Source: an optimization exercise on an open RTL-to-GDS flow (aim: small area and a short achievable clock period). Production flows keep margins and buffers that such runs may drop. RTL that was checked went through simulation tests only; none was proved equivalent to the original. Not every run is shown, and edits may drop behaviour that the tests do not exercise. No functional check of the RTL was part of runs 19 to 21.

**flow/config.mk**
```make
export PLATFORM = sky130hd
export DESIGN_NAME = processor
export DESIGN_NICKNAME = processor
export VERILOG_FILES = /design/flow/design.v
export SDC_FILE = /design/flow/constraint.sdc
export NUM_CORES = 4
export LEC_CHECK = 0
export CAP_MARGIN = 20
export CORE_MARGIN = 2
export CORE_UTILIZATION = 40
export CTS_BUF_LIST = sky130_fd_sc_hd__clkbuf_4 sky130_fd_sc_hd__clkbuf_8
export SLEW_MARGIN = 20
```
**flow/constraint.sdc**
```tcl
create_clock -name core_clock -period 8.5 [get_ports {clk}]
set_input_delay 1.7000 -clock core_clock [delete_from_list [all_inputs] [get_ports {clk}]]
set_output_delay 1.7000 -clock core_clock [all_outputs]
set_load 0.01 [all_outputs]
```
**flow/design.v**
```verilog
`timescale 1ns / 1ps
module decode(instr,opcode,rd_index,rs_index,rt_index,constant,shamt,address);
input [15:0] instr;
output [3:0] opcode;
output [2:0] rd_index,rs_index,rt_index,shamt;
output [5:0] constant;
output [8:0] address;
assign opcode   = instr[15:12];
assign rd_index = instr[11:9];
assign rs_index = instr[8:6];
assign rt_index = instr[5:3];
assign shamt    = instr[2:0];
assign constant = instr[5:0];
assign address  = instr[11:3];
endmodule
`timescale 1ns / 1ps
module control_unit(instr,opcode,rd_index,rs_index,rt_index,shamt,constant,address);
input [15:0] instr;
output  [3:0] opcode;
output  [2:0] rd_index,rs_index,rt_index,shamt;
output [5:0] constant;
output [8:0] address;
decode call(instr,opcode,rd_index,rs_index,rt_index,constant,shamt,address);
endmodule
`timescale 1ns / 1ps
module mul16(a, b, s, c);
input [15:0] a, b;
output [31:0] s, c;
  wire [15:0] pp [0:15];
  genvar gi;
  generate for (gi = 0; gi < 16; gi = gi + 1) begin : g_pp
    assign pp[gi] = b & {16{a[gi]}};
  end endgenerate
  wire t1 = pp[0][13] ^ pp[1][12];
  wire t2 = pp[0][13] & pp[1][12];
  wire t3 = pp[0][14] ^ pp[1][13] ^ pp[2][12];
  wire t4 = (pp[0][14] & pp[1][13]) | (pp[0][14] & pp[2][12]) | (pp[1][13] & pp[2][12]);
  wire t5 = pp[3][11] ^ pp[4][10];
  wire t6 = pp[3][11] & pp[4][10];
  wire t7 = pp[0][15] ^ pp[1][14] ^ pp[2][13];
  wire t8 = (pp[0][15] & pp[1][14]) | (pp[0][15] & pp[2][13]) | (pp[1][14] & pp[2][13]);
  wire t9 = pp[3][12] ^ pp[4][11] ^ pp[5][10];
  wire t10 = (pp[3][12] & pp[4][11]) | (pp[3][12] & pp[5][10]) | (pp[4][11] & pp[5][10]);
  wire t11 = pp[6][9] ^ pp[7][8];
  wire t12 = pp[6][9] & pp[7][8];
  wire t13 = pp[1][15] ^ pp[2][14] ^ pp[3][13];
  wire t14 = (pp[1][15] & pp[2][14]) | (pp[1][15] & pp[3][13]) | (pp[2][14] & pp[3][13]);
  wire t15 = pp[4][12] ^ pp[5][11] ^ pp[6][10];
  wire t16 = (pp[4][12] & pp[5][11]) | (pp[4][12] & pp[6][10]) | (pp[5][11] & pp[6][10]);
  wire t17 = pp[7][9] ^ pp[8][8];
  wire t18 = pp[7][9] & pp[8][8];
  wire t19 = pp[2][15] ^ pp[3][14] ^ pp[4][13];
  wire t20 = (pp[2][15] & pp[3][14]) | (pp[2][15] & pp[4][13]) | (pp[3][14] & pp[4][13]);
  wire t21 = pp[5][12] ^ pp[6][11] ^ pp[7][10];
  wire t22 = (pp[5][12] & pp[6][11]) | (pp[5][12] & pp[7][10]) | (pp[6][11] & pp[7][10]);
  wire t23 = pp[3][15] ^ pp[4][14] ^ pp[5][13];
  wire t24 = (pp[3][15] & pp[4][14]) | (pp[3][15] & pp[5][13]) | (pp[4][14] & pp[5][13]);
  wire t25 = pp[0][9] ^ pp[1][8];
  wire t26 = pp[0][9] & pp[1][8];
  wire t27 = pp[0][10] ^ pp[1][9] ^ pp[2][8];
  wire t28 = (pp[0][10] & pp[1][9]) | (pp[0][10] & pp[2][8]) | (pp[1][9] & pp[2][8]);
  wire t29 = pp[3][7] ^ pp[4][6];
  wire t30 = pp[3][7] & pp[4][6];
  wire t31 = pp[0][11] ^ pp[1][10] ^ pp[2][9];
  wire t32 = (pp[0][11] & pp[1][10]) | (pp[0][11] & pp[2][9]) | (pp[1][10] & pp[2][9]);
  wire t33 = pp[3][8] ^ pp[4][7] ^ pp[5][6];
  wire t34 = (pp[3][8] & pp[4][7]) | (pp[3][8] & pp[5][6]) | (pp[4][7] & pp[5][6]);
  wire t35 = pp[6][5] ^ pp[7][4];
  wire t36 = pp[6][5] & pp[7][4];
  wire t37 = pp[0][12] ^ pp[1][11] ^ pp[2][10];
  wire t38 = (pp[0][12] & pp[1][11]) | (pp[0][12] & pp[2][10]) | (pp[1][11] & pp[2][10]);
  wire t39 = pp[3][9] ^ pp[4][8] ^ pp[5][7];
  wire t40 = (pp[3][9] & pp[4][8]) | (pp[3][9] & pp[5][7]) | (pp[4][8] & pp[5][7]);
  wire t41 = pp[6][6] ^ pp[7][5] ^ pp[8][4];
  wire t42 = (pp[6][6] & pp[7][5]) | (pp[6][6] & pp[8][4]) | (pp[7][5] & pp[8][4]);
  wire t43 = pp[9][3] ^ pp[10][2];
  wire t44 = pp[9][3] & pp[10][2];
  wire t45 = t1 ^ pp[2][11] ^ pp[3][10];
  wire t46 = (t1 & pp[2][11]) | (t1 & pp[3][10]) | (pp[2][11] & pp[3][10]);
  wire t47 = pp[4][9] ^ pp[5][8] ^ pp[6][7];
  wire t48 = (pp[4][9] & pp[5][8]) | (pp[4][9] & pp[6][7]) | (pp[5][8] & pp[6][7]);
  wire t49 = pp[7][6] ^ pp[8][5] ^ pp[9][4];
  wire t50 = (pp[7][6] & pp[8][5]) | (pp[7][6] & pp[9][4]) | (pp[8][5] & pp[9][4]);
  wire t51 = pp[10][3] ^ pp[11][2] ^ pp[12][1];
  wire t52 = (pp[10][3] & pp[11][2]) | (pp[10][3] & pp[12][1]) | (pp[11][2] & pp[12][1]);
  wire t53 = t2 ^ t3 ^ t5;
  wire t54 = (t2 & t3) | (t2 & t5) | (t3 & t5);
  wire t55 = pp[5][9] ^ pp[6][8] ^ pp[7][7];
  wire t56 = (pp[5][9] & pp[6][8]) | (pp[5][9] & pp[7][7]) | (pp[6][8] & pp[7][7]);
  wire t57 = pp[8][6] ^ pp[9][5] ^ pp[10][4];
  wire t58 = (pp[8][6] & pp[9][5]) | (pp[8][6] & pp[10][4]) | (pp[9][5] & pp[10][4]);
  wire t59 = pp[11][3] ^ pp[12][2] ^ pp[13][1];
  wire t60 = (pp[11][3] & pp[12][2]) | (pp[11][3] & pp[13][1]) | (pp[12][2] & pp[13][1]);
  wire t61 = t4 ^ t6 ^ t7;
  wire t62 = (t4 & t6) | (t4 & t7) | (t6 & t7);
  wire t63 = t9 ^ t11 ^ pp[8][7];
  wire t64 = (t9 & t11) | (t9 & pp[8][7]) | (t11 & pp[8][7]);
  wire t65 = pp[9][6] ^ pp[10][5] ^ pp[11][4];
  wire t66 = (pp[9][6] & pp[10][5]) | (pp[9][6] & pp[11][4]) | (pp[10][5] & pp[11][4]);
  wire t67 = pp[12][3] ^ pp[13][2] ^ pp[14][1];
  wire t68 = (pp[12][3] & pp[13][2]) | (pp[12][3] & pp[14][1]) | (pp[13][2] & pp[14][1]);
  wire t69 = t8 ^ t10 ^ t12;
  wire t70 = (t8 & t10) | (t8 & t12) | (t10 & t12);
  wire t71 = t13 ^ t15 ^ t17;
  wire t72 = (t13 & t15) | (t13 & t17) | (t15 & t17);
  wire t73 = pp[9][7] ^ pp[10][6] ^ pp[11][5];
  wire t74 = (pp[9][7] & pp[10][6]) | (pp[9][7] & pp[11][5]) | (pp[10][6] & pp[11][5]);
  wire t75 = pp[12][4] ^ pp[13][3] ^ pp[14][2];
  wire t76 = (pp[12][4] & pp[13][3]) | (pp[12][4] & pp[14][2]) | (pp[13][3] & pp[14][2]);
  wire t77 = t14 ^ t16 ^ t18;
  wire t78 = (t14 & t16) | (t14 & t18) | (t16 & t18);
  wire t79 = t19 ^ t21 ^ pp[8][9];
  wire t80 = (t19 & t21) | (t19 & pp[8][9]) | (t21 & pp[8][9]);
  wire t81 = pp[9][8] ^ pp[10][7] ^ pp[11][6];
  wire t82 = (pp[9][8] & pp[10][7]) | (pp[9][8] & pp[11][6]) | (pp[10][7] & pp[11][6]);
  wire t83 = pp[12][5] ^ pp[13][4] ^ pp[14][3];
  wire t84 = (pp[12][5] & pp[13][4]) | (pp[12][5] & pp[14][3]) | (pp[13][4] & pp[14][3]);
  wire t85 = t20 ^ t22 ^ t23;
  wire t86 = (t20 & t22) | (t20 & t23) | (t22 & t23);
  wire t87 = pp[6][12] ^ pp[7][11] ^ pp[8][10];
  wire t88 = (pp[6][12] & pp[7][11]) | (pp[6][12] & pp[8][10]) | (pp[7][11] & pp[8][10]);
  wire t89 = pp[9][9] ^ pp[10][8] ^ pp[11][7];
  wire t90 = (pp[9][9] & pp[10][8]) | (pp[9][9] & pp[11][7]) | (pp[10][8] & pp[11][7]);
  wire t91 = pp[12][6] ^ pp[13][5] ^ pp[14][4];
  wire t92 = (pp[12][6] & pp[13][5]) | (pp[12][6] & pp[14][4]) | (pp[13][5] & pp[14][4]);
  wire t93 = t24 ^ pp[4][15] ^ pp[5][14];
  wire t94 = (t24 & pp[4][15]) | (t24 & pp[5][14]) | (pp[4][15] & pp[5][14]);
  wire t95 = pp[6][13] ^ pp[7][12] ^ pp[8][11];
  wire t96 = (pp[6][13] & pp[7][12]) | (pp[6][13] & pp[8][11]) | (pp[7][12] & pp[8][11]);
  wire t97 = pp[9][10] ^ pp[10][9] ^ pp[11][8];
  wire t98 = (pp[9][10] & pp[10][9]) | (pp[9][10] & pp[11][8]) | (pp[10][9] & pp[11][8]);
  wire t99 = pp[12][7] ^ pp[13][6] ^ pp[14][5];
  wire t100 = (pp[12][7] & pp[13][6]) | (pp[12][7] & pp[14][5]) | (pp[13][6] & pp[14][5]);
  wire t101 = pp[5][15] ^ pp[6][14] ^ pp[7][13];
  wire t102 = (pp[5][15] & pp[6][14]) | (pp[5][15] & pp[7][13]) | (pp[6][14] & pp[7][13]);
  wire t103 = pp[8][12] ^ pp[9][11] ^ pp[10][10];
  wire t104 = (pp[8][12] & pp[9][11]) | (pp[8][12] & pp[10][10]) | (pp[9][11] & pp[10][10]);
  wire t105 = pp[11][9] ^ pp[12][8] ^ pp[13][7];
  wire t106 = (pp[11][9] & pp[12][8]) | (pp[11][9] & pp[13][7]) | (pp[12][8] & pp[13][7]);
  wire t107 = pp[6][15] ^ pp[7][14] ^ pp[8][13];
  wire t108 = (pp[6][15] & pp[7][14]) | (pp[6][15] & pp[8][13]) | (pp[7][14] & pp[8][13]);
  wire t109 = pp[9][12] ^ pp[10][11] ^ pp[11][10];
  wire t110 = (pp[9][12] & pp[10][11]) | (pp[9][12] & pp[11][10]) | (pp[10][11] & pp[11][10]);
  wire t111 = pp[7][15] ^ pp[8][14] ^ pp[9][13];
  wire t112 = (pp[7][15] & pp[8][14]) | (pp[7][15] & pp[9][13]) | (pp[8][14] & pp[9][13]);
  wire t113 = pp[0][6] ^ pp[1][5];
  wire t114 = pp[0][6] & pp[1][5];
  wire t115 = pp[0][7] ^ pp[1][6] ^ pp[2][5];
  wire t116 = (pp[0][7] & pp[1][6]) | (pp[0][7] & pp[2][5]) | (pp[1][6] & pp[2][5]);
  wire t117 = pp[3][4] ^ pp[4][3];
  wire t118 = pp[3][4] & pp[4][3];
  wire t119 = pp[0][8] ^ pp[1][7] ^ pp[2][6];
  wire t120 = (pp[0][8] & pp[1][7]) | (pp[0][8] & pp[2][6]) | (pp[1][7] & pp[2][6]);
  wire t121 = pp[3][5] ^ pp[4][4] ^ pp[5][3];
  wire t122 = (pp[3][5] & pp[4][4]) | (pp[3][5] & pp[5][3]) | (pp[4][4] & pp[5][3]);
  wire t123 = pp[6][2] ^ pp[7][1];
  wire t124 = pp[6][2] & pp[7][1];
  wire t125 = t25 ^ pp[2][7] ^ pp[3][6];
  wire t126 = (t25 & pp[2][7]) | (t25 & pp[3][6]) | (pp[2][7] & pp[3][6]);
  wire t127 = pp[4][5] ^ pp[5][4] ^ pp[6][3];
  wire t128 = (pp[4][5] & pp[5][4]) | (pp[4][5] & pp[6][3]) | (pp[5][4] & pp[6][3]);
  wire t129 = pp[7][2] ^ pp[8][1] ^ pp[9][0];
  wire t130 = (pp[7][2] & pp[8][1]) | (pp[7][2] & pp[9][0]) | (pp[8][1] & pp[9][0]);
  wire t131 = t26 ^ t27 ^ t29;
  wire t132 = (t26 & t27) | (t26 & t29) | (t27 & t29);
  wire t133 = pp[5][5] ^ pp[6][4] ^ pp[7][3];
  wire t134 = (pp[5][5] & pp[6][4]) | (pp[5][5] & pp[7][3]) | (pp[6][4] & pp[7][3]);
  wire t135 = pp[8][2] ^ pp[9][1] ^ pp[10][0];
  wire t136 = (pp[8][2] & pp[9][1]) | (pp[8][2] & pp[10][0]) | (pp[9][1] & pp[10][0]);
  wire t137 = t28 ^ t30 ^ t31;
  wire t138 = (t28 & t30) | (t28 & t31) | (t30 & t31);
  wire t139 = t33 ^ t35 ^ pp[8][3];
  wire t140 = (t33 & t35) | (t33 & pp[8][3]) | (t35 & pp[8][3]);
  wire t141 = pp[9][2] ^ pp[10][1] ^ pp[11][0];
  wire t142 = (pp[9][2] & pp[10][1]) | (pp[9][2] & pp[11][0]) | (pp[10][1] & pp[11][0]);
  wire t143 = t32 ^ t34 ^ t36;
  wire t144 = (t32 & t34) | (t32 & t36) | (t34 & t36);
  wire t145 = t37 ^ t39 ^ t41;
  wire t146 = (t37 & t39) | (t37 & t41) | (t39 & t41);
  wire t147 = t43 ^ pp[11][1] ^ pp[12][0];
  wire t148 = (t43 & pp[11][1]) | (t43 & pp[12][0]) | (pp[11][1] & pp[12][0]);
  wire t149 = t38 ^ t40 ^ t42;
  wire t150 = (t38 & t40) | (t38 & t42) | (t40 & t42);
  wire t151 = t44 ^ t45 ^ t47;
  wire t152 = (t44 & t45) | (t44 & t47) | (t45 & t47);
  wire t153 = t49 ^ t51 ^ pp[13][0];
  wire t154 = (t49 & t51) | (t49 & pp[13][0]) | (t51 & pp[13][0]);
  wire t155 = t46 ^ t48 ^ t50;
  wire t156 = (t46 & t48) | (t46 & t50) | (t48 & t50);
  wire t157 = t52 ^ t53 ^ t55;
  wire t158 = (t52 & t53) | (t52 & t55) | (t53 & t55);
  wire t159 = t57 ^ t59 ^ pp[14][0];
  wire t160 = (t57 & t59) | (t57 & pp[14][0]) | (t59 & pp[14][0]);
  wire t161 = t54 ^ t56 ^ t58;
  wire t162 = (t54 & t56) | (t54 & t58) | (t56 & t58);
  wire t163 = t60 ^ t61 ^ t63;
  wire t164 = (t60 & t61) | (t60 & t63) | (t61 & t63);
  wire t165 = t65 ^ t67 ^ pp[15][0];
  wire t166 = (t65 & t67) | (t65 & pp[15][0]) | (t67 & pp[15][0]);
  wire t167 = t62 ^ t64 ^ t66;
  wire t168 = (t62 & t64) | (t62 & t66) | (t64 & t66);
  wire t169 = t68 ^ t69 ^ t71;
  wire t170 = (t68 & t69) | (t68 & t71) | (t69 & t71);
  wire t171 = t73 ^ t75 ^ pp[15][1];
  wire t172 = (t73 & t75) | (t73 & pp[15][1]) | (t75 & pp[15][1]);
  wire t173 = t70 ^ t72 ^ t74;
  wire t174 = (t70 & t72) | (t70 & t74) | (t72 & t74);
  wire t175 = t76 ^ t77 ^ t79;
  wire t176 = (t76 & t77) | (t76 & t79) | (t77 & t79);
  wire t177 = t81 ^ t83 ^ pp[15][2];
  wire t178 = (t81 & t83) | (t81 & pp[15][2]) | (t83 & pp[15][2]);
  wire t179 = t78 ^ t80 ^ t82;
  wire t180 = (t78 & t80) | (t78 & t82) | (t80 & t82);
  wire t181 = t84 ^ t85 ^ t87;
  wire t182 = (t84 & t85) | (t84 & t87) | (t85 & t87);
  wire t183 = t89 ^ t91 ^ pp[15][3];
  wire t184 = (t89 & t91) | (t89 & pp[15][3]) | (t91 & pp[15][3]);
  wire t185 = t86 ^ t88 ^ t90;
  wire t186 = (t86 & t88) | (t86 & t90) | (t88 & t90);
  wire t187 = t92 ^ t93 ^ t95;
  wire t188 = (t92 & t93) | (t92 & t95) | (t93 & t95);
  wire t189 = t97 ^ t99 ^ pp[15][4];
  wire t190 = (t97 & t99) | (t97 & pp[15][4]) | (t99 & pp[15][4]);
  wire t191 = t94 ^ t96 ^ t98;
  wire t192 = (t94 & t96) | (t94 & t98) | (t96 & t98);
  wire t193 = t100 ^ t101 ^ t103;
  wire t194 = (t100 & t101) | (t100 & t103) | (t101 & t103);
  wire t195 = t105 ^ pp[14][6] ^ pp[15][5];
  wire t196 = (t105 & pp[14][6]) | (t105 & pp[15][5]) | (pp[14][6] & pp[15][5]);
  wire t197 = t102 ^ t104 ^ t106;
  wire t198 = (t102 & t104) | (t102 & t106) | (t104 & t106);
  wire t199 = t107 ^ t109 ^ pp[12][9];
  wire t200 = (t107 & t109) | (t107 & pp[12][9]) | (t109 & pp[12][9]);
  wire t201 = pp[13][8] ^ pp[14][7] ^ pp[15][6];
  wire t202 = (pp[13][8] & pp[14][7]) | (pp[13][8] & pp[15][6]) | (pp[14][7] & pp[15][6]);
  wire t203 = t108 ^ t110 ^ t111;
  wire t204 = (t108 & t110) | (t108 & t111) | (t110 & t111);
  wire t205 = pp[10][12] ^ pp[11][11] ^ pp[12][10];
  wire t206 = (pp[10][12] & pp[11][11]) | (pp[10][12] & pp[12][10]) | (pp[11][11] & pp[12][10]);
  wire t207 = pp[13][9] ^ pp[14][8] ^ pp[15][7];
  wire t208 = (pp[13][9] & pp[14][8]) | (pp[13][9] & pp[15][7]) | (pp[14][8] & pp[15][7]);
  wire t209 = t112 ^ pp[8][15] ^ pp[9][14];
  wire t210 = (t112 & pp[8][15]) | (t112 & pp[9][14]) | (pp[8][15] & pp[9][14]);
  wire t211 = pp[10][13] ^ pp[11][12] ^ pp[12][11];
  wire t212 = (pp[10][13] & pp[11][12]) | (pp[10][13] & pp[12][11]) | (pp[11][12] & pp[12][11]);
  wire t213 = pp[13][10] ^ pp[14][9] ^ pp[15][8];
  wire t214 = (pp[13][10] & pp[14][9]) | (pp[13][10] & pp[15][8]) | (pp[14][9] & pp[15][8]);
  wire t215 = pp[9][15] ^ pp[10][14] ^ pp[11][13];
  wire t216 = (pp[9][15] & pp[10][14]) | (pp[9][15] & pp[11][13]) | (pp[10][14] & pp[11][13]);
  wire t217 = pp[12][12] ^ pp[13][11] ^ pp[14][10];
  wire t218 = (pp[12][12] & pp[13][11]) | (pp[12][12] & pp[14][10]) | (pp[13][11] & pp[14][10]);
  wire t219 = pp[10][15] ^ pp[11][14] ^ pp[12][13];
  wire t220 = (pp[10][15] & pp[11][14]) | (pp[10][15] & pp[12][13]) | (pp[11][14] & pp[12][13]);
  wire t221 = pp[0][4] ^ pp[1][3];
  wire t222 = pp[0][4] & pp[1][3];
  wire t223 = pp[0][5] ^ pp[1][4] ^ pp[2][3];
  wire t224 = (pp[0][5] & pp[1][4]) | (pp[0][5] & pp[2][3]) | (pp[1][4] & pp[2][3]);
  wire t225 = pp[3][2] ^ pp[4][1];
  wire t226 = pp[3][2] & pp[4][1];
  wire t227 = t113 ^ pp[2][4] ^ pp[3][3];
  wire t228 = (t113 & pp[2][4]) | (t113 & pp[3][3]) | (pp[2][4] & pp[3][3]);
  wire t229 = pp[4][2] ^ pp[5][1] ^ pp[6][0];
  wire t230 = (pp[4][2] & pp[5][1]) | (pp[4][2] & pp[6][0]) | (pp[5][1] & pp[6][0]);
  wire t231 = t114 ^ t115 ^ t117;
  wire t232 = (t114 & t115) | (t114 & t117) | (t115 & t117);
  wire t233 = pp[5][2] ^ pp[6][1] ^ pp[7][0];
  wire t234 = (pp[5][2] & pp[6][1]) | (pp[5][2] & pp[7][0]) | (pp[6][1] & pp[7][0]);
  wire t235 = t116 ^ t118 ^ t119;
  wire t236 = (t116 & t118) | (t116 & t119) | (t118 & t119);
  wire t237 = t121 ^ t123 ^ pp[8][0];
  wire t238 = (t121 & t123) | (t121 & pp[8][0]) | (t123 & pp[8][0]);
  wire t239 = t120 ^ t122 ^ t124;
  wire t240 = (t120 & t122) | (t120 & t124) | (t122 & t124);
  wire t241 = t125 ^ t127 ^ t129;
  wire t242 = (t125 & t127) | (t125 & t129) | (t127 & t129);
  wire t243 = t126 ^ t128 ^ t130;
  wire t244 = (t126 & t128) | (t126 & t130) | (t128 & t130);
  wire t245 = t131 ^ t133 ^ t135;
  wire t246 = (t131 & t133) | (t131 & t135) | (t133 & t135);
  wire t247 = t132 ^ t134 ^ t136;
  wire t248 = (t132 & t134) | (t132 & t136) | (t134 & t136);
  wire t249 = t137 ^ t139 ^ t141;
  wire t250 = (t137 & t139) | (t137 & t141) | (t139 & t141);
  wire t251 = t138 ^ t140 ^ t142;
  wire t252 = (t138 & t140) | (t138 & t142) | (t140 & t142);
  wire t253 = t143 ^ t145 ^ t147;
  wire t254 = (t143 & t145) | (t143 & t147) | (t145 & t147);
  wire t255 = t144 ^ t146 ^ t148;
  wire t256 = (t144 & t146) | (t144 & t148) | (t146 & t148);
  wire t257 = t149 ^ t151 ^ t153;
  wire t258 = (t149 & t151) | (t149 & t153) | (t151 & t153);
  wire t259 = t150 ^ t152 ^ t154;
  wire t260 = (t150 & t152) | (t150 & t154) | (t152 & t154);
  wire t261 = t155 ^ t157 ^ t159;
  wire t262 = (t155 & t157) | (t155 & t159) | (t157 & t159);
  wire t263 = t156 ^ t158 ^ t160;
  wire t264 = (t156 & t158) | (t156 & t160) | (t158 & t160);
  wire t265 = t161 ^ t163 ^ t165;
  wire t266 = (t161 & t163) | (t161 & t165) | (t163 & t165);
  wire t267 = t162 ^ t164 ^ t166;
  wire t268 = (t162 & t164) | (t162 & t166) | (t164 & t166);
  wire t269 = t167 ^ t169 ^ t171;
  wire t270 = (t167 & t169) | (t167 & t171) | (t169 & t171);
  wire t271 = t168 ^ t170 ^ t172;
  wire t272 = (t168 & t170) | (t168 & t172) | (t170 & t172);
  wire t273 = t173 ^ t175 ^ t177;
  wire t274 = (t173 & t175) | (t173 & t177) | (t175 & t177);
  wire t275 = t174 ^ t176 ^ t178;
  wire t276 = (t174 & t176) | (t174 & t178) | (t176 & t178);
  wire t277 = t179 ^ t181 ^ t183;
  wire t278 = (t179 & t181) | (t179 & t183) | (t181 & t183);
  wire t279 = t180 ^ t182 ^ t184;
  wire t280 = (t180 & t182) | (t180 & t184) | (t182 & t184);
  wire t281 = t185 ^ t187 ^ t189;
  wire t282 = (t185 & t187) | (t185 & t189) | (t187 & t189);
  wire t283 = t186 ^ t188 ^ t190;
  wire t284 = (t186 & t188) | (t186 & t190) | (t188 & t190);
  wire t285 = t191 ^ t193 ^ t195;
  wire t286 = (t191 & t193) | (t191 & t195) | (t193 & t195);
  wire t287 = t192 ^ t194 ^ t196;
  wire t288 = (t192 & t194) | (t192 & t196) | (t194 & t196);
  wire t289 = t197 ^ t199 ^ t201;
  wire t290 = (t197 & t199) | (t197 & t201) | (t199 & t201);
  wire t291 = t198 ^ t200 ^ t202;
  wire t292 = (t198 & t200) | (t198 & t202) | (t200 & t202);
  wire t293 = t203 ^ t205 ^ t207;
  wire t294 = (t203 & t205) | (t203 & t207) | (t205 & t207);
  wire t295 = t204 ^ t206 ^ t208;
  wire t296 = (t204 & t206) | (t204 & t208) | (t206 & t208);
  wire t297 = t209 ^ t211 ^ t213;
  wire t298 = (t209 & t211) | (t209 & t213) | (t211 & t213);
  wire t299 = t210 ^ t212 ^ t214;
  wire t300 = (t210 & t212) | (t210 & t214) | (t212 & t214);
  wire t301 = t215 ^ t217 ^ pp[15][9];
  wire t302 = (t215 & t217) | (t215 & pp[15][9]) | (t217 & pp[15][9]);
  wire t303 = t216 ^ t218 ^ t219;
  wire t304 = (t216 & t218) | (t216 & t219) | (t218 & t219);
  wire t305 = pp[13][12] ^ pp[14][11] ^ pp[15][10];
  wire t306 = (pp[13][12] & pp[14][11]) | (pp[13][12] & pp[15][10]) | (pp[14][11] & pp[15][10]);
  wire t307 = t220 ^ pp[11][15] ^ pp[12][14];
  wire t308 = (t220 & pp[11][15]) | (t220 & pp[12][14]) | (pp[11][15] & pp[12][14]);
  wire t309 = pp[13][13] ^ pp[14][12] ^ pp[15][11];
  wire t310 = (pp[13][13] & pp[14][12]) | (pp[13][13] & pp[15][11]) | (pp[14][12] & pp[15][11]);
  wire t311 = pp[12][15] ^ pp[13][14] ^ pp[14][13];
  wire t312 = (pp[12][15] & pp[13][14]) | (pp[12][15] & pp[14][13]) | (pp[13][14] & pp[14][13]);
  wire t313 = pp[0][3] ^ pp[1][2];
  wire t314 = pp[0][3] & pp[1][2];
  wire t315 = t221 ^ pp[2][2] ^ pp[3][1];
  wire t316 = (t221 & pp[2][2]) | (t221 & pp[3][1]) | (pp[2][2] & pp[3][1]);
  wire t317 = t222 ^ t223 ^ t225;
  wire t318 = (t222 & t223) | (t222 & t225) | (t223 & t225);
  wire t319 = t224 ^ t226 ^ t227;
  wire t320 = (t224 & t226) | (t224 & t227) | (t226 & t227);
  wire t321 = t228 ^ t230 ^ t231;
  wire t322 = (t228 & t230) | (t228 & t231) | (t230 & t231);
  wire t323 = t232 ^ t234 ^ t235;
  wire t324 = (t232 & t234) | (t232 & t235) | (t234 & t235);
  wire t325 = t236 ^ t238 ^ t239;
  wire t326 = (t236 & t238) | (t236 & t239) | (t238 & t239);
  wire t327 = t240 ^ t242 ^ t243;
  wire t328 = (t240 & t242) | (t240 & t243) | (t242 & t243);
  wire t329 = t244 ^ t246 ^ t247;
  wire t330 = (t244 & t246) | (t244 & t247) | (t246 & t247);
  wire t331 = t248 ^ t250 ^ t251;
  wire t332 = (t248 & t250) | (t248 & t251) | (t250 & t251);
  wire t333 = t252 ^ t254 ^ t255;
  wire t334 = (t252 & t254) | (t252 & t255) | (t254 & t255);
  wire t335 = t256 ^ t258 ^ t259;
  wire t336 = (t256 & t258) | (t256 & t259) | (t258 & t259);
  wire t337 = t260 ^ t262 ^ t263;
  wire t338 = (t260 & t262) | (t260 & t263) | (t262 & t263);
  wire t339 = t264 ^ t266 ^ t267;
  wire t340 = (t264 & t266) | (t264 & t267) | (t266 & t267);
  wire t341 = t268 ^ t270 ^ t271;
  wire t342 = (t268 & t270) | (t268 & t271) | (t270 & t271);
  wire t343 = t272 ^ t274 ^ t275;
  wire t344 = (t272 & t274) | (t272 & t275) | (t274 & t275);
  wire t345 = t276 ^ t278 ^ t279;
  wire t346 = (t276 & t278) | (t276 & t279) | (t278 & t279);
  wire t347 = t280 ^ t282 ^ t283;
  wire t348 = (t280 & t282) | (t280 & t283) | (t282 & t283);
  wire t349 = t284 ^ t286 ^ t287;
  wire t350 = (t284 & t286) | (t284 & t287) | (t286 & t287);
  wire t351 = t288 ^ t290 ^ t291;
  wire t352 = (t288 & t290) | (t288 & t291) | (t290 & t291);
  wire t353 = t292 ^ t294 ^ t295;
  wire t354 = (t292 & t294) | (t292 & t295) | (t294 & t295);
  wire t355 = t296 ^ t298 ^ t299;
  wire t356 = (t296 & t298) | (t296 & t299) | (t298 & t299);
  wire t357 = t300 ^ t302 ^ t303;
  wire t358 = (t300 & t302) | (t300 & t303) | (t302 & t303);
  wire t359 = t304 ^ t306 ^ t307;
  wire t360 = (t304 & t306) | (t304 & t307) | (t306 & t307);
  wire t361 = t308 ^ t310 ^ t311;
  wire t362 = (t308 & t310) | (t308 & t311) | (t310 & t311);
  wire t363 = t312 ^ pp[13][15] ^ pp[14][14];
  wire t364 = (t312 & pp[13][15]) | (t312 & pp[14][14]) | (pp[13][15] & pp[14][14]);
  wire t365 = pp[0][2] ^ pp[1][1];
  wire t366 = pp[0][2] & pp[1][1];
  wire t367 = t313 ^ pp[2][1] ^ pp[3][0];
  wire t368 = (t313 & pp[2][1]) | (t313 & pp[3][0]) | (pp[2][1] & pp[3][0]);
  wire t369 = t314 ^ t315 ^ pp[4][0];
  wire t370 = (t314 & t315) | (t314 & pp[4][0]) | (t315 & pp[4][0]);
  wire t371 = t316 ^ t317 ^ pp[5][0];
  wire t372 = (t316 & t317) | (t316 & pp[5][0]) | (t317 & pp[5][0]);
  wire t373 = t318 ^ t319 ^ t229;
  wire t374 = (t318 & t319) | (t318 & t229) | (t319 & t229);
  wire t375 = t320 ^ t321 ^ t233;
  wire t376 = (t320 & t321) | (t320 & t233) | (t321 & t233);
  wire t377 = t322 ^ t323 ^ t237;
  wire t378 = (t322 & t323) | (t322 & t237) | (t323 & t237);
  wire t379 = t324 ^ t325 ^ t241;
  wire t380 = (t324 & t325) | (t324 & t241) | (t325 & t241);
  wire t381 = t326 ^ t327 ^ t245;
  wire t382 = (t326 & t327) | (t326 & t245) | (t327 & t245);
  wire t383 = t328 ^ t329 ^ t249;
  wire t384 = (t328 & t329) | (t328 & t249) | (t329 & t249);
  wire t385 = t330 ^ t331 ^ t253;
  wire t386 = (t330 & t331) | (t330 & t253) | (t331 & t253);
  wire t387 = t332 ^ t333 ^ t257;
  wire t388 = (t332 & t333) | (t332 & t257) | (t333 & t257);
  wire t389 = t334 ^ t335 ^ t261;
  wire t390 = (t334 & t335) | (t334 & t261) | (t335 & t261);
  wire t391 = t336 ^ t337 ^ t265;
  wire t392 = (t336 & t337) | (t336 & t265) | (t337 & t265);
  wire t393 = t338 ^ t339 ^ t269;
  wire t394 = (t338 & t339) | (t338 & t269) | (t339 & t269);
  wire t395 = t340 ^ t341 ^ t273;
  wire t396 = (t340 & t341) | (t340 & t273) | (t341 & t273);
  wire t397 = t342 ^ t343 ^ t277;
  wire t398 = (t342 & t343) | (t342 & t277) | (t343 & t277);
  wire t399 = t344 ^ t345 ^ t281;
  wire t400 = (t344 & t345) | (t344 & t281) | (t345 & t281);
  wire t401 = t346 ^ t347 ^ t285;
  wire t402 = (t346 & t347) | (t346 & t285) | (t347 & t285);
  wire t403 = t348 ^ t349 ^ t289;
  wire t404 = (t348 & t349) | (t348 & t289) | (t349 & t289);
  wire t405 = t350 ^ t351 ^ t293;
  wire t406 = (t350 & t351) | (t350 & t293) | (t351 & t293);
  wire t407 = t352 ^ t353 ^ t297;
  wire t408 = (t352 & t353) | (t352 & t297) | (t353 & t297);
  wire t409 = t354 ^ t355 ^ t301;
  wire t410 = (t354 & t355) | (t354 & t301) | (t355 & t301);
  wire t411 = t356 ^ t357 ^ t305;
  wire t412 = (t356 & t357) | (t356 & t305) | (t357 & t305);
  wire t413 = t358 ^ t359 ^ t309;
  wire t414 = (t358 & t359) | (t358 & t309) | (t359 & t309);
  wire t415 = t360 ^ t361 ^ pp[15][12];
  wire t416 = (t360 & t361) | (t360 & pp[15][12]) | (t361 & pp[15][12]);
  wire t417 = t362 ^ t363 ^ pp[15][13];
  wire t418 = (t362 & t363) | (t362 & pp[15][13]) | (t363 & pp[15][13]);
  wire t419 = t364 ^ pp[14][15] ^ pp[15][14];
  wire t420 = (t364 & pp[14][15]) | (t364 & pp[15][14]) | (pp[14][15] & pp[15][14]);
  assign s = {1'b0, t420, t418, t416, t414, t412, t410, t408, t406, t404, t402, t400, t398, t396, t394, t392, t390, t388, t386, t384, t382, t380, t378, t376, t374, t372, t370, t368, t366, t365, pp[0][1], pp[0][0]};
  assign c = {1'b0, pp[15][15], t419, t417, t415, t413, t411, t409, t407, t405, t403, t401, t399, t397, t395, t393, t391, t389, t387, t385, t383, t381, t379, t377, t375, t373, t371, t369, t367, pp[2][0], pp[1][0], 1'b0};
endmodule
`timescale 1ns / 1ps
`timescale 1ns / 1ps
module processor(clk,reset,instr,PC,opcode,rd_index,rs_index,rt_index,shamt,constant,address,rd_value,rs_value,rt_value,low_out,high_out,SR);
input clk,reset;
input [15:0] instr;
output [7:0] PC;
output [3:0] opcode;
output [2:0] rd_index, rs_index, rt_index, shamt;
output [5:0] constant;
output [8:0] address;
output [15:0] rd_value,rs_value,rt_value,low_out,high_out,SR;
control_unit cal1(instr,opcode,rd_index,rs_index,rt_index,shamt,constant,address);
wire [3:0] op = opcode;
reg [7:0] pc;
reg [15:0] R [0:7];
reg [15:0] RAM [0:7];
reg [31:0] ps, pc2;    
reg [3:0] flags_q;
wire op_r    = ~op[3];                  
wire op_rs   = ~(op[3] & op[2]);        
wire is_sw   = (op == 4'd11);
wire is_mul  = (op == 4'd3);
wire wr_en   = ~(is_mul | (op[3] & (op[2] | (op[1] & op[0]))));
reg [15:0] rs_v, rt_v, st_v;
integer i;
always @(*) begin
	rs_v = 16'd0;
	rt_v = 16'd0;
	st_v = 16'd0;
	for (i = 0; i < 8; i = i + 1) begin
		rs_v = rs_v | (R[i] & {16{op_rs & (rs_index == i)}});
		rt_v = rt_v | (R[i] & {16{op_r & (rt_index == i)}});
		st_v = st_v | (R[i] & {16{rd_index == i}});
	end
end
assign rs_value = rs_v;
assign rt_value = rt_v;
wire [15:0] sum = rs_v + (rt_v | (op[3] ? {10'd0, constant} : 16'd0));
reg [7:0] cl, ch, r02, r35;
reg carry3, eq_n1, eq_n0x;
reg [15:0] ram_rd;
reg [7:0] ma_hot;
integer v, j;
always @(*) begin
	for (v = 0; v < 8; v = v + 1) begin
		cl[v]  = (constant[2:0] == v);
		ch[v]  = (constant[5:3] == v);
		r02[v] = (rs_v[2:0] == v);
		r35[v] = (rs_v[5:3] == v);
	end
	carry3 = 1'b0;
	eq_n1 = 1'b0;
	eq_n0x = 1'b0;
	for (v = 0; v < 8; v = v + 1) begin
		carry3 = carry3 | (cl[v] & (rs_v[2:0] > 7 - v));
		eq_n1 = eq_n1 | (r35[v] & ch[7 - v]);
		if (v != 0) eq_n0x = eq_n0x | (r35[v] & ch[8 - v]);
	end
	ram_rd = 16'd0;
	for (j = 0; j < 8; j = j + 1) begin
		ma_hot[j] = 1'b0;
		for (v = 0; v < 8; v = v + 1)
			ma_hot[j] = ma_hot[j] | (cl[v] & r02[(j - v) & 7]);
		ram_rd = ram_rd | (RAM[j] & {16{ma_hot[j]}});
	end
end
wire ones_hi = &rs_v[15:6];
wire ma_ok = carry3 ? (ones_hi & eq_n1)
                    : (ch[0] ? ~(|rs_v[15:3]) : (ones_hi & eq_n0x));
wire [31:0] mul_s, mul_c;
mul16 mul(rs_v, rt_v, mul_s, mul_c);
wire [31:0] prod = ps + pc2;
wire [15:0] lo = prod[15:0];
wire [15:0] hi = prod[31:16];
reg [15:0] rdv;
always @(*) begin
	case (op)
	4'd0, 4'd8: rdv = sum;
	4'd1: rdv = rs_v << shamt;
	4'd2: rdv = rs_v >> shamt;
	4'd4: rdv = lo;
	4'd5: rdv = hi;
	4'd6: rdv = rs_v | rt_v;
	4'd7: rdv = rs_v & rt_v;
	4'd9: rdv = {10'd0, constant};
	4'd10: rdv = ma_ok ? ram_rd : 16'd0;
	default: rdv = 16'd0;
	endcase
end
assign rd_value = rdv;
wire eq = (rs_v == rt_v);
wire lt = (rs_v < rt_v);
wire sgn_eq = (rs_v[15] == rt_v[15]);
wire [3:0] flags = {eq, ~eq & lt, ~eq & ~lt & ~sgn_eq, ~eq & ~lt & sgn_eq};
assign SR = {12'd0, flags_q};
assign low_out = lo;
assign high_out = hi;
assign PC = pc;
integer k;
always @(posedge clk, posedge reset) begin
	if (reset) begin
		pc <= 8'd0;
		ps <= 32'd0;
		pc2 <= 32'd0;
		flags_q <= 4'd0;
		for (k = 0; k < 8; k = k + 1) R[k] <= 7 - k;
		RAM[0] <= 16'd1;
		RAM[1] <= 16'd5;
		RAM[2] <= 16'd0;
		RAM[3] <= 16'd0;
		RAM[4] <= 16'd3;
		RAM[5] <= 16'd1;
		RAM[6] <= 16'd1;
		RAM[7] <= 16'd1;
	end else begin
		if (pc > 8'd14) pc <= 8'd0;
		else if (op[3] & op[2] & ~(op[1] & op[0])) pc <= pc + address[7:0];
		else pc <= pc + 8'd1;
		if (is_mul) begin
			ps <= mul_s;
			pc2 <= mul_c;
		end
		flags_q <= flags;
		if (wr_en) R[rd_index] <= rdv;
		for (k = 0; k < 8; k = k + 1)
			if (is_sw & ma_ok & ma_hot[k]) RAM[k] <= st_v;
	end
end
endmodule
```
**flow/flow/run.sh**
```bash
#!/bin/bash
# The standard layout (standard.sh), with one change: the port buffers that
# global placement inserts on every input and output are buf_4 cells instead
# of the resizer's default pick (clkdlybuf4s50_1, a delay cell).
set -euo pipefail
export BUFFER_PORTS_ARGS="-buffer_cell sky130_fd_sc_hd__buf_4"
bash standard.sh > standard.log 2>&1
```
**flow/standard.sh**
```bash
#!/bin/bash
# synth_recipe.tcl (not shown) runs the flow's synth.tcl, then flattens the netlist and writes it again
# the make line also repeats each setting of config.mk as NAME=value (left out here)
make -C /OpenROAD-flow-scripts/flow DESIGN_CONFIG=/design/flow/config.mk WORK_HOME=/design/flow/orfs CLKGATE_MAP_FILE= SYNTH_SCRIPT=/design/flow/synth_recipe.tcl "${@:-finish}"
```
==> reports/summary.txt, run 1 <==
ROUTE
--------------------------------------------------------------------------------------
Vias per cell ...........................................................         6.09
DR pass1 iterations .....................................................            6
Routed met3 length ......................................................     10100 µm
Remaining antenna violation count .......................................            0
Highest metal layer with signal wires ...................................         met4

WORST SETUP PATH
--------------------------------------------------------------------------------------
Critical Path Start .....................................................    instr[14]
Depth of the critical timing path with buffers and inverters included ...           18
Worst EP required .......................................................      6.80 ns

SYNTHESIS
--------------------------------------------------------------------------------------
Synthesized area per cell ...............................................     8.96 µm²
Count of yosys warnings during synthesis ................................            4
EDFF count, synth .......................................................            0

FLOORPLANNING
--------------------------------------------------------------------------------------
Core Area ...............................................................    67000 µm²
Die span in x ...........................................................       264 µm

CLOCKING
--------------------------------------------------------------------------------------
Clock slew at the register clock pins of the worst setup and hold paths .      0.06 ns
Root buffer cell ........................................................ sky130_fd_sc_hd__clkbuf_8
Clock net sink count ....................................................          329
Clock latency on the worst-skew pair ....................................      0.73 ns

TIMING
--------------------------------------------------------------------------------------
Headroom to the max-slew limit ..........................................        0.241
Total count of hold-check failures in the final report ..................            0

PLACEMENT
--------------------------------------------------------------------------------------
Post-detailed-placement half-perimeter wirelength .......................     83600 µm

LAYOUT
--------------------------------------------------------------------------------------
Commonest non-fill, non-tap cell in the layout .......................... sky130_fd_sc_hd__nand2_1

HOLD PATH
--------------------------------------------------------------------------------------
Cells on Worst Hold Path ................................................            2

STATUS
--------------------------------------------------------------------------------------
Outcome ................................................................. finished clean

GLOBAL ROUTING
--------------------------------------------------------------------------------------
Met2 global-route usage .................................................        0.492

run 1: Yosys cell counts (all sizes together), types with 6 or more instances:
| cell type | instances | area share |
|---|---|---|
| a2111oi | 9 | 0.0042 |
| a211oi | 18 | 0.0052 |
| a21o | 20 | 0.0055 |
| a21oi | 121 | 0.022 |
| a221o | 10 | 0.0037 |
| a221oi | 35 | 0.012 |
| a222oi | 21 | 0.0078 |
| a22o | 24 | 0.0078 |
| a22oi | 128 | 0.036 |
| a31oi | 10 | 0.0025 |
| a32o | 9 | 0.0033 |
| and2 | 9 | 0.0022 |
| and3 | 44 | 0.010 |
| and4 | 7 | 0.0023 |
| buf | 100 | 0.024 |
| clkbuf | 142 | 0.020 |
| dfrtp | 309 | 0.29 |
| dfstp | 20 | 0.019 |
| fa | 198 | 0.15 |
| ha | 106 | 0.049 |
| inv | 273 | 0.038 |
| mux2 | 115 | 0.048 |
| mux2i | 25 | 0.0094 |
| mux4 | 6 | 0.0050 |
| nand2 | 394 | 0.055 |
| nand2b | 18 | 0.0042 |
| nand3 | 41 | 0.0080 |
| nand3b | 11 | 0.0031 |
| nand4 | 28 | 0.0067 |
| nor2 | 282 | 0.039 |
| nor2b | 8 | 0.0018 |
| nor3 | 38 | 0.0080 |
| nor3b | 6 | 0.0017 |
| nor4 | 12 | 0.0030 |
| o211ai | 22 | 0.0063 |
| o21ai | 236 | 0.044 |
| o21bai | 13 | 0.0036 |
| o22ai | 9 | 0.0021 |
| o31ai | 13 | 0.0036 |
| or3b | 7 | 0.0023 |
| xnor2 | 31 | 0.010 |
| xor2 | 15 | 0.0049 |
run 1: cells by family after synthesis:
group	count (synthesis)	synth area share
xor gates and xnor gates	46	0.0149
DFF	329	0.305
muxes	146	0.0624
AOI/OAI and AO/OA	747	0.185
adders and majority gates	304	0.195
other	1	0.000139
buffers and inverters	518	0.0817
and+or+nand+nor	931	0.155
run 1: layout make-up:
type	count	area [µm²]	share of cell area
inverters	276	1040	0.0339
well taps	873	1090	0.0356
clock buffers	96	1200	0.0390
repair buffers	282	2170	0.0707
diodes	2	5.00	0.000163
clock inverters	12	160	0.00522
flip-flops and latches	329	8260	0.269
multi-input cells	2186	16800	0.546
run 1: sequential cells by signal (all words and copies together) (netlist names):
register  flops
R           128
RAM         128
flags_q       4
pc            8
pc2          30
ps           31
==> run_1/drive_strength.png <==
Drawn at 2 px/µm.
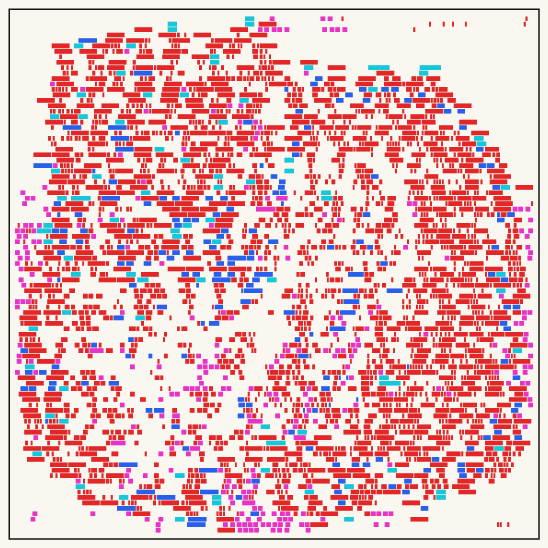
| color | size | cells | share |
|---|---|---|---|
| blue | drive 2 | 199 | 6.3% |
| cyan | drive 6 and up | 84 | 2.6% |
| red | drive 1 or less | 2587 | 81% |
| magenta | drive 3 to 4 | 311 | 9.8% |
non-clock buffer count: 282
final design instance area without fill: 30700 µm²
post-route setup slack: 0.174 ns
area delta synth->final: 13.4%

==> run_1/wire_density.png <==
Drawn at 1.5 px/µm. 26 x 26 tiles, from dark blue (low) to red (high), scaled to the fullest tile. Values are wire area over tile area, all layers added.
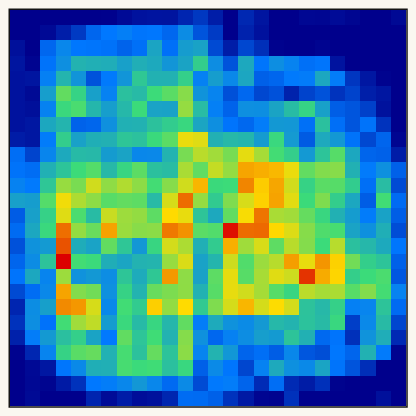
mean over tiles: 0.27
densest ninth of the die: center
tiles over half the peak: 26%
emptiest ninth of the die: north-east
fullest tile: 0.77
Total GRT Usage: 0.315
final wirelength: 111000 µm
routed len/inst: 27.3 µm

==> run_1/metal_stack.png <==
Drawn at 2 px/µm.
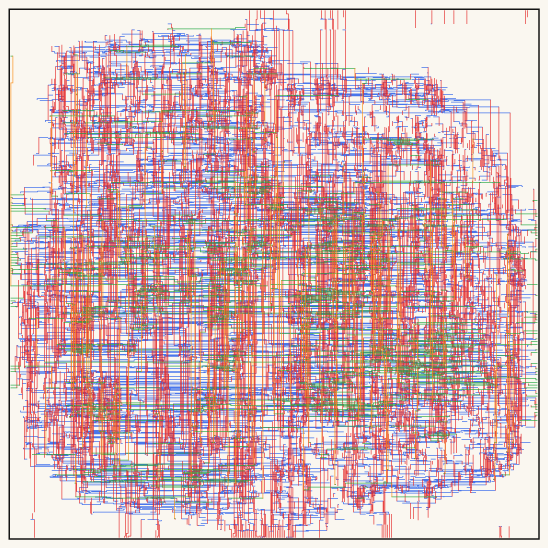
| color | layer | wire length |
|---|---|---|
| red | met2 | 49.5 mm |
| orange | met4 | 7490 µm |
| blue | met1 | 43.6 mm |
| green | met3 | 10100 µm |
via count: 24700

==> run_1/clock_map.png <==
Drawn at 2 px/µm.
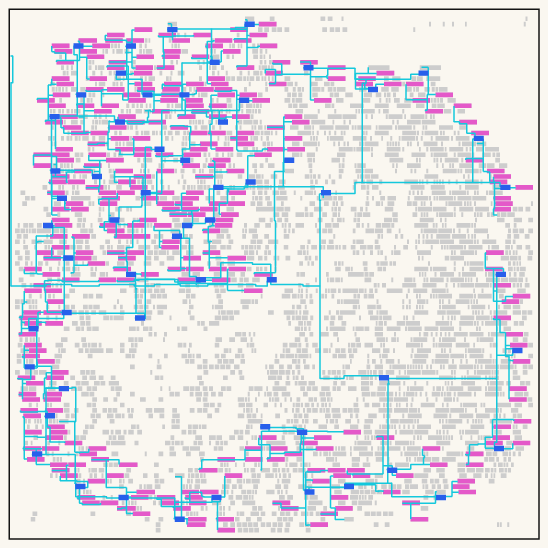

## Run 2: what changed since run 1
--- a/flow/config.mk
+++ b/flow/config.mk
@@ -8,5 +8,4 @@
 export CAP_MARGIN = 20
 export CORE_MARGIN = 2
 export CORE_UTILIZATION = 40
-export CTS_BUF_LIST = sky130_fd_sc_hd__clkbuf_4 sky130_fd_sc_hd__clkbuf_8
 export SLEW_MARGIN = 20
==> run_2/clock_map.png <==
Drawn at 2 px/µm.
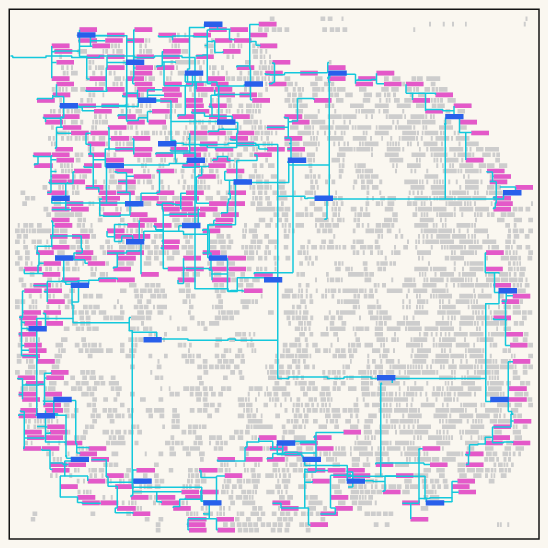
[magenta] flip-flops | count: 329
[blue] cells driving clock nets | count: 39
[cyan] clock wires | length: 5070 µm
routed clock nets: 40
flops lie: spread over the die
clock latency on the worst-skew pair: 0.61 ns
Clock Skew: 0.0437 ns

==> run_2/wire_density.png <==
Drawn at 1.5 px/µm. 26 x 26 tiles, from dark blue (low) to red (high), scaled to the fullest tile. Values are wire area over tile area, all layers added.
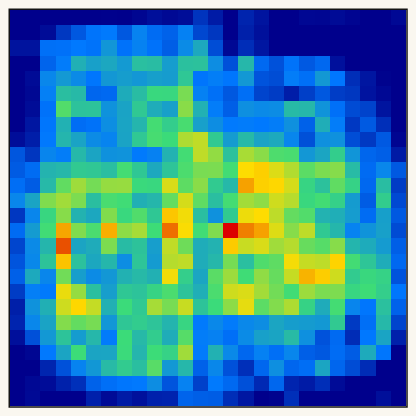
emptiest ninth of the die: north-east
fullest tile: 0.83
mean over tiles: 0.27
nearly empty tiles: 13%
densest ninth of the die: center
tiles over half the peak: 22%
routed len/inst: 27.5 µm
final wirelength: 111000 µm
via count: 24600
Total GRT Usage: 0.315

==> run_2/drive_strength.png <==
Drawn at 2 px/µm.
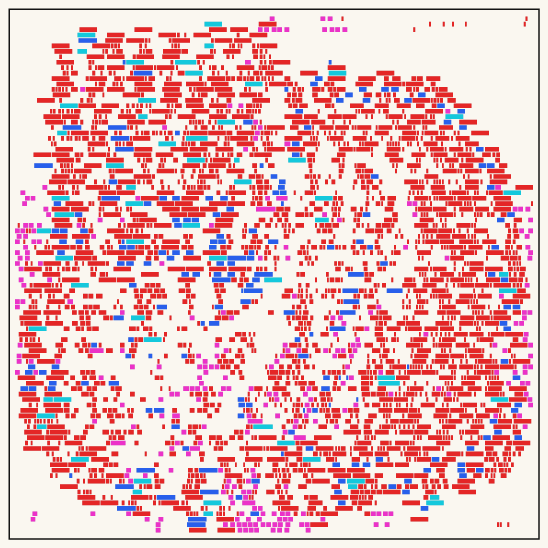
| color | size | cells | share |
|---|---|---|---|
| red | drive 1 or less | 2591 | 82% |
| blue | drive 2 | 198 | 6.3% |
| cyan | drive 6 and up | 60 | 1.9% |
| magenta | drive 3 to 4 | 295 | 9.4% |
post-route setup slack: 0.183 ns
area delta synth->final: 13.4%

==> run 2 against run 1 <==
Against the previous run: sequential share of layout area about the same; die area unchanged; final cell count down 0.96%; hold slack worse by 0.0030 ns; global-route usage about the same; critical path depth unchanged; critical path type unchanged; critical endpoint unchanged; largest cell class unchanged.
==> reports/summary.txt, run 2 <==
STATUS
--------------------------------------------------------------------------------------
Outcome ................................................................. finished clean

ROUTE
--------------------------------------------------------------------------------------
Drt initial violations ..................................................         2724
Vias per cell ...........................................................         6.14
Remaining antenna violation count .......................................            0
DR pass1 iterations .....................................................            9

WORST SETUP PATH
--------------------------------------------------------------------------------------
Critical register-to-register path endpoint ............................. pc2[16]$_DFFE_PP0N_
Setup Crit Path Kind .................................................... input pin to primary output
Startpoint of the worst register-to-register path ....................... R[0][3]$_DFFE_PP0P_
Data arrival time at the worst-slack endpoint ...........................      6.62 ns
WP buf/inv ..............................................................            4
Worst EP required .......................................................      6.80 ns

LAYOUT
--------------------------------------------------------------------------------------
Total area of multi-input combinational cells ...........................    16800 µm²
Count of antenna diodes in the layout ...................................            0
Number of nets at the end of the flow ...................................         3436
Commonest non-fill, non-tap cell in the layout .......................... sky130_fd_sc_hd__nand2_1
Combined flip-flop and latch cell area ..................................     8260 µm²
Largest regs ............................................................ RAM (128), R (128), ps (31)

FLOORPLANNING
--------------------------------------------------------------------------------------
I/O pin total ...........................................................          153
Height of the die .......................................................       264 µm
Core Area ...............................................................    67000 µm²
Count of standard-cell rows .............................................           95
Die span in x ...........................................................       264 µm

SYNTHESIS
--------------------------------------------------------------------------------------
Dominant cell type by area after synthesis .............................. sky130_fd_sc_hd__dfrtp_1
Count of yosys warnings during synthesis ................................            4
Dominant cell by count in the synthesized netlist ....................... sky130_fd_sc_hd__nand2_1
EDFF count, synth .......................................................            0
Top flip-flop cell by instance count after synthesis .................... sky130_fd_sc_hd__dfrtp_1
Synthesized area per cell ...............................................     8.96 µm²
Cell types occupying the most area after synthesis ...................... sky130_fd_sc_hd__dfrtp_1 29%, sky130_fd_sc_hd__fa_1 15%, sky130_fd_sc_hd__nand2_1 5.5%
Ranking of synthesized cells by instance count .......................... 393 x sky130_fd_sc_hd__nand2_1, 309 x sky130_fd_sc_hd__dfrtp_1, 281 x sky130_fd_sc_hd__nor2_1
Share of the synthesized area in the top cell type ......................        0.286

GLOBAL ROUTING
--------------------------------------------------------------------------------------
Initial antenna violation count .........................................            0
Maximum number of pins on one net before global-route repair ............          203

CLOCKING
--------------------------------------------------------------------------------------
Number of buffers added to fix hold violations after cts ................            0
Clock slew at the register clock pins of the worst setup and hold paths .      0.06 ns
Cts bufs inserted .......................................................           39
Root buffer cell ........................................................ sky130_fd_sc_hd__clkbuf_16
Clock net sink count ....................................................          329
CTS tree ................................................................        built

PLACEMENT
--------------------------------------------------------------------------------------
Post-detailed-placement half-perimeter wirelength .......................     83600 µm

TIMING
--------------------------------------------------------------------------------------
Headroom to the max-slew limit ..........................................        0.269
Ratio of final minimum period to clock period ...........................        0.978
Total count of hold-check failures in the final report ..................            0
Number of setup violations in the final report ..........................            0
Setup repair after global routing missed its margin .....................           no

HOLD PATH
--------------------------------------------------------------------------------------
Cells on Worst Hold Path ................................................            2
Origin of the worst min-delay path ...................................... RAM[2][12]$_DFFE_PP0P_

## run 2: changes by cell type in the layout (fill, tap and decap cells not counted), sizes merged
cell,before,now
clkbuf,96,55
clkinv,10,13
diode,2,0
inv,274,275
## run 2: worst max-delay path by stage
stage	from	end	slack (ns)	cells after the start
floorplan	instr[15]	rd_value[14]	0.34	21
global placement	instr[6]	rd_value[14]	0.05	19
detailed placement	instr[6]	rd_value[14]	0.07	19
CTS	instr[6]	rd_value[14]	0.07	19
global route	instr[6]	rd_value[14]	0.004	20
finish	instr[14]	rd_value[13]	0.18	18
## run 2: area by class of cell
class	instances	share of cell area
clock buffer	55	0.0377
clock inverter	16	0.00673
inverter	276	0.0339
multi-input combinational	2186	0.546
sequential	329	0.269
tap	873	0.0356
timing repair buffer	282	0.0707
## run 2: through the flow
stage	cells	setup slack (ns)	cell area, µm²	hold WS [ns]
floorplan	3033	0.337	27100	0.442
global placement	3944	0.0488	29200	0.453
detailed placement	3944	0.0707	29200	0.464
CTS	4015	0.0673	30600	0.479
global route	4017	0.00374	30700	0.498
finish	4017	0.183	30700	0.475
## run 2: metal layers
| metal | share of wire | up-vias | track usage |
|---|---|---|---|
| li1 | - | 10600 | - |
| met1 | 0.40 | 12400 | 0.404 |
| met2 | 0.45 | 1358 | 0.490 |
| met3 | 0.089 | 348 | 0.0665 |
| met4 | 0.066 | 0 | 0.184 |
| met5 | 0 | - | 0 |
## run 2: logic make-up (layout without fill, tap and decap cells)
group           after synthesis  after routing  share of synthesized area
buf+inv                     518            629                     0.0817
fa+ha+maj                   304            304                      0.195
simple gates                931            931                      0.155
flops                       329            329                      0.305
xor+xnor                     46             46                     0.0149
compound gates              747            747                      0.185
other cells                   1             12                   0.000139
mux                         146            146                     0.0624
## run 2: tightest hold or removal path: cells and delay by family (launching register included)
kind	cells	cell delay, ns
simple gates	1	0.05
compound gates	1	0.06
flops	1	0.34
==> run_2/metal_stack.png <==
Drawn at 2 px/µm.
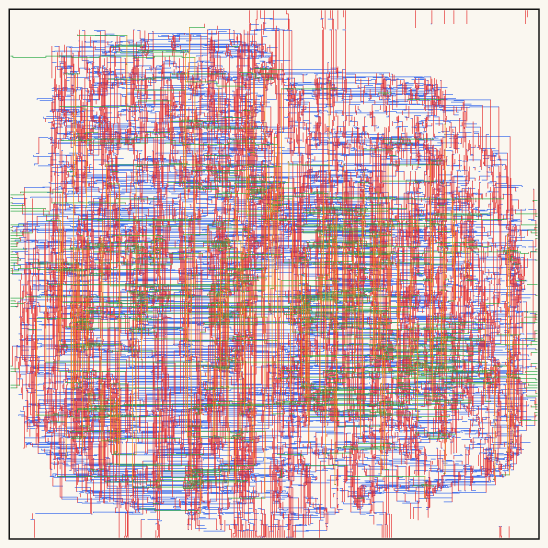

## Run 3: what changed since run 2
--- a/flow/config.mk
+++ b/flow/config.mk
@@ -8,4 +8,5 @@
 export CAP_MARGIN = 20
 export CORE_MARGIN = 2
 export CORE_UTILIZATION = 40
+export CTS_BUF_LIST = sky130_fd_sc_hd__clkbuf_4
 export SLEW_MARGIN = 20
==> run_3/metal_stack.png <==
Drawn at 2 px/µm.
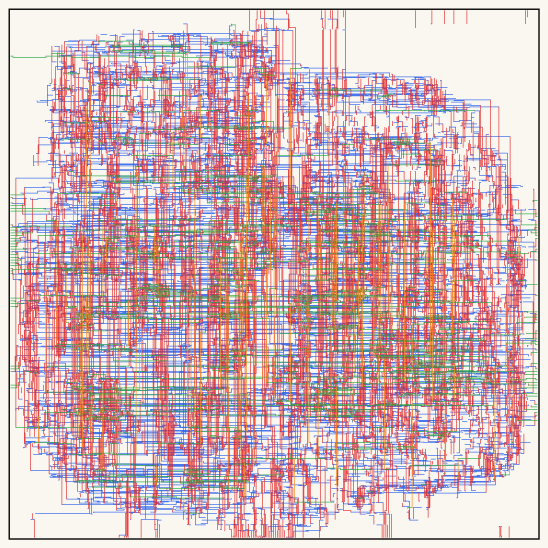
| color | layer | wire length |
|---|---|---|
| green | met3 | 10200 µm |
| orange | met4 | 7140 µm |
| red | met2 | 49.9 mm |
| blue | met1 | 43.6 mm |
via count: 25000
routed len/inst: 27.0 µm

==> run_3/clock_map.png <==
Drawn at 2 px/µm.
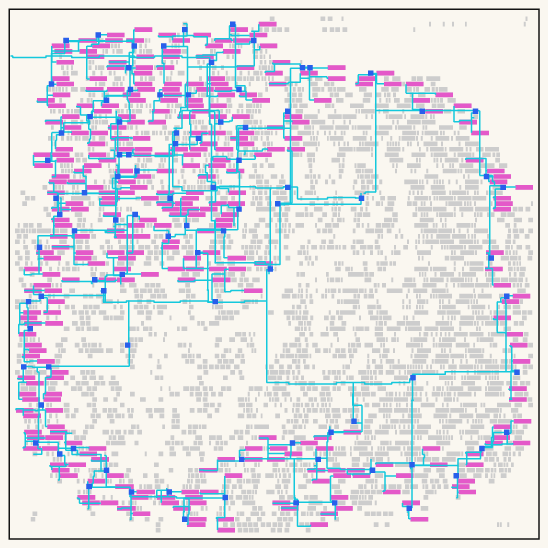
[cyan] clock wires | length: 5360 µm
[blue] cells driving clock nets | count: 92
[magenta] flip-flops | count: 329
routed clock nets: 93
flops lie: spread over the die
clock latency on the worst-skew pair: 0.93 ns
Clock Skew: 0.0816 ns

==> run_3/final_clocks.png <==
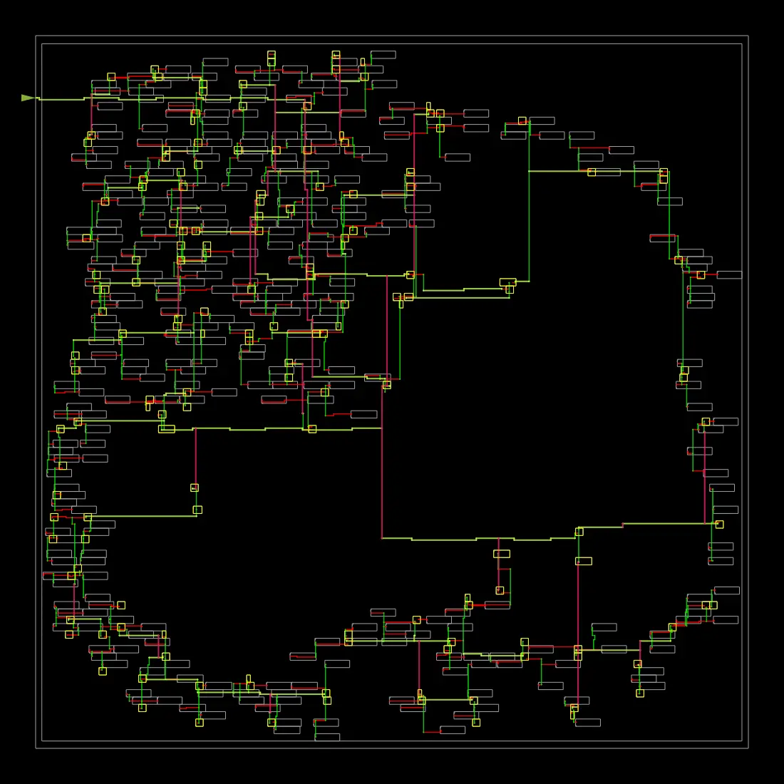
clock net sink count: 329

==> run 3 against run 2 <==
Against the previous run: critical endpoint is now rd_value[15]; first-iteration DRC count is 4.6% lower; worst setup slack worse by 0.0053 ns; largest cell class unchanged; final cell count increased by 2.4%; maximum frequency about the same; highest routed layer unchanged.
==> reports/summary.txt, run 3 <==
LAYOUT
--------------------------------------------------------------------------------------
Commonest non-fill, non-tap cell in the layout .......................... sky130_fd_sc_hd__nand2_1
Largest regs ............................................................ RAM (128), R (128), ps (31)
Combined flip-flop and latch cell area ..................................     8260 µm²
Number of nets at the end of the flow ...................................         3488
Total area of multi-input combinational cells ...........................    16800 µm²
Area delta synth->final .................................................        12.8%

SYNTHESIS
--------------------------------------------------------------------------------------
EDFF count, synth .......................................................            0
Dominant cell type by area after synthesis .............................. sky130_fd_sc_hd__dfrtp_1
Share of the synthesized area in the top cell type ......................        0.286
Synthesized area per cell ...............................................     8.96 µm²
Top flip-flop cell by instance count after synthesis .................... sky130_fd_sc_hd__dfrtp_1
Cell types occupying the most area after synthesis ...................... sky130_fd_sc_hd__dfrtp_1 29%, sky130_fd_sc_hd__fa_1 15%, sky130_fd_sc_hd__nand2_1 5.5%

ROUTE
--------------------------------------------------------------------------------------
DR pass1 iterations .....................................................            8
Final wirelength ........................................................    111000 µm
Remaining antenna violation count .......................................            0

CLOCKING
--------------------------------------------------------------------------------------
Cts bufs inserted .......................................................           92
Clock slew at the register clock pins of the worst setup and hold paths .      0.07 ns
CTS tree ................................................................        built

GLOBAL ROUTING
--------------------------------------------------------------------------------------
Met2 global-route usage .................................................        0.494
Grt met3 use ............................................................       0.0652
Met1 usage ..............................................................        0.406
Initial antenna violation count .........................................            4

FLOORPLANNING
--------------------------------------------------------------------------------------
Height of the die .......................................................       264 µm
I/O pin total ...........................................................          153
Core Area ...............................................................    67000 µm²
Die span in x ...........................................................       264 µm
Count of standard-cell rows .............................................           95

PLACEMENT
--------------------------------------------------------------------------------------
Post-place instance area ................................................    29200 µm²
Post-Place Worst Slack ..................................................    0.0707 ns
Cell count after placement ..............................................         3944
Post-detailed-placement half-perimeter wirelength .......................     83600 µm

TIMING
--------------------------------------------------------------------------------------
Number of setup violations in the final report ..........................            0
Headroom to the max-slew limit ..........................................        0.249
Total count of hold-check failures in the final report ..................            0
Ratio of final minimum period to clock period ...........................        0.979
WHS .....................................................................     0.481 ns

WORST SETUP PATH
--------------------------------------------------------------------------------------
Data arrival time at the worst-slack endpoint ...........................      6.62 ns
Worst EP required .......................................................      6.80 ns

STATUS
--------------------------------------------------------------------------------------
Outcome ................................................................. finished clean

-- run 3: final timing paths --
path	start	to	slack, ns	cells past startpoint
max in group asynchronous	reset	ps[25]$_DFFE_PP0N_	5.65	5
worst max-delay path	instr[15]	rd_value[15]	0.18	18
worst min register to register	RAM[7][11]$_DFFE_PP0P_	RAM[7][11]$_DFFE_PP0P_	0.48	2
min in group asynchronous	reset	R[7][1]$_DFFE_PP0P_	0.93	2
worst min-delay path	RAM[7][11]$_DFFE_PP0P_	RAM[7][11]$_DFFE_PP0P_	0.48	2
worst max register to register	R[0][3]$_DFFE_PP0P_	pc2[16]$_DFFE_PP0N_	2.64	17
-- run 3: logic make-up (layout without fill, tap and decap cells) --
family | Yosys count | after routing | share of synthesized area
other | 1 | 19 | 0.000139
DFF | 329 | 329 | 0.305
xor gates and xnor gates | 46 | 46 | 0.0149
buffers and inverters | 518 | 718 | 0.0817
AOI/OAI and AO/OA | 747 | 747 | 0.185
adders and majority gates | 304 | 304 | 0.195
and+or+nand+nor | 931 | 931 | 0.155
muxes | 146 | 146 | 0.0624
-- run 3: area by class of cell --
cell class | count | area share
Sequential cell | 329 | 0.271
Antenna cell | 7 | 0.000574
Multi-Input combinational cell | 2186 | 0.550
Tap cell | 873 | 0.0358
Clock inverter | 21 | 0.00480
Inverter | 276 | 0.0341
Clock buffer | 140 | 0.0344
Timing Repair Buffer | 281 | 0.0702
-- run 3: layer usage --
| layer | vias up | share of wire |
|---|---|---|
| li1 | 10800 | - |
| met1 | 12400 | 0.39 |
| met2 | 1401 | 0.45 |
| met3 | 361 | 0.092 |
| met4 | 0 | 0.064 |
| met5 | - | 0 |
-- run 3: critical path, delay by kind of cell --
kind | cells | cell delay (ns)
AOI/OAI and AO/OA | 8 | 2.29
and+or+nand+nor | 5 | 1.60
buffers and inverters | 4 | 0.75
adders and majority gates | 1 | 0.25
==> run_3/drive_strength.png <==
Drawn at 2 px/µm.
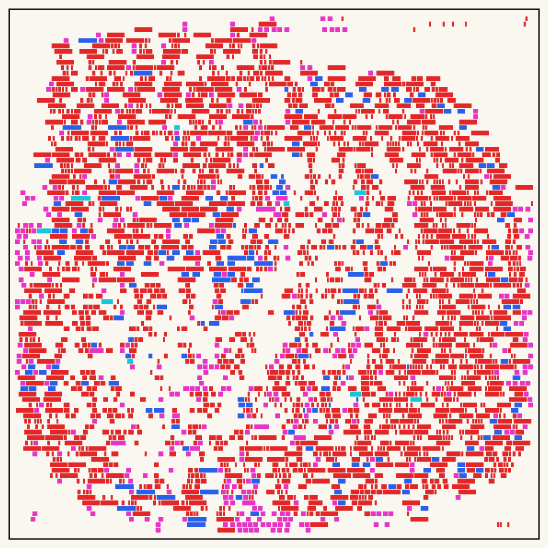

## Run 4: what changed since run 3
==> flow/flow/run.sh (replaced) <==
#!/bin/bash
# The standard layout (standard.sh), with one change: the port buffers that
# global placement inserts on every input and output are buf_2 cells instead
# of the resizer's default pick (clkdlybuf4s50_1, a delay cell).
set -euo pipefail
export BUFFER_PORTS_ARGS="-buffer_cell sky130_fd_sc_hd__buf_2"
bash standard.sh > standard.log 2>&1
--- a/flow/config.mk
+++ b/flow/config.mk
@@ -7,6 +7,5 @@
 export LEC_CHECK = 0
 export CAP_MARGIN = 20
 export CORE_MARGIN = 2
-export CORE_UTILIZATION = 40
-export CTS_BUF_LIST = sky130_fd_sc_hd__clkbuf_4
+export CORE_UTILIZATION = 50
 export SLEW_MARGIN = 20
==> run_4/drive_strength.png <==
Drawn at 2 px/µm.
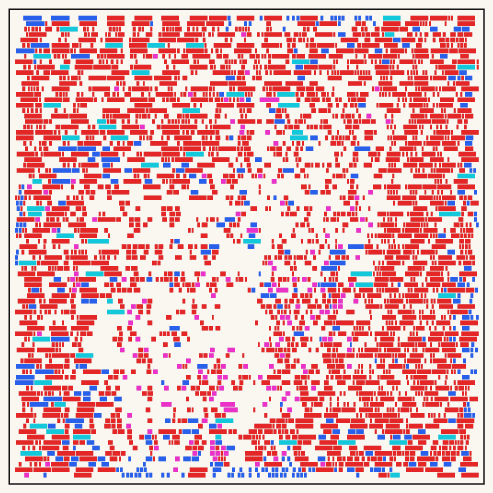
| color | size | cells | share |
|---|---|---|---|
| blue | drive 2 | 341 | 11% |
| cyan | drive 6 and up | 54 | 1.7% |
| red | drive 1 or less | 2598 | 83% |
| magenta | drive 3 to 4 | 155 | 4.9% |
area delta synth->final: 11.0%
non-clock buffer count: 287
post-route setup slack: 0.179 ns
final design instance area without fill: 30100 µm²

==> run_4/wire_density.png <==
Drawn at 1.5 px/µm. 24 x 24 tiles, from dark blue (low) to red (high), scaled to the fullest tile. Values are wire area over tile area, all layers added.
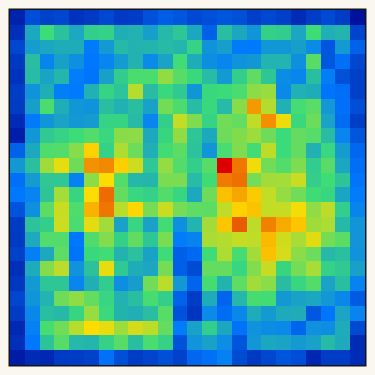
via count: 24600
routed len/inst: 27.7 µm

==> run_4/clock_map.png <==
Drawn at 2 px/µm.
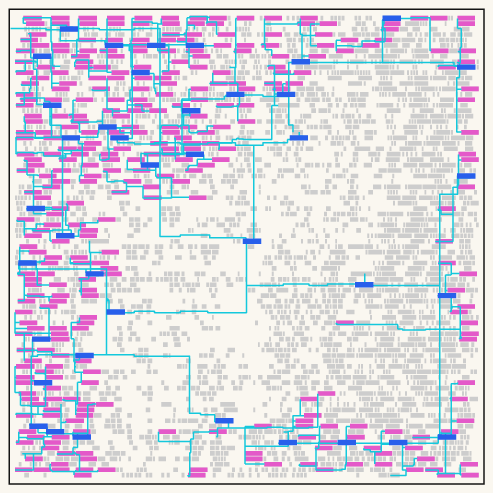
[magenta] flip-flops | count: 329
[blue] cells driving clock nets | count: 39
[cyan] clock wires | length: 4690 µm
routed clock nets: 40
clock latency on the worst-skew pair: 0.59 ns
Clock Skew: 0.0234 ns

==> run 4 against run 3 <==
Against the previous run: still clean on timing, DRC and antenna; maximum frequency about the same; largest cell class unchanged; critical endpoint is now rd_value[14]; critical path type unchanged; sequential share of layout area up 0.42 points.
==> reports/summary.txt, run 4 <==
GLOBAL ROUTING
--------------------------------------------------------------------------------------
Maximum number of pins on one net before global-route repair ............          135
Total GRT Usage .........................................................        0.382
Initial antenna violation count .........................................            4

CLOCKING
--------------------------------------------------------------------------------------
Clock net sink count ....................................................          329
Number of buffers added to fix hold violations after cts ................            0
CTS tree ................................................................        built
Root buffer cell ........................................................ sky130_fd_sc_hd__clkbuf_16
Clock slew at the register clock pins of the worst setup and hold paths .      0.06 ns
Cts bufs inserted .......................................................           39

ROUTE
--------------------------------------------------------------------------------------
Final wirelength ........................................................    107000 µm
Drt initial violations ..................................................         2732
Vias per cell ...........................................................         6.39
DR pass1 iterations .....................................................            6

PLACEMENT
--------------------------------------------------------------------------------------
Post-place instance area ................................................    28700 µm²
Post-Place Worst Slack ..................................................    0.0126 ns
Cell count after placement ..............................................         3774

LAYOUT
--------------------------------------------------------------------------------------
Count of antenna diodes in the layout ...................................            0
Number of nets at the end of the flow ...................................         3441
Layout Cells excl Fill ..................................................         3844
Largest regs ............................................................ RAM (128), R (128), ps (31)
Commonest non-fill, non-tap cell in the layout .......................... sky130_fd_sc_hd__nand2_1

TIMING
--------------------------------------------------------------------------------------
WHS .....................................................................     0.476 ns
Headroom to the max-slew limit ..........................................        0.269
Number of setup violations in the final report ..........................            0
Ratio of final minimum period to clock period ...........................        0.979
Total count of hold-check failures in the final report ..................            0
Sum of negative setup slack .............................................         0 ns

WORST SETUP PATH
--------------------------------------------------------------------------------------
Worst EP required .......................................................      6.80 ns
WP buf/inv ..............................................................            4
Data arrival time at the worst-slack endpoint ...........................      6.62 ns
Top cell family by delay on the critical path ........................... compound AO/OA/AOI/OAI gates
Slowest library cell on the worst path .................................. sky130_fd_sc_hd__or3b_1
Setup Crit Path Kind .................................................... input pin to primary output

FLOORPLANNING
--------------------------------------------------------------------------------------
Count of standard-cell rows .............................................           85
Core Area ...............................................................    53700 µm²
I/O pin total ...........................................................          153
Height of the die .......................................................       237 µm
Die span in x ...........................................................       237 µm

SYNTHESIS
--------------------------------------------------------------------------------------
Share of the synthesized area in the top cell type ......................        0.286
EDFF count, synth .......................................................            0
Synthesized area per cell ...............................................     8.96 µm²
Cell types occupying the most area after synthesis ...................... sky130_fd_sc_hd__dfrtp_1 29%, sky130_fd_sc_hd__fa_1 15%, sky130_fd_sc_hd__nand2_1 5.5%
Ranking of synthesized cells by instance count .......................... 393 x sky130_fd_sc_hd__nand2_1, 309 x sky130_fd_sc_hd__dfrtp_1, 281 x sky130_fd_sc_hd__nor2_1
Dominant cell type by area after synthesis .............................. sky130_fd_sc_hd__dfrtp_1
Count of yosys warnings during synthesis ................................            4

STATUS
--------------------------------------------------------------------------------------
Outcome ................................................................. finished clean

-- run 4: cell count changes in the layout (fill, tap and decap cells not counted), sizes merged --
cell	delta
clkbuf	-85
diode	-7
inv	-4
buf	+6
clkinv	-6
bufinv	+4
-- run 4: routing by layer --
layer  vias to the layer above  global-route usage  part of all wire
met5                         -                   0           0.00035
met4                         6               0.183             0.057
met3                       269              0.0824             0.089
met2                      1273               0.596              0.45
met1                     12400               0.509              0.41
li1                      10600                   -                 -
-- run 4: area by class of cell --
| type | count | area (µm²) |
|---|---|---|
| Clock buffer | 55 | 1090 |
| Multi-Input combinational cell | 2186 | 16700 |
| Fill cell | 4839 | 23700 |
| Clock inverter | 15 | 230 |
| Sequential cell | 329 | 8260 |
| Tap cell | 696 | 871 |
| Inverter | 276 | 1040 |
| Timing Repair Buffer | 287 | 1820 |
-- run 4: timing repair --
item / in CTS / in global routing
gates resized for setup: 1 / 2
hold endpoints to repair: 0 / 0
endpoints found under the setup margin: 1 / 1
-- run 4: path summary, 6_finish.rpt --
kind / startpoint / endpoint / depth (start not counted)
setup / recovery: instr[15] / rd_value[14] / 19
hold / removal: RAM[2][14]$_DFFE_PP0P_ / RAM[2][14]$_DFFE_PP0P_ / 2
setup reg to reg: R[5][5]$_DFFE_PP0P_ / pc2[17]$_DFFE_PP0N_ / 18
hold reg to reg: RAM[2][14]$_DFFE_PP0P_ / RAM[2][14]$_DFFE_PP0P_ / 2
max in group asynchronous: reset / ps[22]$_DFFE_PP0N_ / 4
min in group asynchronous: reset / R[4][4]$_DFFE_PP0P_ / 2
-- run 4: logic make-up (layout without fill, tap and decap cells) --
group,count (synthesis),count (layout),share of synthesized area
adder cells (fa/ha/maj),304,304,0.195
other,1,12,0.000139
multiplexers,146,146,0.0624
XOR/XNOR,46,46,0.0149
AND/OR/NAND/NOR,931,931,0.155
buffers and inverters,518,633,0.0817
AO/OA/AOI/OAI,747,747,0.185
flip-flops,329,329,0.305
==> run_4/metal_stack.png <==
Drawn at 3 px/µm.
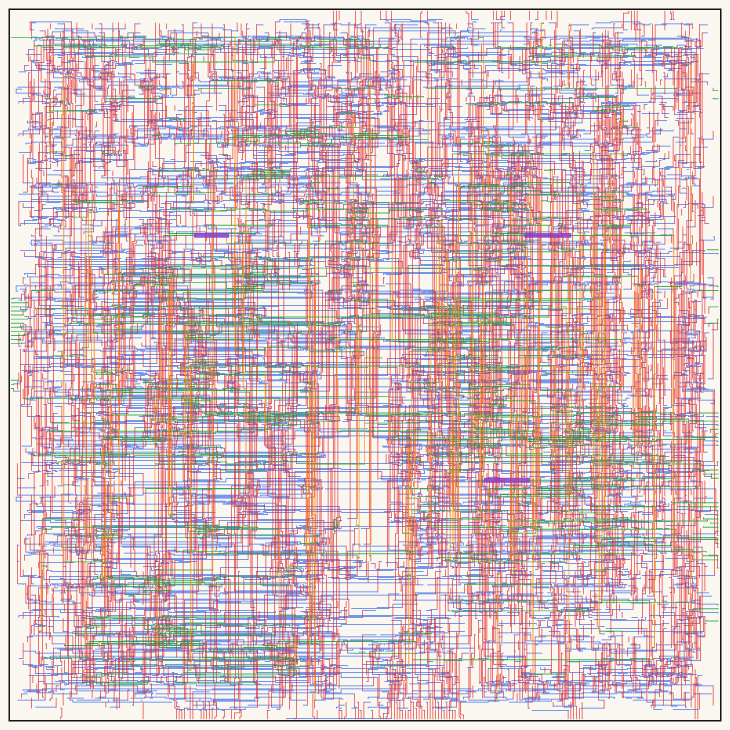

## Run 5: what changed since run 4
--- a/flow/config.mk
+++ b/flow/config.mk
@@ -7,5 +7,6 @@
 export LEC_CHECK = 0
 export CAP_MARGIN = 20
 export CORE_MARGIN = 2
-export CORE_UTILIZATION = 50
+export CORE_UTILIZATION = 55
+export SETUP_SLACK_MARGIN = 1.0
 export SLEW_MARGIN = 20
==> run_5/metal_stack.png <==
Drawn at 3 px/µm.
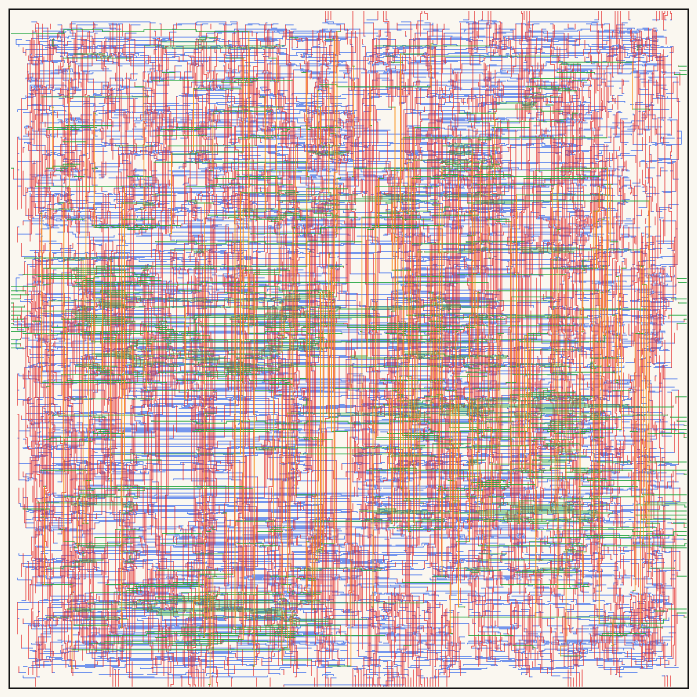
| color | layer | wire length |
|---|---|---|
| red | met2 | 47.9 mm |
| orange | met4 | 7800 µm |
| green | met3 | 10900 µm |
| blue | met1 | 40.0 mm |
routed len/inst: 27.7 µm
via count: 25300
Total GRT Usage: 0.420
final wirelength: 107000 µm

==> run_5/clock_map.png <==
Drawn at 2 px/µm.
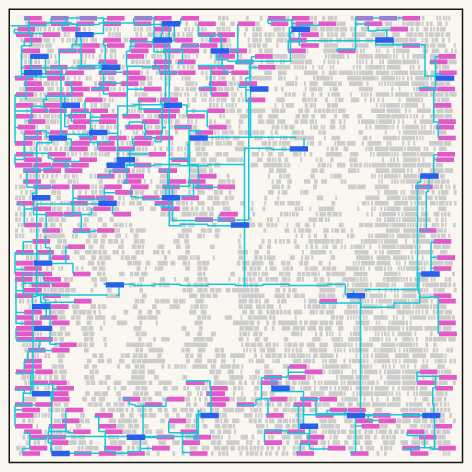
[cyan] clock wires | length: 4680 µm
[blue] cells driving clock nets | count: 38
[magenta] flip-flops | count: 329
flops lie: spread over the die
routed clock nets: 39
Clock Skew: 0.0352 ns
clock latency on the worst-skew pair: 0.60 ns

==> run 5 against run 4 <==
Against the previous run: synthesized cell count is the same; sequential share of layout area shrank 0.66 points; core utilization grew 7.2 points; still clean; critical path depth shrank 1; die area shrank 8.9%; first-iteration DRC count grew 14%; register-to-register slack lost 0.05 ns; worst setup slack gained 0.73 ns; clock skew grew 0.012 ns.
==> reports/summary.txt, run 5 <==
STATUS
--------------------------------------------------------------------------------------
Outcome ................................................................. finished clean

WORST SETUP PATH
--------------------------------------------------------------------------------------
Top cell family by delay on the critical path ........................... compound AO/OA/AOI/OAI gates
Worst path max stage delay ..............................................      0.57 ns
Slowest library cell on the worst path .................................. sky130_fd_sc_hd__a211oi_2
Depth of the critical timing path with buffers and inverters included ...           18
WP buf/inv ..............................................................            7
Data arrival time at the worst-slack endpoint ...........................      5.89 ns
Number of cell instances on the worst register-to-register path .........           18
Setup Crit Path Kind .................................................... input pin to primary output

SYNTHESIS
--------------------------------------------------------------------------------------
Dominant cell by count in the synthesized netlist ....................... sky130_fd_sc_hd__nand2_1
EDFF count, synth .......................................................            0
Top flip-flop cell by instance count after synthesis .................... sky130_fd_sc_hd__dfrtp_1
Share of the synthesized area in the top cell type ......................        0.286
Count of yosys warnings during synthesis ................................            4
Dominant cell type by area after synthesis .............................. sky130_fd_sc_hd__dfrtp_1
Synthesized area per cell ...............................................     8.96 µm²
Ranking of synthesized cells by instance count .......................... 393 x sky130_fd_sc_hd__nand2_1, 309 x sky130_fd_sc_hd__dfrtp_1, 281 x sky130_fd_sc_hd__nor2_1

LAYOUT
--------------------------------------------------------------------------------------
Commonest non-fill, non-tap cell in the layout .......................... sky130_fd_sc_hd__nand2_1
Area delta synth->final .................................................        13.8%
Number of nets at the end of the flow ...................................         3467
Largest regs ............................................................ RAM (128), R (128), ps (31)
Fill cell count .........................................................         4091

TIMING
--------------------------------------------------------------------------------------
Ratio of final minimum period to clock period ...........................        0.893
Setup repair after global routing missed its margin .....................          yes
Total count of hold-check failures in the final report ..................            0
Headroom to the max-slew limit ..........................................        0.282
Number of setup violations in the final report ..........................            0

ROUTE
--------------------------------------------------------------------------------------
Drt initial violations ..................................................         3120
Vias per cell ...........................................................         6.58
M1 WL ...................................................................     40000 µm
DR pass1 iterations .....................................................            9
Sum of met2 wire segment lengths after detailed routing .................     47900 µm
Remaining antenna violation count .......................................            0

GLOBAL ROUTING
--------------------------------------------------------------------------------------
Grt met3 use ............................................................        0.105
Met2 global-route usage .................................................        0.650
Peak-usage layer in the global routing report ...........................         met2
Met1 usage ..............................................................        0.530
Initial antenna violation count .........................................            1
Maximum number of pins on one net before global-route repair ............          157

FLOORPLANNING
--------------------------------------------------------------------------------------
I/O pin total ...........................................................          153
Die span in x ...........................................................       226 µm
Core Area ...............................................................    48700 µm²

HOLD PATH
--------------------------------------------------------------------------------------
Cells on Worst Hold Path ................................................            2

CLOCKING
--------------------------------------------------------------------------------------
Number of buffers added to fix hold violations after cts ................            0
Root buffer cell ........................................................ sky130_fd_sc_hd__clkbuf_16
Cts bufs inserted .......................................................           38
Clock slew at the register clock pins of the worst setup and hold paths .      0.06 ns
CTS tree ................................................................        built

PLACEMENT
--------------------------------------------------------------------------------------
Post-detailed-placement half-perimeter wirelength .......................     79300 µm

==> run_5/wire_density.png <==
Drawn at 1.5 px/µm. 23 x 23 tiles, from dark blue (low) to red (high), scaled to the fullest tile. Values are wire area over tile area, all layers added.
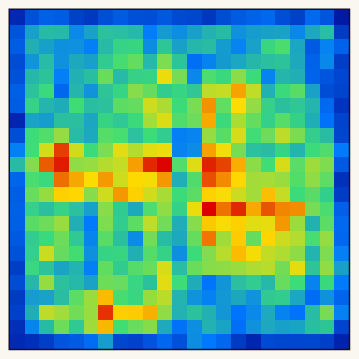
tiles over half the peak: 40%
fullest tile: 0.79
mean over tiles: 0.36
densest ninth of the die: center

run 5: worst paths after layout:
| check | startpoint | to | slack (ns) |
|---|---|---|---|
| max in group asynchronous | reset | RAM[7][1]$_DFFE_PP0P_ | 5.75 |
| worst max-delay path | instr[14] | rd_value[6] | 0.91 |
| worst max register to register | R[7][6]$_DFFE_PP0P_ | pc2[17]$_DFFE_PP0N_ | 2.81 |
| min in group asynchronous | reset | R[7][4]$_DFFE_PP0P_ | 1.32 |
| worst min-delay path | RAM[6][13]$_DFFE_PP0P_ | RAM[6][13]$_DFFE_PP0P_ | 0.48 |
| worst min register to register | RAM[6][13]$_DFFE_PP0P_ | RAM[6][13]$_DFFE_PP0P_ | 0.48 |
run 5: timing repair:
action / 4_1_cts / 5_1_grt
gates cloned: 3 / 0
pin swaps: 19 / 17
setup buffers: 21 / 6
resized for setup: 63 / 32
endpoints found under the setup margin: 15 / 15
run 5: stage by stage:
step / instance area [µm²] / utilization / cells / hold WS, ns / setup WS [ns]
4_1_cts: 30600 / 0.627 / 3833 / 0.482 / 0.949
2_1_floorplan: 27200 / - / 3033 / 0.442 / 0.974
3_5_place_dp: 28700 / 0.589 / 3739 / 0.471 / 0.359
3_3_place_gp: 28700 / 0.589 / 3739 / 0.456 / 0.407
6_report: 30800 / 0.632 / 3841 / 0.481 / 0.909
5_1_grt: 30800 / 0.632 / 3839 / 0.496 / 0.810
run 5: cells by family after synthesis:
family / after synthesis / share of synthesized area
buf+inv: 518 / 0.0817
fa+ha+maj: 304 / 0.195
other cells: 1 / 0.000139
flops: 329 / 0.305
simple gates: 931 / 0.155
xor+xnor: 46 / 0.0149
mux: 146 / 0.0624
compound gates: 747 / 0.185
run 5: final cells by class:
class,instances,area [µm²],share of cell area
repair buffers,314,2220,0.0720
inverters,276,1040,0.0338
clock inverters,21,327,0.0106
well taps,664,831,0.0270
diodes,2,5.00,0.000163
flip-flops and latches,329,8260,0.268
multi-input cells,2186,17100,0.555
clock buffers,49,1030,0.0335
==> run_5/final_clocks.png <==
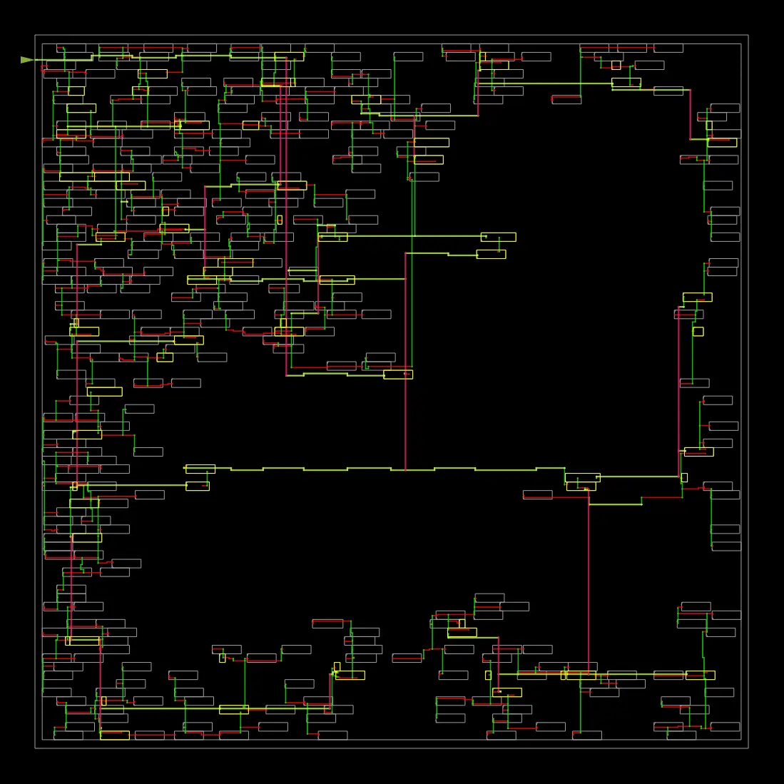

## Run 6: what changed since run 5
==> flow/flow/run.sh (replaced) <==
#!/bin/bash
# The standard layout (standard.sh), with one change: the port buffers that
# global placement inserts on every input and output are buf_1 cells instead
# of the resizer's default pick (clkdlybuf4s50_1, a delay cell).
set -euo pipefail
export BUFFER_PORTS_ARGS="-buffer_cell sky130_fd_sc_hd__buf_1"
bash standard.sh > standard.log 2>&1
--- a/flow/config.mk
+++ b/flow/config.mk
@@ -7,6 +7,5 @@
 export LEC_CHECK = 0
 export CAP_MARGIN = 20
 export CORE_MARGIN = 2
-export CORE_UTILIZATION = 55
-export SETUP_SLACK_MARGIN = 1.0
+export CORE_UTILIZATION = 60
 export SLEW_MARGIN = 20
==> run_6/final_clocks.png <==
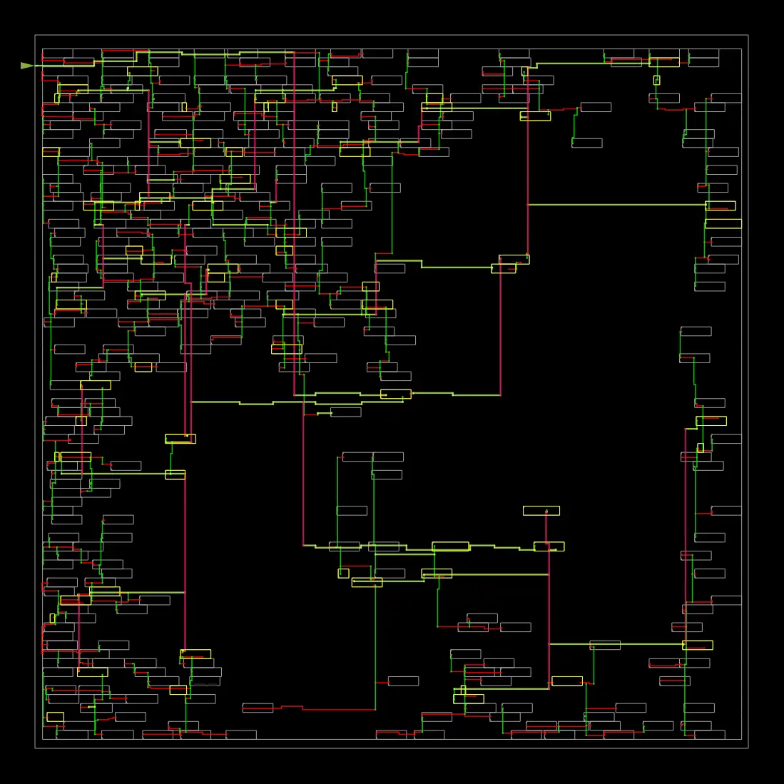
Clock Skew: 0.0202 ns
Seq Cell Count: 329

==> run_6/wire_density.png <==
Drawn at 1.5 px/µm. 22 x 22 tiles, from dark blue (low) to red (high), scaled to the fullest tile. Values are wire area over tile area, all layers added.
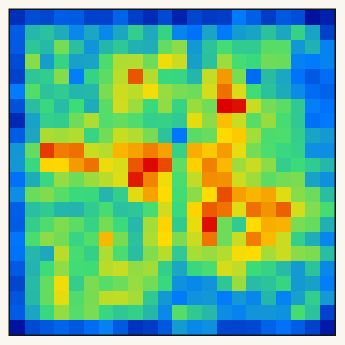
mean over tiles: 0.40
tiles over half the peak: 47%
fullest tile: 0.82
densest ninth of the die: center
via count: 25200
routed len/inst: 28.5 µm
final wirelength: 106000 µm

==> run_6/metal_stack.png <==
Drawn at 3 px/µm.
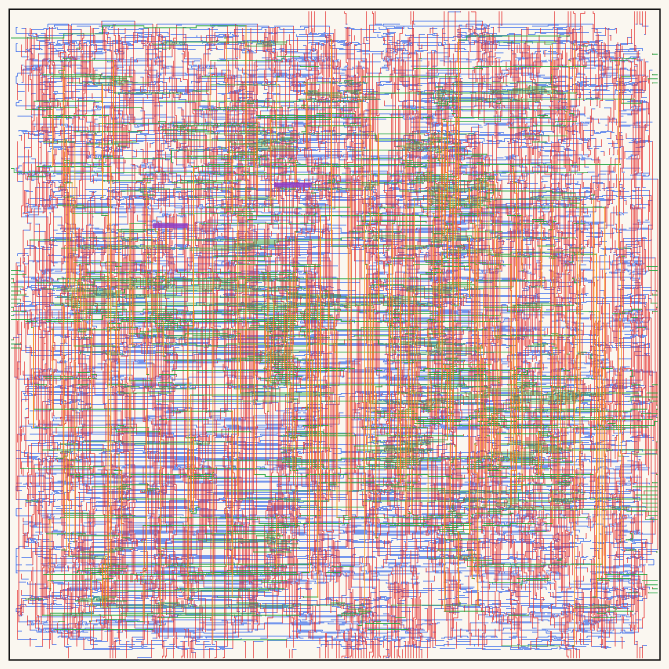
| color | layer | wire length |
|---|---|---|
| purple | met5 | 21.2 µm |
| red | met2 | 47.5 mm |
| orange | met4 | 7570 µm |
| blue | met1 | 38.4 mm |
| green | met3 | 12600 µm |
Total GRT Usage: 0.452

==> run 6 against run 5 <==
Against the previous run: die area is 8.2% lower; sequential share of layout area is 1.0 points higher; maximum frequency is 8.9% lower; hold slack better by 0.0012 ns; flip-flop and latch count stayed put; critical path type unchanged.
==> reports/summary.txt, run 6 <==
TIMING
--------------------------------------------------------------------------------------
Number of setup violations in the final report ..........................            0
Slew at the pin with the worst max-slew slack ...........................      1.09 ns
Time the final worst path needs with I/O delays and setup ...............      8.34 ns
WHS .....................................................................     0.482 ns
Post-route setup slack ..................................................     0.163 ns
Ratio of final minimum period to clock period ...........................        0.981
Total count of hold-check failures in the final report ..................            0
Setup repair after global routing missed its margin .....................           no

FLOORPLANNING
--------------------------------------------------------------------------------------
I/O pin total ...........................................................          153
Core Area ...............................................................    44400 µm²
Height of the die .......................................................       216 µm
Count of standard-cell rows .............................................           77
Die span in x ...........................................................       216 µm

WORST SETUP PATH
--------------------------------------------------------------------------------------
Setup Crit Path Kind .................................................... input pin to primary output
Worst path max stage delay ..............................................      0.49 ns
WP buf/inv ..............................................................            2
Number of cell instances on the worst register-to-register path .........           16
Data arrival time at the worst-slack endpoint ...........................      6.64 ns
Depth of the critical timing path with buffers and inverters included ...           18
Slowest library cell on the worst path .................................. sky130_fd_sc_hd__fa_1
Top cell family by delay on the critical path ........................... compound AO/OA/AOI/OAI gates

CLOCKING
--------------------------------------------------------------------------------------
Root buffer cell ........................................................ sky130_fd_sc_hd__clkbuf_16
Clock net sink count ....................................................          329
Post-CTS Repair Setup Buffers ...........................................            0
Clock latency on the worst-skew pair ....................................      0.60 ns
Number of buffers added to fix hold violations after cts ................            0
CTS tree ................................................................        built
Clock slew at the register clock pins of the worst setup and hold paths .      0.06 ns
Cts bufs inserted .......................................................           37

ROUTE
--------------------------------------------------------------------------------------
Vias per cell ...........................................................         6.78
Drt initial violations ..................................................         3540
Remaining antenna violation count .......................................            0
DR pass1 iterations .....................................................            9

GLOBAL ROUTING
--------------------------------------------------------------------------------------
Initial antenna violation count .........................................            3
Maximum number of pins on one net before global-route repair ............          200

SYNTHESIS
--------------------------------------------------------------------------------------
Top flip-flop cell by instance count after synthesis .................... sky130_fd_sc_hd__dfrtp_1
Count of yosys warnings during synthesis ................................            4
EDFF count, synth .......................................................            0
Share of the synthesized area in the top cell type ......................        0.286
Ranking of synthesized cells by instance count .......................... 393 x sky130_fd_sc_hd__nand2_1, 309 x sky130_fd_sc_hd__dfrtp_1, 281 x sky130_fd_sc_hd__nor2_1
Cell types occupying the most area after synthesis ...................... sky130_fd_sc_hd__dfrtp_1 29%, sky130_fd_sc_hd__fa_1 15%, sky130_fd_sc_hd__nand2_1 5.5%
Synthesized area per cell ...............................................     8.96 µm²
Dominant cell by count in the synthesized netlist ....................... sky130_fd_sc_hd__nand2_1

LAYOUT
--------------------------------------------------------------------------------------
Commonest non-fill, non-tap cell in the layout .......................... sky130_fd_sc_hd__nand2_1
Largest regs ............................................................ RAM (128), R (128), ps (31)
Number of nets at the end of the flow ...................................         3421

PLACEMENT
--------------------------------------------------------------------------------------
Post-Place Worst Slack ..................................................    -0.239 ns

STATUS
--------------------------------------------------------------------------------------
Outcome ................................................................. finished clean

HOLD PATH
--------------------------------------------------------------------------------------
Cells on Worst Hold Path ................................................            2

-- run 6: through the flow --
stage	TNS [ns]	cell area, µm²	cells	util
after floorplan	0	27100	3033	-
after global placement	-0.164	28300	3650	0.637
after detailed placement	-0.266	28300	3650	0.637
after CTS	0	29600	3717	0.666
after global routing	0	29700	3719	0.668
final	0	29700	3721	0.668
-- run 6: final cells by class --
class | instances | area, µm²
fillers | 3507 | 14800
multi-input cells | 2186 | 16800
flip-flops and latches | 329 | 8260
clock inverters | 10 | 159
well taps | 592 | 741
clock buffers | 57 | 1110
repair buffers | 269 | 1560
diodes | 2 | 5.00
inverters | 276 | 1040
-- run 6: what timing repair did --
action                                 CTS  global route
endpoints found under the hold margin    0             0
gates cloned                             0             0
gates resized for setup                  2             9
setup endpoints to repair                3             5
-- run 6: final timing paths --
kind / start / end / slack (ns)
setup / recovery: instr[6] / rd_value[14] / 0.16
hold / removal: RAM[3][10]$_DFFE_PP0P_ / RAM[3][10]$_DFFE_PP0P_ / 0.48
setup reg to reg: R[0][3]$_DFFE_PP0P_ / pc2[16]$_DFFE_PP0N_ / 2.70
hold reg to reg: RAM[3][10]$_DFFE_PP0P_ / RAM[3][10]$_DFFE_PP0P_ / 0.48
max in group asynchronous: reset / pc2[24]$_DFFE_PP0N_ / 5.50
min in group asynchronous: reset / R[6][15]$_DFFE_PP0P_ / 1.06
-- run 6: kinds of logic (layout without fill, tap and decap cells) --
family,after synthesis,in the layout,share of synthesized area
flip-flops,329,329,0.305
other,1,14,0.000139
AND/OR/NAND/NOR,931,931,0.155
multiplexers,146,146,0.0624
XOR/XNOR,46,46,0.0149
AO/OA/AOI/OAI,747,747,0.185
adder cells (fa/ha/maj),304,304,0.195
buffers and inverters,518,612,0.0817
-- run 6: metal layers --
layer	share of wire	wire length, µm	track usage
met3	0.12	12600	0.126
met4	0.071	7570	0.275
met5	0.00020	21	0
met2	0.45	47500	0.698
met1	0.36	38400	0.567
==> run_6/drive_strength.png <==
Drawn at 3 px/µm.
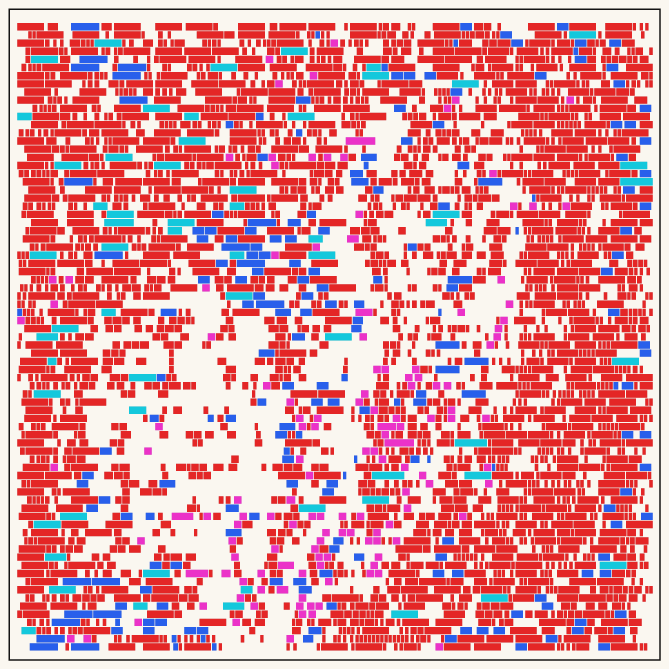

## Run 7: what changed since run 6
--- a/flow/config.mk
+++ b/flow/config.mk
@@ -7,5 +7,6 @@
 export LEC_CHECK = 0
 export CAP_MARGIN = 20
 export CORE_MARGIN = 2
-export CORE_UTILIZATION = 60
+export CORE_UTILIZATION = 55
+export SETUP_SLACK_MARGIN = 0.4
 export SLEW_MARGIN = 20
==> run_7/drive_strength.png <==
Drawn at 2 px/µm.
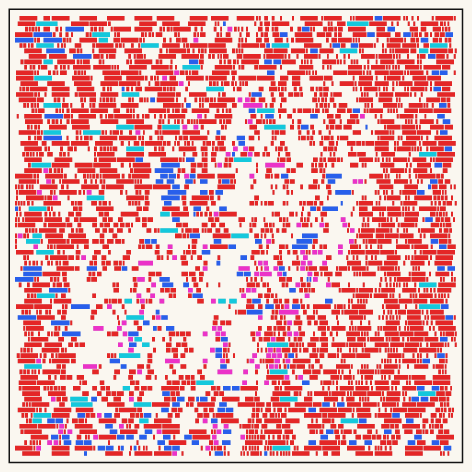
final design instance area without fill: 29900 µm²
post-route setup slack: 0.533 ns
area delta synth->final: 10.5%

==> run_7/wire_density.png <==
Drawn at 1.5 px/µm. 23 x 23 tiles, from dark blue (low) to red (high), scaled to the fullest tile. Values are wire area over tile area, all layers added.
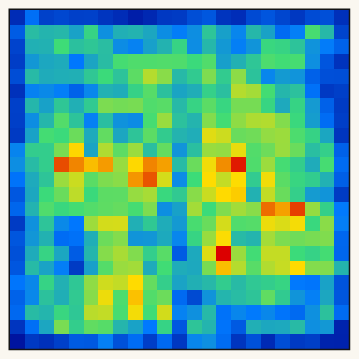
mean over tiles: 0.35
densest ninth of the die: center
fullest tile: 0.83
tiles over half the peak: 35%
routed len/inst: 27.4 µm
final wirelength: 104000 µm
via count: 24900
Total GRT Usage: 0.411

==> run 7 against run 6 <==
Against the previous run: count of clock-buffer cells in the layout shrank 5; die area grew 8.9%; largest cell class unchanged; clock skew up 0.014 ns; wire length decreased by 1.8%; still clean on timing, DRC and antenna; synthesized cell count is the same; hold slack got worse by 0.0036 ns.
==> reports/summary.txt, run 7 <==
SYNTHESIS
------------------------------------------------------------------------------
Area fraction in and, or, nand and nor cells after synthesis ....        0.155
Fraction of synthesized area in multiplexers ....................       0.0624
Main combinational cell family by area after synthesis ..........  adder cells
Ranking of synthesized cells by instance count .................. 393 x sky130_fd_sc_hd__nand2_1, 309 x sky130_fd_sc_hd__dfrtp_1, 281 x sky130_fd_sc_hd__nor2_1
Cell types occupying the most area after synthesis .............. sky130_fd_sc_hd__dfrtp_1 29%, sky130_fd_sc_hd__fa_1 15%, sky130_fd_sc_hd__nand2_1 5.5%
EDFF count, synth ...............................................            0
Xor-xnor portion of the synthesized cell area ...................       0.0149
Top flip-flop cell by instance count after synthesis ............ sky130_fd_sc_hd__dfrtp_1
Synthesized area per cell .......................................     8.96 µm²
Dominant cell type by area after synthesis ...................... sky130_fd_sc_hd__dfrtp_1
Count of yosys warnings during synthesis ........................            4
Area share of fa/ha/maj cells after synthesis ...................        0.195
Dominant cell by count in the synthesized netlist ............... sky130_fd_sc_hd__nand2_1
Compound-Gate Fraction of Synth Area ............................        0.185

WORST SETUP PATH
------------------------------------------------------------------------------
Number of cell instances on the worst register-to-register path .           16
Worst path max stage delay ......................................      0.44 ns
Reg2reg setup slack .............................................      2.96 ns
Critical register-to-register path endpoint ..................... pc2[18]$_DFFE_PP0N_
Worst EP required ...............................................      6.80 ns
Startpoint of the worst register-to-register path ............... R[4][2]$_DFFE_PP0P_

GLOBAL ROUTING
------------------------------------------------------------------------------
Initial antenna violation count .................................            3
Maximum number of pins on one net before global-route repair ....          193

HOLD PATH
------------------------------------------------------------------------------
Origin of the worst min-delay path .............................. RAM[3][7]$_DFFE_PP0P_

STATUS
------------------------------------------------------------------------------
Outcome ......................................................... finished clean

TIMING
------------------------------------------------------------------------------
Number of setup violations in the final report ..................            0
Total count of hold-check failures in the final report ..........            0
Time the final worst path needs with I/O delays and setup .......      7.97 ns
Ratio of final minimum period to clock period ...................        0.937
Sum of negative setup slack .....................................         0 ns
Setup repair after global routing missed its margin .............          yes
Slew at the pin with the worst max-slew slack ...................      1.03 ns

FLOORPLANNING
------------------------------------------------------------------------------
Height of the die ...............................................       226 µm
I/O pin total ...................................................          153
Count of standard-cell rows .....................................           81
Die span in x ...................................................       226 µm

LAYOUT
------------------------------------------------------------------------------
Number of nets at the end of the flow ...........................         3432
Largest regs .................................................... RAM (128), R (128), ps (31)
Layout Cells excl Fill ..........................................         3801
Commonest non-fill, non-tap cell in the layout .................. sky130_fd_sc_hd__nand2_1

PLACEMENT
------------------------------------------------------------------------------
Post-detailed-placement half-perimeter wirelength ...............     77900 µm
Post-Place Worst Slack ..........................................   -0.0285 ns

CLOCKING
------------------------------------------------------------------------------
Root buffer cell ................................................ sky130_fd_sc_hd__clkbuf_16
Clock net sink count ............................................          329

ROUTE
------------------------------------------------------------------------------
Remaining antenna violation count ...............................            0
Drt initial violations ..........................................         3091

==> run_7/clock_map.png <==
Drawn at 2 px/µm.
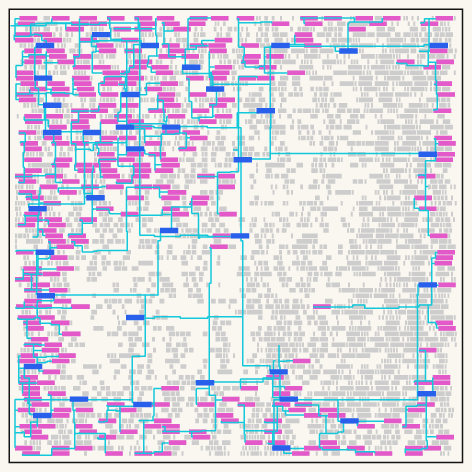
Clock Skew: 0.0341 ns

-- run 7: final cells by class --
class,count,area [µm²],area share
clock buffer,52,1050,0.0352
clock inverter,13,249,0.00832
timing repair buffer,280,1640,0.0548
inverter,276,1040,0.0349
sequential,329,8260,0.276
antenna,1,2.50,0.0000837
multi-input combinational,2186,16800,0.563
tap,664,831,0.0278
-- run 7: kinds of logic (layout without fill, tap and decap cells) --
family | after synthesis | count (layout)
simple gates | 931 | 931
flops | 329 | 329
fa+ha+maj | 304 | 304
buf+inv | 518 | 621
compound gates | 747 | 747
xor+xnor | 46 | 46
other cells | 1 | 13
mux | 146 | 146
-- run 7: timing repair --
item / CTS / global route
buffers inserted: 0 / 2
gates resized for setup: 6 / 23
endpoints found under the setup margin: 4 / 3
hold endpoints to repair: 0 / 0
pin swaps: 1 / 2
hold buffers: 0 / 0
-- run 7: critical path, delay by kind of cell --
kind            cells  cell delay [ns]
xor+xnor            1             0.17
compound gates      8             2.04
fa+ha+maj           2             0.70
buf+inv             3             0.51
simple gates        5             1.13
-- run 7: stage by stage --
step	hold slack [ns]	utilization
6_report	0.479	0.614
4_1_cts	0.483	0.611
3_5_place_dp	0.469	0.583
2_1_floorplan	0.442	-
3_3_place_gp	0.459	0.583
5_1_grt	0.494	0.614
-- run 7: worst max-delay path by stage --
stage	start	endpoint	slack [ns]	cells after the start
floorplan	instr[15]	rd_value[14]	0.47	21
global placement	instr[7]	rd_value[14]	-0.02	19
detailed placement	instr[7]	rd_value[14]	-0.03	19
CTS	instr[8]	rd_value[14]	0.38	20
global route	instr[7]	rd_value[14]	0.36	19
finish	instr[7]	rd_value[14]	0.53	19
-- run 7: routing by layer --
layer  global-route usage  vias up  routed length [µm]
li1                     -    10600                   -
met1                0.531    12500               39500
met2                0.646     1544               47500
met3               0.0968      364               11000
met4                0.215        4                6230
met5                    0        -                  26
==> run_7/final_clocks.png <==
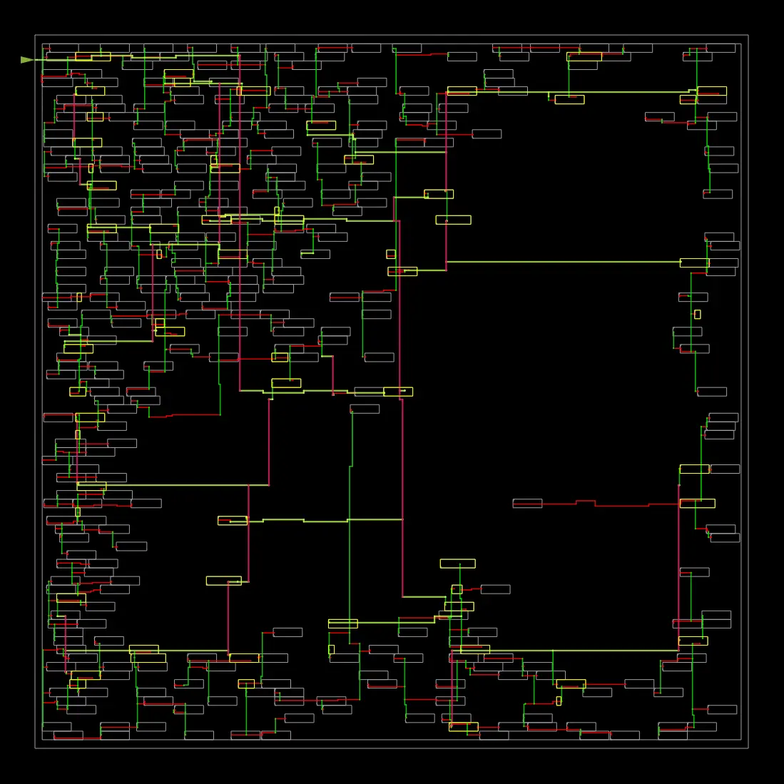

## Run 8: what changed since run 7
--- a/flow/config.mk
+++ b/flow/config.mk
@@ -8,5 +8,5 @@
 export CAP_MARGIN = 20
 export CORE_MARGIN = 2
 export CORE_UTILIZATION = 55
-export SETUP_SLACK_MARGIN = 0.4
+export SETUP_SLACK_MARGIN = 1.5
 export SLEW_MARGIN = 20
==> run_8/final_clocks.png <==
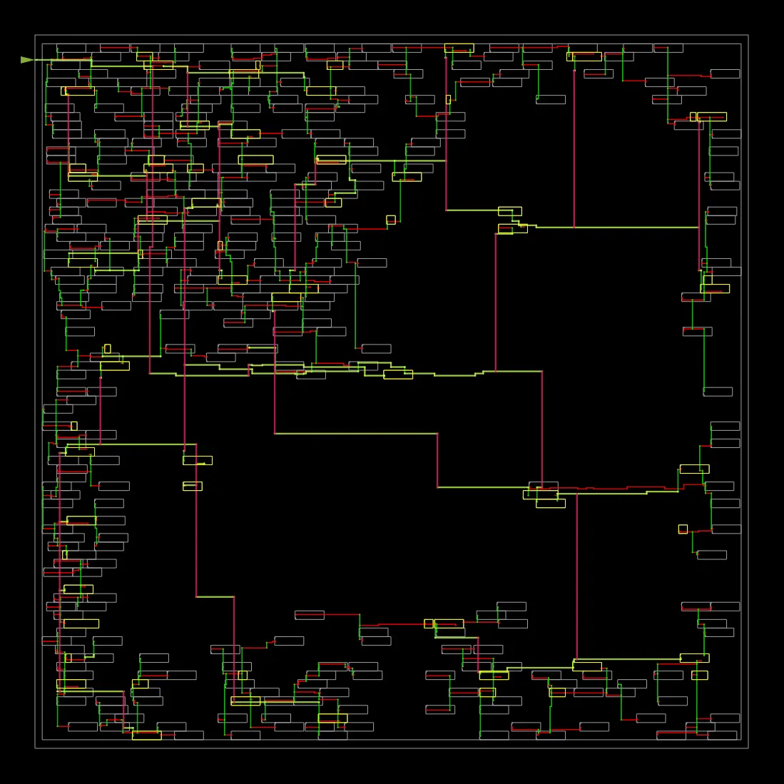
Clock Skew: 0.0177 ns
cts bufs inserted: 37
clock buffer instance count of the final layout: 53

==> run_8/drive_strength.png <==
Drawn at 2 px/µm.
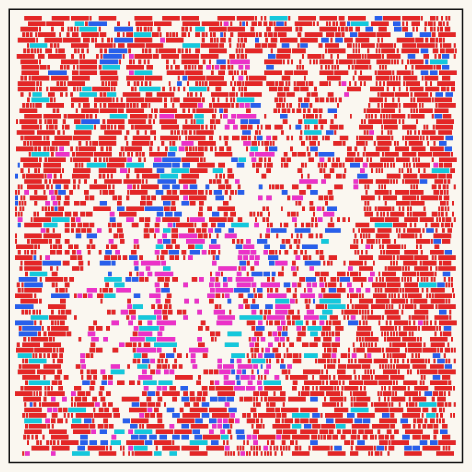
| color | size | cells | share |
|---|---|---|---|
| magenta | drive 3 to 4 | 282 | 8.7% |
| red | drive 1 or less | 2614 | 81% |
| cyan | drive 6 and up | 96 | 3.0% |
| blue | drive 2 | 240 | 7.4% |
final design instance area without fill: 31800 µm²
post-route setup slack: 1.02 ns
area delta synth->final: 17.3%
non-clock buffer count: 373

==> run 8 against run 7 <==
Against the previous run: cell area rose by 6.2%; largest cell class unchanged; die area unchanged; hold slack got worse by 0.0029 ns; wire length is 3.1% higher; final cell count is 2.5% higher; via count grew 2.3%; worst setup slack improved by 0.49 ns; non-clock buffer count grew 93.
==> reports/summary.txt, run 8 <==
WORST SETUP PATH
--------------------------------------------------------------------------------------
WP buf/inv ..............................................................            6
Worst path max stage delay ..............................................      0.42 ns
Number of cell instances on the worst register-to-register path .........           16
Critical register-to-register path endpoint ............................. pc2[15]$_DFFE_PP0N_
Slowest library cell on the worst path .................................. sky130_fd_sc_hd__ha_1
Worst EP required .......................................................      6.80 ns
Top cell family by delay on the critical path ........................... buffers and inverters
Setup Crit Path Kind .................................................... input pin to primary output
Reg2reg setup slack .....................................................      3.06 ns

STATUS
--------------------------------------------------------------------------------------
Outcome ................................................................. finished clean

SYNTHESIS
--------------------------------------------------------------------------------------
Ranking of synthesized cells by instance count .......................... 393 x sky130_fd_sc_hd__nand2_1, 309 x sky130_fd_sc_hd__dfrtp_1, 281 x sky130_fd_sc_hd__nor2_1
Share of the synthesized area in the top cell type ......................        0.286
EDFF count, synth .......................................................            0
Dominant cell type by area after synthesis .............................. sky130_fd_sc_hd__dfrtp_1
Synthesized area per cell ...............................................     8.96 µm²
Top flip-flop cell by instance count after synthesis .................... sky130_fd_sc_hd__dfrtp_1
Cell types occupying the most area after synthesis ...................... sky130_fd_sc_hd__dfrtp_1 29%, sky130_fd_sc_hd__fa_1 15%, sky130_fd_sc_hd__nand2_1 5.5%
Count of yosys warnings during synthesis ................................            4

GLOBAL ROUTING
--------------------------------------------------------------------------------------
Initial antenna violation count .........................................            3
Maximum number of pins on one net before global-route repair ............          196

TIMING
--------------------------------------------------------------------------------------
Sum of negative setup slack .............................................         0 ns
Ratio of final minimum period to clock period ...........................        0.880
Headroom to the max-slew limit ..........................................        0.326
Time the final worst path needs with I/O delays and setup ...............      7.48 ns
Total count of hold-check failures in the final report ..................            0
Setup repair after global routing missed its margin .....................          yes
Number of setup violations in the final report ..........................            0
Slew at the pin with the worst max-slew slack ...........................      1.01 ns
WHS .....................................................................     0.476 ns

PLACEMENT
--------------------------------------------------------------------------------------
Cell count after placement ..............................................         3735
Post-detailed-placement half-perimeter wirelength .......................     78800 µm
Post-place instance area ................................................    28600 µm²

CLOCKING
--------------------------------------------------------------------------------------
Clock net sink count ....................................................          329
CTS tree ................................................................        built
Clock latency on the worst-skew pair ....................................      0.60 ns
Clock slew at the register clock pins of the worst setup and hold paths .      0.06 ns

FLOORPLANNING
--------------------------------------------------------------------------------------
Count of standard-cell rows .............................................           81
Height of the die .......................................................       226 µm
Core Area ...............................................................    48700 µm²
I/O pin total ...........................................................          153
Die span in x ...........................................................       226 µm

ROUTE
--------------------------------------------------------------------------------------
Vias per cell ...........................................................         6.55
Remaining antenna violation count .......................................            0
DR pass1 iterations .....................................................            6

LAYOUT
--------------------------------------------------------------------------------------
Commonest non-fill, non-tap cell in the layout .......................... sky130_fd_sc_hd__nand2_1
Largest regs ............................................................ RAM (128), R (128), ps (31)
Layout Cells excl Fill ..................................................         3897

HOLD PATH
--------------------------------------------------------------------------------------
Origin of the worst min-delay path ...................................... RAM[2][15]$_DFFE_PP0P_

==> run_8/wire_density.png <==
Drawn at 1.5 px/µm. 23 x 23 tiles, from dark blue (low) to red (high), scaled to the fullest tile. Values are wire area over tile area, all layers added.
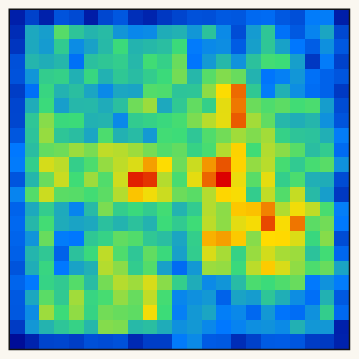
via count: 25500
final wirelength: 107000 µm
Total GRT Usage: 0.422
routed len/inst: 27.6 µm

-- run 8: cell counts after synthesis --
Identical to the previous run, type by type.
-- run 8: cells by family after synthesis --
kind of cell	share of synthesized area
AO/OA/AOI/OAI	0.185
XOR/XNOR	0.0149
adder cells (fa/ha/maj)	0.195
buffers and inverters	0.0817
flip-flops	0.305
multiplexers	0.0624
other	0.000139
AND/OR/NAND/NOR	0.155
-- run 8: worst max path at each step --
stage                    from            to  slack (ns)  cells after the start
floorplan            instr[6]  rd_value[14]        1.09                     20
global placement    instr[15]  rd_value[15]        0.32                     20
detailed placement  instr[15]  rd_value[15]        0.27                     20
CTS                  instr[6]  rd_value[14]        0.95                     18
global route         instr[4]  rd_value[14]        0.93                     21
finish               instr[6]  rd_value[15]        1.02                     17
-- run 8: through the flow --
step | worst slack, ns | utilization
2_1_floorplan | 1.09 | -
3_3_place_gp | 0.317 | 0.587
3_5_place_dp | 0.270 | 0.587
4_1_cts | 0.955 | 0.632
5_1_grt | 0.934 | 0.651
6_report | 1.02 | 0.651
-- run 8: area by class of cell --
type | instances | area (µm²) | area share
inverters | 276 | 1080 | 0.0341
clock inverters | 15 | 189 | 0.00595
flip-flops and latches | 329 | 8260 | 0.260
clock buffers | 53 | 1090 | 0.0342
multi-input cells | 2186 | 17600 | 0.553
diodes | 1 | 2.50 | 0.0000788
well taps | 664 | 831 | 0.0262
repair buffers | 373 | 2740 | 0.0862
-- run 8: layer usage --
layer,track usage,vias up,part of all wire
met3,0.0890,414,0.097
met1,0.542,12700,0.38
li1,-,10800,-
met5,0,-,0.00012
met2,0.658,1595,0.45
met4,0.252,2,0.069
-- run 8: repair_timing --
action / 4_1_cts / 5_1_grt
setup buffers: 46 / 40
gates resized for setup: 102 / 116
endpoints found under the setup margin: 27 / 16
pin swaps: 33 / 33
hold buffers: 0 / 0
gates cloned: 3 / 2
==> run_8/clock_map.png <==
Drawn at 2 px/µm.
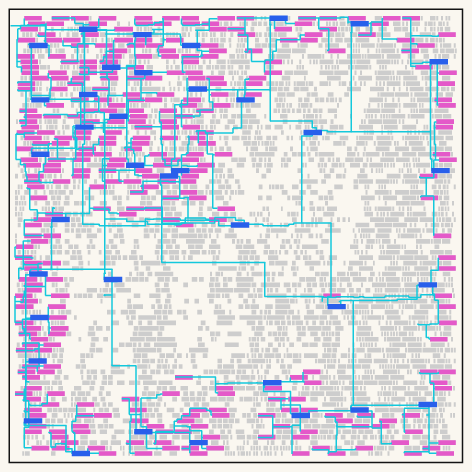

## Run 9: what changed since run 8
--- a/flow/config.mk
+++ b/flow/config.mk
@@ -8,5 +8,5 @@
 export CAP_MARGIN = 20
 export CORE_MARGIN = 2
 export CORE_UTILIZATION = 55
-export SETUP_SLACK_MARGIN = 1.5
+export SETUP_SLACK_MARGIN = 2.0
 export SLEW_MARGIN = 20
==> run_9/clock_map.png <==
Drawn at 2 px/µm.
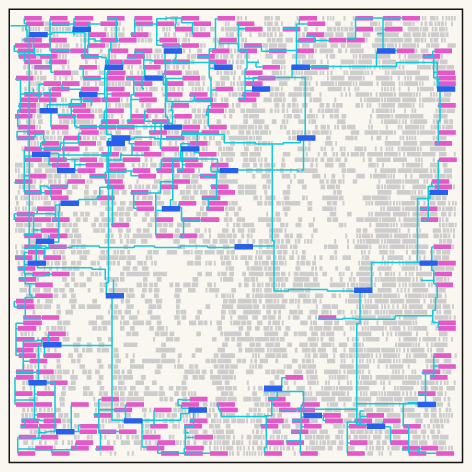
[blue] cells driving clock nets | count: 38
[cyan] clock wires | length: 4480 µm
[magenta] flip-flops | count: 329
routed clock nets: 39
Clock Skew: 0.0418 ns

==> run_9/wire_density.png <==
Drawn at 1.5 px/µm. 23 x 23 tiles, from dark blue (low) to red (high), scaled to the fullest tile. Values are wire area over tile area, all layers added.
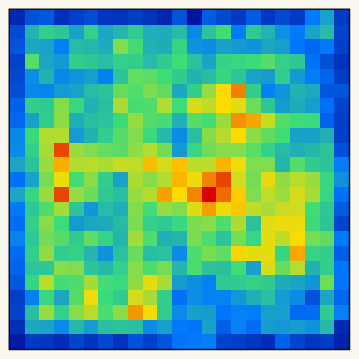
routed len/inst: 27.8 µm
final wirelength: 108000 µm

==> run 9 against run 8 <==
Against the previous run: register-to-register slack got worse by 0.02 ns; largest cell class unchanged; flip-flop and latch count did not move; core utilization fell by 0.37 points; wire length rose by 0.35%; sequential share of layout area rose by 0.15 points; global-route usage rose by 0.33 points; highest routed layer unchanged; critical path type unchanged; count of clock-buffer cells in the layout rose by 6.
==> reports/summary.txt, run 9 <==
WORST SETUP PATH
-----------------------------------------------------------------------
Reg2reg setup slack ......................................      3.04 ns
Data arrival time at the worst-slack endpoint ............      5.73 ns
Critical Path Start ......................................     instr[6]
Critical register-to-register path endpoint .............. pc2[17]$_DFFE_PP0N_
Setup Crit Path Kind ..................................... input pin to primary output

SYNTHESIS
-----------------------------------------------------------------------
Count of yosys warnings during synthesis .................            4
EDFF count, synth ........................................            0
Top flip-flop cell by instance count after synthesis ..... sky130_fd_sc_hd__dfrtp_1
Cell types occupying the most area after synthesis ....... sky130_fd_sc_hd__dfrtp_1 29%, sky130_fd_sc_hd__fa_1 15%, sky130_fd_sc_hd__nand2_1 5.5%
Ranking of synthesized cells by instance count ........... 393 x sky130_fd_sc_hd__nand2_1, 309 x sky130_fd_sc_hd__dfrtp_1, 281 x sky130_fd_sc_hd__nor2_1
Share of the synthesized area in the top cell type .......        0.286

FLOORPLANNING
-----------------------------------------------------------------------
Die span in x ............................................       226 µm
Core Area ................................................    48700 µm²

TIMING
-----------------------------------------------------------------------
Setup repair after global routing missed its margin ......          yes
Headroom to the max-slew limit ...........................        0.255
Sum of negative setup slack ..............................         0 ns

STATUS
-----------------------------------------------------------------------
Outcome .................................................. finished clean

HOLD PATH
-----------------------------------------------------------------------
Hold endpoint ............................................ RAM[2][15]$_DFFE_PP0P_
Cells on Worst Hold Path .................................            2
Origin of the worst min-delay path ....................... RAM[2][15]$_DFFE_PP0P_

LAYOUT
-----------------------------------------------------------------------
Final design instance area without fill ..................    31600 µm²
Number of nets at the end of the flow ....................         3512
Count of antenna diodes in the layout ....................            0
Commonest non-fill, non-tap cell in the layout ........... sky130_fd_sc_hd__nand2_1

CLOCKING
-----------------------------------------------------------------------
Clock net sink count .....................................          329
Number of buffers added to fix hold violations after cts .            0

GLOBAL ROUTING
-----------------------------------------------------------------------
Initial antenna violation count ..........................            2
Total GRT Usage ..........................................        0.425

PLACEMENT
-----------------------------------------------------------------------
Post-Place Worst Slack ...................................     0.371 ns

ROUTE
-----------------------------------------------------------------------
DR pass1 iterations ......................................            6

==> run_9/drive_strength.png <==
Drawn at 2 px/µm.
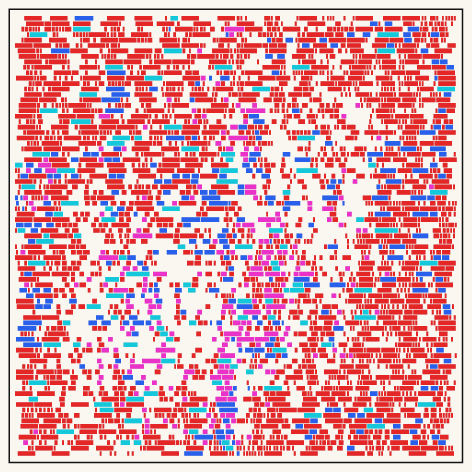
| color | size | cells | share |
|---|---|---|---|
| red | drive 1 or less | 2594 | 81% |
| cyan | drive 6 and up | 106 | 3.3% |
| blue | drive 2 | 278 | 8.6% |
| magenta | drive 3 to 4 | 241 | 7.5% |
non-clock buffer count: 359
post-route setup slack: 1.07 ns
area delta synth->final: 16.7%

## run 9: layout make-up
cell class / count / area, µm²
Multi-Input combinational cell: 2186 / 17500
Clock buffer: 59 / 1070
Sequential cell: 329 / 8260
Fill cell: 4031 / 17200
Inverter: 276 / 1070
Clock inverter: 10 / 171
Timing Repair Buffer: 359 / 2650
Tap cell: 664 / 831
## run 9: kinds of logic after synthesis
family	Yosys count	synth area share
XOR/XNOR	46	0.0149
multiplexers	146	0.0624
AO/OA/AOI/OAI	747	0.185
adder cells (fa/ha/maj)	304	0.195
other	1	0.000139
flip-flops	329	0.305
AND/OR/NAND/NOR	931	0.155
buffers and inverters	518	0.0817
## run 9: routing by layer
layer | GRT usage | routed length, µm
met1 | 0.530 | 39600
met2 | 0.663 | 48300
met3 | 0.0963 | 11500
met4 | 0.282 | 8430
met5 | 0 | 18
## run 9: per-stage QoR
stage | instances | hold WS (ns)
floorplan | 3033 | 0.442
global placement | 3730 | 0.456
detailed placement | 3730 | 0.464
CTS | 3858 | 0.476
global route | 3883 | 0.501
finish | 3883 | 0.476
## run 9: what timing repair did
| action | 4_1_cts | 5_1_grt |
|---|---|---|
| resized for setup | 141 | 80 |
| gates cloned | 2 | 0 |
| endpoints found under the setup margin | 40 | 30 |
| pin swaps | 30 | 27 |
| buffers inserted | 57 | 24 |
## run 9: worst max-delay path by stage
stage                         endpoint  slack, ns  cells past startpoint
after floorplan           rd_value[14]       1.09                     20
after global placement    rd_value[14]       0.41                     19
after detailed placement  rd_value[14]       0.37                     19
after CTS                 rd_value[14]       1.01                     18
after global routing      rd_value[14]       0.93                     18
final                     rd_value[14]       1.07                     18
==> run_9/metal_stack.png <==
Drawn at 3 px/µm.
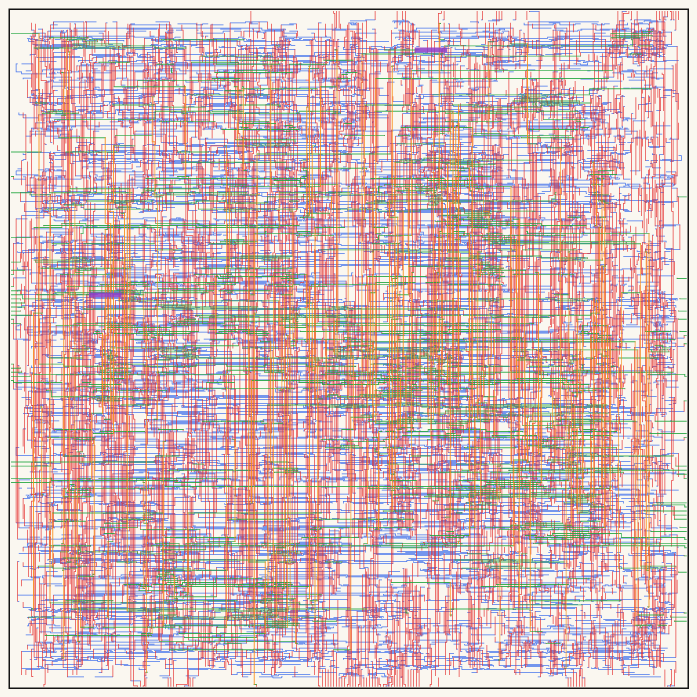

## Run 10: what changed since run 9
--- a/flow/config.mk
+++ b/flow/config.mk
@@ -8,5 +8,5 @@
 export CAP_MARGIN = 20
 export CORE_MARGIN = 2
 export CORE_UTILIZATION = 55
-export SETUP_SLACK_MARGIN = 2.0
+export SETUP_SLACK_MARGIN = 1.2
 export SLEW_MARGIN = 20
==> run_10/metal_stack.png <==
Drawn at 3 px/µm.
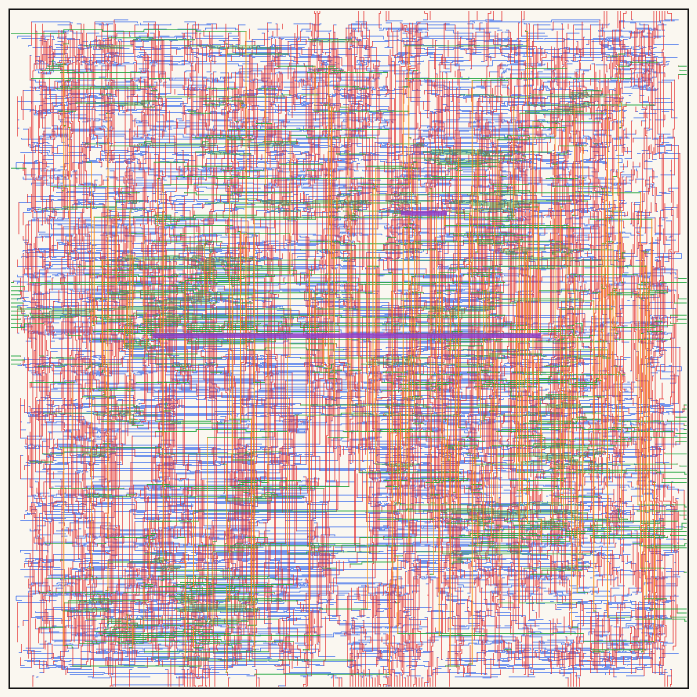
| color | layer | wire length |
|---|---|---|
| purple | met5 | 142 µm |
| orange | met4 | 7300 µm |
| blue | met1 | 40.6 mm |
| green | met3 | 11600 µm |
| red | met2 | 47.4 mm |
via count: 25300
routed len/inst: 27.7 µm
final wirelength: 107000 µm
Total GRT Usage: 0.420

==> run_10/drive_strength.png <==
Drawn at 2 px/µm.
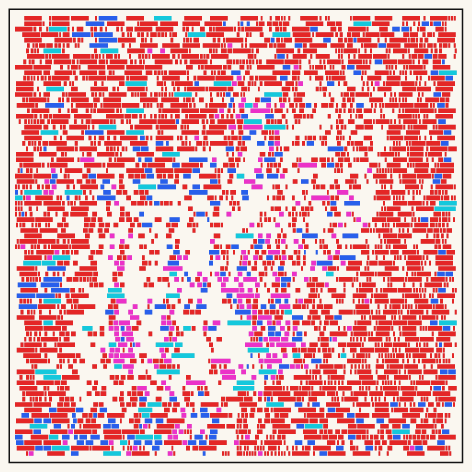
post-route setup slack: 0.920 ns
area delta synth->final: 14.5%
non-clock buffer count: 340

==> run_10/clock_map.png <==
Drawn at 2 px/µm.
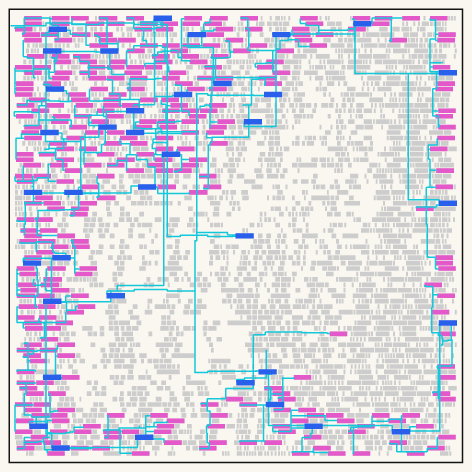
Clock Skew: 0.0472 ns

==> run 10 against run 9 <==
Against the previous run: still clean; clock skew increased by 0.0054 ns; die area unchanged; sequential share of layout area up 0.50 points; final cell count down 0.49%; synthesized cell count did not move; critical path type unchanged.
==> reports/summary.txt, run 10 <==
STATUS
--------------------------------------------------------------------------------------
Outcome ................................................................. finished clean

LAYOUT
--------------------------------------------------------------------------------------
Fill cell count .........................................................         4079
Total area of multi-input combinational cells ...........................    17300 µm²

PLACEMENT
--------------------------------------------------------------------------------------
Post-Place Worst Slack ..................................................     0.228 ns

FLOORPLANNING
--------------------------------------------------------------------------------------
Height of the die .......................................................       226 µm
Die span in x ...........................................................       226 µm
Core Area ...............................................................    48700 µm²

WORST SETUP PATH
--------------------------------------------------------------------------------------
Worst EP required .......................................................      6.80 ns
Reg2reg setup slack .....................................................      2.82 ns
Worst path max stage delay ..............................................      0.45 ns
Number of cell instances on the worst register-to-register path .........           18
Critical register-to-register path endpoint ............................. pc2[17]$_DFFE_PP0N_

SYNTHESIS
--------------------------------------------------------------------------------------
Dominant cell by count in the synthesized netlist ....................... sky130_fd_sc_hd__nand2_1
EDFF count, synth .......................................................            0
Synthesized area per cell ...............................................     8.96 µm²

TIMING
--------------------------------------------------------------------------------------
Time the final worst path needs with I/O delays and setup ...............      7.58 ns
Number of setup violations in the final report ..........................            0
Total count of hold-check failures in the final report ..................            0

ROUTE
--------------------------------------------------------------------------------------
Vias per cell ...........................................................         6.56
DR pass1 iterations .....................................................            6
Drt initial violations ..................................................         2932

CLOCKING
--------------------------------------------------------------------------------------
Number of buffers added to fix hold violations after cts ................            0
Clock latency on the worst-skew pair ....................................      0.60 ns
Root buffer cell ........................................................ sky130_fd_sc_hd__clkbuf_16
Clock net sink count ....................................................          329
Clock slew at the register clock pins of the worst setup and hold paths .      0.06 ns

HOLD PATH
--------------------------------------------------------------------------------------
Hold endpoint ........................................................... RAM[6][5]$_DFFE_PP0P_
Cells on Worst Hold Path ................................................            2

run 10: cell counts after synthesis:
Identical to the previous run, type by type.
run 10: logic make-up after synthesis:
kind of cell | synth area share
buffers and inverters | 0.0817
XOR/XNOR | 0.0149
AO/OA/AOI/OAI | 0.185
adder cells (fa/ha/maj) | 0.195
AND/OR/NAND/NOR | 0.155
multiplexers | 0.0624
flip-flops | 0.305
other | 0.000139
run 10: final cells by class:
cell class	count	share of cell area
multi-input cells	2186	0.558
flip-flops and latches	329	0.267
repair buffers	340	0.0737
inverters	276	0.0340
clock buffers	48	0.0319
well taps	664	0.0268
clock inverters	19	0.00860
diodes	2	0.000162
run 10: through the flow:
stage	area [µm²]	utilization	cells	hold WS (ns)
finish	31000	0.636	3864	0.481
global placement	28600	0.586	3736	0.456
global route	31000	0.635	3863	0.497
CTS	30300	0.622	3830	0.482
floorplan	27300	-	3033	0.442
detailed placement	28600	0.586	3737	0.469
run 10: worst max-delay path: cells and delay by family:
kind / cells / cell delay, ns
mux: 1 / 0.30
compound gates: 8 / 1.86
simple gates: 4 / 0.87
buf+inv: 3 / 0.44
xor+xnor: 1 / 0.17
fa+ha+maj: 2 / 0.56
run 10: what timing repair did:
item                                    CTS  global route
buffers inserted                         23            31
pin swaps                                12            34
gates cloned                              3             1
endpoints found under the setup margin   16            16
gates resized for setup                  56            86
run 10: worst max-delay path by stage:
stage,from,to
detailed placement,instr[5],rd_value[14]
floorplan,instr[15],rd_value[14]
global route,instr[14],rd_value[14]
CTS,instr[6],rd_value[14]
global placement,instr[5],rd_value[14]
finish,instr[6],rd_value[14]
run 10: per-layer routing:
layer,GRT usage,wire length (µm)
met1,0.540,40600
met2,0.644,47400
met3,0.104,11600
met4,0.246,7300
met5,0.0186,141
==> run_10/wire_density.png <==
Drawn at 1.5 px/µm. 23 x 23 tiles, from dark blue (low) to red (high), scaled to the fullest tile. Values are wire area over tile area, all layers added.
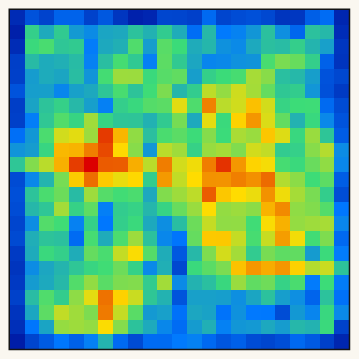

## Run 11: what changed since run 10
--- a/flow/config.mk
+++ b/flow/config.mk
@@ -8,5 +8,4 @@
 export CAP_MARGIN = 20
 export CORE_MARGIN = 2
 export CORE_UTILIZATION = 55
-export SETUP_SLACK_MARGIN = 1.2
 export SLEW_MARGIN = 20
==> run_11/wire_density.png <==
Drawn at 1.5 px/µm. 23 x 23 tiles, from dark blue (low) to red (high), scaled to the fullest tile. Values are wire area over tile area, all layers added.
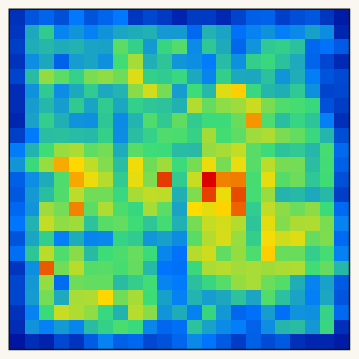
via count: 24800
routed len/inst: 27.0 µm
Total GRT Usage: 0.407
final wirelength: 103000 µm

==> run_11/metal_stack.png <==
Drawn at 3 px/µm.
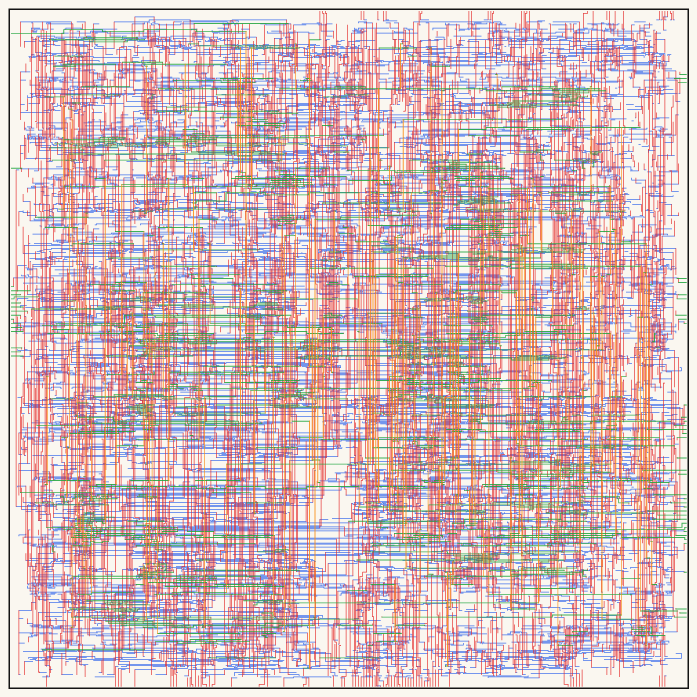

==> run 11 against run 10 <==
Against the previous run: still clean; synthesized cell count is the same; worst setup slack lost 0.59 ns; critical path depth grew 1; critical path type unchanged; critical endpoint unchanged.
==> reports/summary.txt, run 11 <==
ROUTE
---------------------------------------------------------------------------
DR pass1 iterations ..........................................            9
Remaining antenna violation count ............................            0
Drt initial violations .......................................         2987
Vias per cell ................................................         6.52

STATUS
---------------------------------------------------------------------------
Outcome ...................................................... finished clean

LAYOUT
---------------------------------------------------------------------------
Commonest non-fill, non-tap cell in the layout ............... sky130_fd_sc_hd__nand2_1
Largest regs ................................................. RAM (128), R (128), ps (31)
Post-Route Utilization .......................................        0.612

SYNTHESIS
---------------------------------------------------------------------------
Share of the synthesized area in the top cell type ...........        0.286
Xor-xnor portion of the synthesized cell area ................       0.0149
Count of yosys warnings during synthesis .....................            4
Ranking of synthesized cells by instance count ............... 393 x sky130_fd_sc_hd__nand2_1, 309 x sky130_fd_sc_hd__dfrtp_1, 281 x sky130_fd_sc_hd__nor2_1
Top flip-flop cell by instance count after synthesis ......... sky130_fd_sc_hd__dfrtp_1
Dominant cell by count in the synthesized netlist ............ sky130_fd_sc_hd__nand2_1
Cell types occupying the most area after synthesis ........... sky130_fd_sc_hd__dfrtp_1 29%, sky130_fd_sc_hd__fa_1 15%, sky130_fd_sc_hd__nand2_1 5.5%
Fraction of synthesized area in multiplexers .................       0.0624
Area fraction in and, or, nand and nor cells after synthesis .        0.155
Area share of fa/ha/maj cells after synthesis ................        0.195
Main combinational cell family by area after synthesis .......  adder cells
EDFF count, synth ............................................            0

CLOCKING
---------------------------------------------------------------------------
Clock latency on the worst-skew pair .........................      0.59 ns
Cts bufs inserted ............................................           37
Clock net sink count .........................................          329
Post-CTS Repair Setup Buffers ................................            0
CTS tree .....................................................        built
Number of buffers added to fix hold violations after cts .....            0

TIMING
---------------------------------------------------------------------------
Sum of negative setup slack ..................................         0 ns
Total count of hold-check failures in the final report .......            0
Slew at the pin with the worst max-slew slack ................      1.08 ns
Clock Skew ...................................................    0.0500 ns
Headroom to the max-slew limit ...............................        0.279
Time the final worst path needs with I/O delays and setup ....      8.18 ns
Number of setup violations in the final report ...............            0

GLOBAL ROUTING
---------------------------------------------------------------------------
Initial antenna violation count ..............................            2

WORST SETUP PATH
---------------------------------------------------------------------------
Data arrival time at the worst-slack endpoint ................      6.48 ns
Slowest library cell on the worst path ....................... sky130_fd_sc_hd__fa_1
Top cell family by delay on the critical path ................ compound AO/OA/AOI/OAI gates

PLACEMENT
---------------------------------------------------------------------------
Cell count after placement ...................................         3739
Post-Place Worst Slack .......................................     0.234 ns

FLOORPLANNING
---------------------------------------------------------------------------
Count of standard-cell rows ..................................           81
Core Area ....................................................    48700 µm²

==> run_11/drive_strength.png <==
Drawn at 2 px/µm.
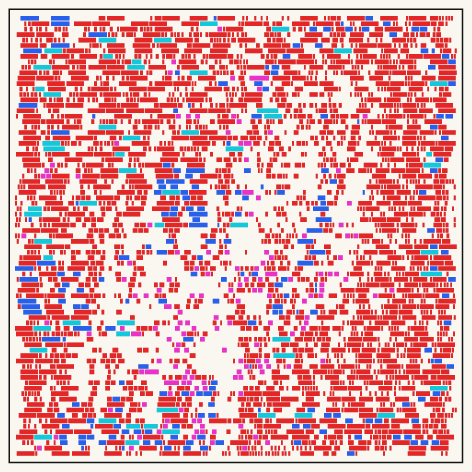
| color | size | cells | share |
|---|---|---|---|
| magenta | drive 3 to 4 | 151 | 4.8% |
| blue | drive 2 | 210 | 6.7% |
| red | drive 1 or less | 2728 | 87% |
| cyan | drive 6 and up | 54 | 1.7% |
final design instance area without fill: 29800 µm²
area delta synth->final: 10.2%
post-route setup slack: 0.325 ns
non-clock buffer count: 284

[run 11: cell counts after synthesis]
Identical to the previous run, type by type.
[run 11: cells by family after synthesis]
family / count (synthesis)
and+or+nand+nor: 931
AOI/OAI and AO/OA: 747
buffers and inverters: 518
DFF: 329
adders and majority gates: 304
muxes: 146
xor gates and xnor gates: 46
other: 1
[run 11: final timing paths]
kind                       slack (ns)                  start  cells after the start                     to
hold / removal                   0.48  RAM[5][2]$_DFFE_PP0P_                      2  RAM[5][2]$_DFFE_PP0P_
min in group asynchronous        1.23                  reset                      2    R[4][4]$_DFFE_PP0P_
setup / recovery                 0.32               instr[6]                     20           rd_value[14]
setup reg to reg                 2.69    R[5][5]$_DFFE_PP0P_                     18    pc2[17]$_DFFE_PP0N_
hold reg to reg                  0.48  RAM[5][2]$_DFFE_PP0P_                      2  RAM[5][2]$_DFFE_PP0P_
max in group asynchronous        5.36                  reset                      4     ps[24]$_DFFE_PP0N_
[run 11: cell type report]
cell class,count,area (µm²)
tap,664,831
multi-input combinational,2186,16800
clock inverter,17,231
clock buffer,51,1040
antenna,1,2.50
timing repair buffer,284,1660
fill,4271,18900
sequential,329,8260
inverter,276,1040
[run 11: worst register-to-register path, delay by kind of cell, from the launching register on]
kind            cells  cell delay (ns)
compound gates      1             0.09
fa+ha+maj           6             3.01
buf+inv             7             0.93
flops               1             0.43
mux                 2             0.47
simple gates        2             0.73
[run 11: stage by stage]
step	area [µm²]	hold slack [ns]
floorplan	27100	0.442
global placement	28500	0.455
detailed placement	28500	0.464
CTS	29800	0.477
global route	29800	0.499
finish	29800	0.483
[run 11: routing by layer]
layer / track usage / share of wire
met1: 0.517 / 0.38
met2: 0.641 / 0.45
met3: 0.0857 / 0.099
met4: 0.245 / 0.070
met5: 0 / 0
==> run_11/final_clocks.png <==
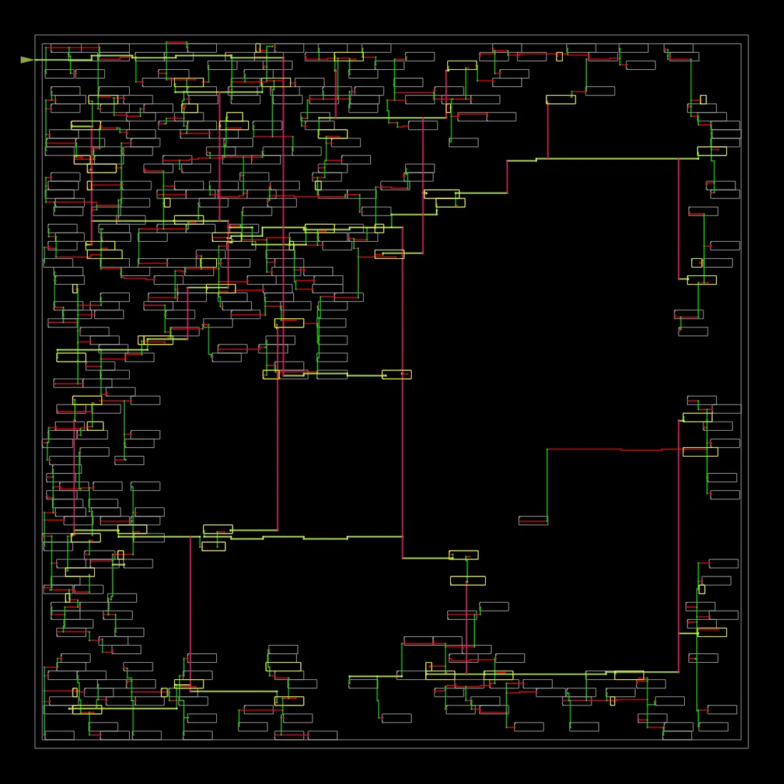

## Run 12: what changed since run 11
--- a/flow/config.mk
+++ b/flow/config.mk
@@ -8,4 +8,5 @@
 export CAP_MARGIN = 20
 export CORE_MARGIN = 2
 export CORE_UTILIZATION = 55
+export SETUP_SLACK_MARGIN = 0.8
 export SLEW_MARGIN = 20
==> run_12/final_clocks.png <==
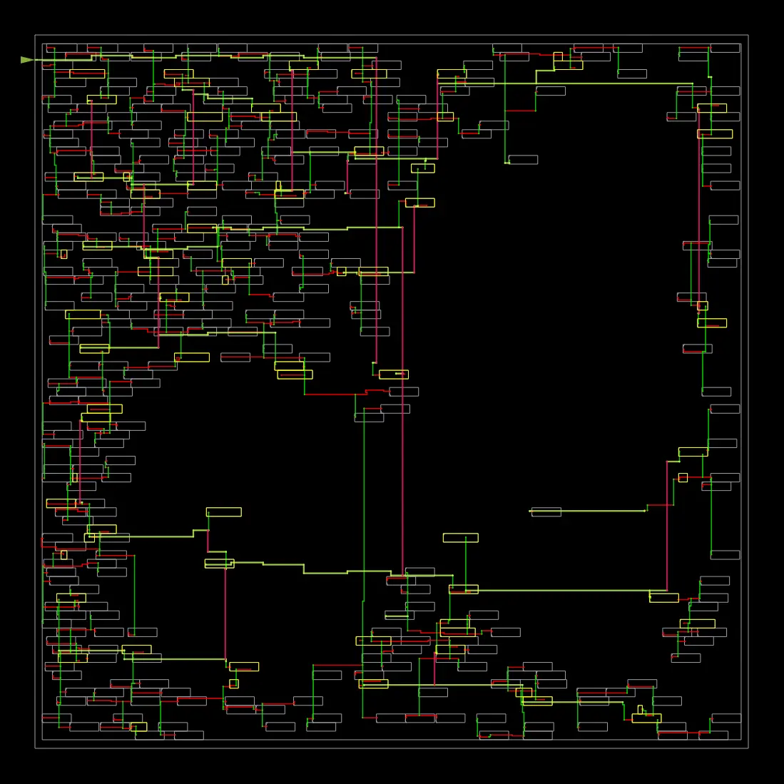
clock buffer instance count of the final layout: 45
cts bufs inserted: 39
Clock Skew: 0.0360 ns

==> run_12/drive_strength.png <==
Drawn at 2 px/µm.
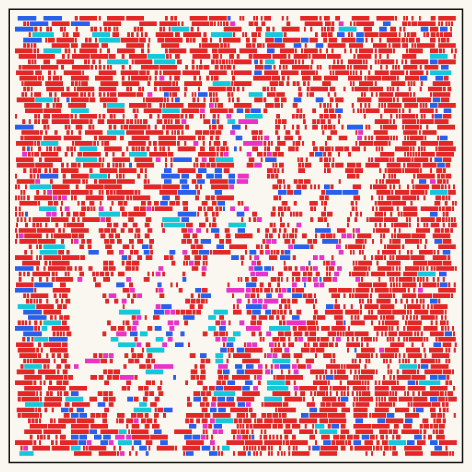
| color | size | cells | share |
|---|---|---|---|
| red | drive 1 or less | 2695 | 86% |
| magenta | drive 3 to 4 | 157 | 5.0% |
| blue | drive 2 | 220 | 7.0% |
| cyan | drive 6 and up | 79 | 2.5% |
non-clock buffer count: 288
post-route setup slack: 0.819 ns
final design instance area without fill: 30500 µm²
area delta synth->final: 12.5%

==> run 12 against run 11 <==
Against the previous run: worst setup slack improved by 0.49 ns; via count decreased by 0.15%; first-iteration DRC count increased by 7.8%; final cell count increased by 0.21%; cell area increased by 2.1%; wire length increased by 2.8%; area after synthesis unchanged; maximum frequency increased by 6.4%; clock skew decreased by 0.014 ns.
==> reports/summary.txt, run 12 <==
STATUS
-----------------------------------------------------------------
Outcome ............................................ finished clean

LAYOUT
-----------------------------------------------------------------
Fill cell count ....................................         4223
Total area of multi-input combinational cells ......    16900 µm²
Clock buffers and inverters, area share ............       0.0524
Fraction of area in registers ......................        0.271
Combined flip-flop and latch cell area .............     8260 µm²
Commonest non-fill, non-tap cell in the layout ..... sky130_fd_sc_hd__nand2_1
Multi-input combinational area share ...............        0.556
Most area-hungry cell class in the final design .... multi-input combinational cells
Non-clock buffer contribution to total cell area ...       0.0588

PLACEMENT
-----------------------------------------------------------------
Cell count after placement .........................         3733

HOLD PATH
-----------------------------------------------------------------
Origin of the worst min-delay path ................. RAM[2][15]$_DFFE_PP0P_
Hold endpoint ...................................... RAM[2][15]$_DFFE_PP0P_

ROUTE
-----------------------------------------------------------------
Routed len/inst ....................................      27.7 µm
Remaining antenna violation count ..................            0
M1 WL ..............................................     40300 µm
Routed met3 length .................................     10800 µm

SYNTHESIS
-----------------------------------------------------------------
Cell types occupying the most area after synthesis . sky130_fd_sc_hd__dfrtp_1 29%, sky130_fd_sc_hd__fa_1 15%, sky130_fd_sc_hd__nand2_1 5.5%
Count of yosys warnings during synthesis ...........            4

GLOBAL ROUTING
-----------------------------------------------------------------
Met2 global-route usage ............................        0.642
Total GRT Usage ....................................        0.417

TIMING
-----------------------------------------------------------------
Number of setup violations in the final report .....            0
Ratio of final minimum period to clock period ......        0.904

CLOCKING
-----------------------------------------------------------------
CTS tree ...........................................        built
Root buffer cell ................................... sky130_fd_sc_hd__clkbuf_16

WORST SETUP PATH
-----------------------------------------------------------------
Data arrival time at the worst-slack endpoint ......      5.98 ns
Reg2reg setup slack ................................      2.86 ns

FLOORPLANNING
-----------------------------------------------------------------
I/O pin total ......................................          153

==> run_12/clock_map.png <==
Drawn at 2 px/µm.
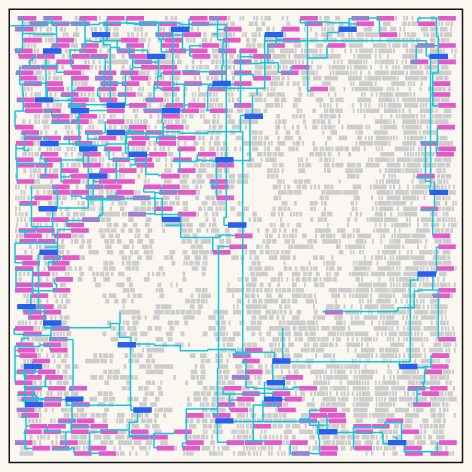
[blue] cells driving clock nets | count: 39
[cyan] clock wires | length: 4720 µm
[magenta] flip-flops | count: 329
routed clock nets: 40
flops lie: spread over the die

## run 12: cell types whose count changed in the layout (fill, tap and decap cells not counted), moves of 3 or more
cell	change
sky130_fd_sc_hd__buf_6	+13
sky130_fd_sc_hd__bufinv_16	+11
sky130_fd_sc_hd__buf_4	-10
sky130_fd_sc_hd__buf_1	-5
sky130_fd_sc_hd__clkbuf_1	-5
sky130_fd_sc_hd__clkinv_2	-5
sky130_fd_sc_hd__clkbuf_16	+4
sky130_fd_sc_hd__o21ai_0	-4
sky130_fd_sc_hd__a211oi_1	-3
sky130_fd_sc_hd__clkbuf_8	-3
sky130_fd_sc_hd__clkinvlp_4	+3
sky130_fd_sc_hd__ha_1	-3
sky130_fd_sc_hd__o21ai_1	+3
## run 12: what timing repair did
| item | in CTS | in global routing |
|---|---|---|
| endpoints found under the setup margin | 7 | 15 |
| cloned | 0 | 3 |
| pin swaps | 3 | 13 |
| resized for setup | 22 | 46 |
| hold buffers | 0 | 0 |
| setup buffers | 2 | 5 |
## run 12: critical path, stage by stage
cell,delay [ns]
sky130_fd_sc_hd__clkbuf_2,0.15
sky130_fd_sc_hd__buf_6,0.21
sky130_fd_sc_hd__and2_1,0.17
sky130_fd_sc_hd__buf_4,0.25
sky130_fd_sc_hd__a211oi_2,0.09
sky130_fd_sc_hd__a221oi_2,0.31
sky130_fd_sc_hd__nand2_1,0.15
sky130_fd_sc_hd__buf_4,0.23
sky130_fd_sc_hd__inv_2,0.35
sky130_fd_sc_hd__ha_1,0.24
sky130_fd_sc_hd__nor2_1,0.05
sky130_fd_sc_hd__a2111oi_1,0.69
sky130_fd_sc_hd__nand3_1,0.19
sky130_fd_sc_hd__a21oi_1,0.56
sky130_fd_sc_hd__a21boi_1,0.25
sky130_fd_sc_hd__buf_4,0.20
sky130_fd_sc_hd__inv_1,0.05
sky130_fd_sc_hd__buf_1,0.12
## run 12: cells by family after synthesis
| family | synth area share |
|---|---|
| muxes | 0.0624 |
| AOI/OAI and AO/OA | 0.185 |
| xor gates and xnor gates | 0.0149 |
| DFF | 0.305 |
| and+or+nand+nor | 0.155 |
| other | 0.000139 |
| buffers and inverters | 0.0817 |
| adders and majority gates | 0.195 |
## run 12: through the flow
stage,setup WS [ns],instance area (µm²)
after floorplan,0.685,27200
after global placement,0.219,28500
after detailed placement,0.122,28500
after global routing,0.691,30500
after CTS,0.727,30200
final,0.819,30500
==> run_12/metal_stack.png <==
Drawn at 3 px/µm.
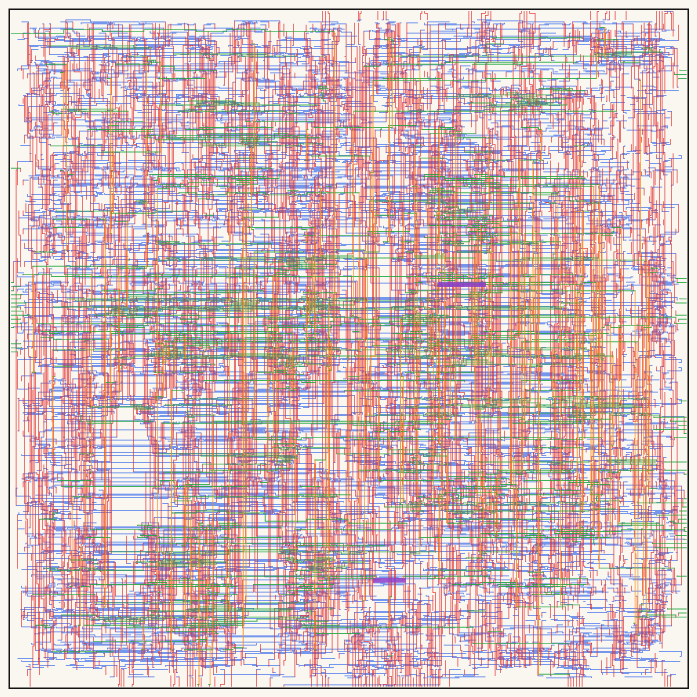

## Run 13: what changed since run 12
--- a/flow/config.mk
+++ b/flow/config.mk
@@ -8,5 +8,5 @@
 export CAP_MARGIN = 20
 export CORE_MARGIN = 2
 export CORE_UTILIZATION = 55
-export SETUP_SLACK_MARGIN = 0.8
+export SETUP_SLACK_MARGIN = 1.0
 export SLEW_MARGIN = 20
==> run_13/metal_stack.png <==
Drawn at 3 px/µm.
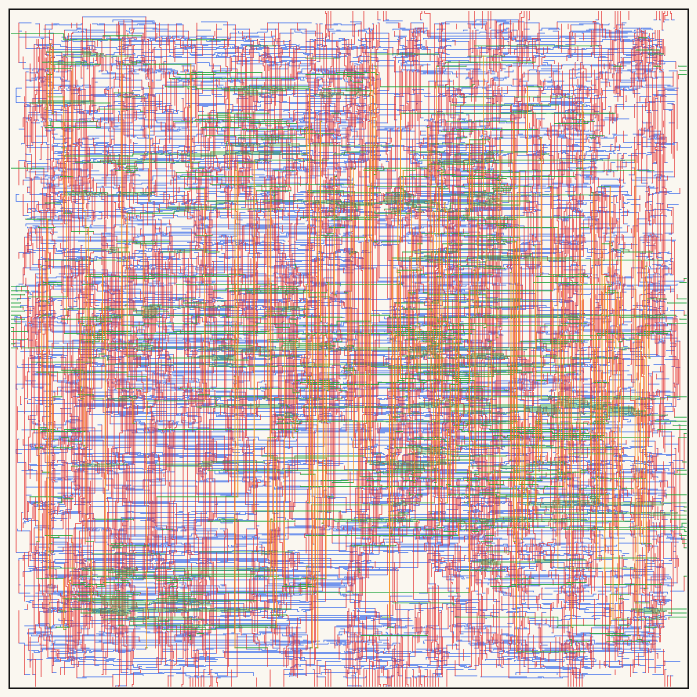
| color | layer | wire length |
|---|---|---|
| blue | met1 | 40.2 mm |
| red | met2 | 47.3 mm |
| green | met3 | 10600 µm |
| orange | met4 | 7750 µm |
routed len/inst: 27.7 µm
via count: 25000
Total GRT Usage: 0.418
final wirelength: 106000 µm

==> run_13/drive_strength.png <==
Drawn at 2 px/µm.
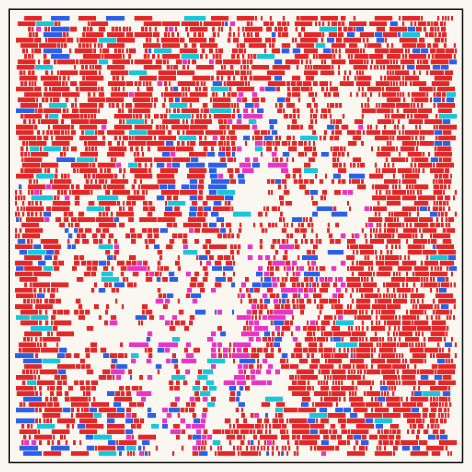
| color | size | cells | share |
|---|---|---|---|
| blue | drive 2 | 242 | 7.7% |
| magenta | drive 3 to 4 | 177 | 5.6% |
| cyan | drive 6 and up | 76 | 2.4% |
| red | drive 1 or less | 2660 | 84% |
final design instance area without fill: 30500 µm²
non-clock buffer count: 297

==> run 13 against run 12 <==
Against the previous run: synthesized cell count unchanged; final cell count rose by 0.10%; count of clock-buffer cells in the layout grew 6; clock skew down 0.0051 ns; cell area grew 0.23%; critical path depth unchanged; die area unchanged.
==> reports/summary.txt, run 13 <==
CLOCKING
--------------------------------------------------------------------------------------
Clock slew at the register clock pins of the worst setup and hold paths .      0.06 ns
Cts bufs inserted .......................................................           37
Number of buffers added to fix hold violations after cts ................            0
Clock net sink count ....................................................          329
Root buffer cell ........................................................ sky130_fd_sc_hd__clkbuf_16

TIMING
--------------------------------------------------------------------------------------
Clock Skew ..............................................................    0.0309 ns
Sum of negative setup slack .............................................         0 ns
Time the final worst path needs with I/O delays and setup ...............      7.51 ns
Post-route setup slack ..................................................     0.990 ns
Headroom to the max-slew limit ..........................................        0.245
Total count of hold-check failures in the final report ..................            0
Slew at the pin with the worst max-slew slack ...........................      1.13 ns

SYNTHESIS
--------------------------------------------------------------------------------------
Cell types occupying the most area after synthesis ...................... sky130_fd_sc_hd__dfrtp_1 29%, sky130_fd_sc_hd__fa_1 15%, sky130_fd_sc_hd__nand2_1 5.5%
Fraction of synthesized area in multiplexers ............................       0.0624
Synthesized area per cell ...............................................     8.96 µm²
Ranking of synthesized cells by instance count .......................... 393 x sky130_fd_sc_hd__nand2_1, 309 x sky130_fd_sc_hd__dfrtp_1, 281 x sky130_fd_sc_hd__nor2_1
Dominant cell type by area after synthesis .............................. sky130_fd_sc_hd__dfrtp_1
Xor-xnor portion of the synthesized cell area ...........................       0.0149
Share of the synthesized area in the top cell type ......................        0.286
Area fraction in and, or, nand and nor cells after synthesis ............        0.155
Main combinational cell family by area after synthesis ..................  adder cells

GLOBAL ROUTING
--------------------------------------------------------------------------------------
Grt met3 use ............................................................       0.0965
Met1 usage ..............................................................        0.530
Initial antenna violation count .........................................            2
Met2 global-route usage .................................................        0.648
Peak-usage layer in the global routing report ...........................         met2

WORST SETUP PATH
--------------------------------------------------------------------------------------
Reg2reg setup slack .....................................................      2.77 ns
Number of cell instances on the worst register-to-register path .........           18
Data arrival time at the worst-slack endpoint ...........................      5.81 ns
Setup Crit Path Kind .................................................... input pin to primary output
Startpoint of the worst register-to-register path ....................... R[5][6]$_DFFE_PP0P_
Critical register-to-register path endpoint ............................. pc2[17]$_DFFE_PP0N_
Worst EP required .......................................................      6.80 ns

LAYOUT
--------------------------------------------------------------------------------------
Number of nets at the end of the flow ...................................         3449
Total area of multi-input combinational cells ...........................    17200 µm²
Commonest non-fill, non-tap cell in the layout .......................... sky130_fd_sc_hd__nand2_1
Fill cell count .........................................................         4118
Post-Route Utilization ..................................................        0.626

ROUTE
--------------------------------------------------------------------------------------
Vias per cell ...........................................................         6.55
Remaining antenna violation count .......................................            0
Drt initial violations ..................................................         2886
DR pass1 iterations .....................................................            9
Highest metal layer with signal wires ...................................         met4
Sum of met2 wire segment lengths after detailed routing .................     47300 µm

FLOORPLANNING
--------------------------------------------------------------------------------------
Count of standard-cell rows .............................................           81
Core Area ...............................................................    48700 µm²
Height of the die .......................................................       226 µm
Die span in x ...........................................................       226 µm

STATUS
--------------------------------------------------------------------------------------
Outcome ................................................................. finished clean

HOLD PATH
--------------------------------------------------------------------------------------
Cells on Worst Hold Path ................................................            2
Hold endpoint ........................................................... RAM[6][0]$_DFFE_PP1P_

PLACEMENT
--------------------------------------------------------------------------------------
Post-detailed-placement half-perimeter wirelength .......................     78400 µm

==> run_13/wire_density.png <==
Drawn at 1.5 px/µm. 23 x 23 tiles, from dark blue (low) to red (high), scaled to the fullest tile. Values are wire area over tile area, all layers added.
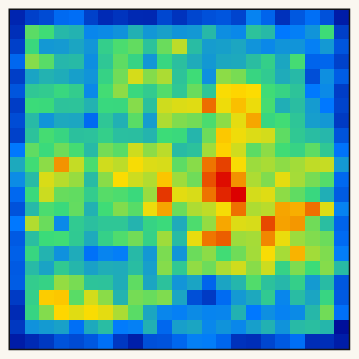
tiles over half the peak: 39%
densest ninth of the die: center
fullest tile: 0.80
mean over tiles: 0.36

==> run 13: cell counts after synthesis <==
Identical to the previous run, type by type.
==> run 13: stage by stage <==
stage	hold WS (ns)	cell area (µm²)	std cells
floorplan	0.442	27200	3033
global placement	0.455	28400	3724
detailed placement	0.466	28400	3724
CTS	0.480	30100	3802
global route	0.503	30500	3819
finish	0.478	30500	3820
==> run 13: critical path, stage by stage <==
cell and delay (ns):
sky130_fd_sc_hd__clkbuf_16 0.14, sky130_fd_sc_hd__mux2_4 0.29, sky130_fd_sc_hd__a32o_1 0.22, sky130_fd_sc_hd__a211o_1 0.30
sky130_fd_sc_hd__or2_4 0.26, sky130_fd_sc_hd__ha_4 0.17, sky130_fd_sc_hd__fa_2 0.42, sky130_fd_sc_hd__a211oi_4 0.24
sky130_fd_sc_hd__o21bai_2 0.14, sky130_fd_sc_hd__a2111oi_4 0.39, sky130_fd_sc_hd__nor4b_4 0.12, sky130_fd_sc_hd__o21a_1 0.23
sky130_fd_sc_hd__o41ai_4 0.23, sky130_fd_sc_hd__o21ai_1 0.11, sky130_fd_sc_hd__xnor2_1 0.15, sky130_fd_sc_hd__nor2_1 0.06
sky130_fd_sc_hd__or3b_4 0.46, sky130_fd_sc_hd__buf_6 0.15
==> run 13: cell type report <==
class / instances / share of cell area
clock inverter: 16 / 0.00951
antenna: 1 / 0.0000820
clock buffer: 51 / 0.0350
inverter: 276 / 0.0341
timing repair buffer: 297 / 0.0613
multi-input combinational: 2186 / 0.562
tap: 664 / 0.0272
sequential: 329 / 0.271
==> run 13: kinds of logic after synthesis <==
kind of cell,after synthesis
xor+xnor,46
simple gates,931
other cells,1
flops,329
buf+inv,518
mux,146
compound gates,747
fa+ha+maj,304
==> run 13: what timing repair did <==
action	in CTS	in global routing
setup endpoints to repair	16	16
gates resized for setup	45	61
pin swaps	11	10
setup buffers	11	17
==> run_13/final_clocks.png <==
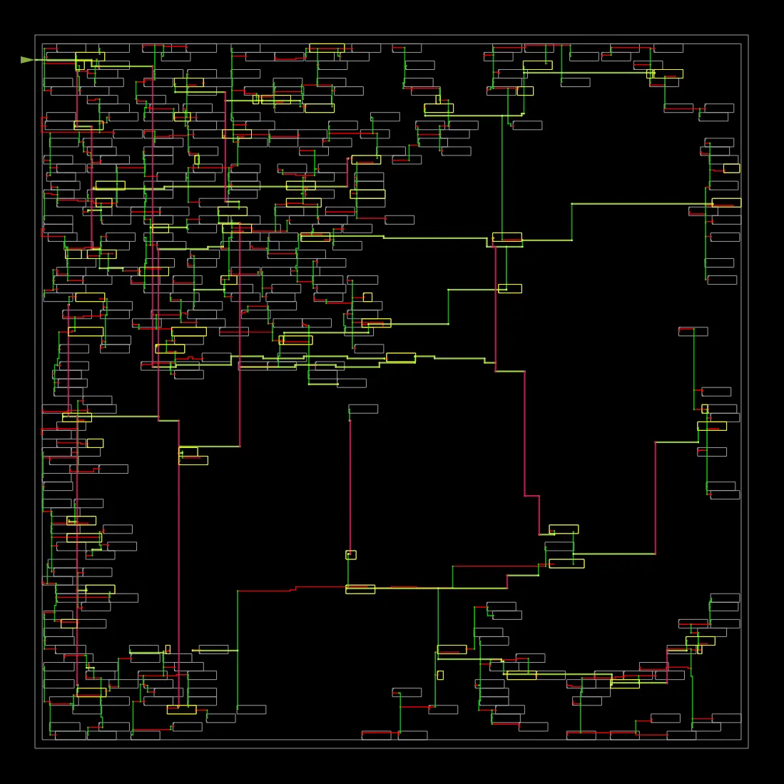

## Run 14: what changed since run 13
--- a/flow/config.mk
+++ b/flow/config.mk
@@ -7,6 +7,6 @@
 export LEC_CHECK = 0
 export CAP_MARGIN = 20
 export CORE_MARGIN = 2
-export CORE_UTILIZATION = 55
+export CORE_UTILIZATION = 50
 export SETUP_SLACK_MARGIN = 1.0
 export SLEW_MARGIN = 20
==> run_14/final_clocks.png <==
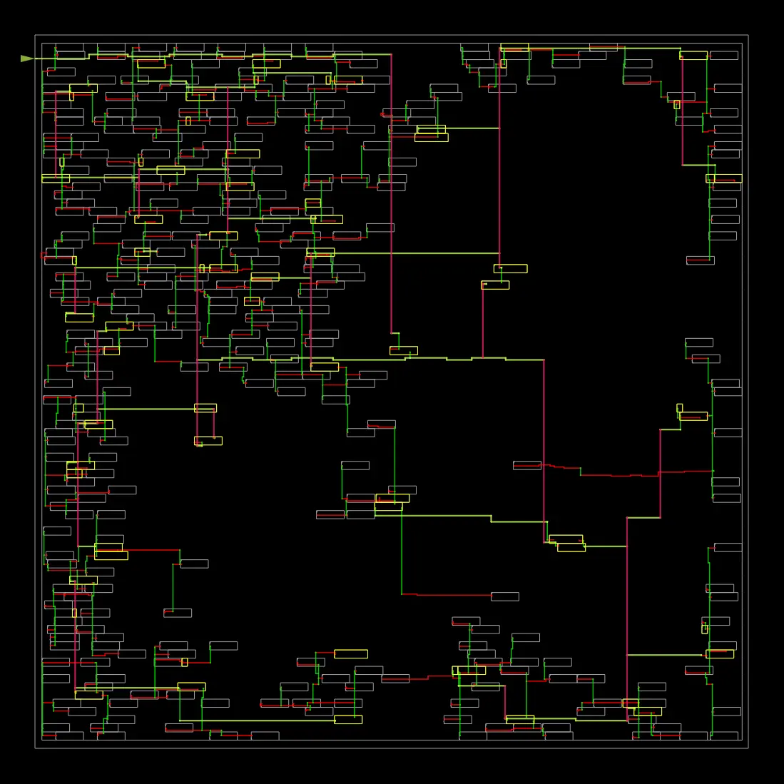
clock buffer instance count of the final layout: 54
cts bufs inserted: 38

==> run_14/wire_density.png <==
Drawn at 1.5 px/µm. 24 x 24 tiles, from dark blue (low) to red (high), scaled to the fullest tile. Values are wire area over tile area, all layers added.
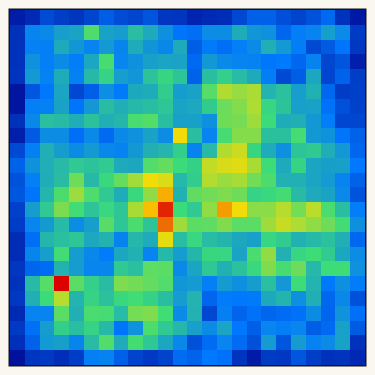
densest ninth of the die: center
fullest tile: 0.92
tiles over half the peak: 19%
mean over tiles: 0.33
Total GRT Usage: 0.390
routed len/inst: 28.1 µm
via count: 24900

==> run_14/clock_map.png <==
Drawn at 2 px/µm.
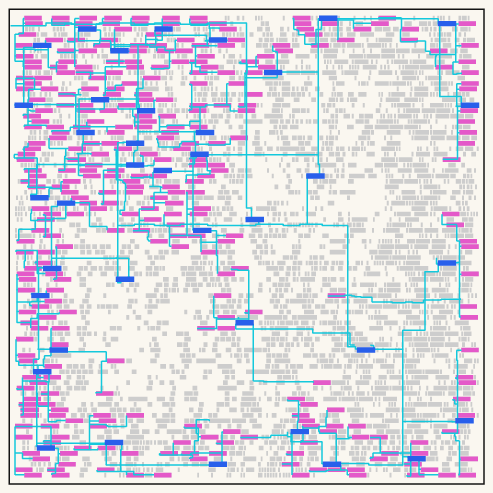
[cyan] clock wires | length: 4920 µm
[blue] cells driving clock nets | count: 38
[magenta] flip-flops | count: 329
flops lie: spread over the die
routed clock nets: 39
Clock Skew: 0.0242 ns

==> run 14 against run 13 <==
Against the previous run: clock skew down 0.0067 ns; hold slack better by 0.0046 ns; via count down 0.31%; register-to-register slack gained 0.14 ns; flip-flop and latch count did not move; area after synthesis unchanged; cell area up 1.3%; critical endpoint is now rd_value[15]; core utilization decreased by 5.1 points; synthesized cell count is the same; highest routed layer unchanged.
==> reports/summary.txt, run 14 <==
WORST SETUP PATH
--------------------------------------------------------------------------------------
Worst path max stage delay ..............................................      0.80 ns
Data arrival time at the worst-slack endpoint ...........................      5.86 ns
Ordered cell list for the critical path ................................. buf_6, buf_12, nand2b_4, nor2_4, buf_6, buf_4, a22oi_1, nand4_1, ha_1, a21oi_1, o22ai_1, a221oi_1, o31ai_1, a31oi_1, nand3_1, nand4bb_1, buf_6, clkbuf_2
Most used cell along the critical path .................................. sky130_fd_sc_hd__buf_6
Worst EP required .......................................................      6.80 ns
Setup Crit Path Kind .................................................... input pin to primary output
Slowest library cell on the worst path .................................. sky130_fd_sc_hd__nand4_1
WP buf/inv ..............................................................            6

LAYOUT
--------------------------------------------------------------------------------------
Final design instance area without fill .................................    30900 µm²
Post-Route Utilization ..................................................        0.575
Commonest non-fill, non-tap cell in the layout .......................... sky130_fd_sc_hd__nand2_1
Largest regs ............................................................ RAM (128), R (128), ps (31)
Fill cell count .........................................................         4872
Area delta synth->final .................................................        14.2%

TIMING
--------------------------------------------------------------------------------------
Slew at the pin with the worst max-slew slack ...........................      1.14 ns
Time the final worst path needs with I/O delays and setup ...............      7.56 ns
Ratio of final minimum period to clock period ...........................        0.890
Total count of hold-check failures in the final report ..................            0
Sum of negative setup slack .............................................         0 ns
Headroom to the max-slew limit ..........................................        0.242
Setup repair after global routing missed its margin .....................          yes
Number of setup violations in the final report ..........................            0

PLACEMENT
--------------------------------------------------------------------------------------
Post-place instance area ................................................    28600 µm²
Post-detailed-placement half-perimeter wirelength .......................     80300 µm

SYNTHESIS
--------------------------------------------------------------------------------------
Ranking of synthesized cells by instance count .......................... 393 x sky130_fd_sc_hd__nand2_1, 309 x sky130_fd_sc_hd__dfrtp_1, 281 x sky130_fd_sc_hd__nor2_1
Dominant cell type by area after synthesis .............................. sky130_fd_sc_hd__dfrtp_1
Cell types occupying the most area after synthesis ...................... sky130_fd_sc_hd__dfrtp_1 29%, sky130_fd_sc_hd__fa_1 15%, sky130_fd_sc_hd__nand2_1 5.5%
Count of yosys warnings during synthesis ................................            4
Share of the synthesized area in the top cell type ......................        0.286
Synthesized area per cell ...............................................     8.96 µm²

GLOBAL ROUTING
--------------------------------------------------------------------------------------
Maximum number of pins on one net before global-route repair ............          197
Initial antenna violation count .........................................            2

CLOCKING
--------------------------------------------------------------------------------------
Root buffer cell ........................................................ sky130_fd_sc_hd__clkbuf_16
Clock latency on the worst-skew pair ....................................      0.60 ns
Clock slew at the register clock pins of the worst setup and hold paths .      0.06 ns
CTS tree ................................................................        built
Number of buffers added to fix hold violations after cts ................            0

ROUTE
--------------------------------------------------------------------------------------
Remaining antenna violation count .......................................            0
Drt initial violations ..................................................         2740
Vias per cell ...........................................................         6.40
Final wirelength ........................................................    109000 µm

STATUS
--------------------------------------------------------------------------------------
Outcome ................................................................. finished clean

FLOORPLANNING
--------------------------------------------------------------------------------------
Height of the die .......................................................       237 µm
Count of standard-cell rows .............................................           85
I/O pin total ...........................................................          153
Die span in x ...........................................................       237 µm

run 14: cell families after synthesis:
| group | count (synthesis) | synth area share |
|---|---|---|
| AO/OA/AOI/OAI | 747 | 0.185 |
| XOR/XNOR | 46 | 0.0149 |
| adder cells (fa/ha/maj) | 304 | 0.195 |
| buffers and inverters | 518 | 0.0817 |
| flip-flops | 329 | 0.305 |
| multiplexers | 146 | 0.0624 |
| other | 1 | 0.000139 |
| AND/OR/NAND/NOR | 931 | 0.155 |
run 14: tightest hold or removal path, delay by kind of cell (launching register included):
kind	cells	cell delay [ns]
flip-flops	1	0.34
AO/OA/AOI/OAI	1	0.06
AND/OR/NAND/NOR	1	0.05
run 14: what timing repair did:
item,in CTS,in global routing
pin swaps,20,13
endpoints found under the hold margin,0,0
endpoints found under the setup margin,16,15
cloned,3,2
buffers inserted,27,16
gates resized for setup,64,48
run 14: final timing paths:
kind,slack (ns),to,cells past startpoint,from
worst max register to register,2.91,pc2[17]$_DFFE_PP0N_,18,R[5][5]$_DFFE_PP0P_
worst min-delay path,0.48,RAM[2][12]$_DFFE_PP0P_,2,RAM[2][12]$_DFFE_PP0P_
max in group asynchronous,5.52,pc2[23]$_DFFE_PP0N_,5,reset
min in group asynchronous,1.13,R[6][4]$_DFFE_PP0P_,2,reset
worst min register to register,0.48,RAM[2][12]$_DFFE_PP0P_,2,RAM[2][12]$_DFFE_PP0P_
worst max-delay path,0.94,rd_value[15],18,instr[15]
run 14: layout make-up:
type                       instances  area [µm²]  share of cell area
clock buffer                      54        1070              0.0347
sequential                       329        8260               0.267
clock inverter                    16         277             0.00895
antenna                            3        7.51            0.000243
timing repair buffer             336        2210              0.0717
multi-input combinational       2186       17200               0.555
inverter                         276        1050              0.0338
tap                              696         871              0.0282
run 14: through the flow:
stage | instances | setup WS [ns]
after floorplan | 3033 | 0.974
after global placement | 3774 | 0.355
after detailed placement | 3774 | 0.400
after CTS | 3874 | 0.968
after global routing | 3894 | 0.856
final | 3896 | 0.938
run 14: layer usage:
| metal | global-route usage | share of wire |
|---|---|---|
| met5 | 0.00260 | 0 |
| met2 | 0.625 | 0.47 |
| met3 | 0.0853 | 0.085 |
| met1 | 0.499 | 0.39 |
| met4 | 0.195 | 0.056 |
==> run_14/drive_strength.png <==
Drawn at 2 px/µm.
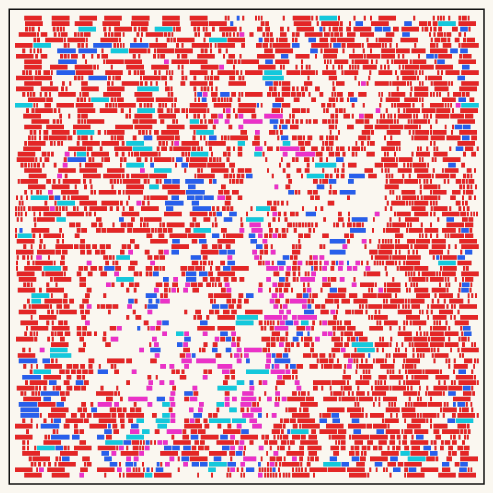

## Run 15: what changed since run 14
--- a/flow/config.mk
+++ b/flow/config.mk
@@ -7,6 +7,8 @@
 export LEC_CHECK = 0
 export CAP_MARGIN = 20
 export CORE_MARGIN = 2
-export CORE_UTILIZATION = 50
+export CORE_UTILIZATION = 55
+export CTS_CLUSTER_DIAMETER = 100
+export CTS_CLUSTER_SIZE = 24
 export SETUP_SLACK_MARGIN = 1.0
 export SLEW_MARGIN = 20
==> run_15/drive_strength.png <==
Drawn at 2 px/µm.
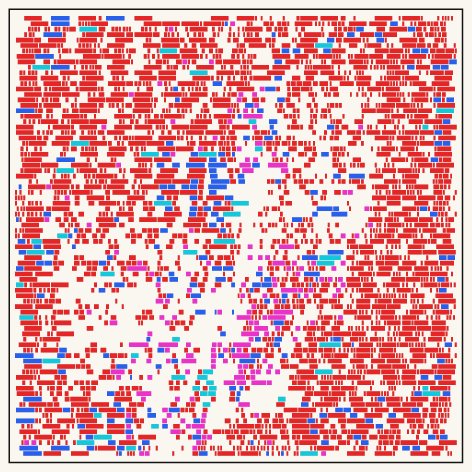
| color | size | cells | share |
|---|---|---|---|
| blue | drive 2 | 237 | 7.6% |
| cyan | drive 6 and up | 49 | 1.6% |
| red | drive 1 or less | 2664 | 85% |
| magenta | drive 3 to 4 | 178 | 5.7% |
non-clock buffer count: 301
final design instance area without fill: 29900 µm²
area delta synth->final: 10.4%
post-route setup slack: 0.989 ns

==> run_15/wire_density.png <==
Drawn at 1.5 px/µm. 23 x 23 tiles, from dark blue (low) to red (high), scaled to the fullest tile. Values are wire area over tile area, all layers added.
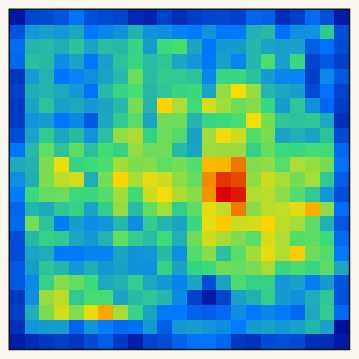
densest ninth of the die: center
mean over tiles: 0.36
fullest tile: 0.89
tiles over half the peak: 29%
final wirelength: 105000 µm
via count: 25100
Total GRT Usage: 0.413

==> run_15/final_clocks.png <==
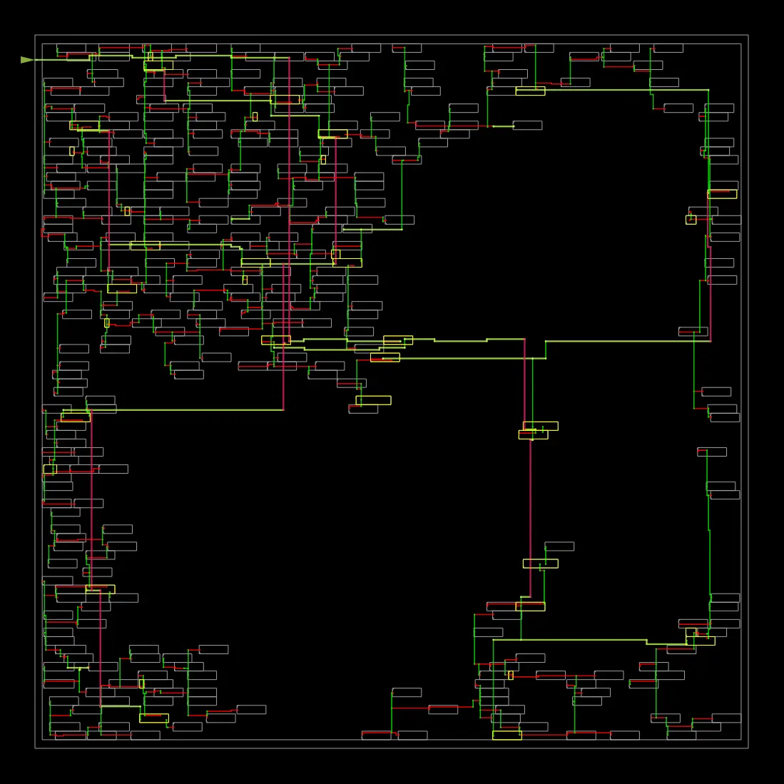
cts bufs inserted: 20
Clock Skew: 0.0345 ns
clock buffer instance count of the final layout: 29

==> run 15 against run 14 <==
Against the previous run: still clean; critical path depth did not move; hold slack worse by 0.0012 ns.
==> reports/summary.txt, run 15 <==
STATUS
-----------------------------------------------------------------------
Outcome .................................................. finished clean

FLOORPLANNING
-----------------------------------------------------------------------
Height of the die ........................................       226 µm
Count of standard-cell rows ..............................           81
Die span in x ............................................       226 µm

SYNTHESIS
-----------------------------------------------------------------------
Dominant cell by count in the synthesized netlist ........ sky130_fd_sc_hd__nand2_1
Dominant cell type by area after synthesis ............... sky130_fd_sc_hd__dfrtp_1
Synthesized area per cell ................................     8.96 µm²

PLACEMENT
-----------------------------------------------------------------------
Cell count after placement ...............................         3724
Post-Place Worst Slack ...................................     0.318 ns
Post-detailed-placement half-perimeter wirelength ........     78400 µm

TIMING
-----------------------------------------------------------------------
Total count of hold-check failures in the final report ...            0
WHS ......................................................     0.482 ns
Slew at the pin with the worst max-slew slack ............      1.10 ns

WORST SETUP PATH
-----------------------------------------------------------------------
Slowest library cell on the worst path ................... sky130_fd_sc_hd__or3b_4
Worst path max stage delay ...............................      0.46 ns
Ordered cell list for the critical path .................. clkbuf_16, mux2_4, a32o_1, a211o_1, or2_4, ha_4, fa_2, a211oi_4, o21bai_2, a2111oi_4, nor4b_4, o21a_1, o41ai_4, o21ai_1, xnor2_1, nor2_1, or3b_4, buf_1
Setup Crit Path Kind ..................................... input pin to primary output

GLOBAL ROUTING
-----------------------------------------------------------------------
Initial antenna violation count ..........................            2

CLOCKING
-----------------------------------------------------------------------
Number of buffers added to fix hold violations after cts .            0
Root buffer cell ......................................... sky130_fd_sc_hd__clkbuf_16
CTS tree .................................................        built

LAYOUT
-----------------------------------------------------------------------
Layout Cells excl Fill ...................................         3793
Post-Route Utilization ...................................        0.613
Number of nets at the end of the flow ....................         3436
Commonest non-fill, non-tap cell in the layout ........... sky130_fd_sc_hd__nand2_1

ROUTE
-----------------------------------------------------------------------
Vias per cell ............................................         6.61
DR pass1 iterations ......................................            7

run 15: layout make-up:
class	instances	area, µm²
flip-flops and latches	329	8260
well taps	664	831
repair buffers	301	1910
inverters	276	1040
clock inverters	7	126
diodes	1	2.50
clock buffers	29	534
fillers	4252	18900
multi-input cells	2186	17200
run 15: layer usage:
| layer | up-vias | share of wire | GRT usage |
|---|---|---|---|
| met4 | 4 | 0.074 | 0.252 |
| met1 | 12500 | 0.37 | 0.530 |
| li1 | 10600 | - | - |
| met5 | - | 0.00032 | 0 |
| met3 | 401 | 0.10 | 0.0920 |
| met2 | 1579 | 0.45 | 0.641 |
run 15: timing repair:
item                                    in CTS  in global routing
pin swaps                                   11                 13
buffers inserted                            11                 19
gates resized for setup                     45                 63
endpoints found under the setup margin      16                 16
run 15: kinds of logic after synthesis:
family | count (synthesis) | synth area share
simple gates | 931 | 0.155
flops | 329 | 0.305
buf+inv | 518 | 0.0817
compound gates | 747 | 0.185
mux | 146 | 0.0624
other cells | 1 | 0.000139
fa+ha+maj | 304 | 0.195
xor+xnor | 46 | 0.0149
run 15: worst max-delay path, delay by kind of cell:
family	cells	cell delay [ns]
adders and majority gates	2	0.59
buffers and inverters	2	0.30
AOI/OAI and AO/OA	8	1.87
and+or+nand+nor	4	0.90
muxes	1	0.29
xor gates and xnor gates	1	0.15
run 15: worst paths after layout:
kind,from,end,slack [ns],cells after the start
worst max-delay path,instr[6],rd_value[14],0.99,18
worst min-delay path,RAM[6][0]$_DFFE_PP1P_,RAM[6][0]$_DFFE_PP1P_,0.48,2
worst max register to register,R[5][6]$_DFFE_PP0P_,pc2[17]$_DFFE_PP0N_,2.74,18
worst min register to register,RAM[6][0]$_DFFE_PP1P_,RAM[6][0]$_DFFE_PP1P_,0.48,2
max in group asynchronous,reset,pc2[27]$_DFFE_PP0N_,5.39,4
min in group asynchronous,reset,R[6][1]$_DFFE_PP0P_,1.17,2
==> run_15/metal_stack.png <==
Drawn at 3 px/µm.
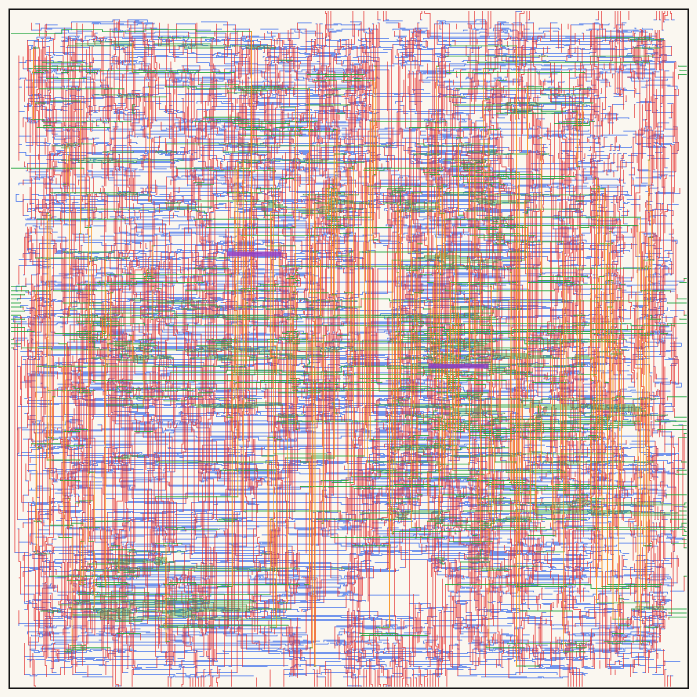

## Run 16: what changed since run 15
--- a/flow/config.mk
+++ b/flow/config.mk
@@ -8,7 +8,7 @@
 export CAP_MARGIN = 20
 export CORE_MARGIN = 2
 export CORE_UTILIZATION = 55
-export CTS_CLUSTER_DIAMETER = 100
-export CTS_CLUSTER_SIZE = 24
+export CTS_CLUSTER_DIAMETER = 110
+export CTS_CLUSTER_SIZE = 27
 export SETUP_SLACK_MARGIN = 1.0
 export SLEW_MARGIN = 20
==> run_16/metal_stack.png <==
Drawn at 3 px/µm.
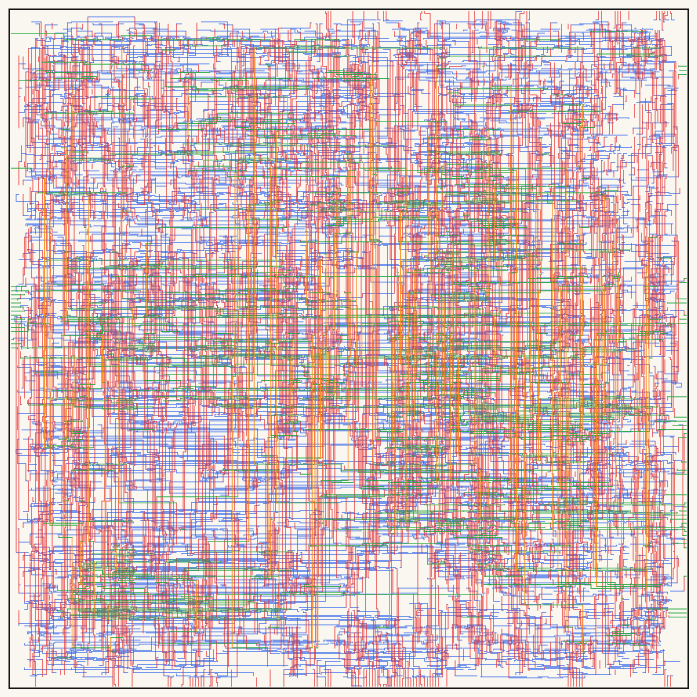
routed len/inst: 27.7 µm
via count: 24800
final wirelength: 105000 µm
Total GRT Usage: 0.412

==> run_16/final_clocks.png <==
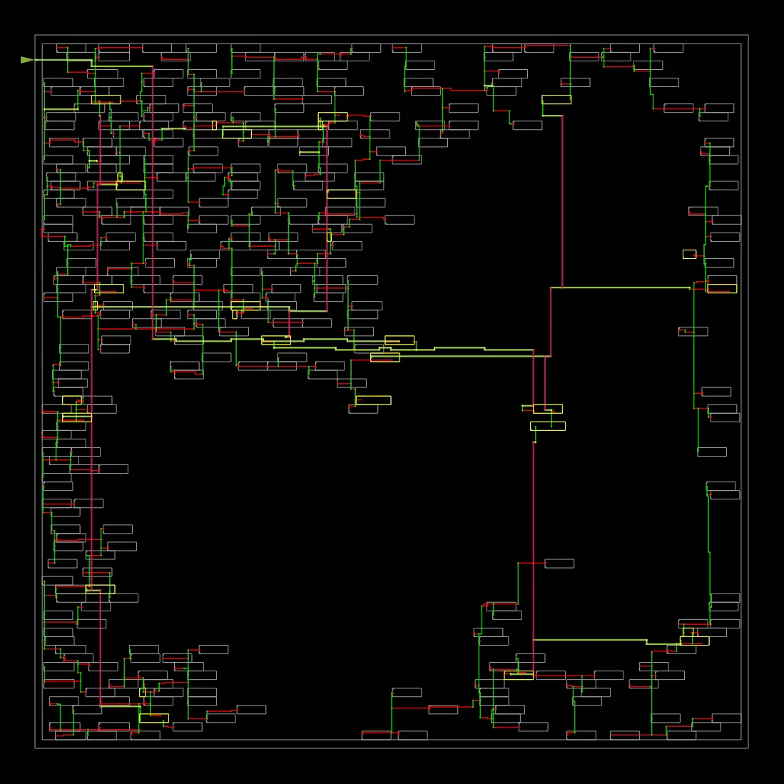
cts bufs inserted: 18
clock buffer instance count of the final layout: 24

==> run_16/clock_map.png <==
Drawn at 2 px/µm.
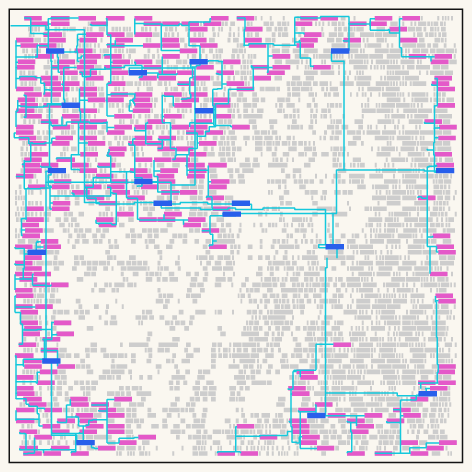
[cyan] clock wires | length: 3890 µm
[magenta] flip-flops | count: 329
[blue] cells driving clock nets | count: 18
routed clock nets: 19
Clock Skew: 0.0438 ns
clock latency on the worst-skew pair: 0.59 ns

==> run 16 against run 15 <==
Against the previous run: hold slack gained 0.0022 ns; wire length decreased by 0.77%; synthesized cell count did not move; maximum frequency grew 0.32%; cell area fell by 0.83%; die area is the same; final cell count decreased by 0.42%; sequential share of layout area grew 0.23 points; critical path depth unchanged; clock skew is 0.0093 ns higher; critical path type unchanged.
==> reports/summary.txt, run 16 <==
TIMING
--------------------------------------------------------------------------------------
Number of setup violations in the final report ..........................            0
Post-route setup slack ..................................................      1.01 ns
Ratio of final minimum period to clock period ...........................        0.881

CLOCKING
--------------------------------------------------------------------------------------
Clock slew at the register clock pins of the worst setup and hold paths .      0.10 ns
Number of buffers added to fix hold violations after cts ................            0
Count of instances resized after the clock tree is built ................           45
Clock net sink count ....................................................          329

SYNTHESIS
--------------------------------------------------------------------------------------
Ranking of synthesized cells by instance count .......................... 393 x sky130_fd_sc_hd__nand2_1, 309 x sky130_fd_sc_hd__dfrtp_1, 281 x sky130_fd_sc_hd__nor2_1
Dominant cell by count in the synthesized netlist ....................... sky130_fd_sc_hd__nand2_1

FLOORPLANNING
--------------------------------------------------------------------------------------
Count of standard-cell rows .............................................           81
Height of the die .......................................................       226 µm
I/O pin total ...........................................................          153
Core Area ...............................................................    48700 µm²

WORST SETUP PATH
--------------------------------------------------------------------------------------
Ordered cell list for the critical path ................................. clkbuf_16, mux2_4, a32o_1, a211o_1, or2_4, ha_4, fa_2, a211oi_4, o21bai_2, a2111oi_4, nor4b_4, o21a_1, o41ai_4, o21ai_1, xnor2_1, nor2_1, or3b_4, buf_6
Worst EP required .......................................................      6.80 ns
Top cell family by delay on the critical path ........................... compound AO/OA/AOI/OAI gates
Data arrival time at the worst-slack endpoint ...........................      5.79 ns
Critical Path Start .....................................................     instr[6]
Worst path max stage delay ..............................................      0.46 ns

GLOBAL ROUTING
--------------------------------------------------------------------------------------
Peak-usage layer in the global routing report ...........................         met2

ROUTE
--------------------------------------------------------------------------------------
Remaining antenna violation count .......................................            0
DR pass1 iterations .....................................................            6

STATUS
--------------------------------------------------------------------------------------
Outcome ................................................................. finished clean

PLACEMENT
--------------------------------------------------------------------------------------
Post-detailed-placement half-perimeter wirelength .......................     78400 µm

LAYOUT
--------------------------------------------------------------------------------------
Largest regs ............................................................ RAM (128), R (128), ps (31)

run 16: routing by layer:
metal	up-vias	routed length, µm
met4	0	7620
li1	10500	-
met2	1480	46700
met5	-	0
met3	367	10800
met1	12400	39400
run 16: cell families after synthesis:
logic type               after synthesis  share of synthesized area
AND/OR/NAND/NOR                      931                      0.155
AO/OA/AOI/OAI                        747                      0.185
buffers and inverters                518                     0.0817
flip-flops                           329                      0.305
adder cells (fa/ha/maj)              304                      0.195
multiplexers                         146                     0.0624
XOR/XNOR                              46                     0.0149
other                                  1                   0.000139
run 16: final cells by class:
class / count / area, µm² / area share
Sequential cell: 329 / 8260 / 0.279
Multi-Input combinational cell: 2186 / 17100 / 0.578
Tap cell: 664 / 831 / 0.0280
Timing Repair Buffer: 291 / 1800 / 0.0607
Inverter: 276 / 1040 / 0.0351
Antenna cell: 1 / 2.50 / 0.0000845
Clock buffer: 24 / 473 / 0.0160
Clock inverter: 6 / 101 / 0.00342
run 16: worst min-delay path: stages (launching register included):
cell                      delay (ns)
sky130_fd_sc_hd__dfstp_2        0.38
sky130_fd_sc_hd__nand2_1        0.04
sky130_fd_sc_hd__o21ai_0        0.06
run 16: final timing paths:
path / endpoint / slack, ns / cells after the start
min in group asynchronous: R[6][1]$_DFFE_PP0P_ / 1.18 / 2
hold / removal: RAM[6][0]$_DFFE_PP1P_ / 0.48 / 2
setup / recovery: rd_value[14] / 1.01 / 18
setup reg to reg: pc2[17]$_DFFE_PP0N_ / 2.70 / 18
max in group asynchronous: pc2[27]$_DFFE_PP0N_ / 5.37 / 4
hold reg to reg: RAM[6][0]$_DFFE_PP1P_ / 0.48 / 2
run 16: stage by stage:
stage | util | hold slack [ns] | cell area, µm² | cells
CTS | 0.601 | 0.491 | 29300 | 3765
finish | 0.608 | 0.484 | 29600 | 3777
global placement | 0.583 | 0.455 | 28400 | 3724
floorplan | - | 0.442 | 27200 | 3033
detailed placement | 0.583 | 0.466 | 28400 | 3724
global route | 0.608 | 0.510 | 29600 | 3776
==> run_16/wire_density.png <==
Drawn at 1.5 px/µm. 23 x 23 tiles, from dark blue (low) to red (high), scaled to the fullest tile. Values are wire area over tile area, all layers added.
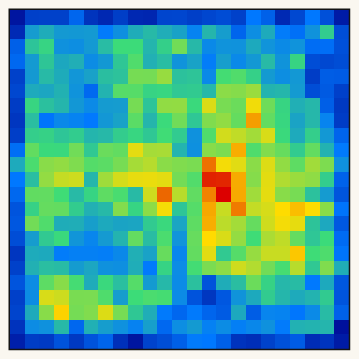

## Run 17: what changed since run 16
==> flow/config.mk (replaced) <==
export PLATFORM = sky130hd
export DESIGN_NAME = processor
export DESIGN_NICKNAME = processor
export VERILOG_FILES = /design/flow/design.v
export SDC_FILE = /design/flow/constraint.sdc
export NUM_CORES = 4
export LEC_CHECK = 0
export CAP_MARGIN = 10
export CORE_MARGIN = 2
export CORE_UTILIZATION = 55
export PLACE_DENSITY = 0.75
export SLEW_MARGIN = 10
==> run_17/wire_density.png <==
Drawn at 1.5 px/µm. 23 x 23 tiles, from dark blue (low) to red (high), scaled to the fullest tile. Values are wire area over tile area, all layers added.
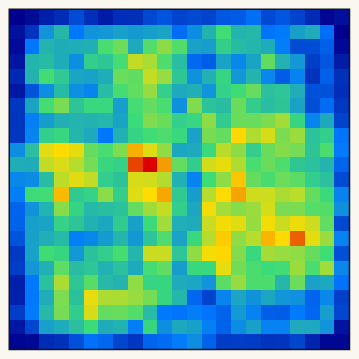
fullest tile: 0.89
nearly empty tiles: 1.5%
tiles over half the peak: 33%
mean over tiles: 0.37
final wirelength: 106000 µm
routed len/inst: 27.9 µm

==> run_17/final_clocks.png <==
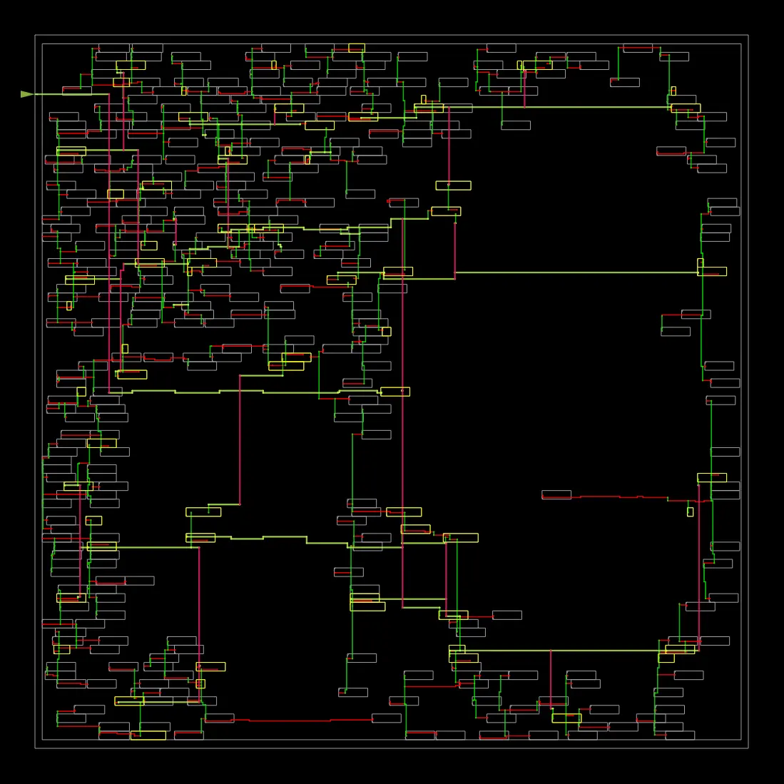
clock buffer instance count of the final layout: 54
cts bufs inserted: 37
Clock Skew: 0.0264 ns

==> run 17 against run 16 <==
Against the previous run: largest cell class unchanged; critical endpoint unchanged; critical path depth increased by 2; area after synthesis unchanged; via count increased by 1.1%.
==> reports/summary.txt, run 17 <==
STATUS
--------------------------------------------------------------------------------------
Outcome ................................................................. finished clean

GLOBAL ROUTING
--------------------------------------------------------------------------------------
Met2 global-route usage .................................................        0.654
Grt met3 use ............................................................        0.102
Initial antenna violation count .........................................            3
Met1 usage ..............................................................        0.527
Peak-usage layer in the global routing report ...........................         met2
Maximum number of pins on one net before global-route repair ............          171

SYNTHESIS
--------------------------------------------------------------------------------------
Dominant cell type by area after synthesis .............................. sky130_fd_sc_hd__dfrtp_1
Count of yosys warnings during synthesis ................................            4
Cell types occupying the most area after synthesis ...................... sky130_fd_sc_hd__dfrtp_1 29%, sky130_fd_sc_hd__fa_1 15%, sky130_fd_sc_hd__nand2_1 5.5%
Top flip-flop cell by instance count after synthesis .................... sky130_fd_sc_hd__dfrtp_1
Synthesized area per cell ...............................................     8.96 µm²
Dominant cell by count in the synthesized netlist ....................... sky130_fd_sc_hd__nand2_1
Share of the synthesized area in the top cell type ......................        0.286

WORST SETUP PATH
--------------------------------------------------------------------------------------
Worst path max stage delay ..............................................      0.52 ns
Data arrival time at the worst-slack endpoint ...........................      6.58 ns
Slowest library cell on the worst path .................................. sky130_fd_sc_hd__or3b_1

CLOCKING
--------------------------------------------------------------------------------------
Clock net sink count ....................................................          329
Count of instances resized after the clock tree is built ................            0
Post-CTS Repair Setup Buffers ...........................................            0
Number of buffers added to fix hold violations after cts ................            0
CTS tree ................................................................        built
Clock slew at the register clock pins of the worst setup and hold paths .      0.06 ns

TIMING
--------------------------------------------------------------------------------------
Slew at the pin with the worst max-slew slack ...........................      1.26 ns
Headroom to the max-slew limit ..........................................        0.160
Total count of hold-check failures in the final report ..................            0
Ratio of final minimum period to clock period ...........................        0.974

ROUTE
--------------------------------------------------------------------------------------
Drt initial violations ..................................................         3185
Remaining antenna violation count .......................................            0
DR pass1 iterations .....................................................            8

LAYOUT
--------------------------------------------------------------------------------------
Largest regs ............................................................ RAM (128), R (128), ps (31)
Post-Route Utilization ..................................................        0.611

FLOORPLANNING
--------------------------------------------------------------------------------------
Core Area ...............................................................    48700 µm²
Die span in x ...........................................................       226 µm
I/O pin total ...........................................................          153

PLACEMENT
--------------------------------------------------------------------------------------
Post-detailed-placement half-perimeter wirelength .......................     78300 µm

==> run_17/metal_stack.png <==
Drawn at 3 px/µm.
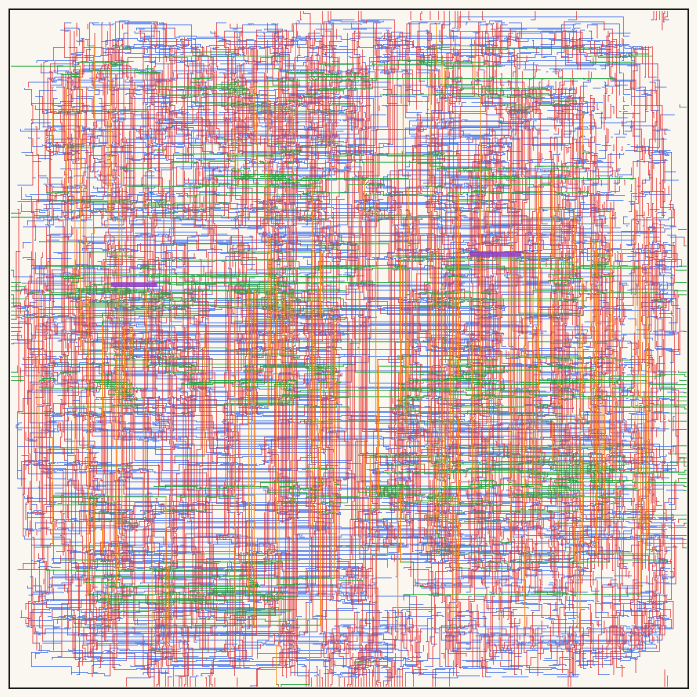
Total GRT Usage: 0.420
via count: 25100

==> run 17: cell count changes in the layout (fill, tap and decap cells not counted), moves of 6 or more <==
cell / before / now
sky130_fd_sc_hd__clkbuf_8: 1 / 8
sky130_fd_sc_hd__nand2_1: 387 / 393
sky130_fd_sc_hd__nand2_2: 7 / 1
sky130_fd_sc_hd__buf_6: 15 / 0
sky130_fd_sc_hd__clkbuf_16: 19 / 37
sky130_fd_sc_hd__buf_1: 128 / 135
==> run 17: layout make-up <==
cell class	count	area, µm²	area share
timing repair buffer	278	1590	0.0534
sequential	329	8260	0.277
antenna	3	7.51	0.000252
inverter	276	1040	0.0349
multi-input combinational	2186	16700	0.562
tap	664	831	0.0279
clock inverter	14	253	0.00848
clock buffer	54	1070	0.0359
==> run 17: cell families (layout without fill, tap and decap cells) <==
group / after synthesis / count (layout) / share of synthesized area
AO/OA/AOI/OAI: 747 / 747 / 0.185
other: 1 / 15 / 0.000139
adder cells (fa/ha/maj): 304 / 304 / 0.195
multiplexers: 146 / 146 / 0.0624
XOR/XNOR: 46 / 46 / 0.0149
flip-flops: 329 / 329 / 0.305
AND/OR/NAND/NOR: 931 / 931 / 0.155
buffers and inverters: 518 / 622 / 0.0817
==> run 17: worst paths after layout <==
check | startpoint | end | slack (ns) | cells past startpoint
max in group asynchronous | reset | pc2[17]$_DFFE_PP0N_ | 5.69 | 3
min reg2reg | RAM[7][8]$_DFFE_PP0P_ | RAM[7][8]$_DFFE_PP0P_ | 0.48 | 2
min | RAM[7][8]$_DFFE_PP0P_ | RAM[7][8]$_DFFE_PP0P_ | 0.48 | 2
max reg2reg | R[5][5]$_DFFE_PP0P_ | pc2[17]$_DFFE_PP0N_ | 2.79 | 18
min in group asynchronous | reset | RAM[2][0]$_DFFE_PP0P_ | 1.30 | 2
max | instr[7] | rd_value[14] | 0.22 | 20
==> run 17: stage by stage <==
stage	instances	setup slack, ns	setup TNS (ns)	hold WS [ns]
2_1_floorplan	3033	0.337	0	0.442
3_3_place_gp	3733	0.212	0	0.455
3_5_place_dp	3733	0.165	0	0.472
4_1_cts	3801	0.141	0	0.484
5_1_grt	3801	-0.0160	-0.0160	0.496
6_report	3804	0.220	0	0.482
==> run 17: routing by layer <==
metal	part of all wire	routed length [µm]
met1	0.37	39200
met2	0.45	47600
met3	0.11	11500
met4	0.073	7760
met5	0.00027	29
==> run_17/clock_map.png <==
Drawn at 2 px/µm.
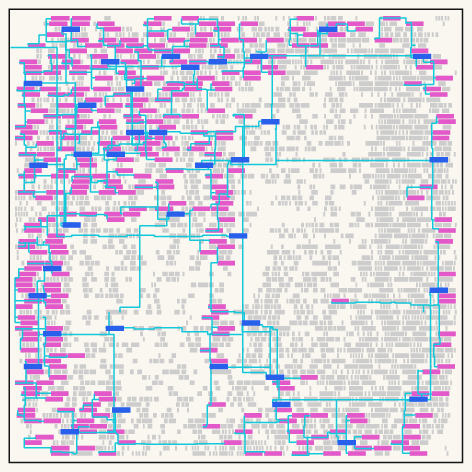

## Run 18: what changed since run 17
==> flow/flow/run.sh (replaced) <==
#!/bin/bash
# The standard layout (standard.sh), with two changes: the port buffers
# that global placement inserts on every input and output are buf_1 cells
# instead of the resizer's default pick (clkdlybuf4s50_1, a delay cell); and
# synthesis maps no adder cells (ADDER_MAP_FILE empty, so no extract_fa):
# ABC then maps the adders with the rest of the logic and sees their paths.
set -euo pipefail
export BUFFER_PORTS_ARGS="-buffer_cell sky130_fd_sc_hd__buf_1"
export ADDER_MAP_FILE=
bash standard.sh > standard.log 2>&1
==> flow/config.mk (replaced) <==
export PLATFORM = sky130hd
export DESIGN_NAME = processor
export DESIGN_NICKNAME = processor
export VERILOG_FILES = /design/flow/design.v
export SDC_FILE = /design/flow/constraint.sdc
export NUM_CORES = 4
export LEC_CHECK = 0
export CAP_MARGIN = 20
export CORE_MARGIN = 2
export CORE_UTILIZATION = 55
export SETUP_SLACK_MARGIN = 1.0
export SLEW_MARGIN = 20
==> run_18/clock_map.png <==
Drawn at 2 px/µm.
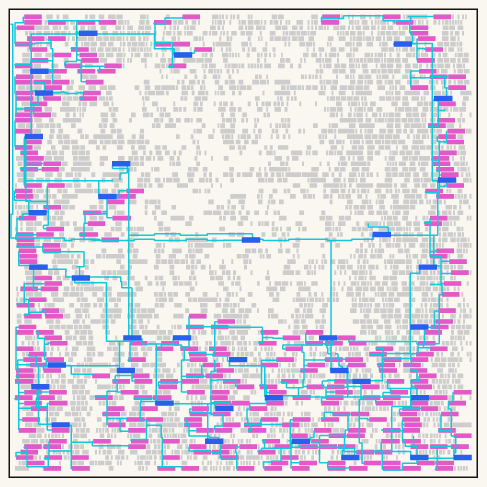
[cyan] clock wires | length: 4530 µm
[magenta] flip-flops | count: 329
[blue] cells driving clock nets | count: 36
routed clock nets: 37
clock latency on the worst-skew pair: 0.58 ns
Clock Skew: 0.0232 ns

==> run_18/drive_strength.png <==
Drawn at 2 px/µm.
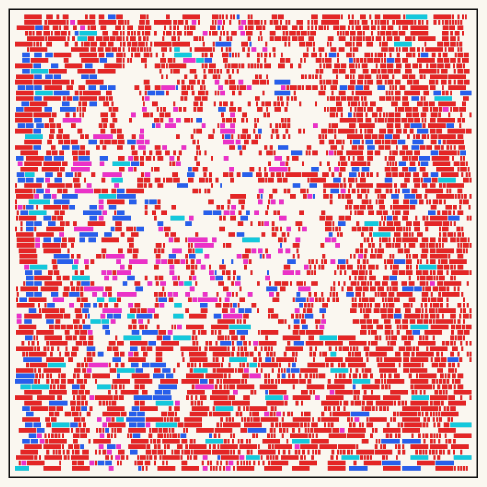
| color | size | cells | share |
|---|---|---|---|
| blue | drive 2 | 306 | 8.6% |
| cyan | drive 6 and up | 66 | 1.9% |
| red | drive 1 or less | 2955 | 83% |
| magenta | drive 3 to 4 | 217 | 6.1% |
area delta synth->final: 10.6%
final design instance area without fill: 32000 µm²

==> run 18 against run 17 <==
Against the previous run: global-route usage increased by 2.0 points; hold slack improved by 0.0013 ns; worst setup slack improved by 0.83 ns; maximum frequency increased by 11%; critical path type unchanged; first-iteration DRC count increased by 6.6%; count of clock-buffer cells in the layout decreased by 6; critical path depth decreased by 4; highest routed layer unchanged.
==> reports/summary.txt, run 18 <==
ROUTE
---------------------------------------------------------------------------
DR pass1 iterations ..........................................            8
Routed met3 length ...........................................     13400 µm
Final wirelength .............................................    122000 µm
Via count ....................................................        28100

TIMING
---------------------------------------------------------------------------
Ratio of final minimum period to clock period ................        0.876
Number of setup violations in the final report ...............            0
Slew at the pin with the worst max-slew slack ................      1.28 ns
Headroom to the max-slew limit ...............................        0.143
Total count of hold-check failures in the final report .......            0

WORST SETUP PATH
---------------------------------------------------------------------------
Worst EP required ............................................      6.80 ns
Data arrival time at the worst-slack endpoint ................      5.75 ns
Reg2reg setup slack ..........................................      3.39 ns

SYNTHESIS
---------------------------------------------------------------------------
Cell types occupying the most area after synthesis ........... sky130_fd_sc_hd__dfrtp_1 27%, sky130_fd_sc_hd__xnor2_1 10%, sky130_fd_sc_hd__nand2_1 6.8%
Ranking of synthesized cells by instance count ............... 524 x sky130_fd_sc_hd__nand2_1, 329 x sky130_fd_sc_hd__xnor2_1, 309 x sky130_fd_sc_hd__dfrtp_1
Dominant cell by count in the synthesized netlist ............ sky130_fd_sc_hd__nand2_1
Share of the synthesized area in the top cell type ...........        0.267

LAYOUT
---------------------------------------------------------------------------
Number of nets at the end of the flow ........................         3534
Combined flip-flop and latch cell area .......................     8260 µm²
Commonest non-fill, non-tap cell in the layout ............... sky130_fd_sc_hd__nand2_1

PLACEMENT
---------------------------------------------------------------------------
Post-detailed-placement half-perimeter wirelength ............     92100 µm

GLOBAL ROUTING
---------------------------------------------------------------------------
Maximum number of pins on one net before global-route repair .          171
Peak-usage layer in the global routing report ................         met2

STATUS
---------------------------------------------------------------------------
Outcome ...................................................... finished clean

CLOCKING
---------------------------------------------------------------------------
Root buffer cell ............................................. sky130_fd_sc_hd__clkbuf_16
CTS tree .....................................................        built

==> run_18/final_clocks.png <==
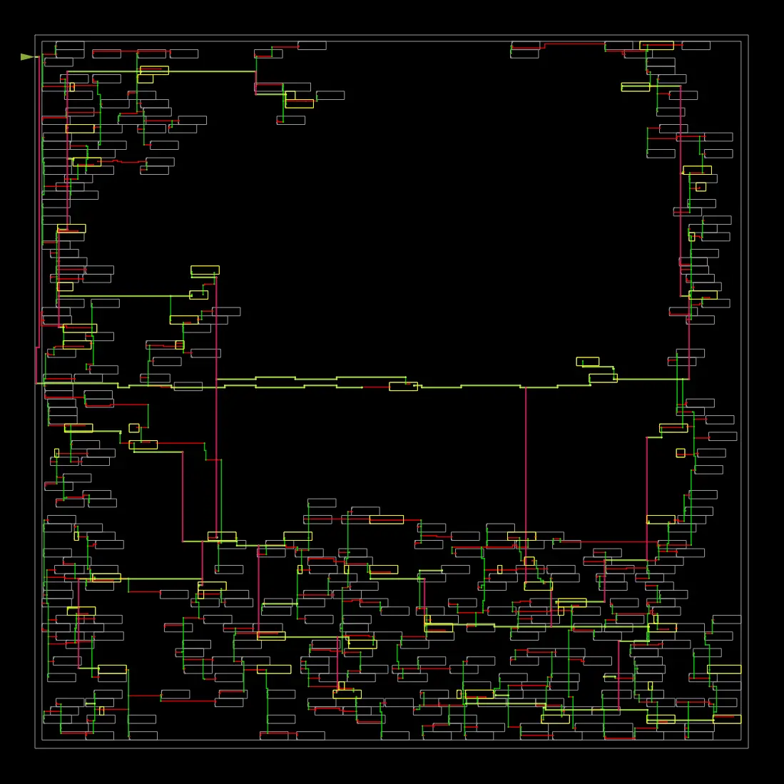
cts bufs inserted: 36
clock buffer instance count of the final layout: 48

run 18: worst max-delay path, stage by stage:
cell	delay [ns]
sky130_fd_sc_hd__clkbuf_4	0.28
sky130_fd_sc_hd__buf_6	0.25
sky130_fd_sc_hd__and4b_1	0.23
sky130_fd_sc_hd__o31ai_2	0.26
sky130_fd_sc_hd__and4_4	0.31
sky130_fd_sc_hd__buf_6	0.26
sky130_fd_sc_hd__nand2_1	0.16
sky130_fd_sc_hd__and2_1	0.23
sky130_fd_sc_hd__and2_1	0.29
sky130_fd_sc_hd__buf_4	0.24
sky130_fd_sc_hd__a221oi_1	0.34
sky130_fd_sc_hd__nand3_1	0.27
sky130_fd_sc_hd__a221o_1	0.41
sky130_fd_sc_hd__a21oi_4	0.27
sky130_fd_sc_hd__inv_1	0.09
sky130_fd_sc_hd__buf_1	0.13
run 18: final timing paths:
check | endpoint | cells after the start
hold reg to reg | RAM[6][8]$_DFFE_PP0P_ | 2
setup / recovery | rd_value[11] | 16
setup reg to reg | R[5][14]$_DFFE_PP0P_ | 15
hold / removal | RAM[6][8]$_DFFE_PP0P_ | 2
max in group asynchronous | ps[14]$_DFFE_PP0N_ | 4
min in group asynchronous | R[1][8]$_DFFE_PP0P_ | 2
run 18: repair_timing:
action                     4_1_cts  5_1_grt
hold buffers                     0        0
buffers inserted                10       19
pin swaps                        7       14
setup endpoints to repair       16       16
gates resized for setup         45       54
run 18: cell families (layout without fill, tap and decap cells):
logic type | after synthesis | count (layout) | synth area share
and+or+nand+nor | 1049 | 1049 | 0.161
AOI/OAI and AO/OA | 863 | 863 | 0.200
xor gates and xnor gates | 465 | 465 | 0.153
buffers and inverters | 370 | 466 | 0.0627
DFF | 329 | 329 | 0.286
adders and majority gates | 187 | 187 | 0.0666
muxes | 173 | 173 | 0.0699
other | 1 | 15 | 0.000130
run 18: cell type report:
class                   instances  share of cell area
flip-flops and latches        329               0.258
multi-input cells            2749               0.603
clock buffers                  48              0.0302
well taps                     688              0.0269
clock inverters                18             0.00818
inverters                      79             0.00994
repair buffers                321              0.0635
diodes                          3            0.000235
run 18: through the flow:
step | worst slack [ns] | hold WS [ns]
detailed placement | 0.312 | 0.470
floorplan | 1.74 | 0.442
CTS | 1.00 | 0.485
global route | 0.973 | 0.516
finish | 1.05 | 0.483
global placement | 0.512 | 0.461
==> run_18/wire_density.png <==
Drawn at 1.5 px/µm. 23 x 23 tiles, from dark blue (low) to red (high), scaled to the fullest tile. Values are wire area over tile area, all layers added.
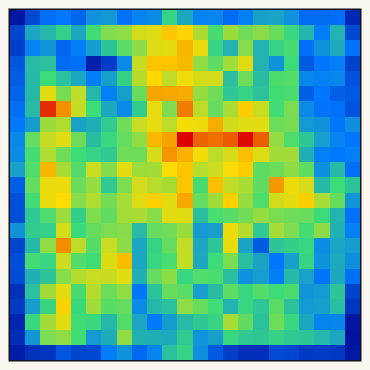

## Run 19: what changed since run 18
--- a/flow/design.v
+++ b/flow/design.v
@@ -23,9 +23,9 @@
 decode call(instr,opcode,rd_index,rs_index,rt_index,constant,shamt,address);
 endmodule
 `timescale 1ns / 1ps
-module mul16(a, b, s, c);
+module mul16(a, b, p);
 input [15:0] a, b;
-output [31:0] s, c;
+output [31:0] p;
   wire [15:0] pp [0:15];
   genvar gi;
   generate for (gi = 0; gi < 16; gi = gi + 1) begin : g_pp
@@ -451,8 +451,9 @@
   wire t418 = (t362 & t363) | (t362 & pp[15][13]) | (t363 & pp[15][13]);
   wire t419 = t364 ^ pp[14][15] ^ pp[15][14];
   wire t420 = (t364 & pp[14][15]) | (t364 & pp[15][14]) | (pp[14][15] & pp[15][14]);
-  assign s = {1'b0, t420, t418, t416, t414, t412, t410, t408, t406, t404, t402, t400, t398, t396, t394, t392, t390, t388, t386, t384, t382, t380, t378, t376, t374, t372, t370, t368, t366, t365, pp[0][1], pp[0][0]};
-  assign c = {1'b0, pp[15][15], t419, t417, t415, t413, t411, t409, t407, t405, t403, t401, t399, t397, t395, t393, t391, t389, t387, t385, t383, t381, t379, t377, t375, t373, t371, t369, t367, pp[2][0], pp[1][0], 1'b0};
+  wire [31:0] ra = {1'b0, t420, t418, t416, t414, t412, t410, t408, t406, t404, t402, t400, t398, t396, t394, t392, t390, t388, t386, t384, t382, t380, t378, t376, t374, t372, t370, t368, t366, t365, pp[0][1], pp[0][0]};
+  wire [31:0] rb = {1'b0, pp[15][15], t419, t417, t415, t413, t411, t409, t407, t405, t403, t401, t399, t397, t395, t393, t391, t389, t387, t385, t383, t381, t379, t377, t375, t373, t371, t369, t367, pp[2][0], pp[1][0], 1'b0};
+  assign p = ra + rb;
 endmodule
 `timescale 1ns / 1ps
 `timescale 1ns / 1ps
@@ -470,7 +471,7 @@
 reg [7:0] pc;
 reg [15:0] R [0:7];
 reg [15:0] RAM [0:7];
-reg [31:0] ps, pc2;    
+reg [15:0] mul_a, mul_b;    
 reg [3:0] flags_q;
 wire op_r    = ~op[3];                  
 wire op_rs   = ~(op[3] & op[2]);        
@@ -523,9 +524,8 @@
 wire ones_hi = &rs_v[15:6];
 wire ma_ok = carry3 ? (ones_hi & eq_n1)
                     : (ch[0] ? ~(|rs_v[15:3]) : (ones_hi & eq_n0x));
-wire [31:0] mul_s, mul_c;
-mul16 mul(rs_v, rt_v, mul_s, mul_c);
-wire [31:0] prod = ps + pc2;
+wire [31:0] prod;
+mul16 mul(mul_a, mul_b, prod);
 wire [15:0] lo = prod[15:0];
 wire [15:0] hi = prod[31:16];
 reg [15:0] rdv;
@@ -556,8 +556,8 @@
 always @(posedge clk, posedge reset) begin
 	if (reset) begin
 		pc <= 8'd0;
-		ps <= 32'd0;
-		pc2 <= 32'd0;
+		mul_a <= 16'd0;
+		mul_b <= 16'd0;
 		flags_q <= 4'd0;
 		for (k = 0; k < 8; k = k + 1) R[k] <= 7 - k;
 		RAM[0] <= 16'd1;
@@ -573,8 +573,8 @@
 		else if (op[3] & op[2] & ~(op[1] & op[0])) pc <= pc + address[7:0];
 		else pc <= pc + 8'd1;
 		if (is_mul) begin
-			ps <= mul_s;
-			pc2 <= mul_c;
+			mul_a <= rs_v;
+			mul_b <= rt_v;
 		end
 		flags_q <= flags;
 		if (wr_en) R[rd_index] <= rdv;
==> flow/flow/run.sh (replaced) <==
#!/bin/bash
# The standard layout (standard.sh), with one change: the port buffers that
# global placement inserts on every input and output are buf_4 cells instead
# of the resizer's default pick (clkdlybuf4s50_1, a delay cell).
set -euo pipefail
export BUFFER_PORTS_ARGS="-buffer_cell sky130_fd_sc_hd__buf_4"
bash standard.sh > standard.log 2>&1
--- a/flow/config.mk
+++ b/flow/config.mk
@@ -7,6 +7,5 @@
 export LEC_CHECK = 0
 export CAP_MARGIN = 20
 export CORE_MARGIN = 2
-export CORE_UTILIZATION = 55
-export SETUP_SLACK_MARGIN = 1.0
+export CORE_UTILIZATION = 40
 export SLEW_MARGIN = 20
==> run_19/wire_density.png <==
Drawn at 1.5 px/µm. 26 x 26 tiles, from dark blue (low) to red (high), scaled to the fullest tile. Values are wire area over tile area, all layers added.
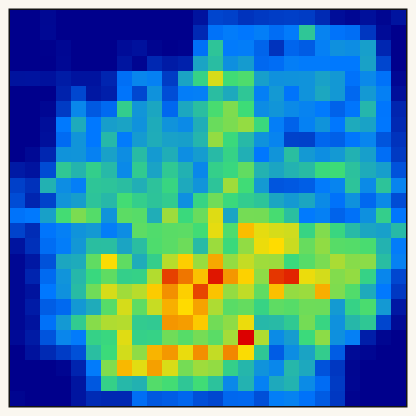
emptiest ninth of the die: north-west
nearly empty tiles: 14%
tiles over half the peak: 23%
densest ninth of the die: south
via count: 23900
Total GRT Usage: 0.307
final wirelength: 109000 µm
routed len/inst: 27.7 µm

==> run_19/drive_strength.png <==
Drawn at 2 px/µm.
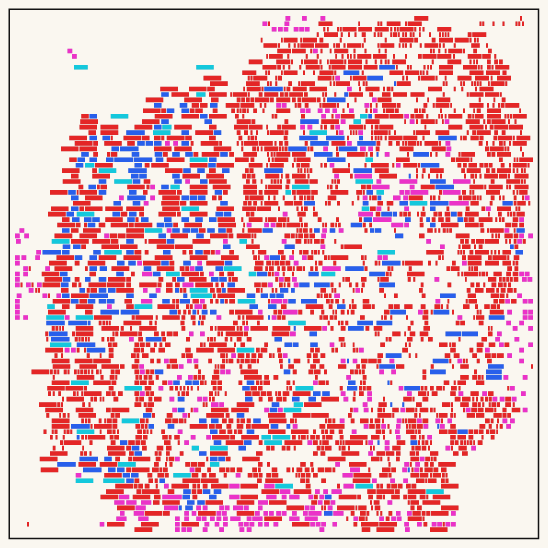
| color | size | cells | share |
|---|---|---|---|
| red | drive 1 or less | 2269 | 74% |
| magenta | drive 3 to 4 | 397 | 13% |
| blue | drive 2 | 324 | 11% |
| cyan | drive 6 and up | 62 | 2.0% |
post-route setup slack: 0.136 ns
final design instance area without fill: 31500 µm²
non-clock buffer count: 353

==> run_19/clock_map.png <==
Drawn at 2 px/µm.
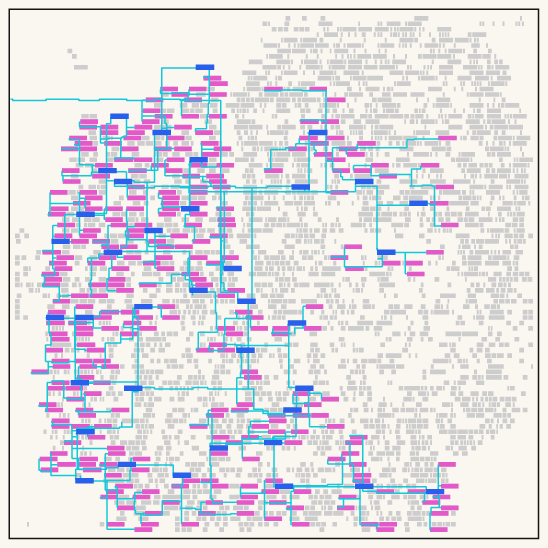
[blue] cells driving clock nets | count: 37
[cyan] clock wires | length: 4480 µm
[magenta] flip-flops | count: 300
routed clock nets: 38
clock latency on the worst-skew pair: 0.56 ns
Clock Skew: 0.0200 ns

==> run 19 against run 18 <==
Against the previous run: highest routed layer unchanged; global-route usage decreased by 13 points; critical path type is now flip-flop to primary output; sequential share of layout area decreased by 1.8 points; cell area decreased by 1.5%; final cell count decreased by 7.3%; largest cell class unchanged; flip-flop and latch count decreased by 29; first-iteration DRC count decreased by 16%; via count decreased by 15%; hold slack got worse by 0.0019 ns; worst setup slack got worse by 0.92 ns; synthesized cell count decreased by 18%.
==> reports/summary.txt, run 19 <==
CLOCKING
--------------------------------------------------------------------------
CTS tree ....................................................        built
Root buffer cell ............................................ sky130_fd_sc_hd__clkbuf_16
Number of buffers added to fix hold violations after cts ....            0
Clock net sink count ........................................          300
Cts bufs inserted ...........................................           37

STATUS
--------------------------------------------------------------------------
Outcome ..................................................... finished clean

PLACEMENT
--------------------------------------------------------------------------
Post-place instance area ....................................    29600 µm²
Post-Place Worst Slack ......................................     0.205 ns
Post-detailed-placement half-perimeter wirelength ...........     82300 µm

WORST SETUP PATH
--------------------------------------------------------------------------
WP buf/inv ..................................................            5
Data arrival time at the worst-slack endpoint ...............      6.66 ns
Worst EP required ...........................................      6.80 ns
Worst path max stage delay ..................................      0.56 ns
Setup Crit Path Kind ........................................ flip-flop to primary output
Most used cell along the critical path ...................... sky130_fd_sc_hd__fa_1
Top cell family by delay on the critical path ...............  adder cells
Ordered cell list for the critical path ..................... and2_1, fa_1, fa_1, fa_1, inv_1, fa_1, fa_1, inv_1, fa_1, ha_4, buf_4, nand2_1, o211ai_1, a221oi_4, a21oi_2, o21ai_2, a311oi_2, buf_4, a21oi_4, mux2i_1, o211ai_2, buf_6
Slowest library cell on the worst path ...................... sky130_fd_sc_hd__fa_1

SYNTHESIS
--------------------------------------------------------------------------
Dominant cell type by area after synthesis .................. sky130_fd_sc_hd__dfrtp_1
Top flip-flop cell by instance count after synthesis ........ sky130_fd_sc_hd__dfrtp_1
Synthesized area per cell ...................................     9.54 µm²
Share of the synthesized area in the top cell type ..........        0.259
Ranking of synthesized cells by instance count .............. 313 x sky130_fd_sc_hd__inv_1, 280 x sky130_fd_sc_hd__dfrtp_1, 256 x sky130_fd_sc_hd__nand2_1
Dominant cell by count in the synthesized netlist ........... sky130_fd_sc_hd__inv_1
EDFF count, synth ...........................................            0

FLOORPLANNING
--------------------------------------------------------------------------
I/O pin total ...............................................          153
Die span in x ...............................................       264 µm
Height of the die ...........................................       264 µm
Count of standard-cell rows .................................           95

TIMING
--------------------------------------------------------------------------
Slew at the pin with the worst max-slew slack ...............      1.14 ns
Number of setup violations in the final report ..............            0
Total count of hold-check failures in the final report ......            0
Headroom to the max-slew limit ..............................        0.240

ROUTE
--------------------------------------------------------------------------
Sum of met2 wire segment lengths after detailed routing .....     48400 µm
Highest metal layer with signal wires .......................         met5
Routed met3 length ..........................................     10800 µm
Drt initial violations ......................................         2847
M1 WL .......................................................     43500 µm
Remaining antenna violation count ...........................            0
Vias per cell ...............................................         6.10

LAYOUT
--------------------------------------------------------------------------
Area delta synth->final .....................................        16.5%
Fill cell count .............................................         6348
Clock buffer instance count of the final layout .............           50
Fraction of area in registers ...............................        0.240
Number of nets at the end of the flow .......................         3349
Clock buffers and inverters, area share .....................       0.0399
Commonest non-fill, non-tap cell in the layout .............. sky130_fd_sc_hd__buf_4
Count of inverters other than clock inverters in the layout .          326
Non-clock buffer contribution to total cell area ............       0.0864
Combined flip-flop and latch cell area ......................     7560 µm²
Multi-input combinational area share ........................        0.560
Number of multi-input logic gates ...........................         2009
Most area-hungry cell class in the final design ............. multi-input combinational cells

GLOBAL ROUTING
--------------------------------------------------------------------------
Initial antenna violation count .............................            5

-- run 19: cell types whose count changed in the layout (fill, tap and decap cells not counted), sizes merged, moves of 106 or more --
| cell | before | now |
|---|---|---|
| inv | 72 | 324 |
| fa | 0 | 198 |
| xnor2 | 340 | 37 |
| o21ai | 306 | 106 |
| and2 | 30 | 173 |
| nand2 | 526 | 257 |
| maj3 | 187 | 0 |
| ha | 0 | 106 |
| nor2 | 274 | 127 |
-- run 19: path summary, 6_finish.rpt --
check / cells past startpoint / to / startpoint
max: 22 / rd_value[12] / mul_a[2]$_DFFE_PP0N_
min: 1 / RAM[3][5]$_DFFE_PP0P_ / RAM[3][5]$_DFFE_PP0P_
max reg2reg: 23 / R[2][12]$_DFFE_PP0P_ / mul_a[2]$_DFFE_PP0N_
min reg2reg: 1 / RAM[3][5]$_DFFE_PP0P_ / RAM[3][5]$_DFFE_PP0P_
max in group asynchronous: 4 / pc[7]$_DFF_PP0_ / reset
min in group asynchronous: 3 / RAM[3][5]$_DFFE_PP0P_ / reset
-- run 19: per-stage QoR --
step	TNS, ns	std cells	util	hold WS, ns
after floorplan	0	2843	-	0.450
after global placement	0	3836	0.442	0.463
after detailed placement	0	3836	0.442	0.471
after CTS	-0.0160	3906	0.463	0.486
after global routing	-0.171	3925	0.470	0.501
final	0	3925	0.470	0.482
-- run 19: metal layers --
metal / vias to the layer above / track usage
met5: - / 0
met4: 4 / 0.146
met3: 319 / 0.0768
met2: 1338 / 0.475
met1: 12100 / 0.403
li1: 10200 / -
-- run 19: cell families after synthesis --
| kind of cell | count (synthesis) | synth area share |
|---|---|---|
| compound gates | 607 | 0.160 |
| xor+xnor | 48 | 0.0156 |
| fa+ha+maj | 304 | 0.196 |
| buf+inv | 534 | 0.0851 |
| flops | 300 | 0.279 |
| mux | 256 | 0.118 |
| other cells | 1 | 0.000139 |
| simple gates | 782 | 0.147 |
-- run 19: what timing repair did --
action | CTS | global route
setup endpoints to repair | 21 | 23
endpoints found under the hold margin | 0 | 0
setup buffers | 6 | 19
pin swaps | 4 | 38
resized for setup | 29 | 75
==> run_19/metal_stack.png <==
Drawn at 2 px/µm.
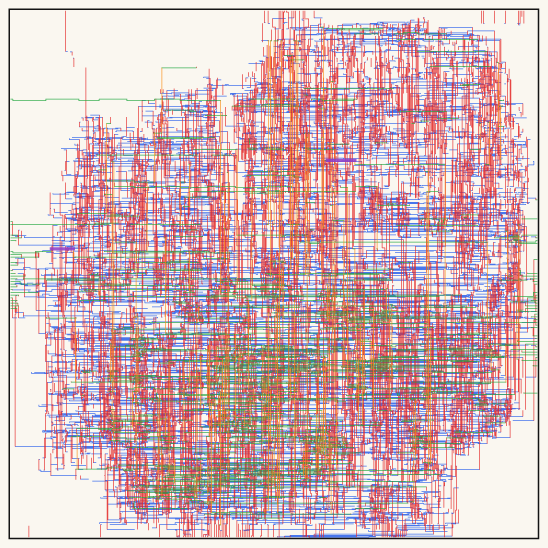

## Run 20: what changed since run 19
==> flow/flow/run.sh (replaced) <==
#!/bin/bash
# The standard layout (standard.sh), with one change: the port buffers that
# global placement inserts on every input and output are buf_2 cells instead
# of the resizer's default pick (clkdlybuf4s50_1, a delay cell).
set -euo pipefail
export BUFFER_PORTS_ARGS="-buffer_cell sky130_fd_sc_hd__buf_2"
bash standard.sh > standard.log 2>&1
--- a/flow/config.mk
+++ b/flow/config.mk
@@ -7,5 +7,5 @@
 export LEC_CHECK = 0
 export CAP_MARGIN = 20
 export CORE_MARGIN = 2
-export CORE_UTILIZATION = 40
+export CORE_UTILIZATION = 50
 export SLEW_MARGIN = 20
==> run_20/metal_stack.png <==
Drawn at 3 px/µm.
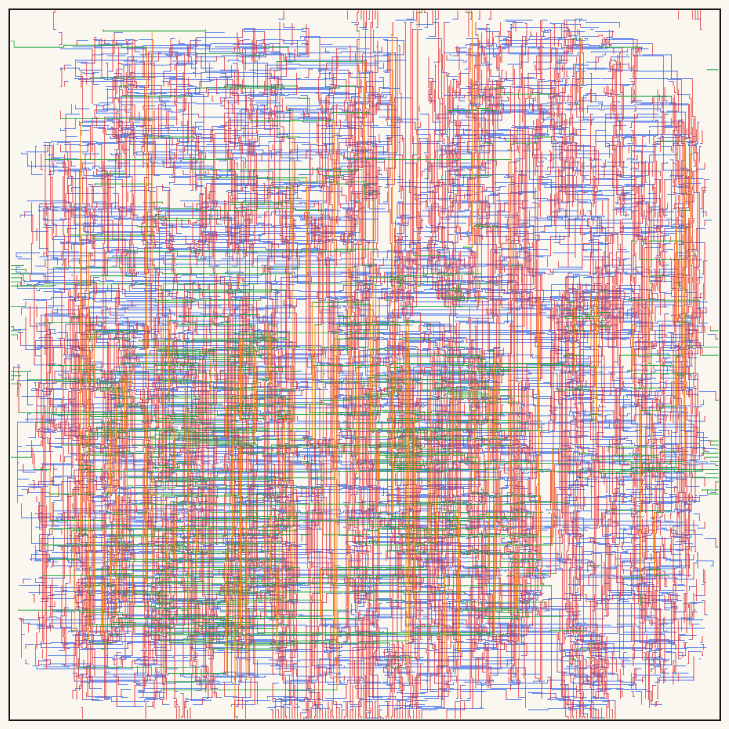
| color | layer | wire length |
|---|---|---|
| blue | met1 | 38.7 mm |
| orange | met4 | 6190 µm |
| green | met3 | 9510 µm |
| red | met2 | 47.1 mm |
Total GRT Usage: 0.363
final wirelength: 102000 µm
routed len/inst: 27.1 µm

==> run_20/clock_map.png <==
Drawn at 2 px/µm.
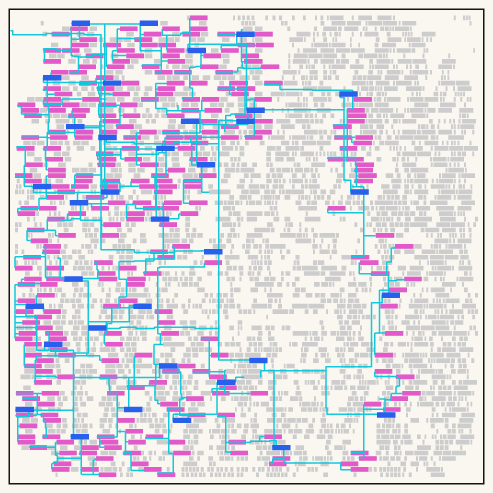
[cyan] clock wires | length: 4460 µm
[blue] cells driving clock nets | count: 35
[magenta] flip-flops | count: 300
routed clock nets: 36
clock latency on the worst-skew pair: 0.57 ns
Clock Skew: 0.0244 ns

==> run_20/drive_strength.png <==
Drawn at 2 px/µm.
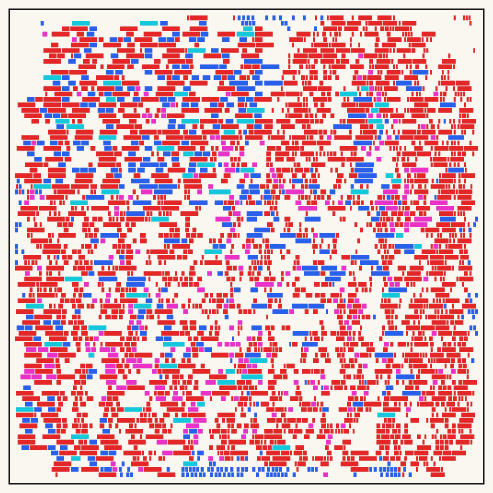
| color | size | cells | share |
|---|---|---|---|
| cyan | drive 6 and up | 61 | 2.0% |
| red | drive 1 or less | 2282 | 75% |
| magenta | drive 3 to 4 | 244 | 8.0% |
| blue | drive 2 | 461 | 15% |
non-clock buffer count: 351
area delta synth->final: 14.1%
final design instance area without fill: 30800 µm²
post-route setup slack: 0.146 ns

==> run 20 against run 19 <==
Against the previous run: area after synthesis stayed put; critical path depth is 2 higher; maximum frequency is 0.12% higher; worst setup slack better by 0.0097 ns; flip-flop and latch count stayed put; clock skew is 0.0044 ns higher; core utilization is 11 points higher; first-iteration DRC count is 21% lower; non-clock buffer count is 2 lower; synthesized cell count stayed put; largest cell class unchanged.
==> reports/summary.txt, run 20 <==
SYNTHESIS
--------------------------------------------------------------------------------------
Count of yosys warnings during synthesis ................................            4
Cell types occupying the most area after synthesis ...................... sky130_fd_sc_hd__dfrtp_1 26%, sky130_fd_sc_hd__fa_1 15%, sky130_fd_sc_hd__mux2_2 7.0%
EDFF count, synth .......................................................            0
Main combinational cell family by area after synthesis ..................  adder cells
Area fraction in and, or, nand and nor cells after synthesis ............        0.147
Xor-xnor portion of the synthesized cell area ...........................       0.0156
Area share of fa/ha/maj cells after synthesis ...........................        0.196
Synthesized area per cell ...............................................     9.54 µm²
Register bit total from synthesis .......................................          300
Compound-Gate Fraction of Synth Area ....................................        0.160
Dominant cell by count in the synthesized netlist ....................... sky130_fd_sc_hd__inv_1
Ranking of synthesized cells by instance count .......................... 313 x sky130_fd_sc_hd__inv_1, 280 x sky130_fd_sc_hd__dfrtp_1, 256 x sky130_fd_sc_hd__nand2_1
Share of the synthesized area in the top cell type ......................        0.259

GLOBAL ROUTING
--------------------------------------------------------------------------------------
Maximum number of pins on one net before global-route repair ............          128

ROUTE
--------------------------------------------------------------------------------------
Remaining antenna violation count .......................................            0
Vias per cell ...........................................................         6.33
Drt initial violations ..................................................         2255
Via count ...............................................................        23700
DR pass1 iterations .....................................................            8

WORST SETUP PATH
--------------------------------------------------------------------------------------
Number of cell instances on the worst register-to-register path .........           25
Ordered cell list for the critical path ................................. buf_4, and2_1, ha_1, inv_1, fa_1, inv_1, fa_1, inv_1, fa_1, fa_1, inv_1, fa_2, ha_4, and4_1, o2111a_2, a221oi_4, a21oi_2, o21ai_2, and2_4, a21oi_1, xnor2_1, a221oi_2, inv_1, buf_2
Slowest library cell on the worst path .................................. sky130_fd_sc_hd__fa_2
Critical Path Start ..................................................... mul_b[10]$_DFFE_PP0N_
Critical register-to-register path endpoint ............................. R[2][14]$_DFFE_PP0P_
Worst path max stage delay ..............................................      0.56 ns
Worst EP required .......................................................      6.80 ns
Setup Crit Path Kind .................................................... flip-flop to primary output
Startpoint of the worst register-to-register path ....................... mul_b[10]$_DFFE_PP0N_
Most used cell along the critical path .................................. sky130_fd_sc_hd__inv_1
Reg2reg setup slack .....................................................      1.93 ns

CLOCKING
--------------------------------------------------------------------------------------
Clock slew at the register clock pins of the worst setup and hold paths .      0.06 ns
Root buffer cell ........................................................ sky130_fd_sc_hd__clkbuf_16
Cts bufs inserted .......................................................           35
Clock net sink count ....................................................          300
CTS tree ................................................................        built
Number of buffers added to fix hold violations after cts ................            0
Worst-case clock buffer depth ...........................................            3

FLOORPLANNING
--------------------------------------------------------------------------------------
Height of the die .......................................................       236 µm
I/O pin total ...........................................................          153
Die span in x ...........................................................       236 µm

PLACEMENT
--------------------------------------------------------------------------------------
Post-Place Worst Slack ..................................................     0.125 ns
Post-place instance area ................................................    29000 µm²

LAYOUT
--------------------------------------------------------------------------------------
Fill cell count .........................................................         4796
Number of nets at the end of the flow ...................................         3345
Commonest non-fill, non-tap cell in the layout .......................... sky130_fd_sc_hd__inv_1
Count of antenna diodes in the layout ...................................            0
Largest regs ............................................................ RAM (128), R (128)

TIMING
--------------------------------------------------------------------------------------
Setup repair after global routing missed its margin .....................          yes
Headroom to the max-slew limit ..........................................        0.200
WHS .....................................................................     0.478 ns
Slew at the pin with the worst max-slew slack ...........................      1.20 ns
Number of setup violations in the final report ..........................            0
Ratio of final minimum period to clock period ...........................        0.983
Total count of hold-check failures in the final report ..................            0

HOLD PATH
--------------------------------------------------------------------------------------
Hold endpoint ........................................................... RAM[3][8]$_DFFE_PP0P_

STATUS
--------------------------------------------------------------------------------------
Outcome ................................................................. finished clean

==> run 20: how the worst max path moves through the flow <==
stage                   end  slack [ns]
6_report       rd_value[10]        0.15
5_1_grt        rd_value[10]       -0.08
3_3_place_gp   rd_value[12]        0.16
3_5_place_dp   rd_value[12]        0.12
2_1_floorplan  rd_value[13]        0.26
4_1_cts        rd_value[14]      -0.007
==> run 20: final cells by class <==
class                   count  area (µm²)  area share
inverters                 326        1230      0.0398
clock inverters             9         160     0.00520
repair buffers            351        2410      0.0781
multi-input cells        2009       17600       0.572
well taps                 696         871      0.0283
clock buffers              53         983      0.0319
flip-flops and latches    300        7550       0.245
==> run 20: cells by family (layout without fill, tap and decap cells) <==
kind of cell,after synthesis,after routing
multiplexers,256,256
adder cells (fa/ha/maj),304,304
AO/OA/AOI/OAI,607,607
XOR/XNOR,48,48
buffers and inverters,534,739
flip-flops,300,300
other,1,12
AND/OR/NAND/NOR,782,782
==> run 20: stage by stage <==
stage | setup TNS [ns] | std cells
after floorplan | 0 | 2843
after global placement | 0 | 3652
after detailed placement | 0 | 3652
after CTS | -0.00739 | 3717
after global routing | -0.218 | 3744
final | 0 | 3744
==> run 20: worst max-delay path, delay by kind of cell, from the launching register on <==
family                   cells  cell delay [ns]
AND/OR/NAND/NOR              3             0.55
XOR/XNOR                     1             0.18
flip-flops                   1             0.43
buffers and inverters        7             0.65
adder cells (fa/ha/maj)      7             2.99
AO/OA/AOI/OAI                6             1.30
==> run 20: timing repair <==
action,4_1_cts,5_1_grt
resized for setup,27,78
pin swaps,9,34
cloned,0,0
endpoints found under the setup margin,18,22
buffers inserted,3,24
==> run 20: metal layers <==
metal / wire, µm / track usage
met1: 38700 / 0.459
met2: 47100 / 0.585
met3: 9510 / 0.0846
met4: 6190 / 0.186
met5: 0 / 0
==> run_20/wire_density.png <==
Drawn at 1.5 px/µm. 24 x 24 tiles, from dark blue (low) to red (high), scaled to the fullest tile. Values are wire area over tile area, all layers added.
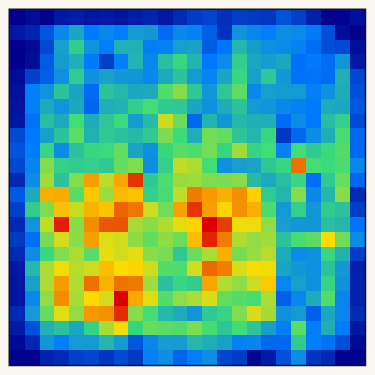

## Run 21: what changed since run 20
==> flow/flow/run.sh (replaced) <==
#!/bin/bash
# The standard layout (standard.sh), with one change: the port buffers that
# global placement inserts on every input and output are buf_1 cells instead
# of the resizer's default pick (clkdlybuf4s50_1, a delay cell).
set -euo pipefail
export BUFFER_PORTS_ARGS="-buffer_cell sky130_fd_sc_hd__buf_1"
bash standard.sh > standard.log 2>&1
--- a/flow/config.mk
+++ b/flow/config.mk
@@ -7,5 +7,6 @@
 export LEC_CHECK = 0
 export CAP_MARGIN = 20
 export CORE_MARGIN = 2
-export CORE_UTILIZATION = 50
+export CORE_UTILIZATION = 55
+export SETUP_SLACK_MARGIN = 1.0
 export SLEW_MARGIN = 20
==> run_21/wire_density.png <==
Drawn at 1.5 px/µm. 23 x 23 tiles, from dark blue (low) to red (high), scaled to the fullest tile. Values are wire area over tile area, all layers added.
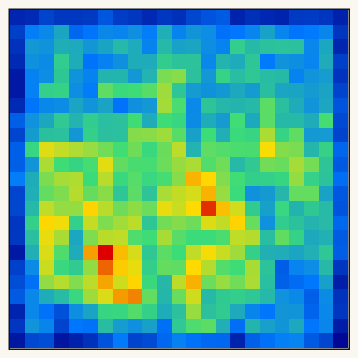
routed len/inst: 27.4 µm
final wirelength: 102000 µm
Total GRT Usage: 0.404
via count: 24000

==> run_21/final_clocks.png <==
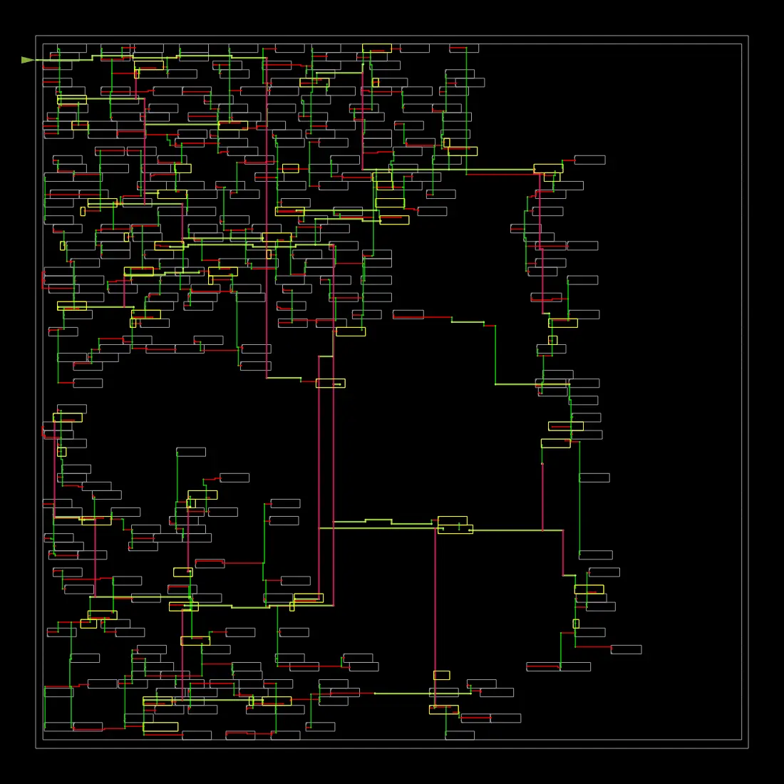
cts bufs inserted: 34
clock buffer instance count of the final layout: 49
Clock Skew: 0.0293 ns
clock net sink count: 300

==> run 21 against run 20 <==
Against the previous run: wire length rose by 0.75%; core utilization rose by 7.3 points; count of clock-buffer cells in the layout fell by 4; synthesized cell count did not move; maximum frequency rose by 1.1%; global-route usage rose by 4.1 points; hold slack improved by 0.0078 ns; area after synthesis did not move; register-to-register slack improved by 0.09 ns; cell area rose by 2.4%; non-clock buffer count rose by 22; largest cell class unchanged.
==> reports/summary.txt, run 21 <==
TIMING
--------------------------------------------------------------------------------------
Ratio of final minimum period to clock period ...........................        0.972
Slew at the pin with the worst max-slew slack ...........................      1.12 ns
Time the final worst path needs with I/O delays and setup ...............      8.26 ns
Setup repair after global routing missed its margin .....................          yes
Sum of negative setup slack .............................................         0 ns
Headroom to the max-slew limit ..........................................        0.253

ROUTE
--------------------------------------------------------------------------------------
Remaining antenna violation count .......................................            0
DR pass1 iterations .....................................................            9
Vias per cell ...........................................................         6.44

LAYOUT
--------------------------------------------------------------------------------------
Post-Route Utilization ..................................................        0.648
Area delta synth->final .................................................        16.8%
Number of nets at the end of the flow ...................................         3366
Largest regs ............................................................ RAM (128), R (128)
Commonest non-fill, non-tap cell in the layout .......................... sky130_fd_sc_hd__inv_1

FLOORPLANNING
--------------------------------------------------------------------------------------
I/O pin total ...........................................................          153
Count of standard-cell rows .............................................           81
Height of the die .......................................................       226 µm

SYNTHESIS
--------------------------------------------------------------------------------------
Dominant cell by count in the synthesized netlist ....................... sky130_fd_sc_hd__inv_1
EDFF count, synth .......................................................            0
Synthesized area per cell ...............................................     9.54 µm²
Register bit total from synthesis .......................................          300
Ranking of synthesized cells by instance count .......................... 313 x sky130_fd_sc_hd__inv_1, 280 x sky130_fd_sc_hd__dfrtp_1, 256 x sky130_fd_sc_hd__nand2_1
Share of the synthesized area in the top cell type ......................        0.259
Dominant cell type by area after synthesis .............................. sky130_fd_sc_hd__dfrtp_1
Top flip-flop cell by instance count after synthesis .................... sky130_fd_sc_hd__dfrtp_1
Cell types occupying the most area after synthesis ...................... sky130_fd_sc_hd__dfrtp_1 26%, sky130_fd_sc_hd__fa_1 15%, sky130_fd_sc_hd__mux2_2 7.0%
Count of yosys warnings during synthesis ................................            4

STATUS
--------------------------------------------------------------------------------------
Outcome ................................................................. finished clean

WORST SETUP PATH
--------------------------------------------------------------------------------------
Critical register-to-register path endpoint ............................. R[6][12]$_DFFE_PP0P_
Data arrival time at the worst-slack endpoint ...........................      6.56 ns
Setup Crit Path Kind .................................................... flip-flop to primary output
Critical path destination ............................................... rd_value[13]
Critical Path Start ..................................................... mul_a[0]$_DFFE_PP0N_

HOLD PATH
--------------------------------------------------------------------------------------
Cells on Worst Hold Path ................................................            1
Origin of the worst min-delay path ...................................... RAM[3][8]$_DFFE_PP0P_

CLOCKING
--------------------------------------------------------------------------------------
Number of buffers added to fix hold violations after cts ................            0
CTS tree ................................................................        built
Clock slew at the register clock pins of the worst setup and hold paths .      0.07 ns

GLOBAL ROUTING
--------------------------------------------------------------------------------------
Initial antenna violation count .........................................            0

PLACEMENT
--------------------------------------------------------------------------------------
Post-place instance area ................................................    28800 µm²
Post-detailed-placement half-perimeter wirelength .......................     76000 µm

==> run_21/metal_stack.png <==
Drawn at 3 px/µm.
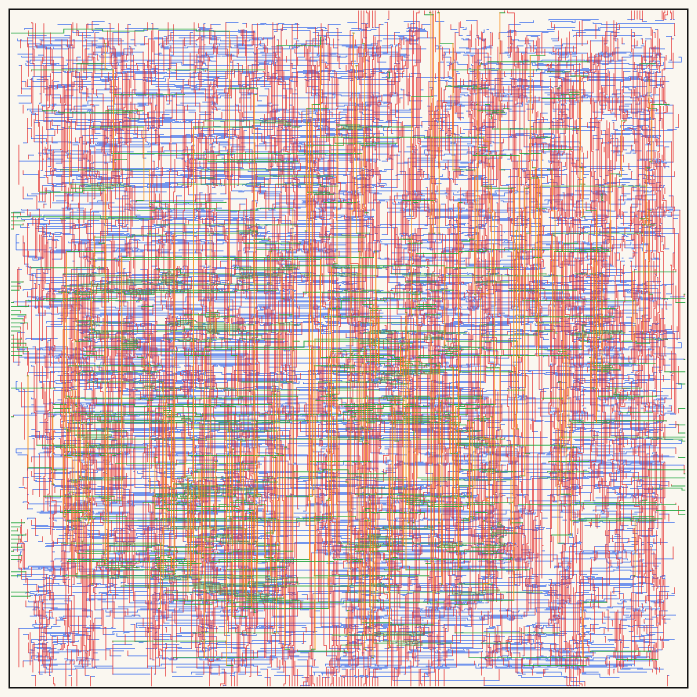
| color | layer | wire length |
|---|---|---|
| orange | met4 | 7810 µm |
| red | met2 | 46.9 mm |
| green | met3 | 8970 µm |
| blue | met1 | 38.6 mm |

## run 21: worst max-delay path: stages (launching register included)
cell,delay [ns]
sky130_fd_sc_hd__dfrtp_2,0.45
sky130_fd_sc_hd__buf_6,0.12
sky130_fd_sc_hd__and2_4,0.13
sky130_fd_sc_hd__fa_1,0.56
sky130_fd_sc_hd__fa_1,0.44
sky130_fd_sc_hd__fa_2,0.55
sky130_fd_sc_hd__inv_2,0.04
sky130_fd_sc_hd__fa_2,0.33
sky130_fd_sc_hd__fa_1,0.50
sky130_fd_sc_hd__inv_2,0.04
sky130_fd_sc_hd__fa_1,0.47
sky130_fd_sc_hd__ha_4,0.33
sky130_fd_sc_hd__nand3_4,0.09
sky130_fd_sc_hd__a31oi_4,0.24
sky130_fd_sc_hd__nor3_4,0.07
sky130_fd_sc_hd__o41ai_4,0.38
sky130_fd_sc_hd__nand2_1,0.16
sky130_fd_sc_hd__o221ai_2,0.27
sky130_fd_sc_hd__a31oi_1,0.13
sky130_fd_sc_hd__xnor2_1,0.25
sky130_fd_sc_hd__nand2_2,0.19
sky130_fd_sc_hd__nand2_2,0.14
sky130_fd_sc_hd__buf_6,0.11
## run 21: cells by family (layout without fill, tap and decap cells)
family                     after synthesis  after routing  synth area share
adders and majority gates              304            304             0.196
AOI/OAI and AO/OA                      607            607             0.160
buffers and inverters                  534            760            0.0851
other                                    1             13          0.000139
xor gates and xnor gates                48             48            0.0156
DFF                                    300            300             0.279
muxes                                  256            256             0.118
and+or+nand+nor                        782            782             0.147
## run 21: per-stage QoR
step,worst slack (ns),hold slack (ns),std cells
after CTS,0.346,0.486,3710
after floorplan,1.01,0.450,2843
after global routing,0.0529,0.504,3733
final,0.238,0.486,3734
after detailed placement,0.232,0.473,3610
after global placement,0.308,0.461,3610
## run 21: routing by layer
metal  wire [µm]  track usage
met5           0            0
met4        7810        0.259
met3        8970       0.0798
met2       46900        0.646
met1       38600        0.504
## run 21: cell type report
class	count	area [µm²]
multi-input cells	2009	18200
repair buffers	373	2580
flip-flops and latches	300	7570
inverters	326	1230
clock inverters	12	165
diodes	1	2.50
fillers	4035	17200
well taps	664	831
clock buffers	49	977

==> gallery <==
Routed clock nets over the placement.
Drawn at 2 px/µm.
shot_01.png
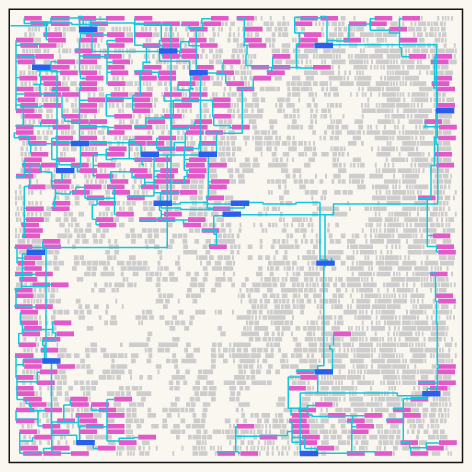
shot_02.png
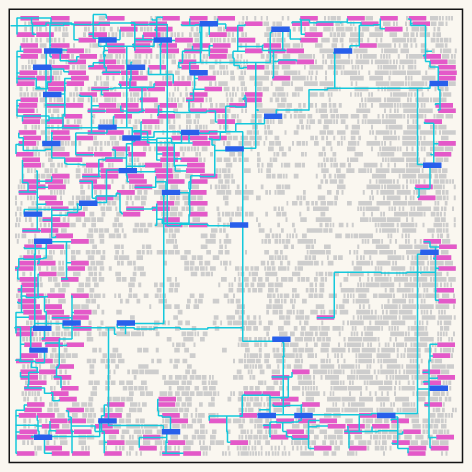
shot_03.png
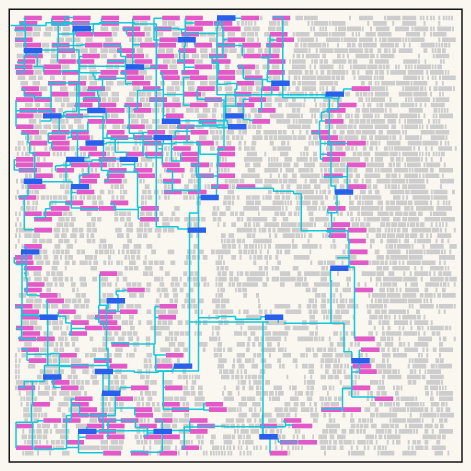
shot_02.png comes from run 11.
shot_03.png comes from run 21.
shot_01.png comes from run 15.

Key to shot_01.png:
[cyan] clock wires | length: 4040 µm
[magenta] flip-flops | count: 329
[blue] cells driving clock nets | count: 20
flops lie: spread over the die
routed clock nets: 21


==> notes/layouts.md <==
Pictures saved along the way, in no particular order.

Wiring by layer.
Drawn at 3 px/µm.
panel A
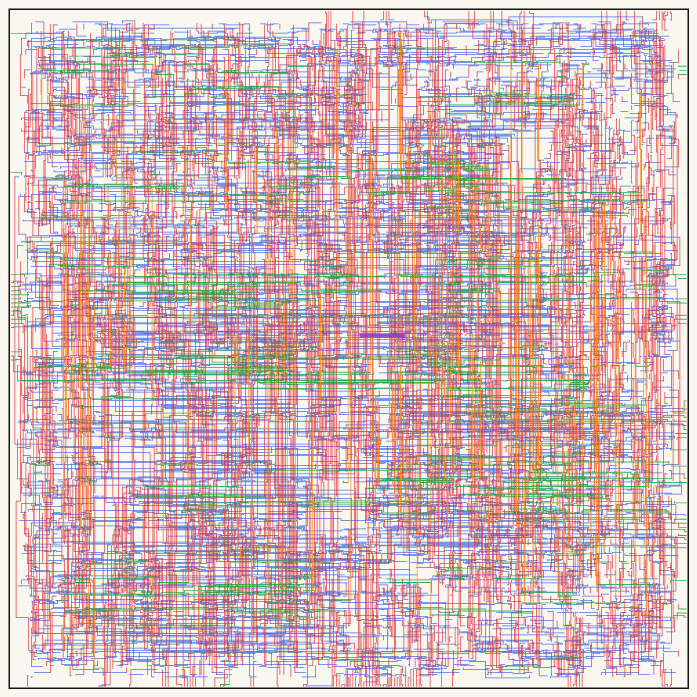
panel B
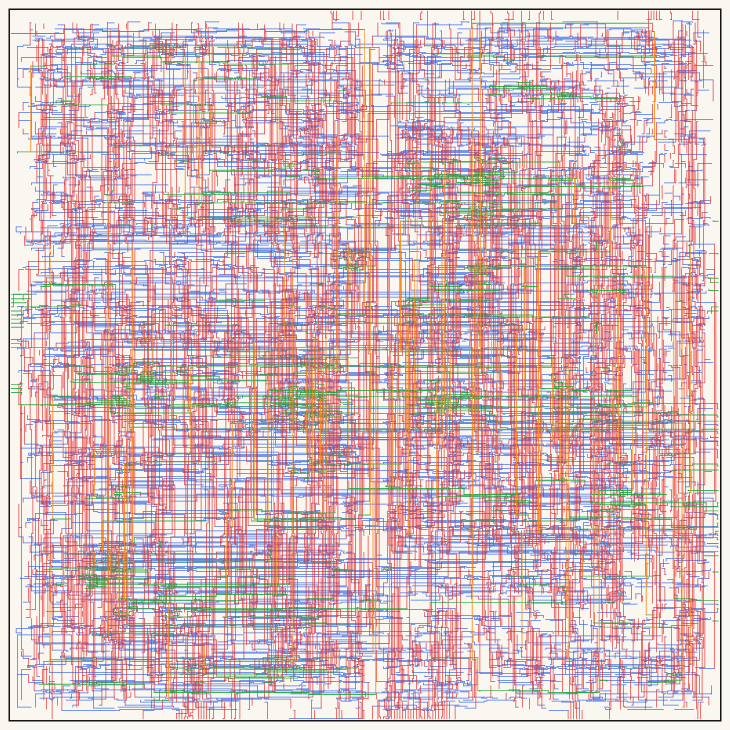
panel C
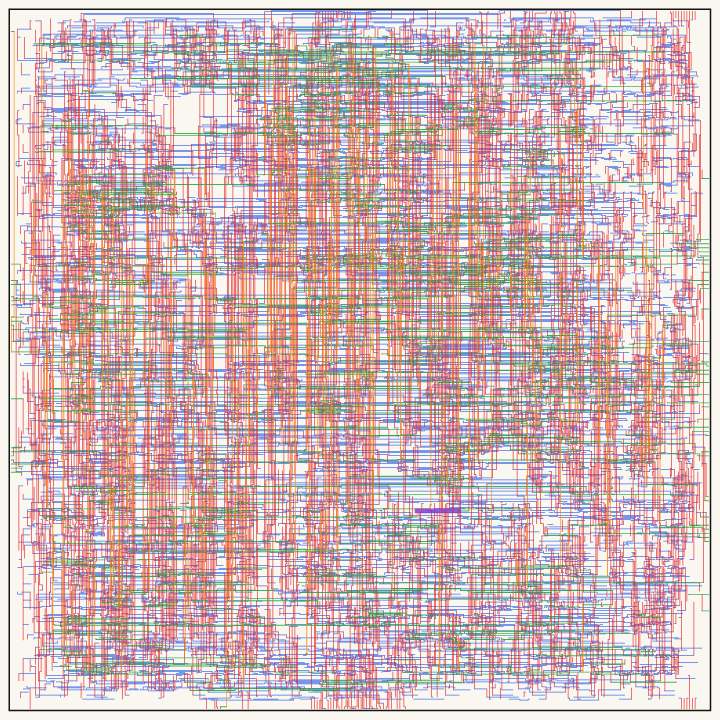
Panel B comes from run 14.
Panel C comes from run 18.
Panel A comes from run 8.

## static timing again, ports no longer ideal
How much do the figures lean on ideal ports? The routed layouts below were timed once more, with nothing changed but the port constraints. Step 1 sets driving cells, clkbuf_16 on the clock port and buf_2 on the other inputs (assumed; they add their load-dependent delay and slew). Step 2 moves the port delays by t, midway between the first and last clock arrival at a register: inputs arrive t later, outputs are due t later. That takes back most of the time a late clock gives input paths. Slacks: no drivers / after step 1 / after step 2; pairs: no drivers / after step 1.
run | shift t [ns] | setup WS [ns] | worst hold slack (ns) | latest minus earliest clock arrival (ns)
run 1 | 0.765 | 0.174 / 0.151 / 0.151 | 0.478 / 0.478 / 0.478 | 0.048 / 0.048
run 2 | 0.654 | 0.183 / 0.161 / 0.161 | 0.475 / 0.475 / 0.475 | 0.044 / 0.044
run 3 | 0.949 | 0.178 / 0.154 / 0.154 | 0.481 / 0.481 / 0.481 | 0.082 / 0.082
run 4 | 0.643 | 0.179 / 0.158 / 0.158 | 0.476 / 0.476 / 0.476 | 0.024 / 0.023
run 5 | 0.639 | 0.909 / 0.788 / 0.788 | 0.481 / 0.481 / 0.481 | 0.035 / 0.035
run 6 | 0.654 | 0.163 / 0.130 / 0.130 | 0.482 / 0.482 / 0.482 | 0.020 / 0.020
run 7 | 0.634 | 0.533 / 0.511 / 0.511 | 0.479 / 0.479 / 0.479 | 0.035 / 0.034
run 8 | 0.652 | 1.023 / 0.947 / 0.947 | 0.476 / 0.476 / 0.476 | 0.019 / 0.020
run 9 | 0.645 | 1.073 / 1.013 / 1.013 | 0.476 / 0.476 / 0.476 | 0.042 / 0.042
run 10 | 0.637 | 0.920 / 0.873 / 0.873 | 0.481 / 0.481 / 0.481 | 0.052 / 0.051
run 11 | 0.626 | 0.325 / 0.300 / 0.300 | 0.483 / 0.483 / 0.483 | 0.050 / 0.050
run 12 | 0.643 | 0.819 / 0.798 / 0.798 | 0.475 / 0.475 / 0.475 | 0.036 / 0.036
run 13 | 0.653 | 0.990 / 0.939 / 0.933 | 0.478 / 0.478 / 0.478 | 0.031 / 0.031
run 14 | 0.645 | 0.938 / 0.900 / 0.900 | 0.483 / 0.483 / 0.483 | 0.025 / 0.025
run 15 | 0.644 | 0.989 / 0.932 / 0.925 | 0.482 / 0.482 / 0.482 | 0.035 / 0.036
run 16 | 0.630 | 1.013 / 0.953 / 0.896 | 0.484 / 0.484 / 0.484 | 0.044 / 0.044
run 17 | 0.640 | 0.220 / 0.196 / 0.196 | 0.482 / 0.482 / 0.482 | 0.027 / 0.026
run 18 | 0.627 | 1.051 / 1.026 / 1.026 | 0.483 / 0.483 / 0.483 | 0.024 / 0.023
run 19 | 0.609 | 0.136 / 0.078 / 0.245 | 0.482 / 0.482 / 0.482 | 0.020 / 0.020
run 20 | 0.617 | 0.146 / 0.085 / 0.246 | 0.478 / 0.478 / 0.478 | 0.024 / 0.025
run 21 | 0.615 | 0.238 / 0.180 / 0.235 | 0.486 / 0.486 / 0.486 | 0.029 / 0.029
After both steps setup and hold are still met in every run listed. The setup slack of run 5, which loses most, moves by -0.121 ns with the drivers and by -0.121 ns with both steps.
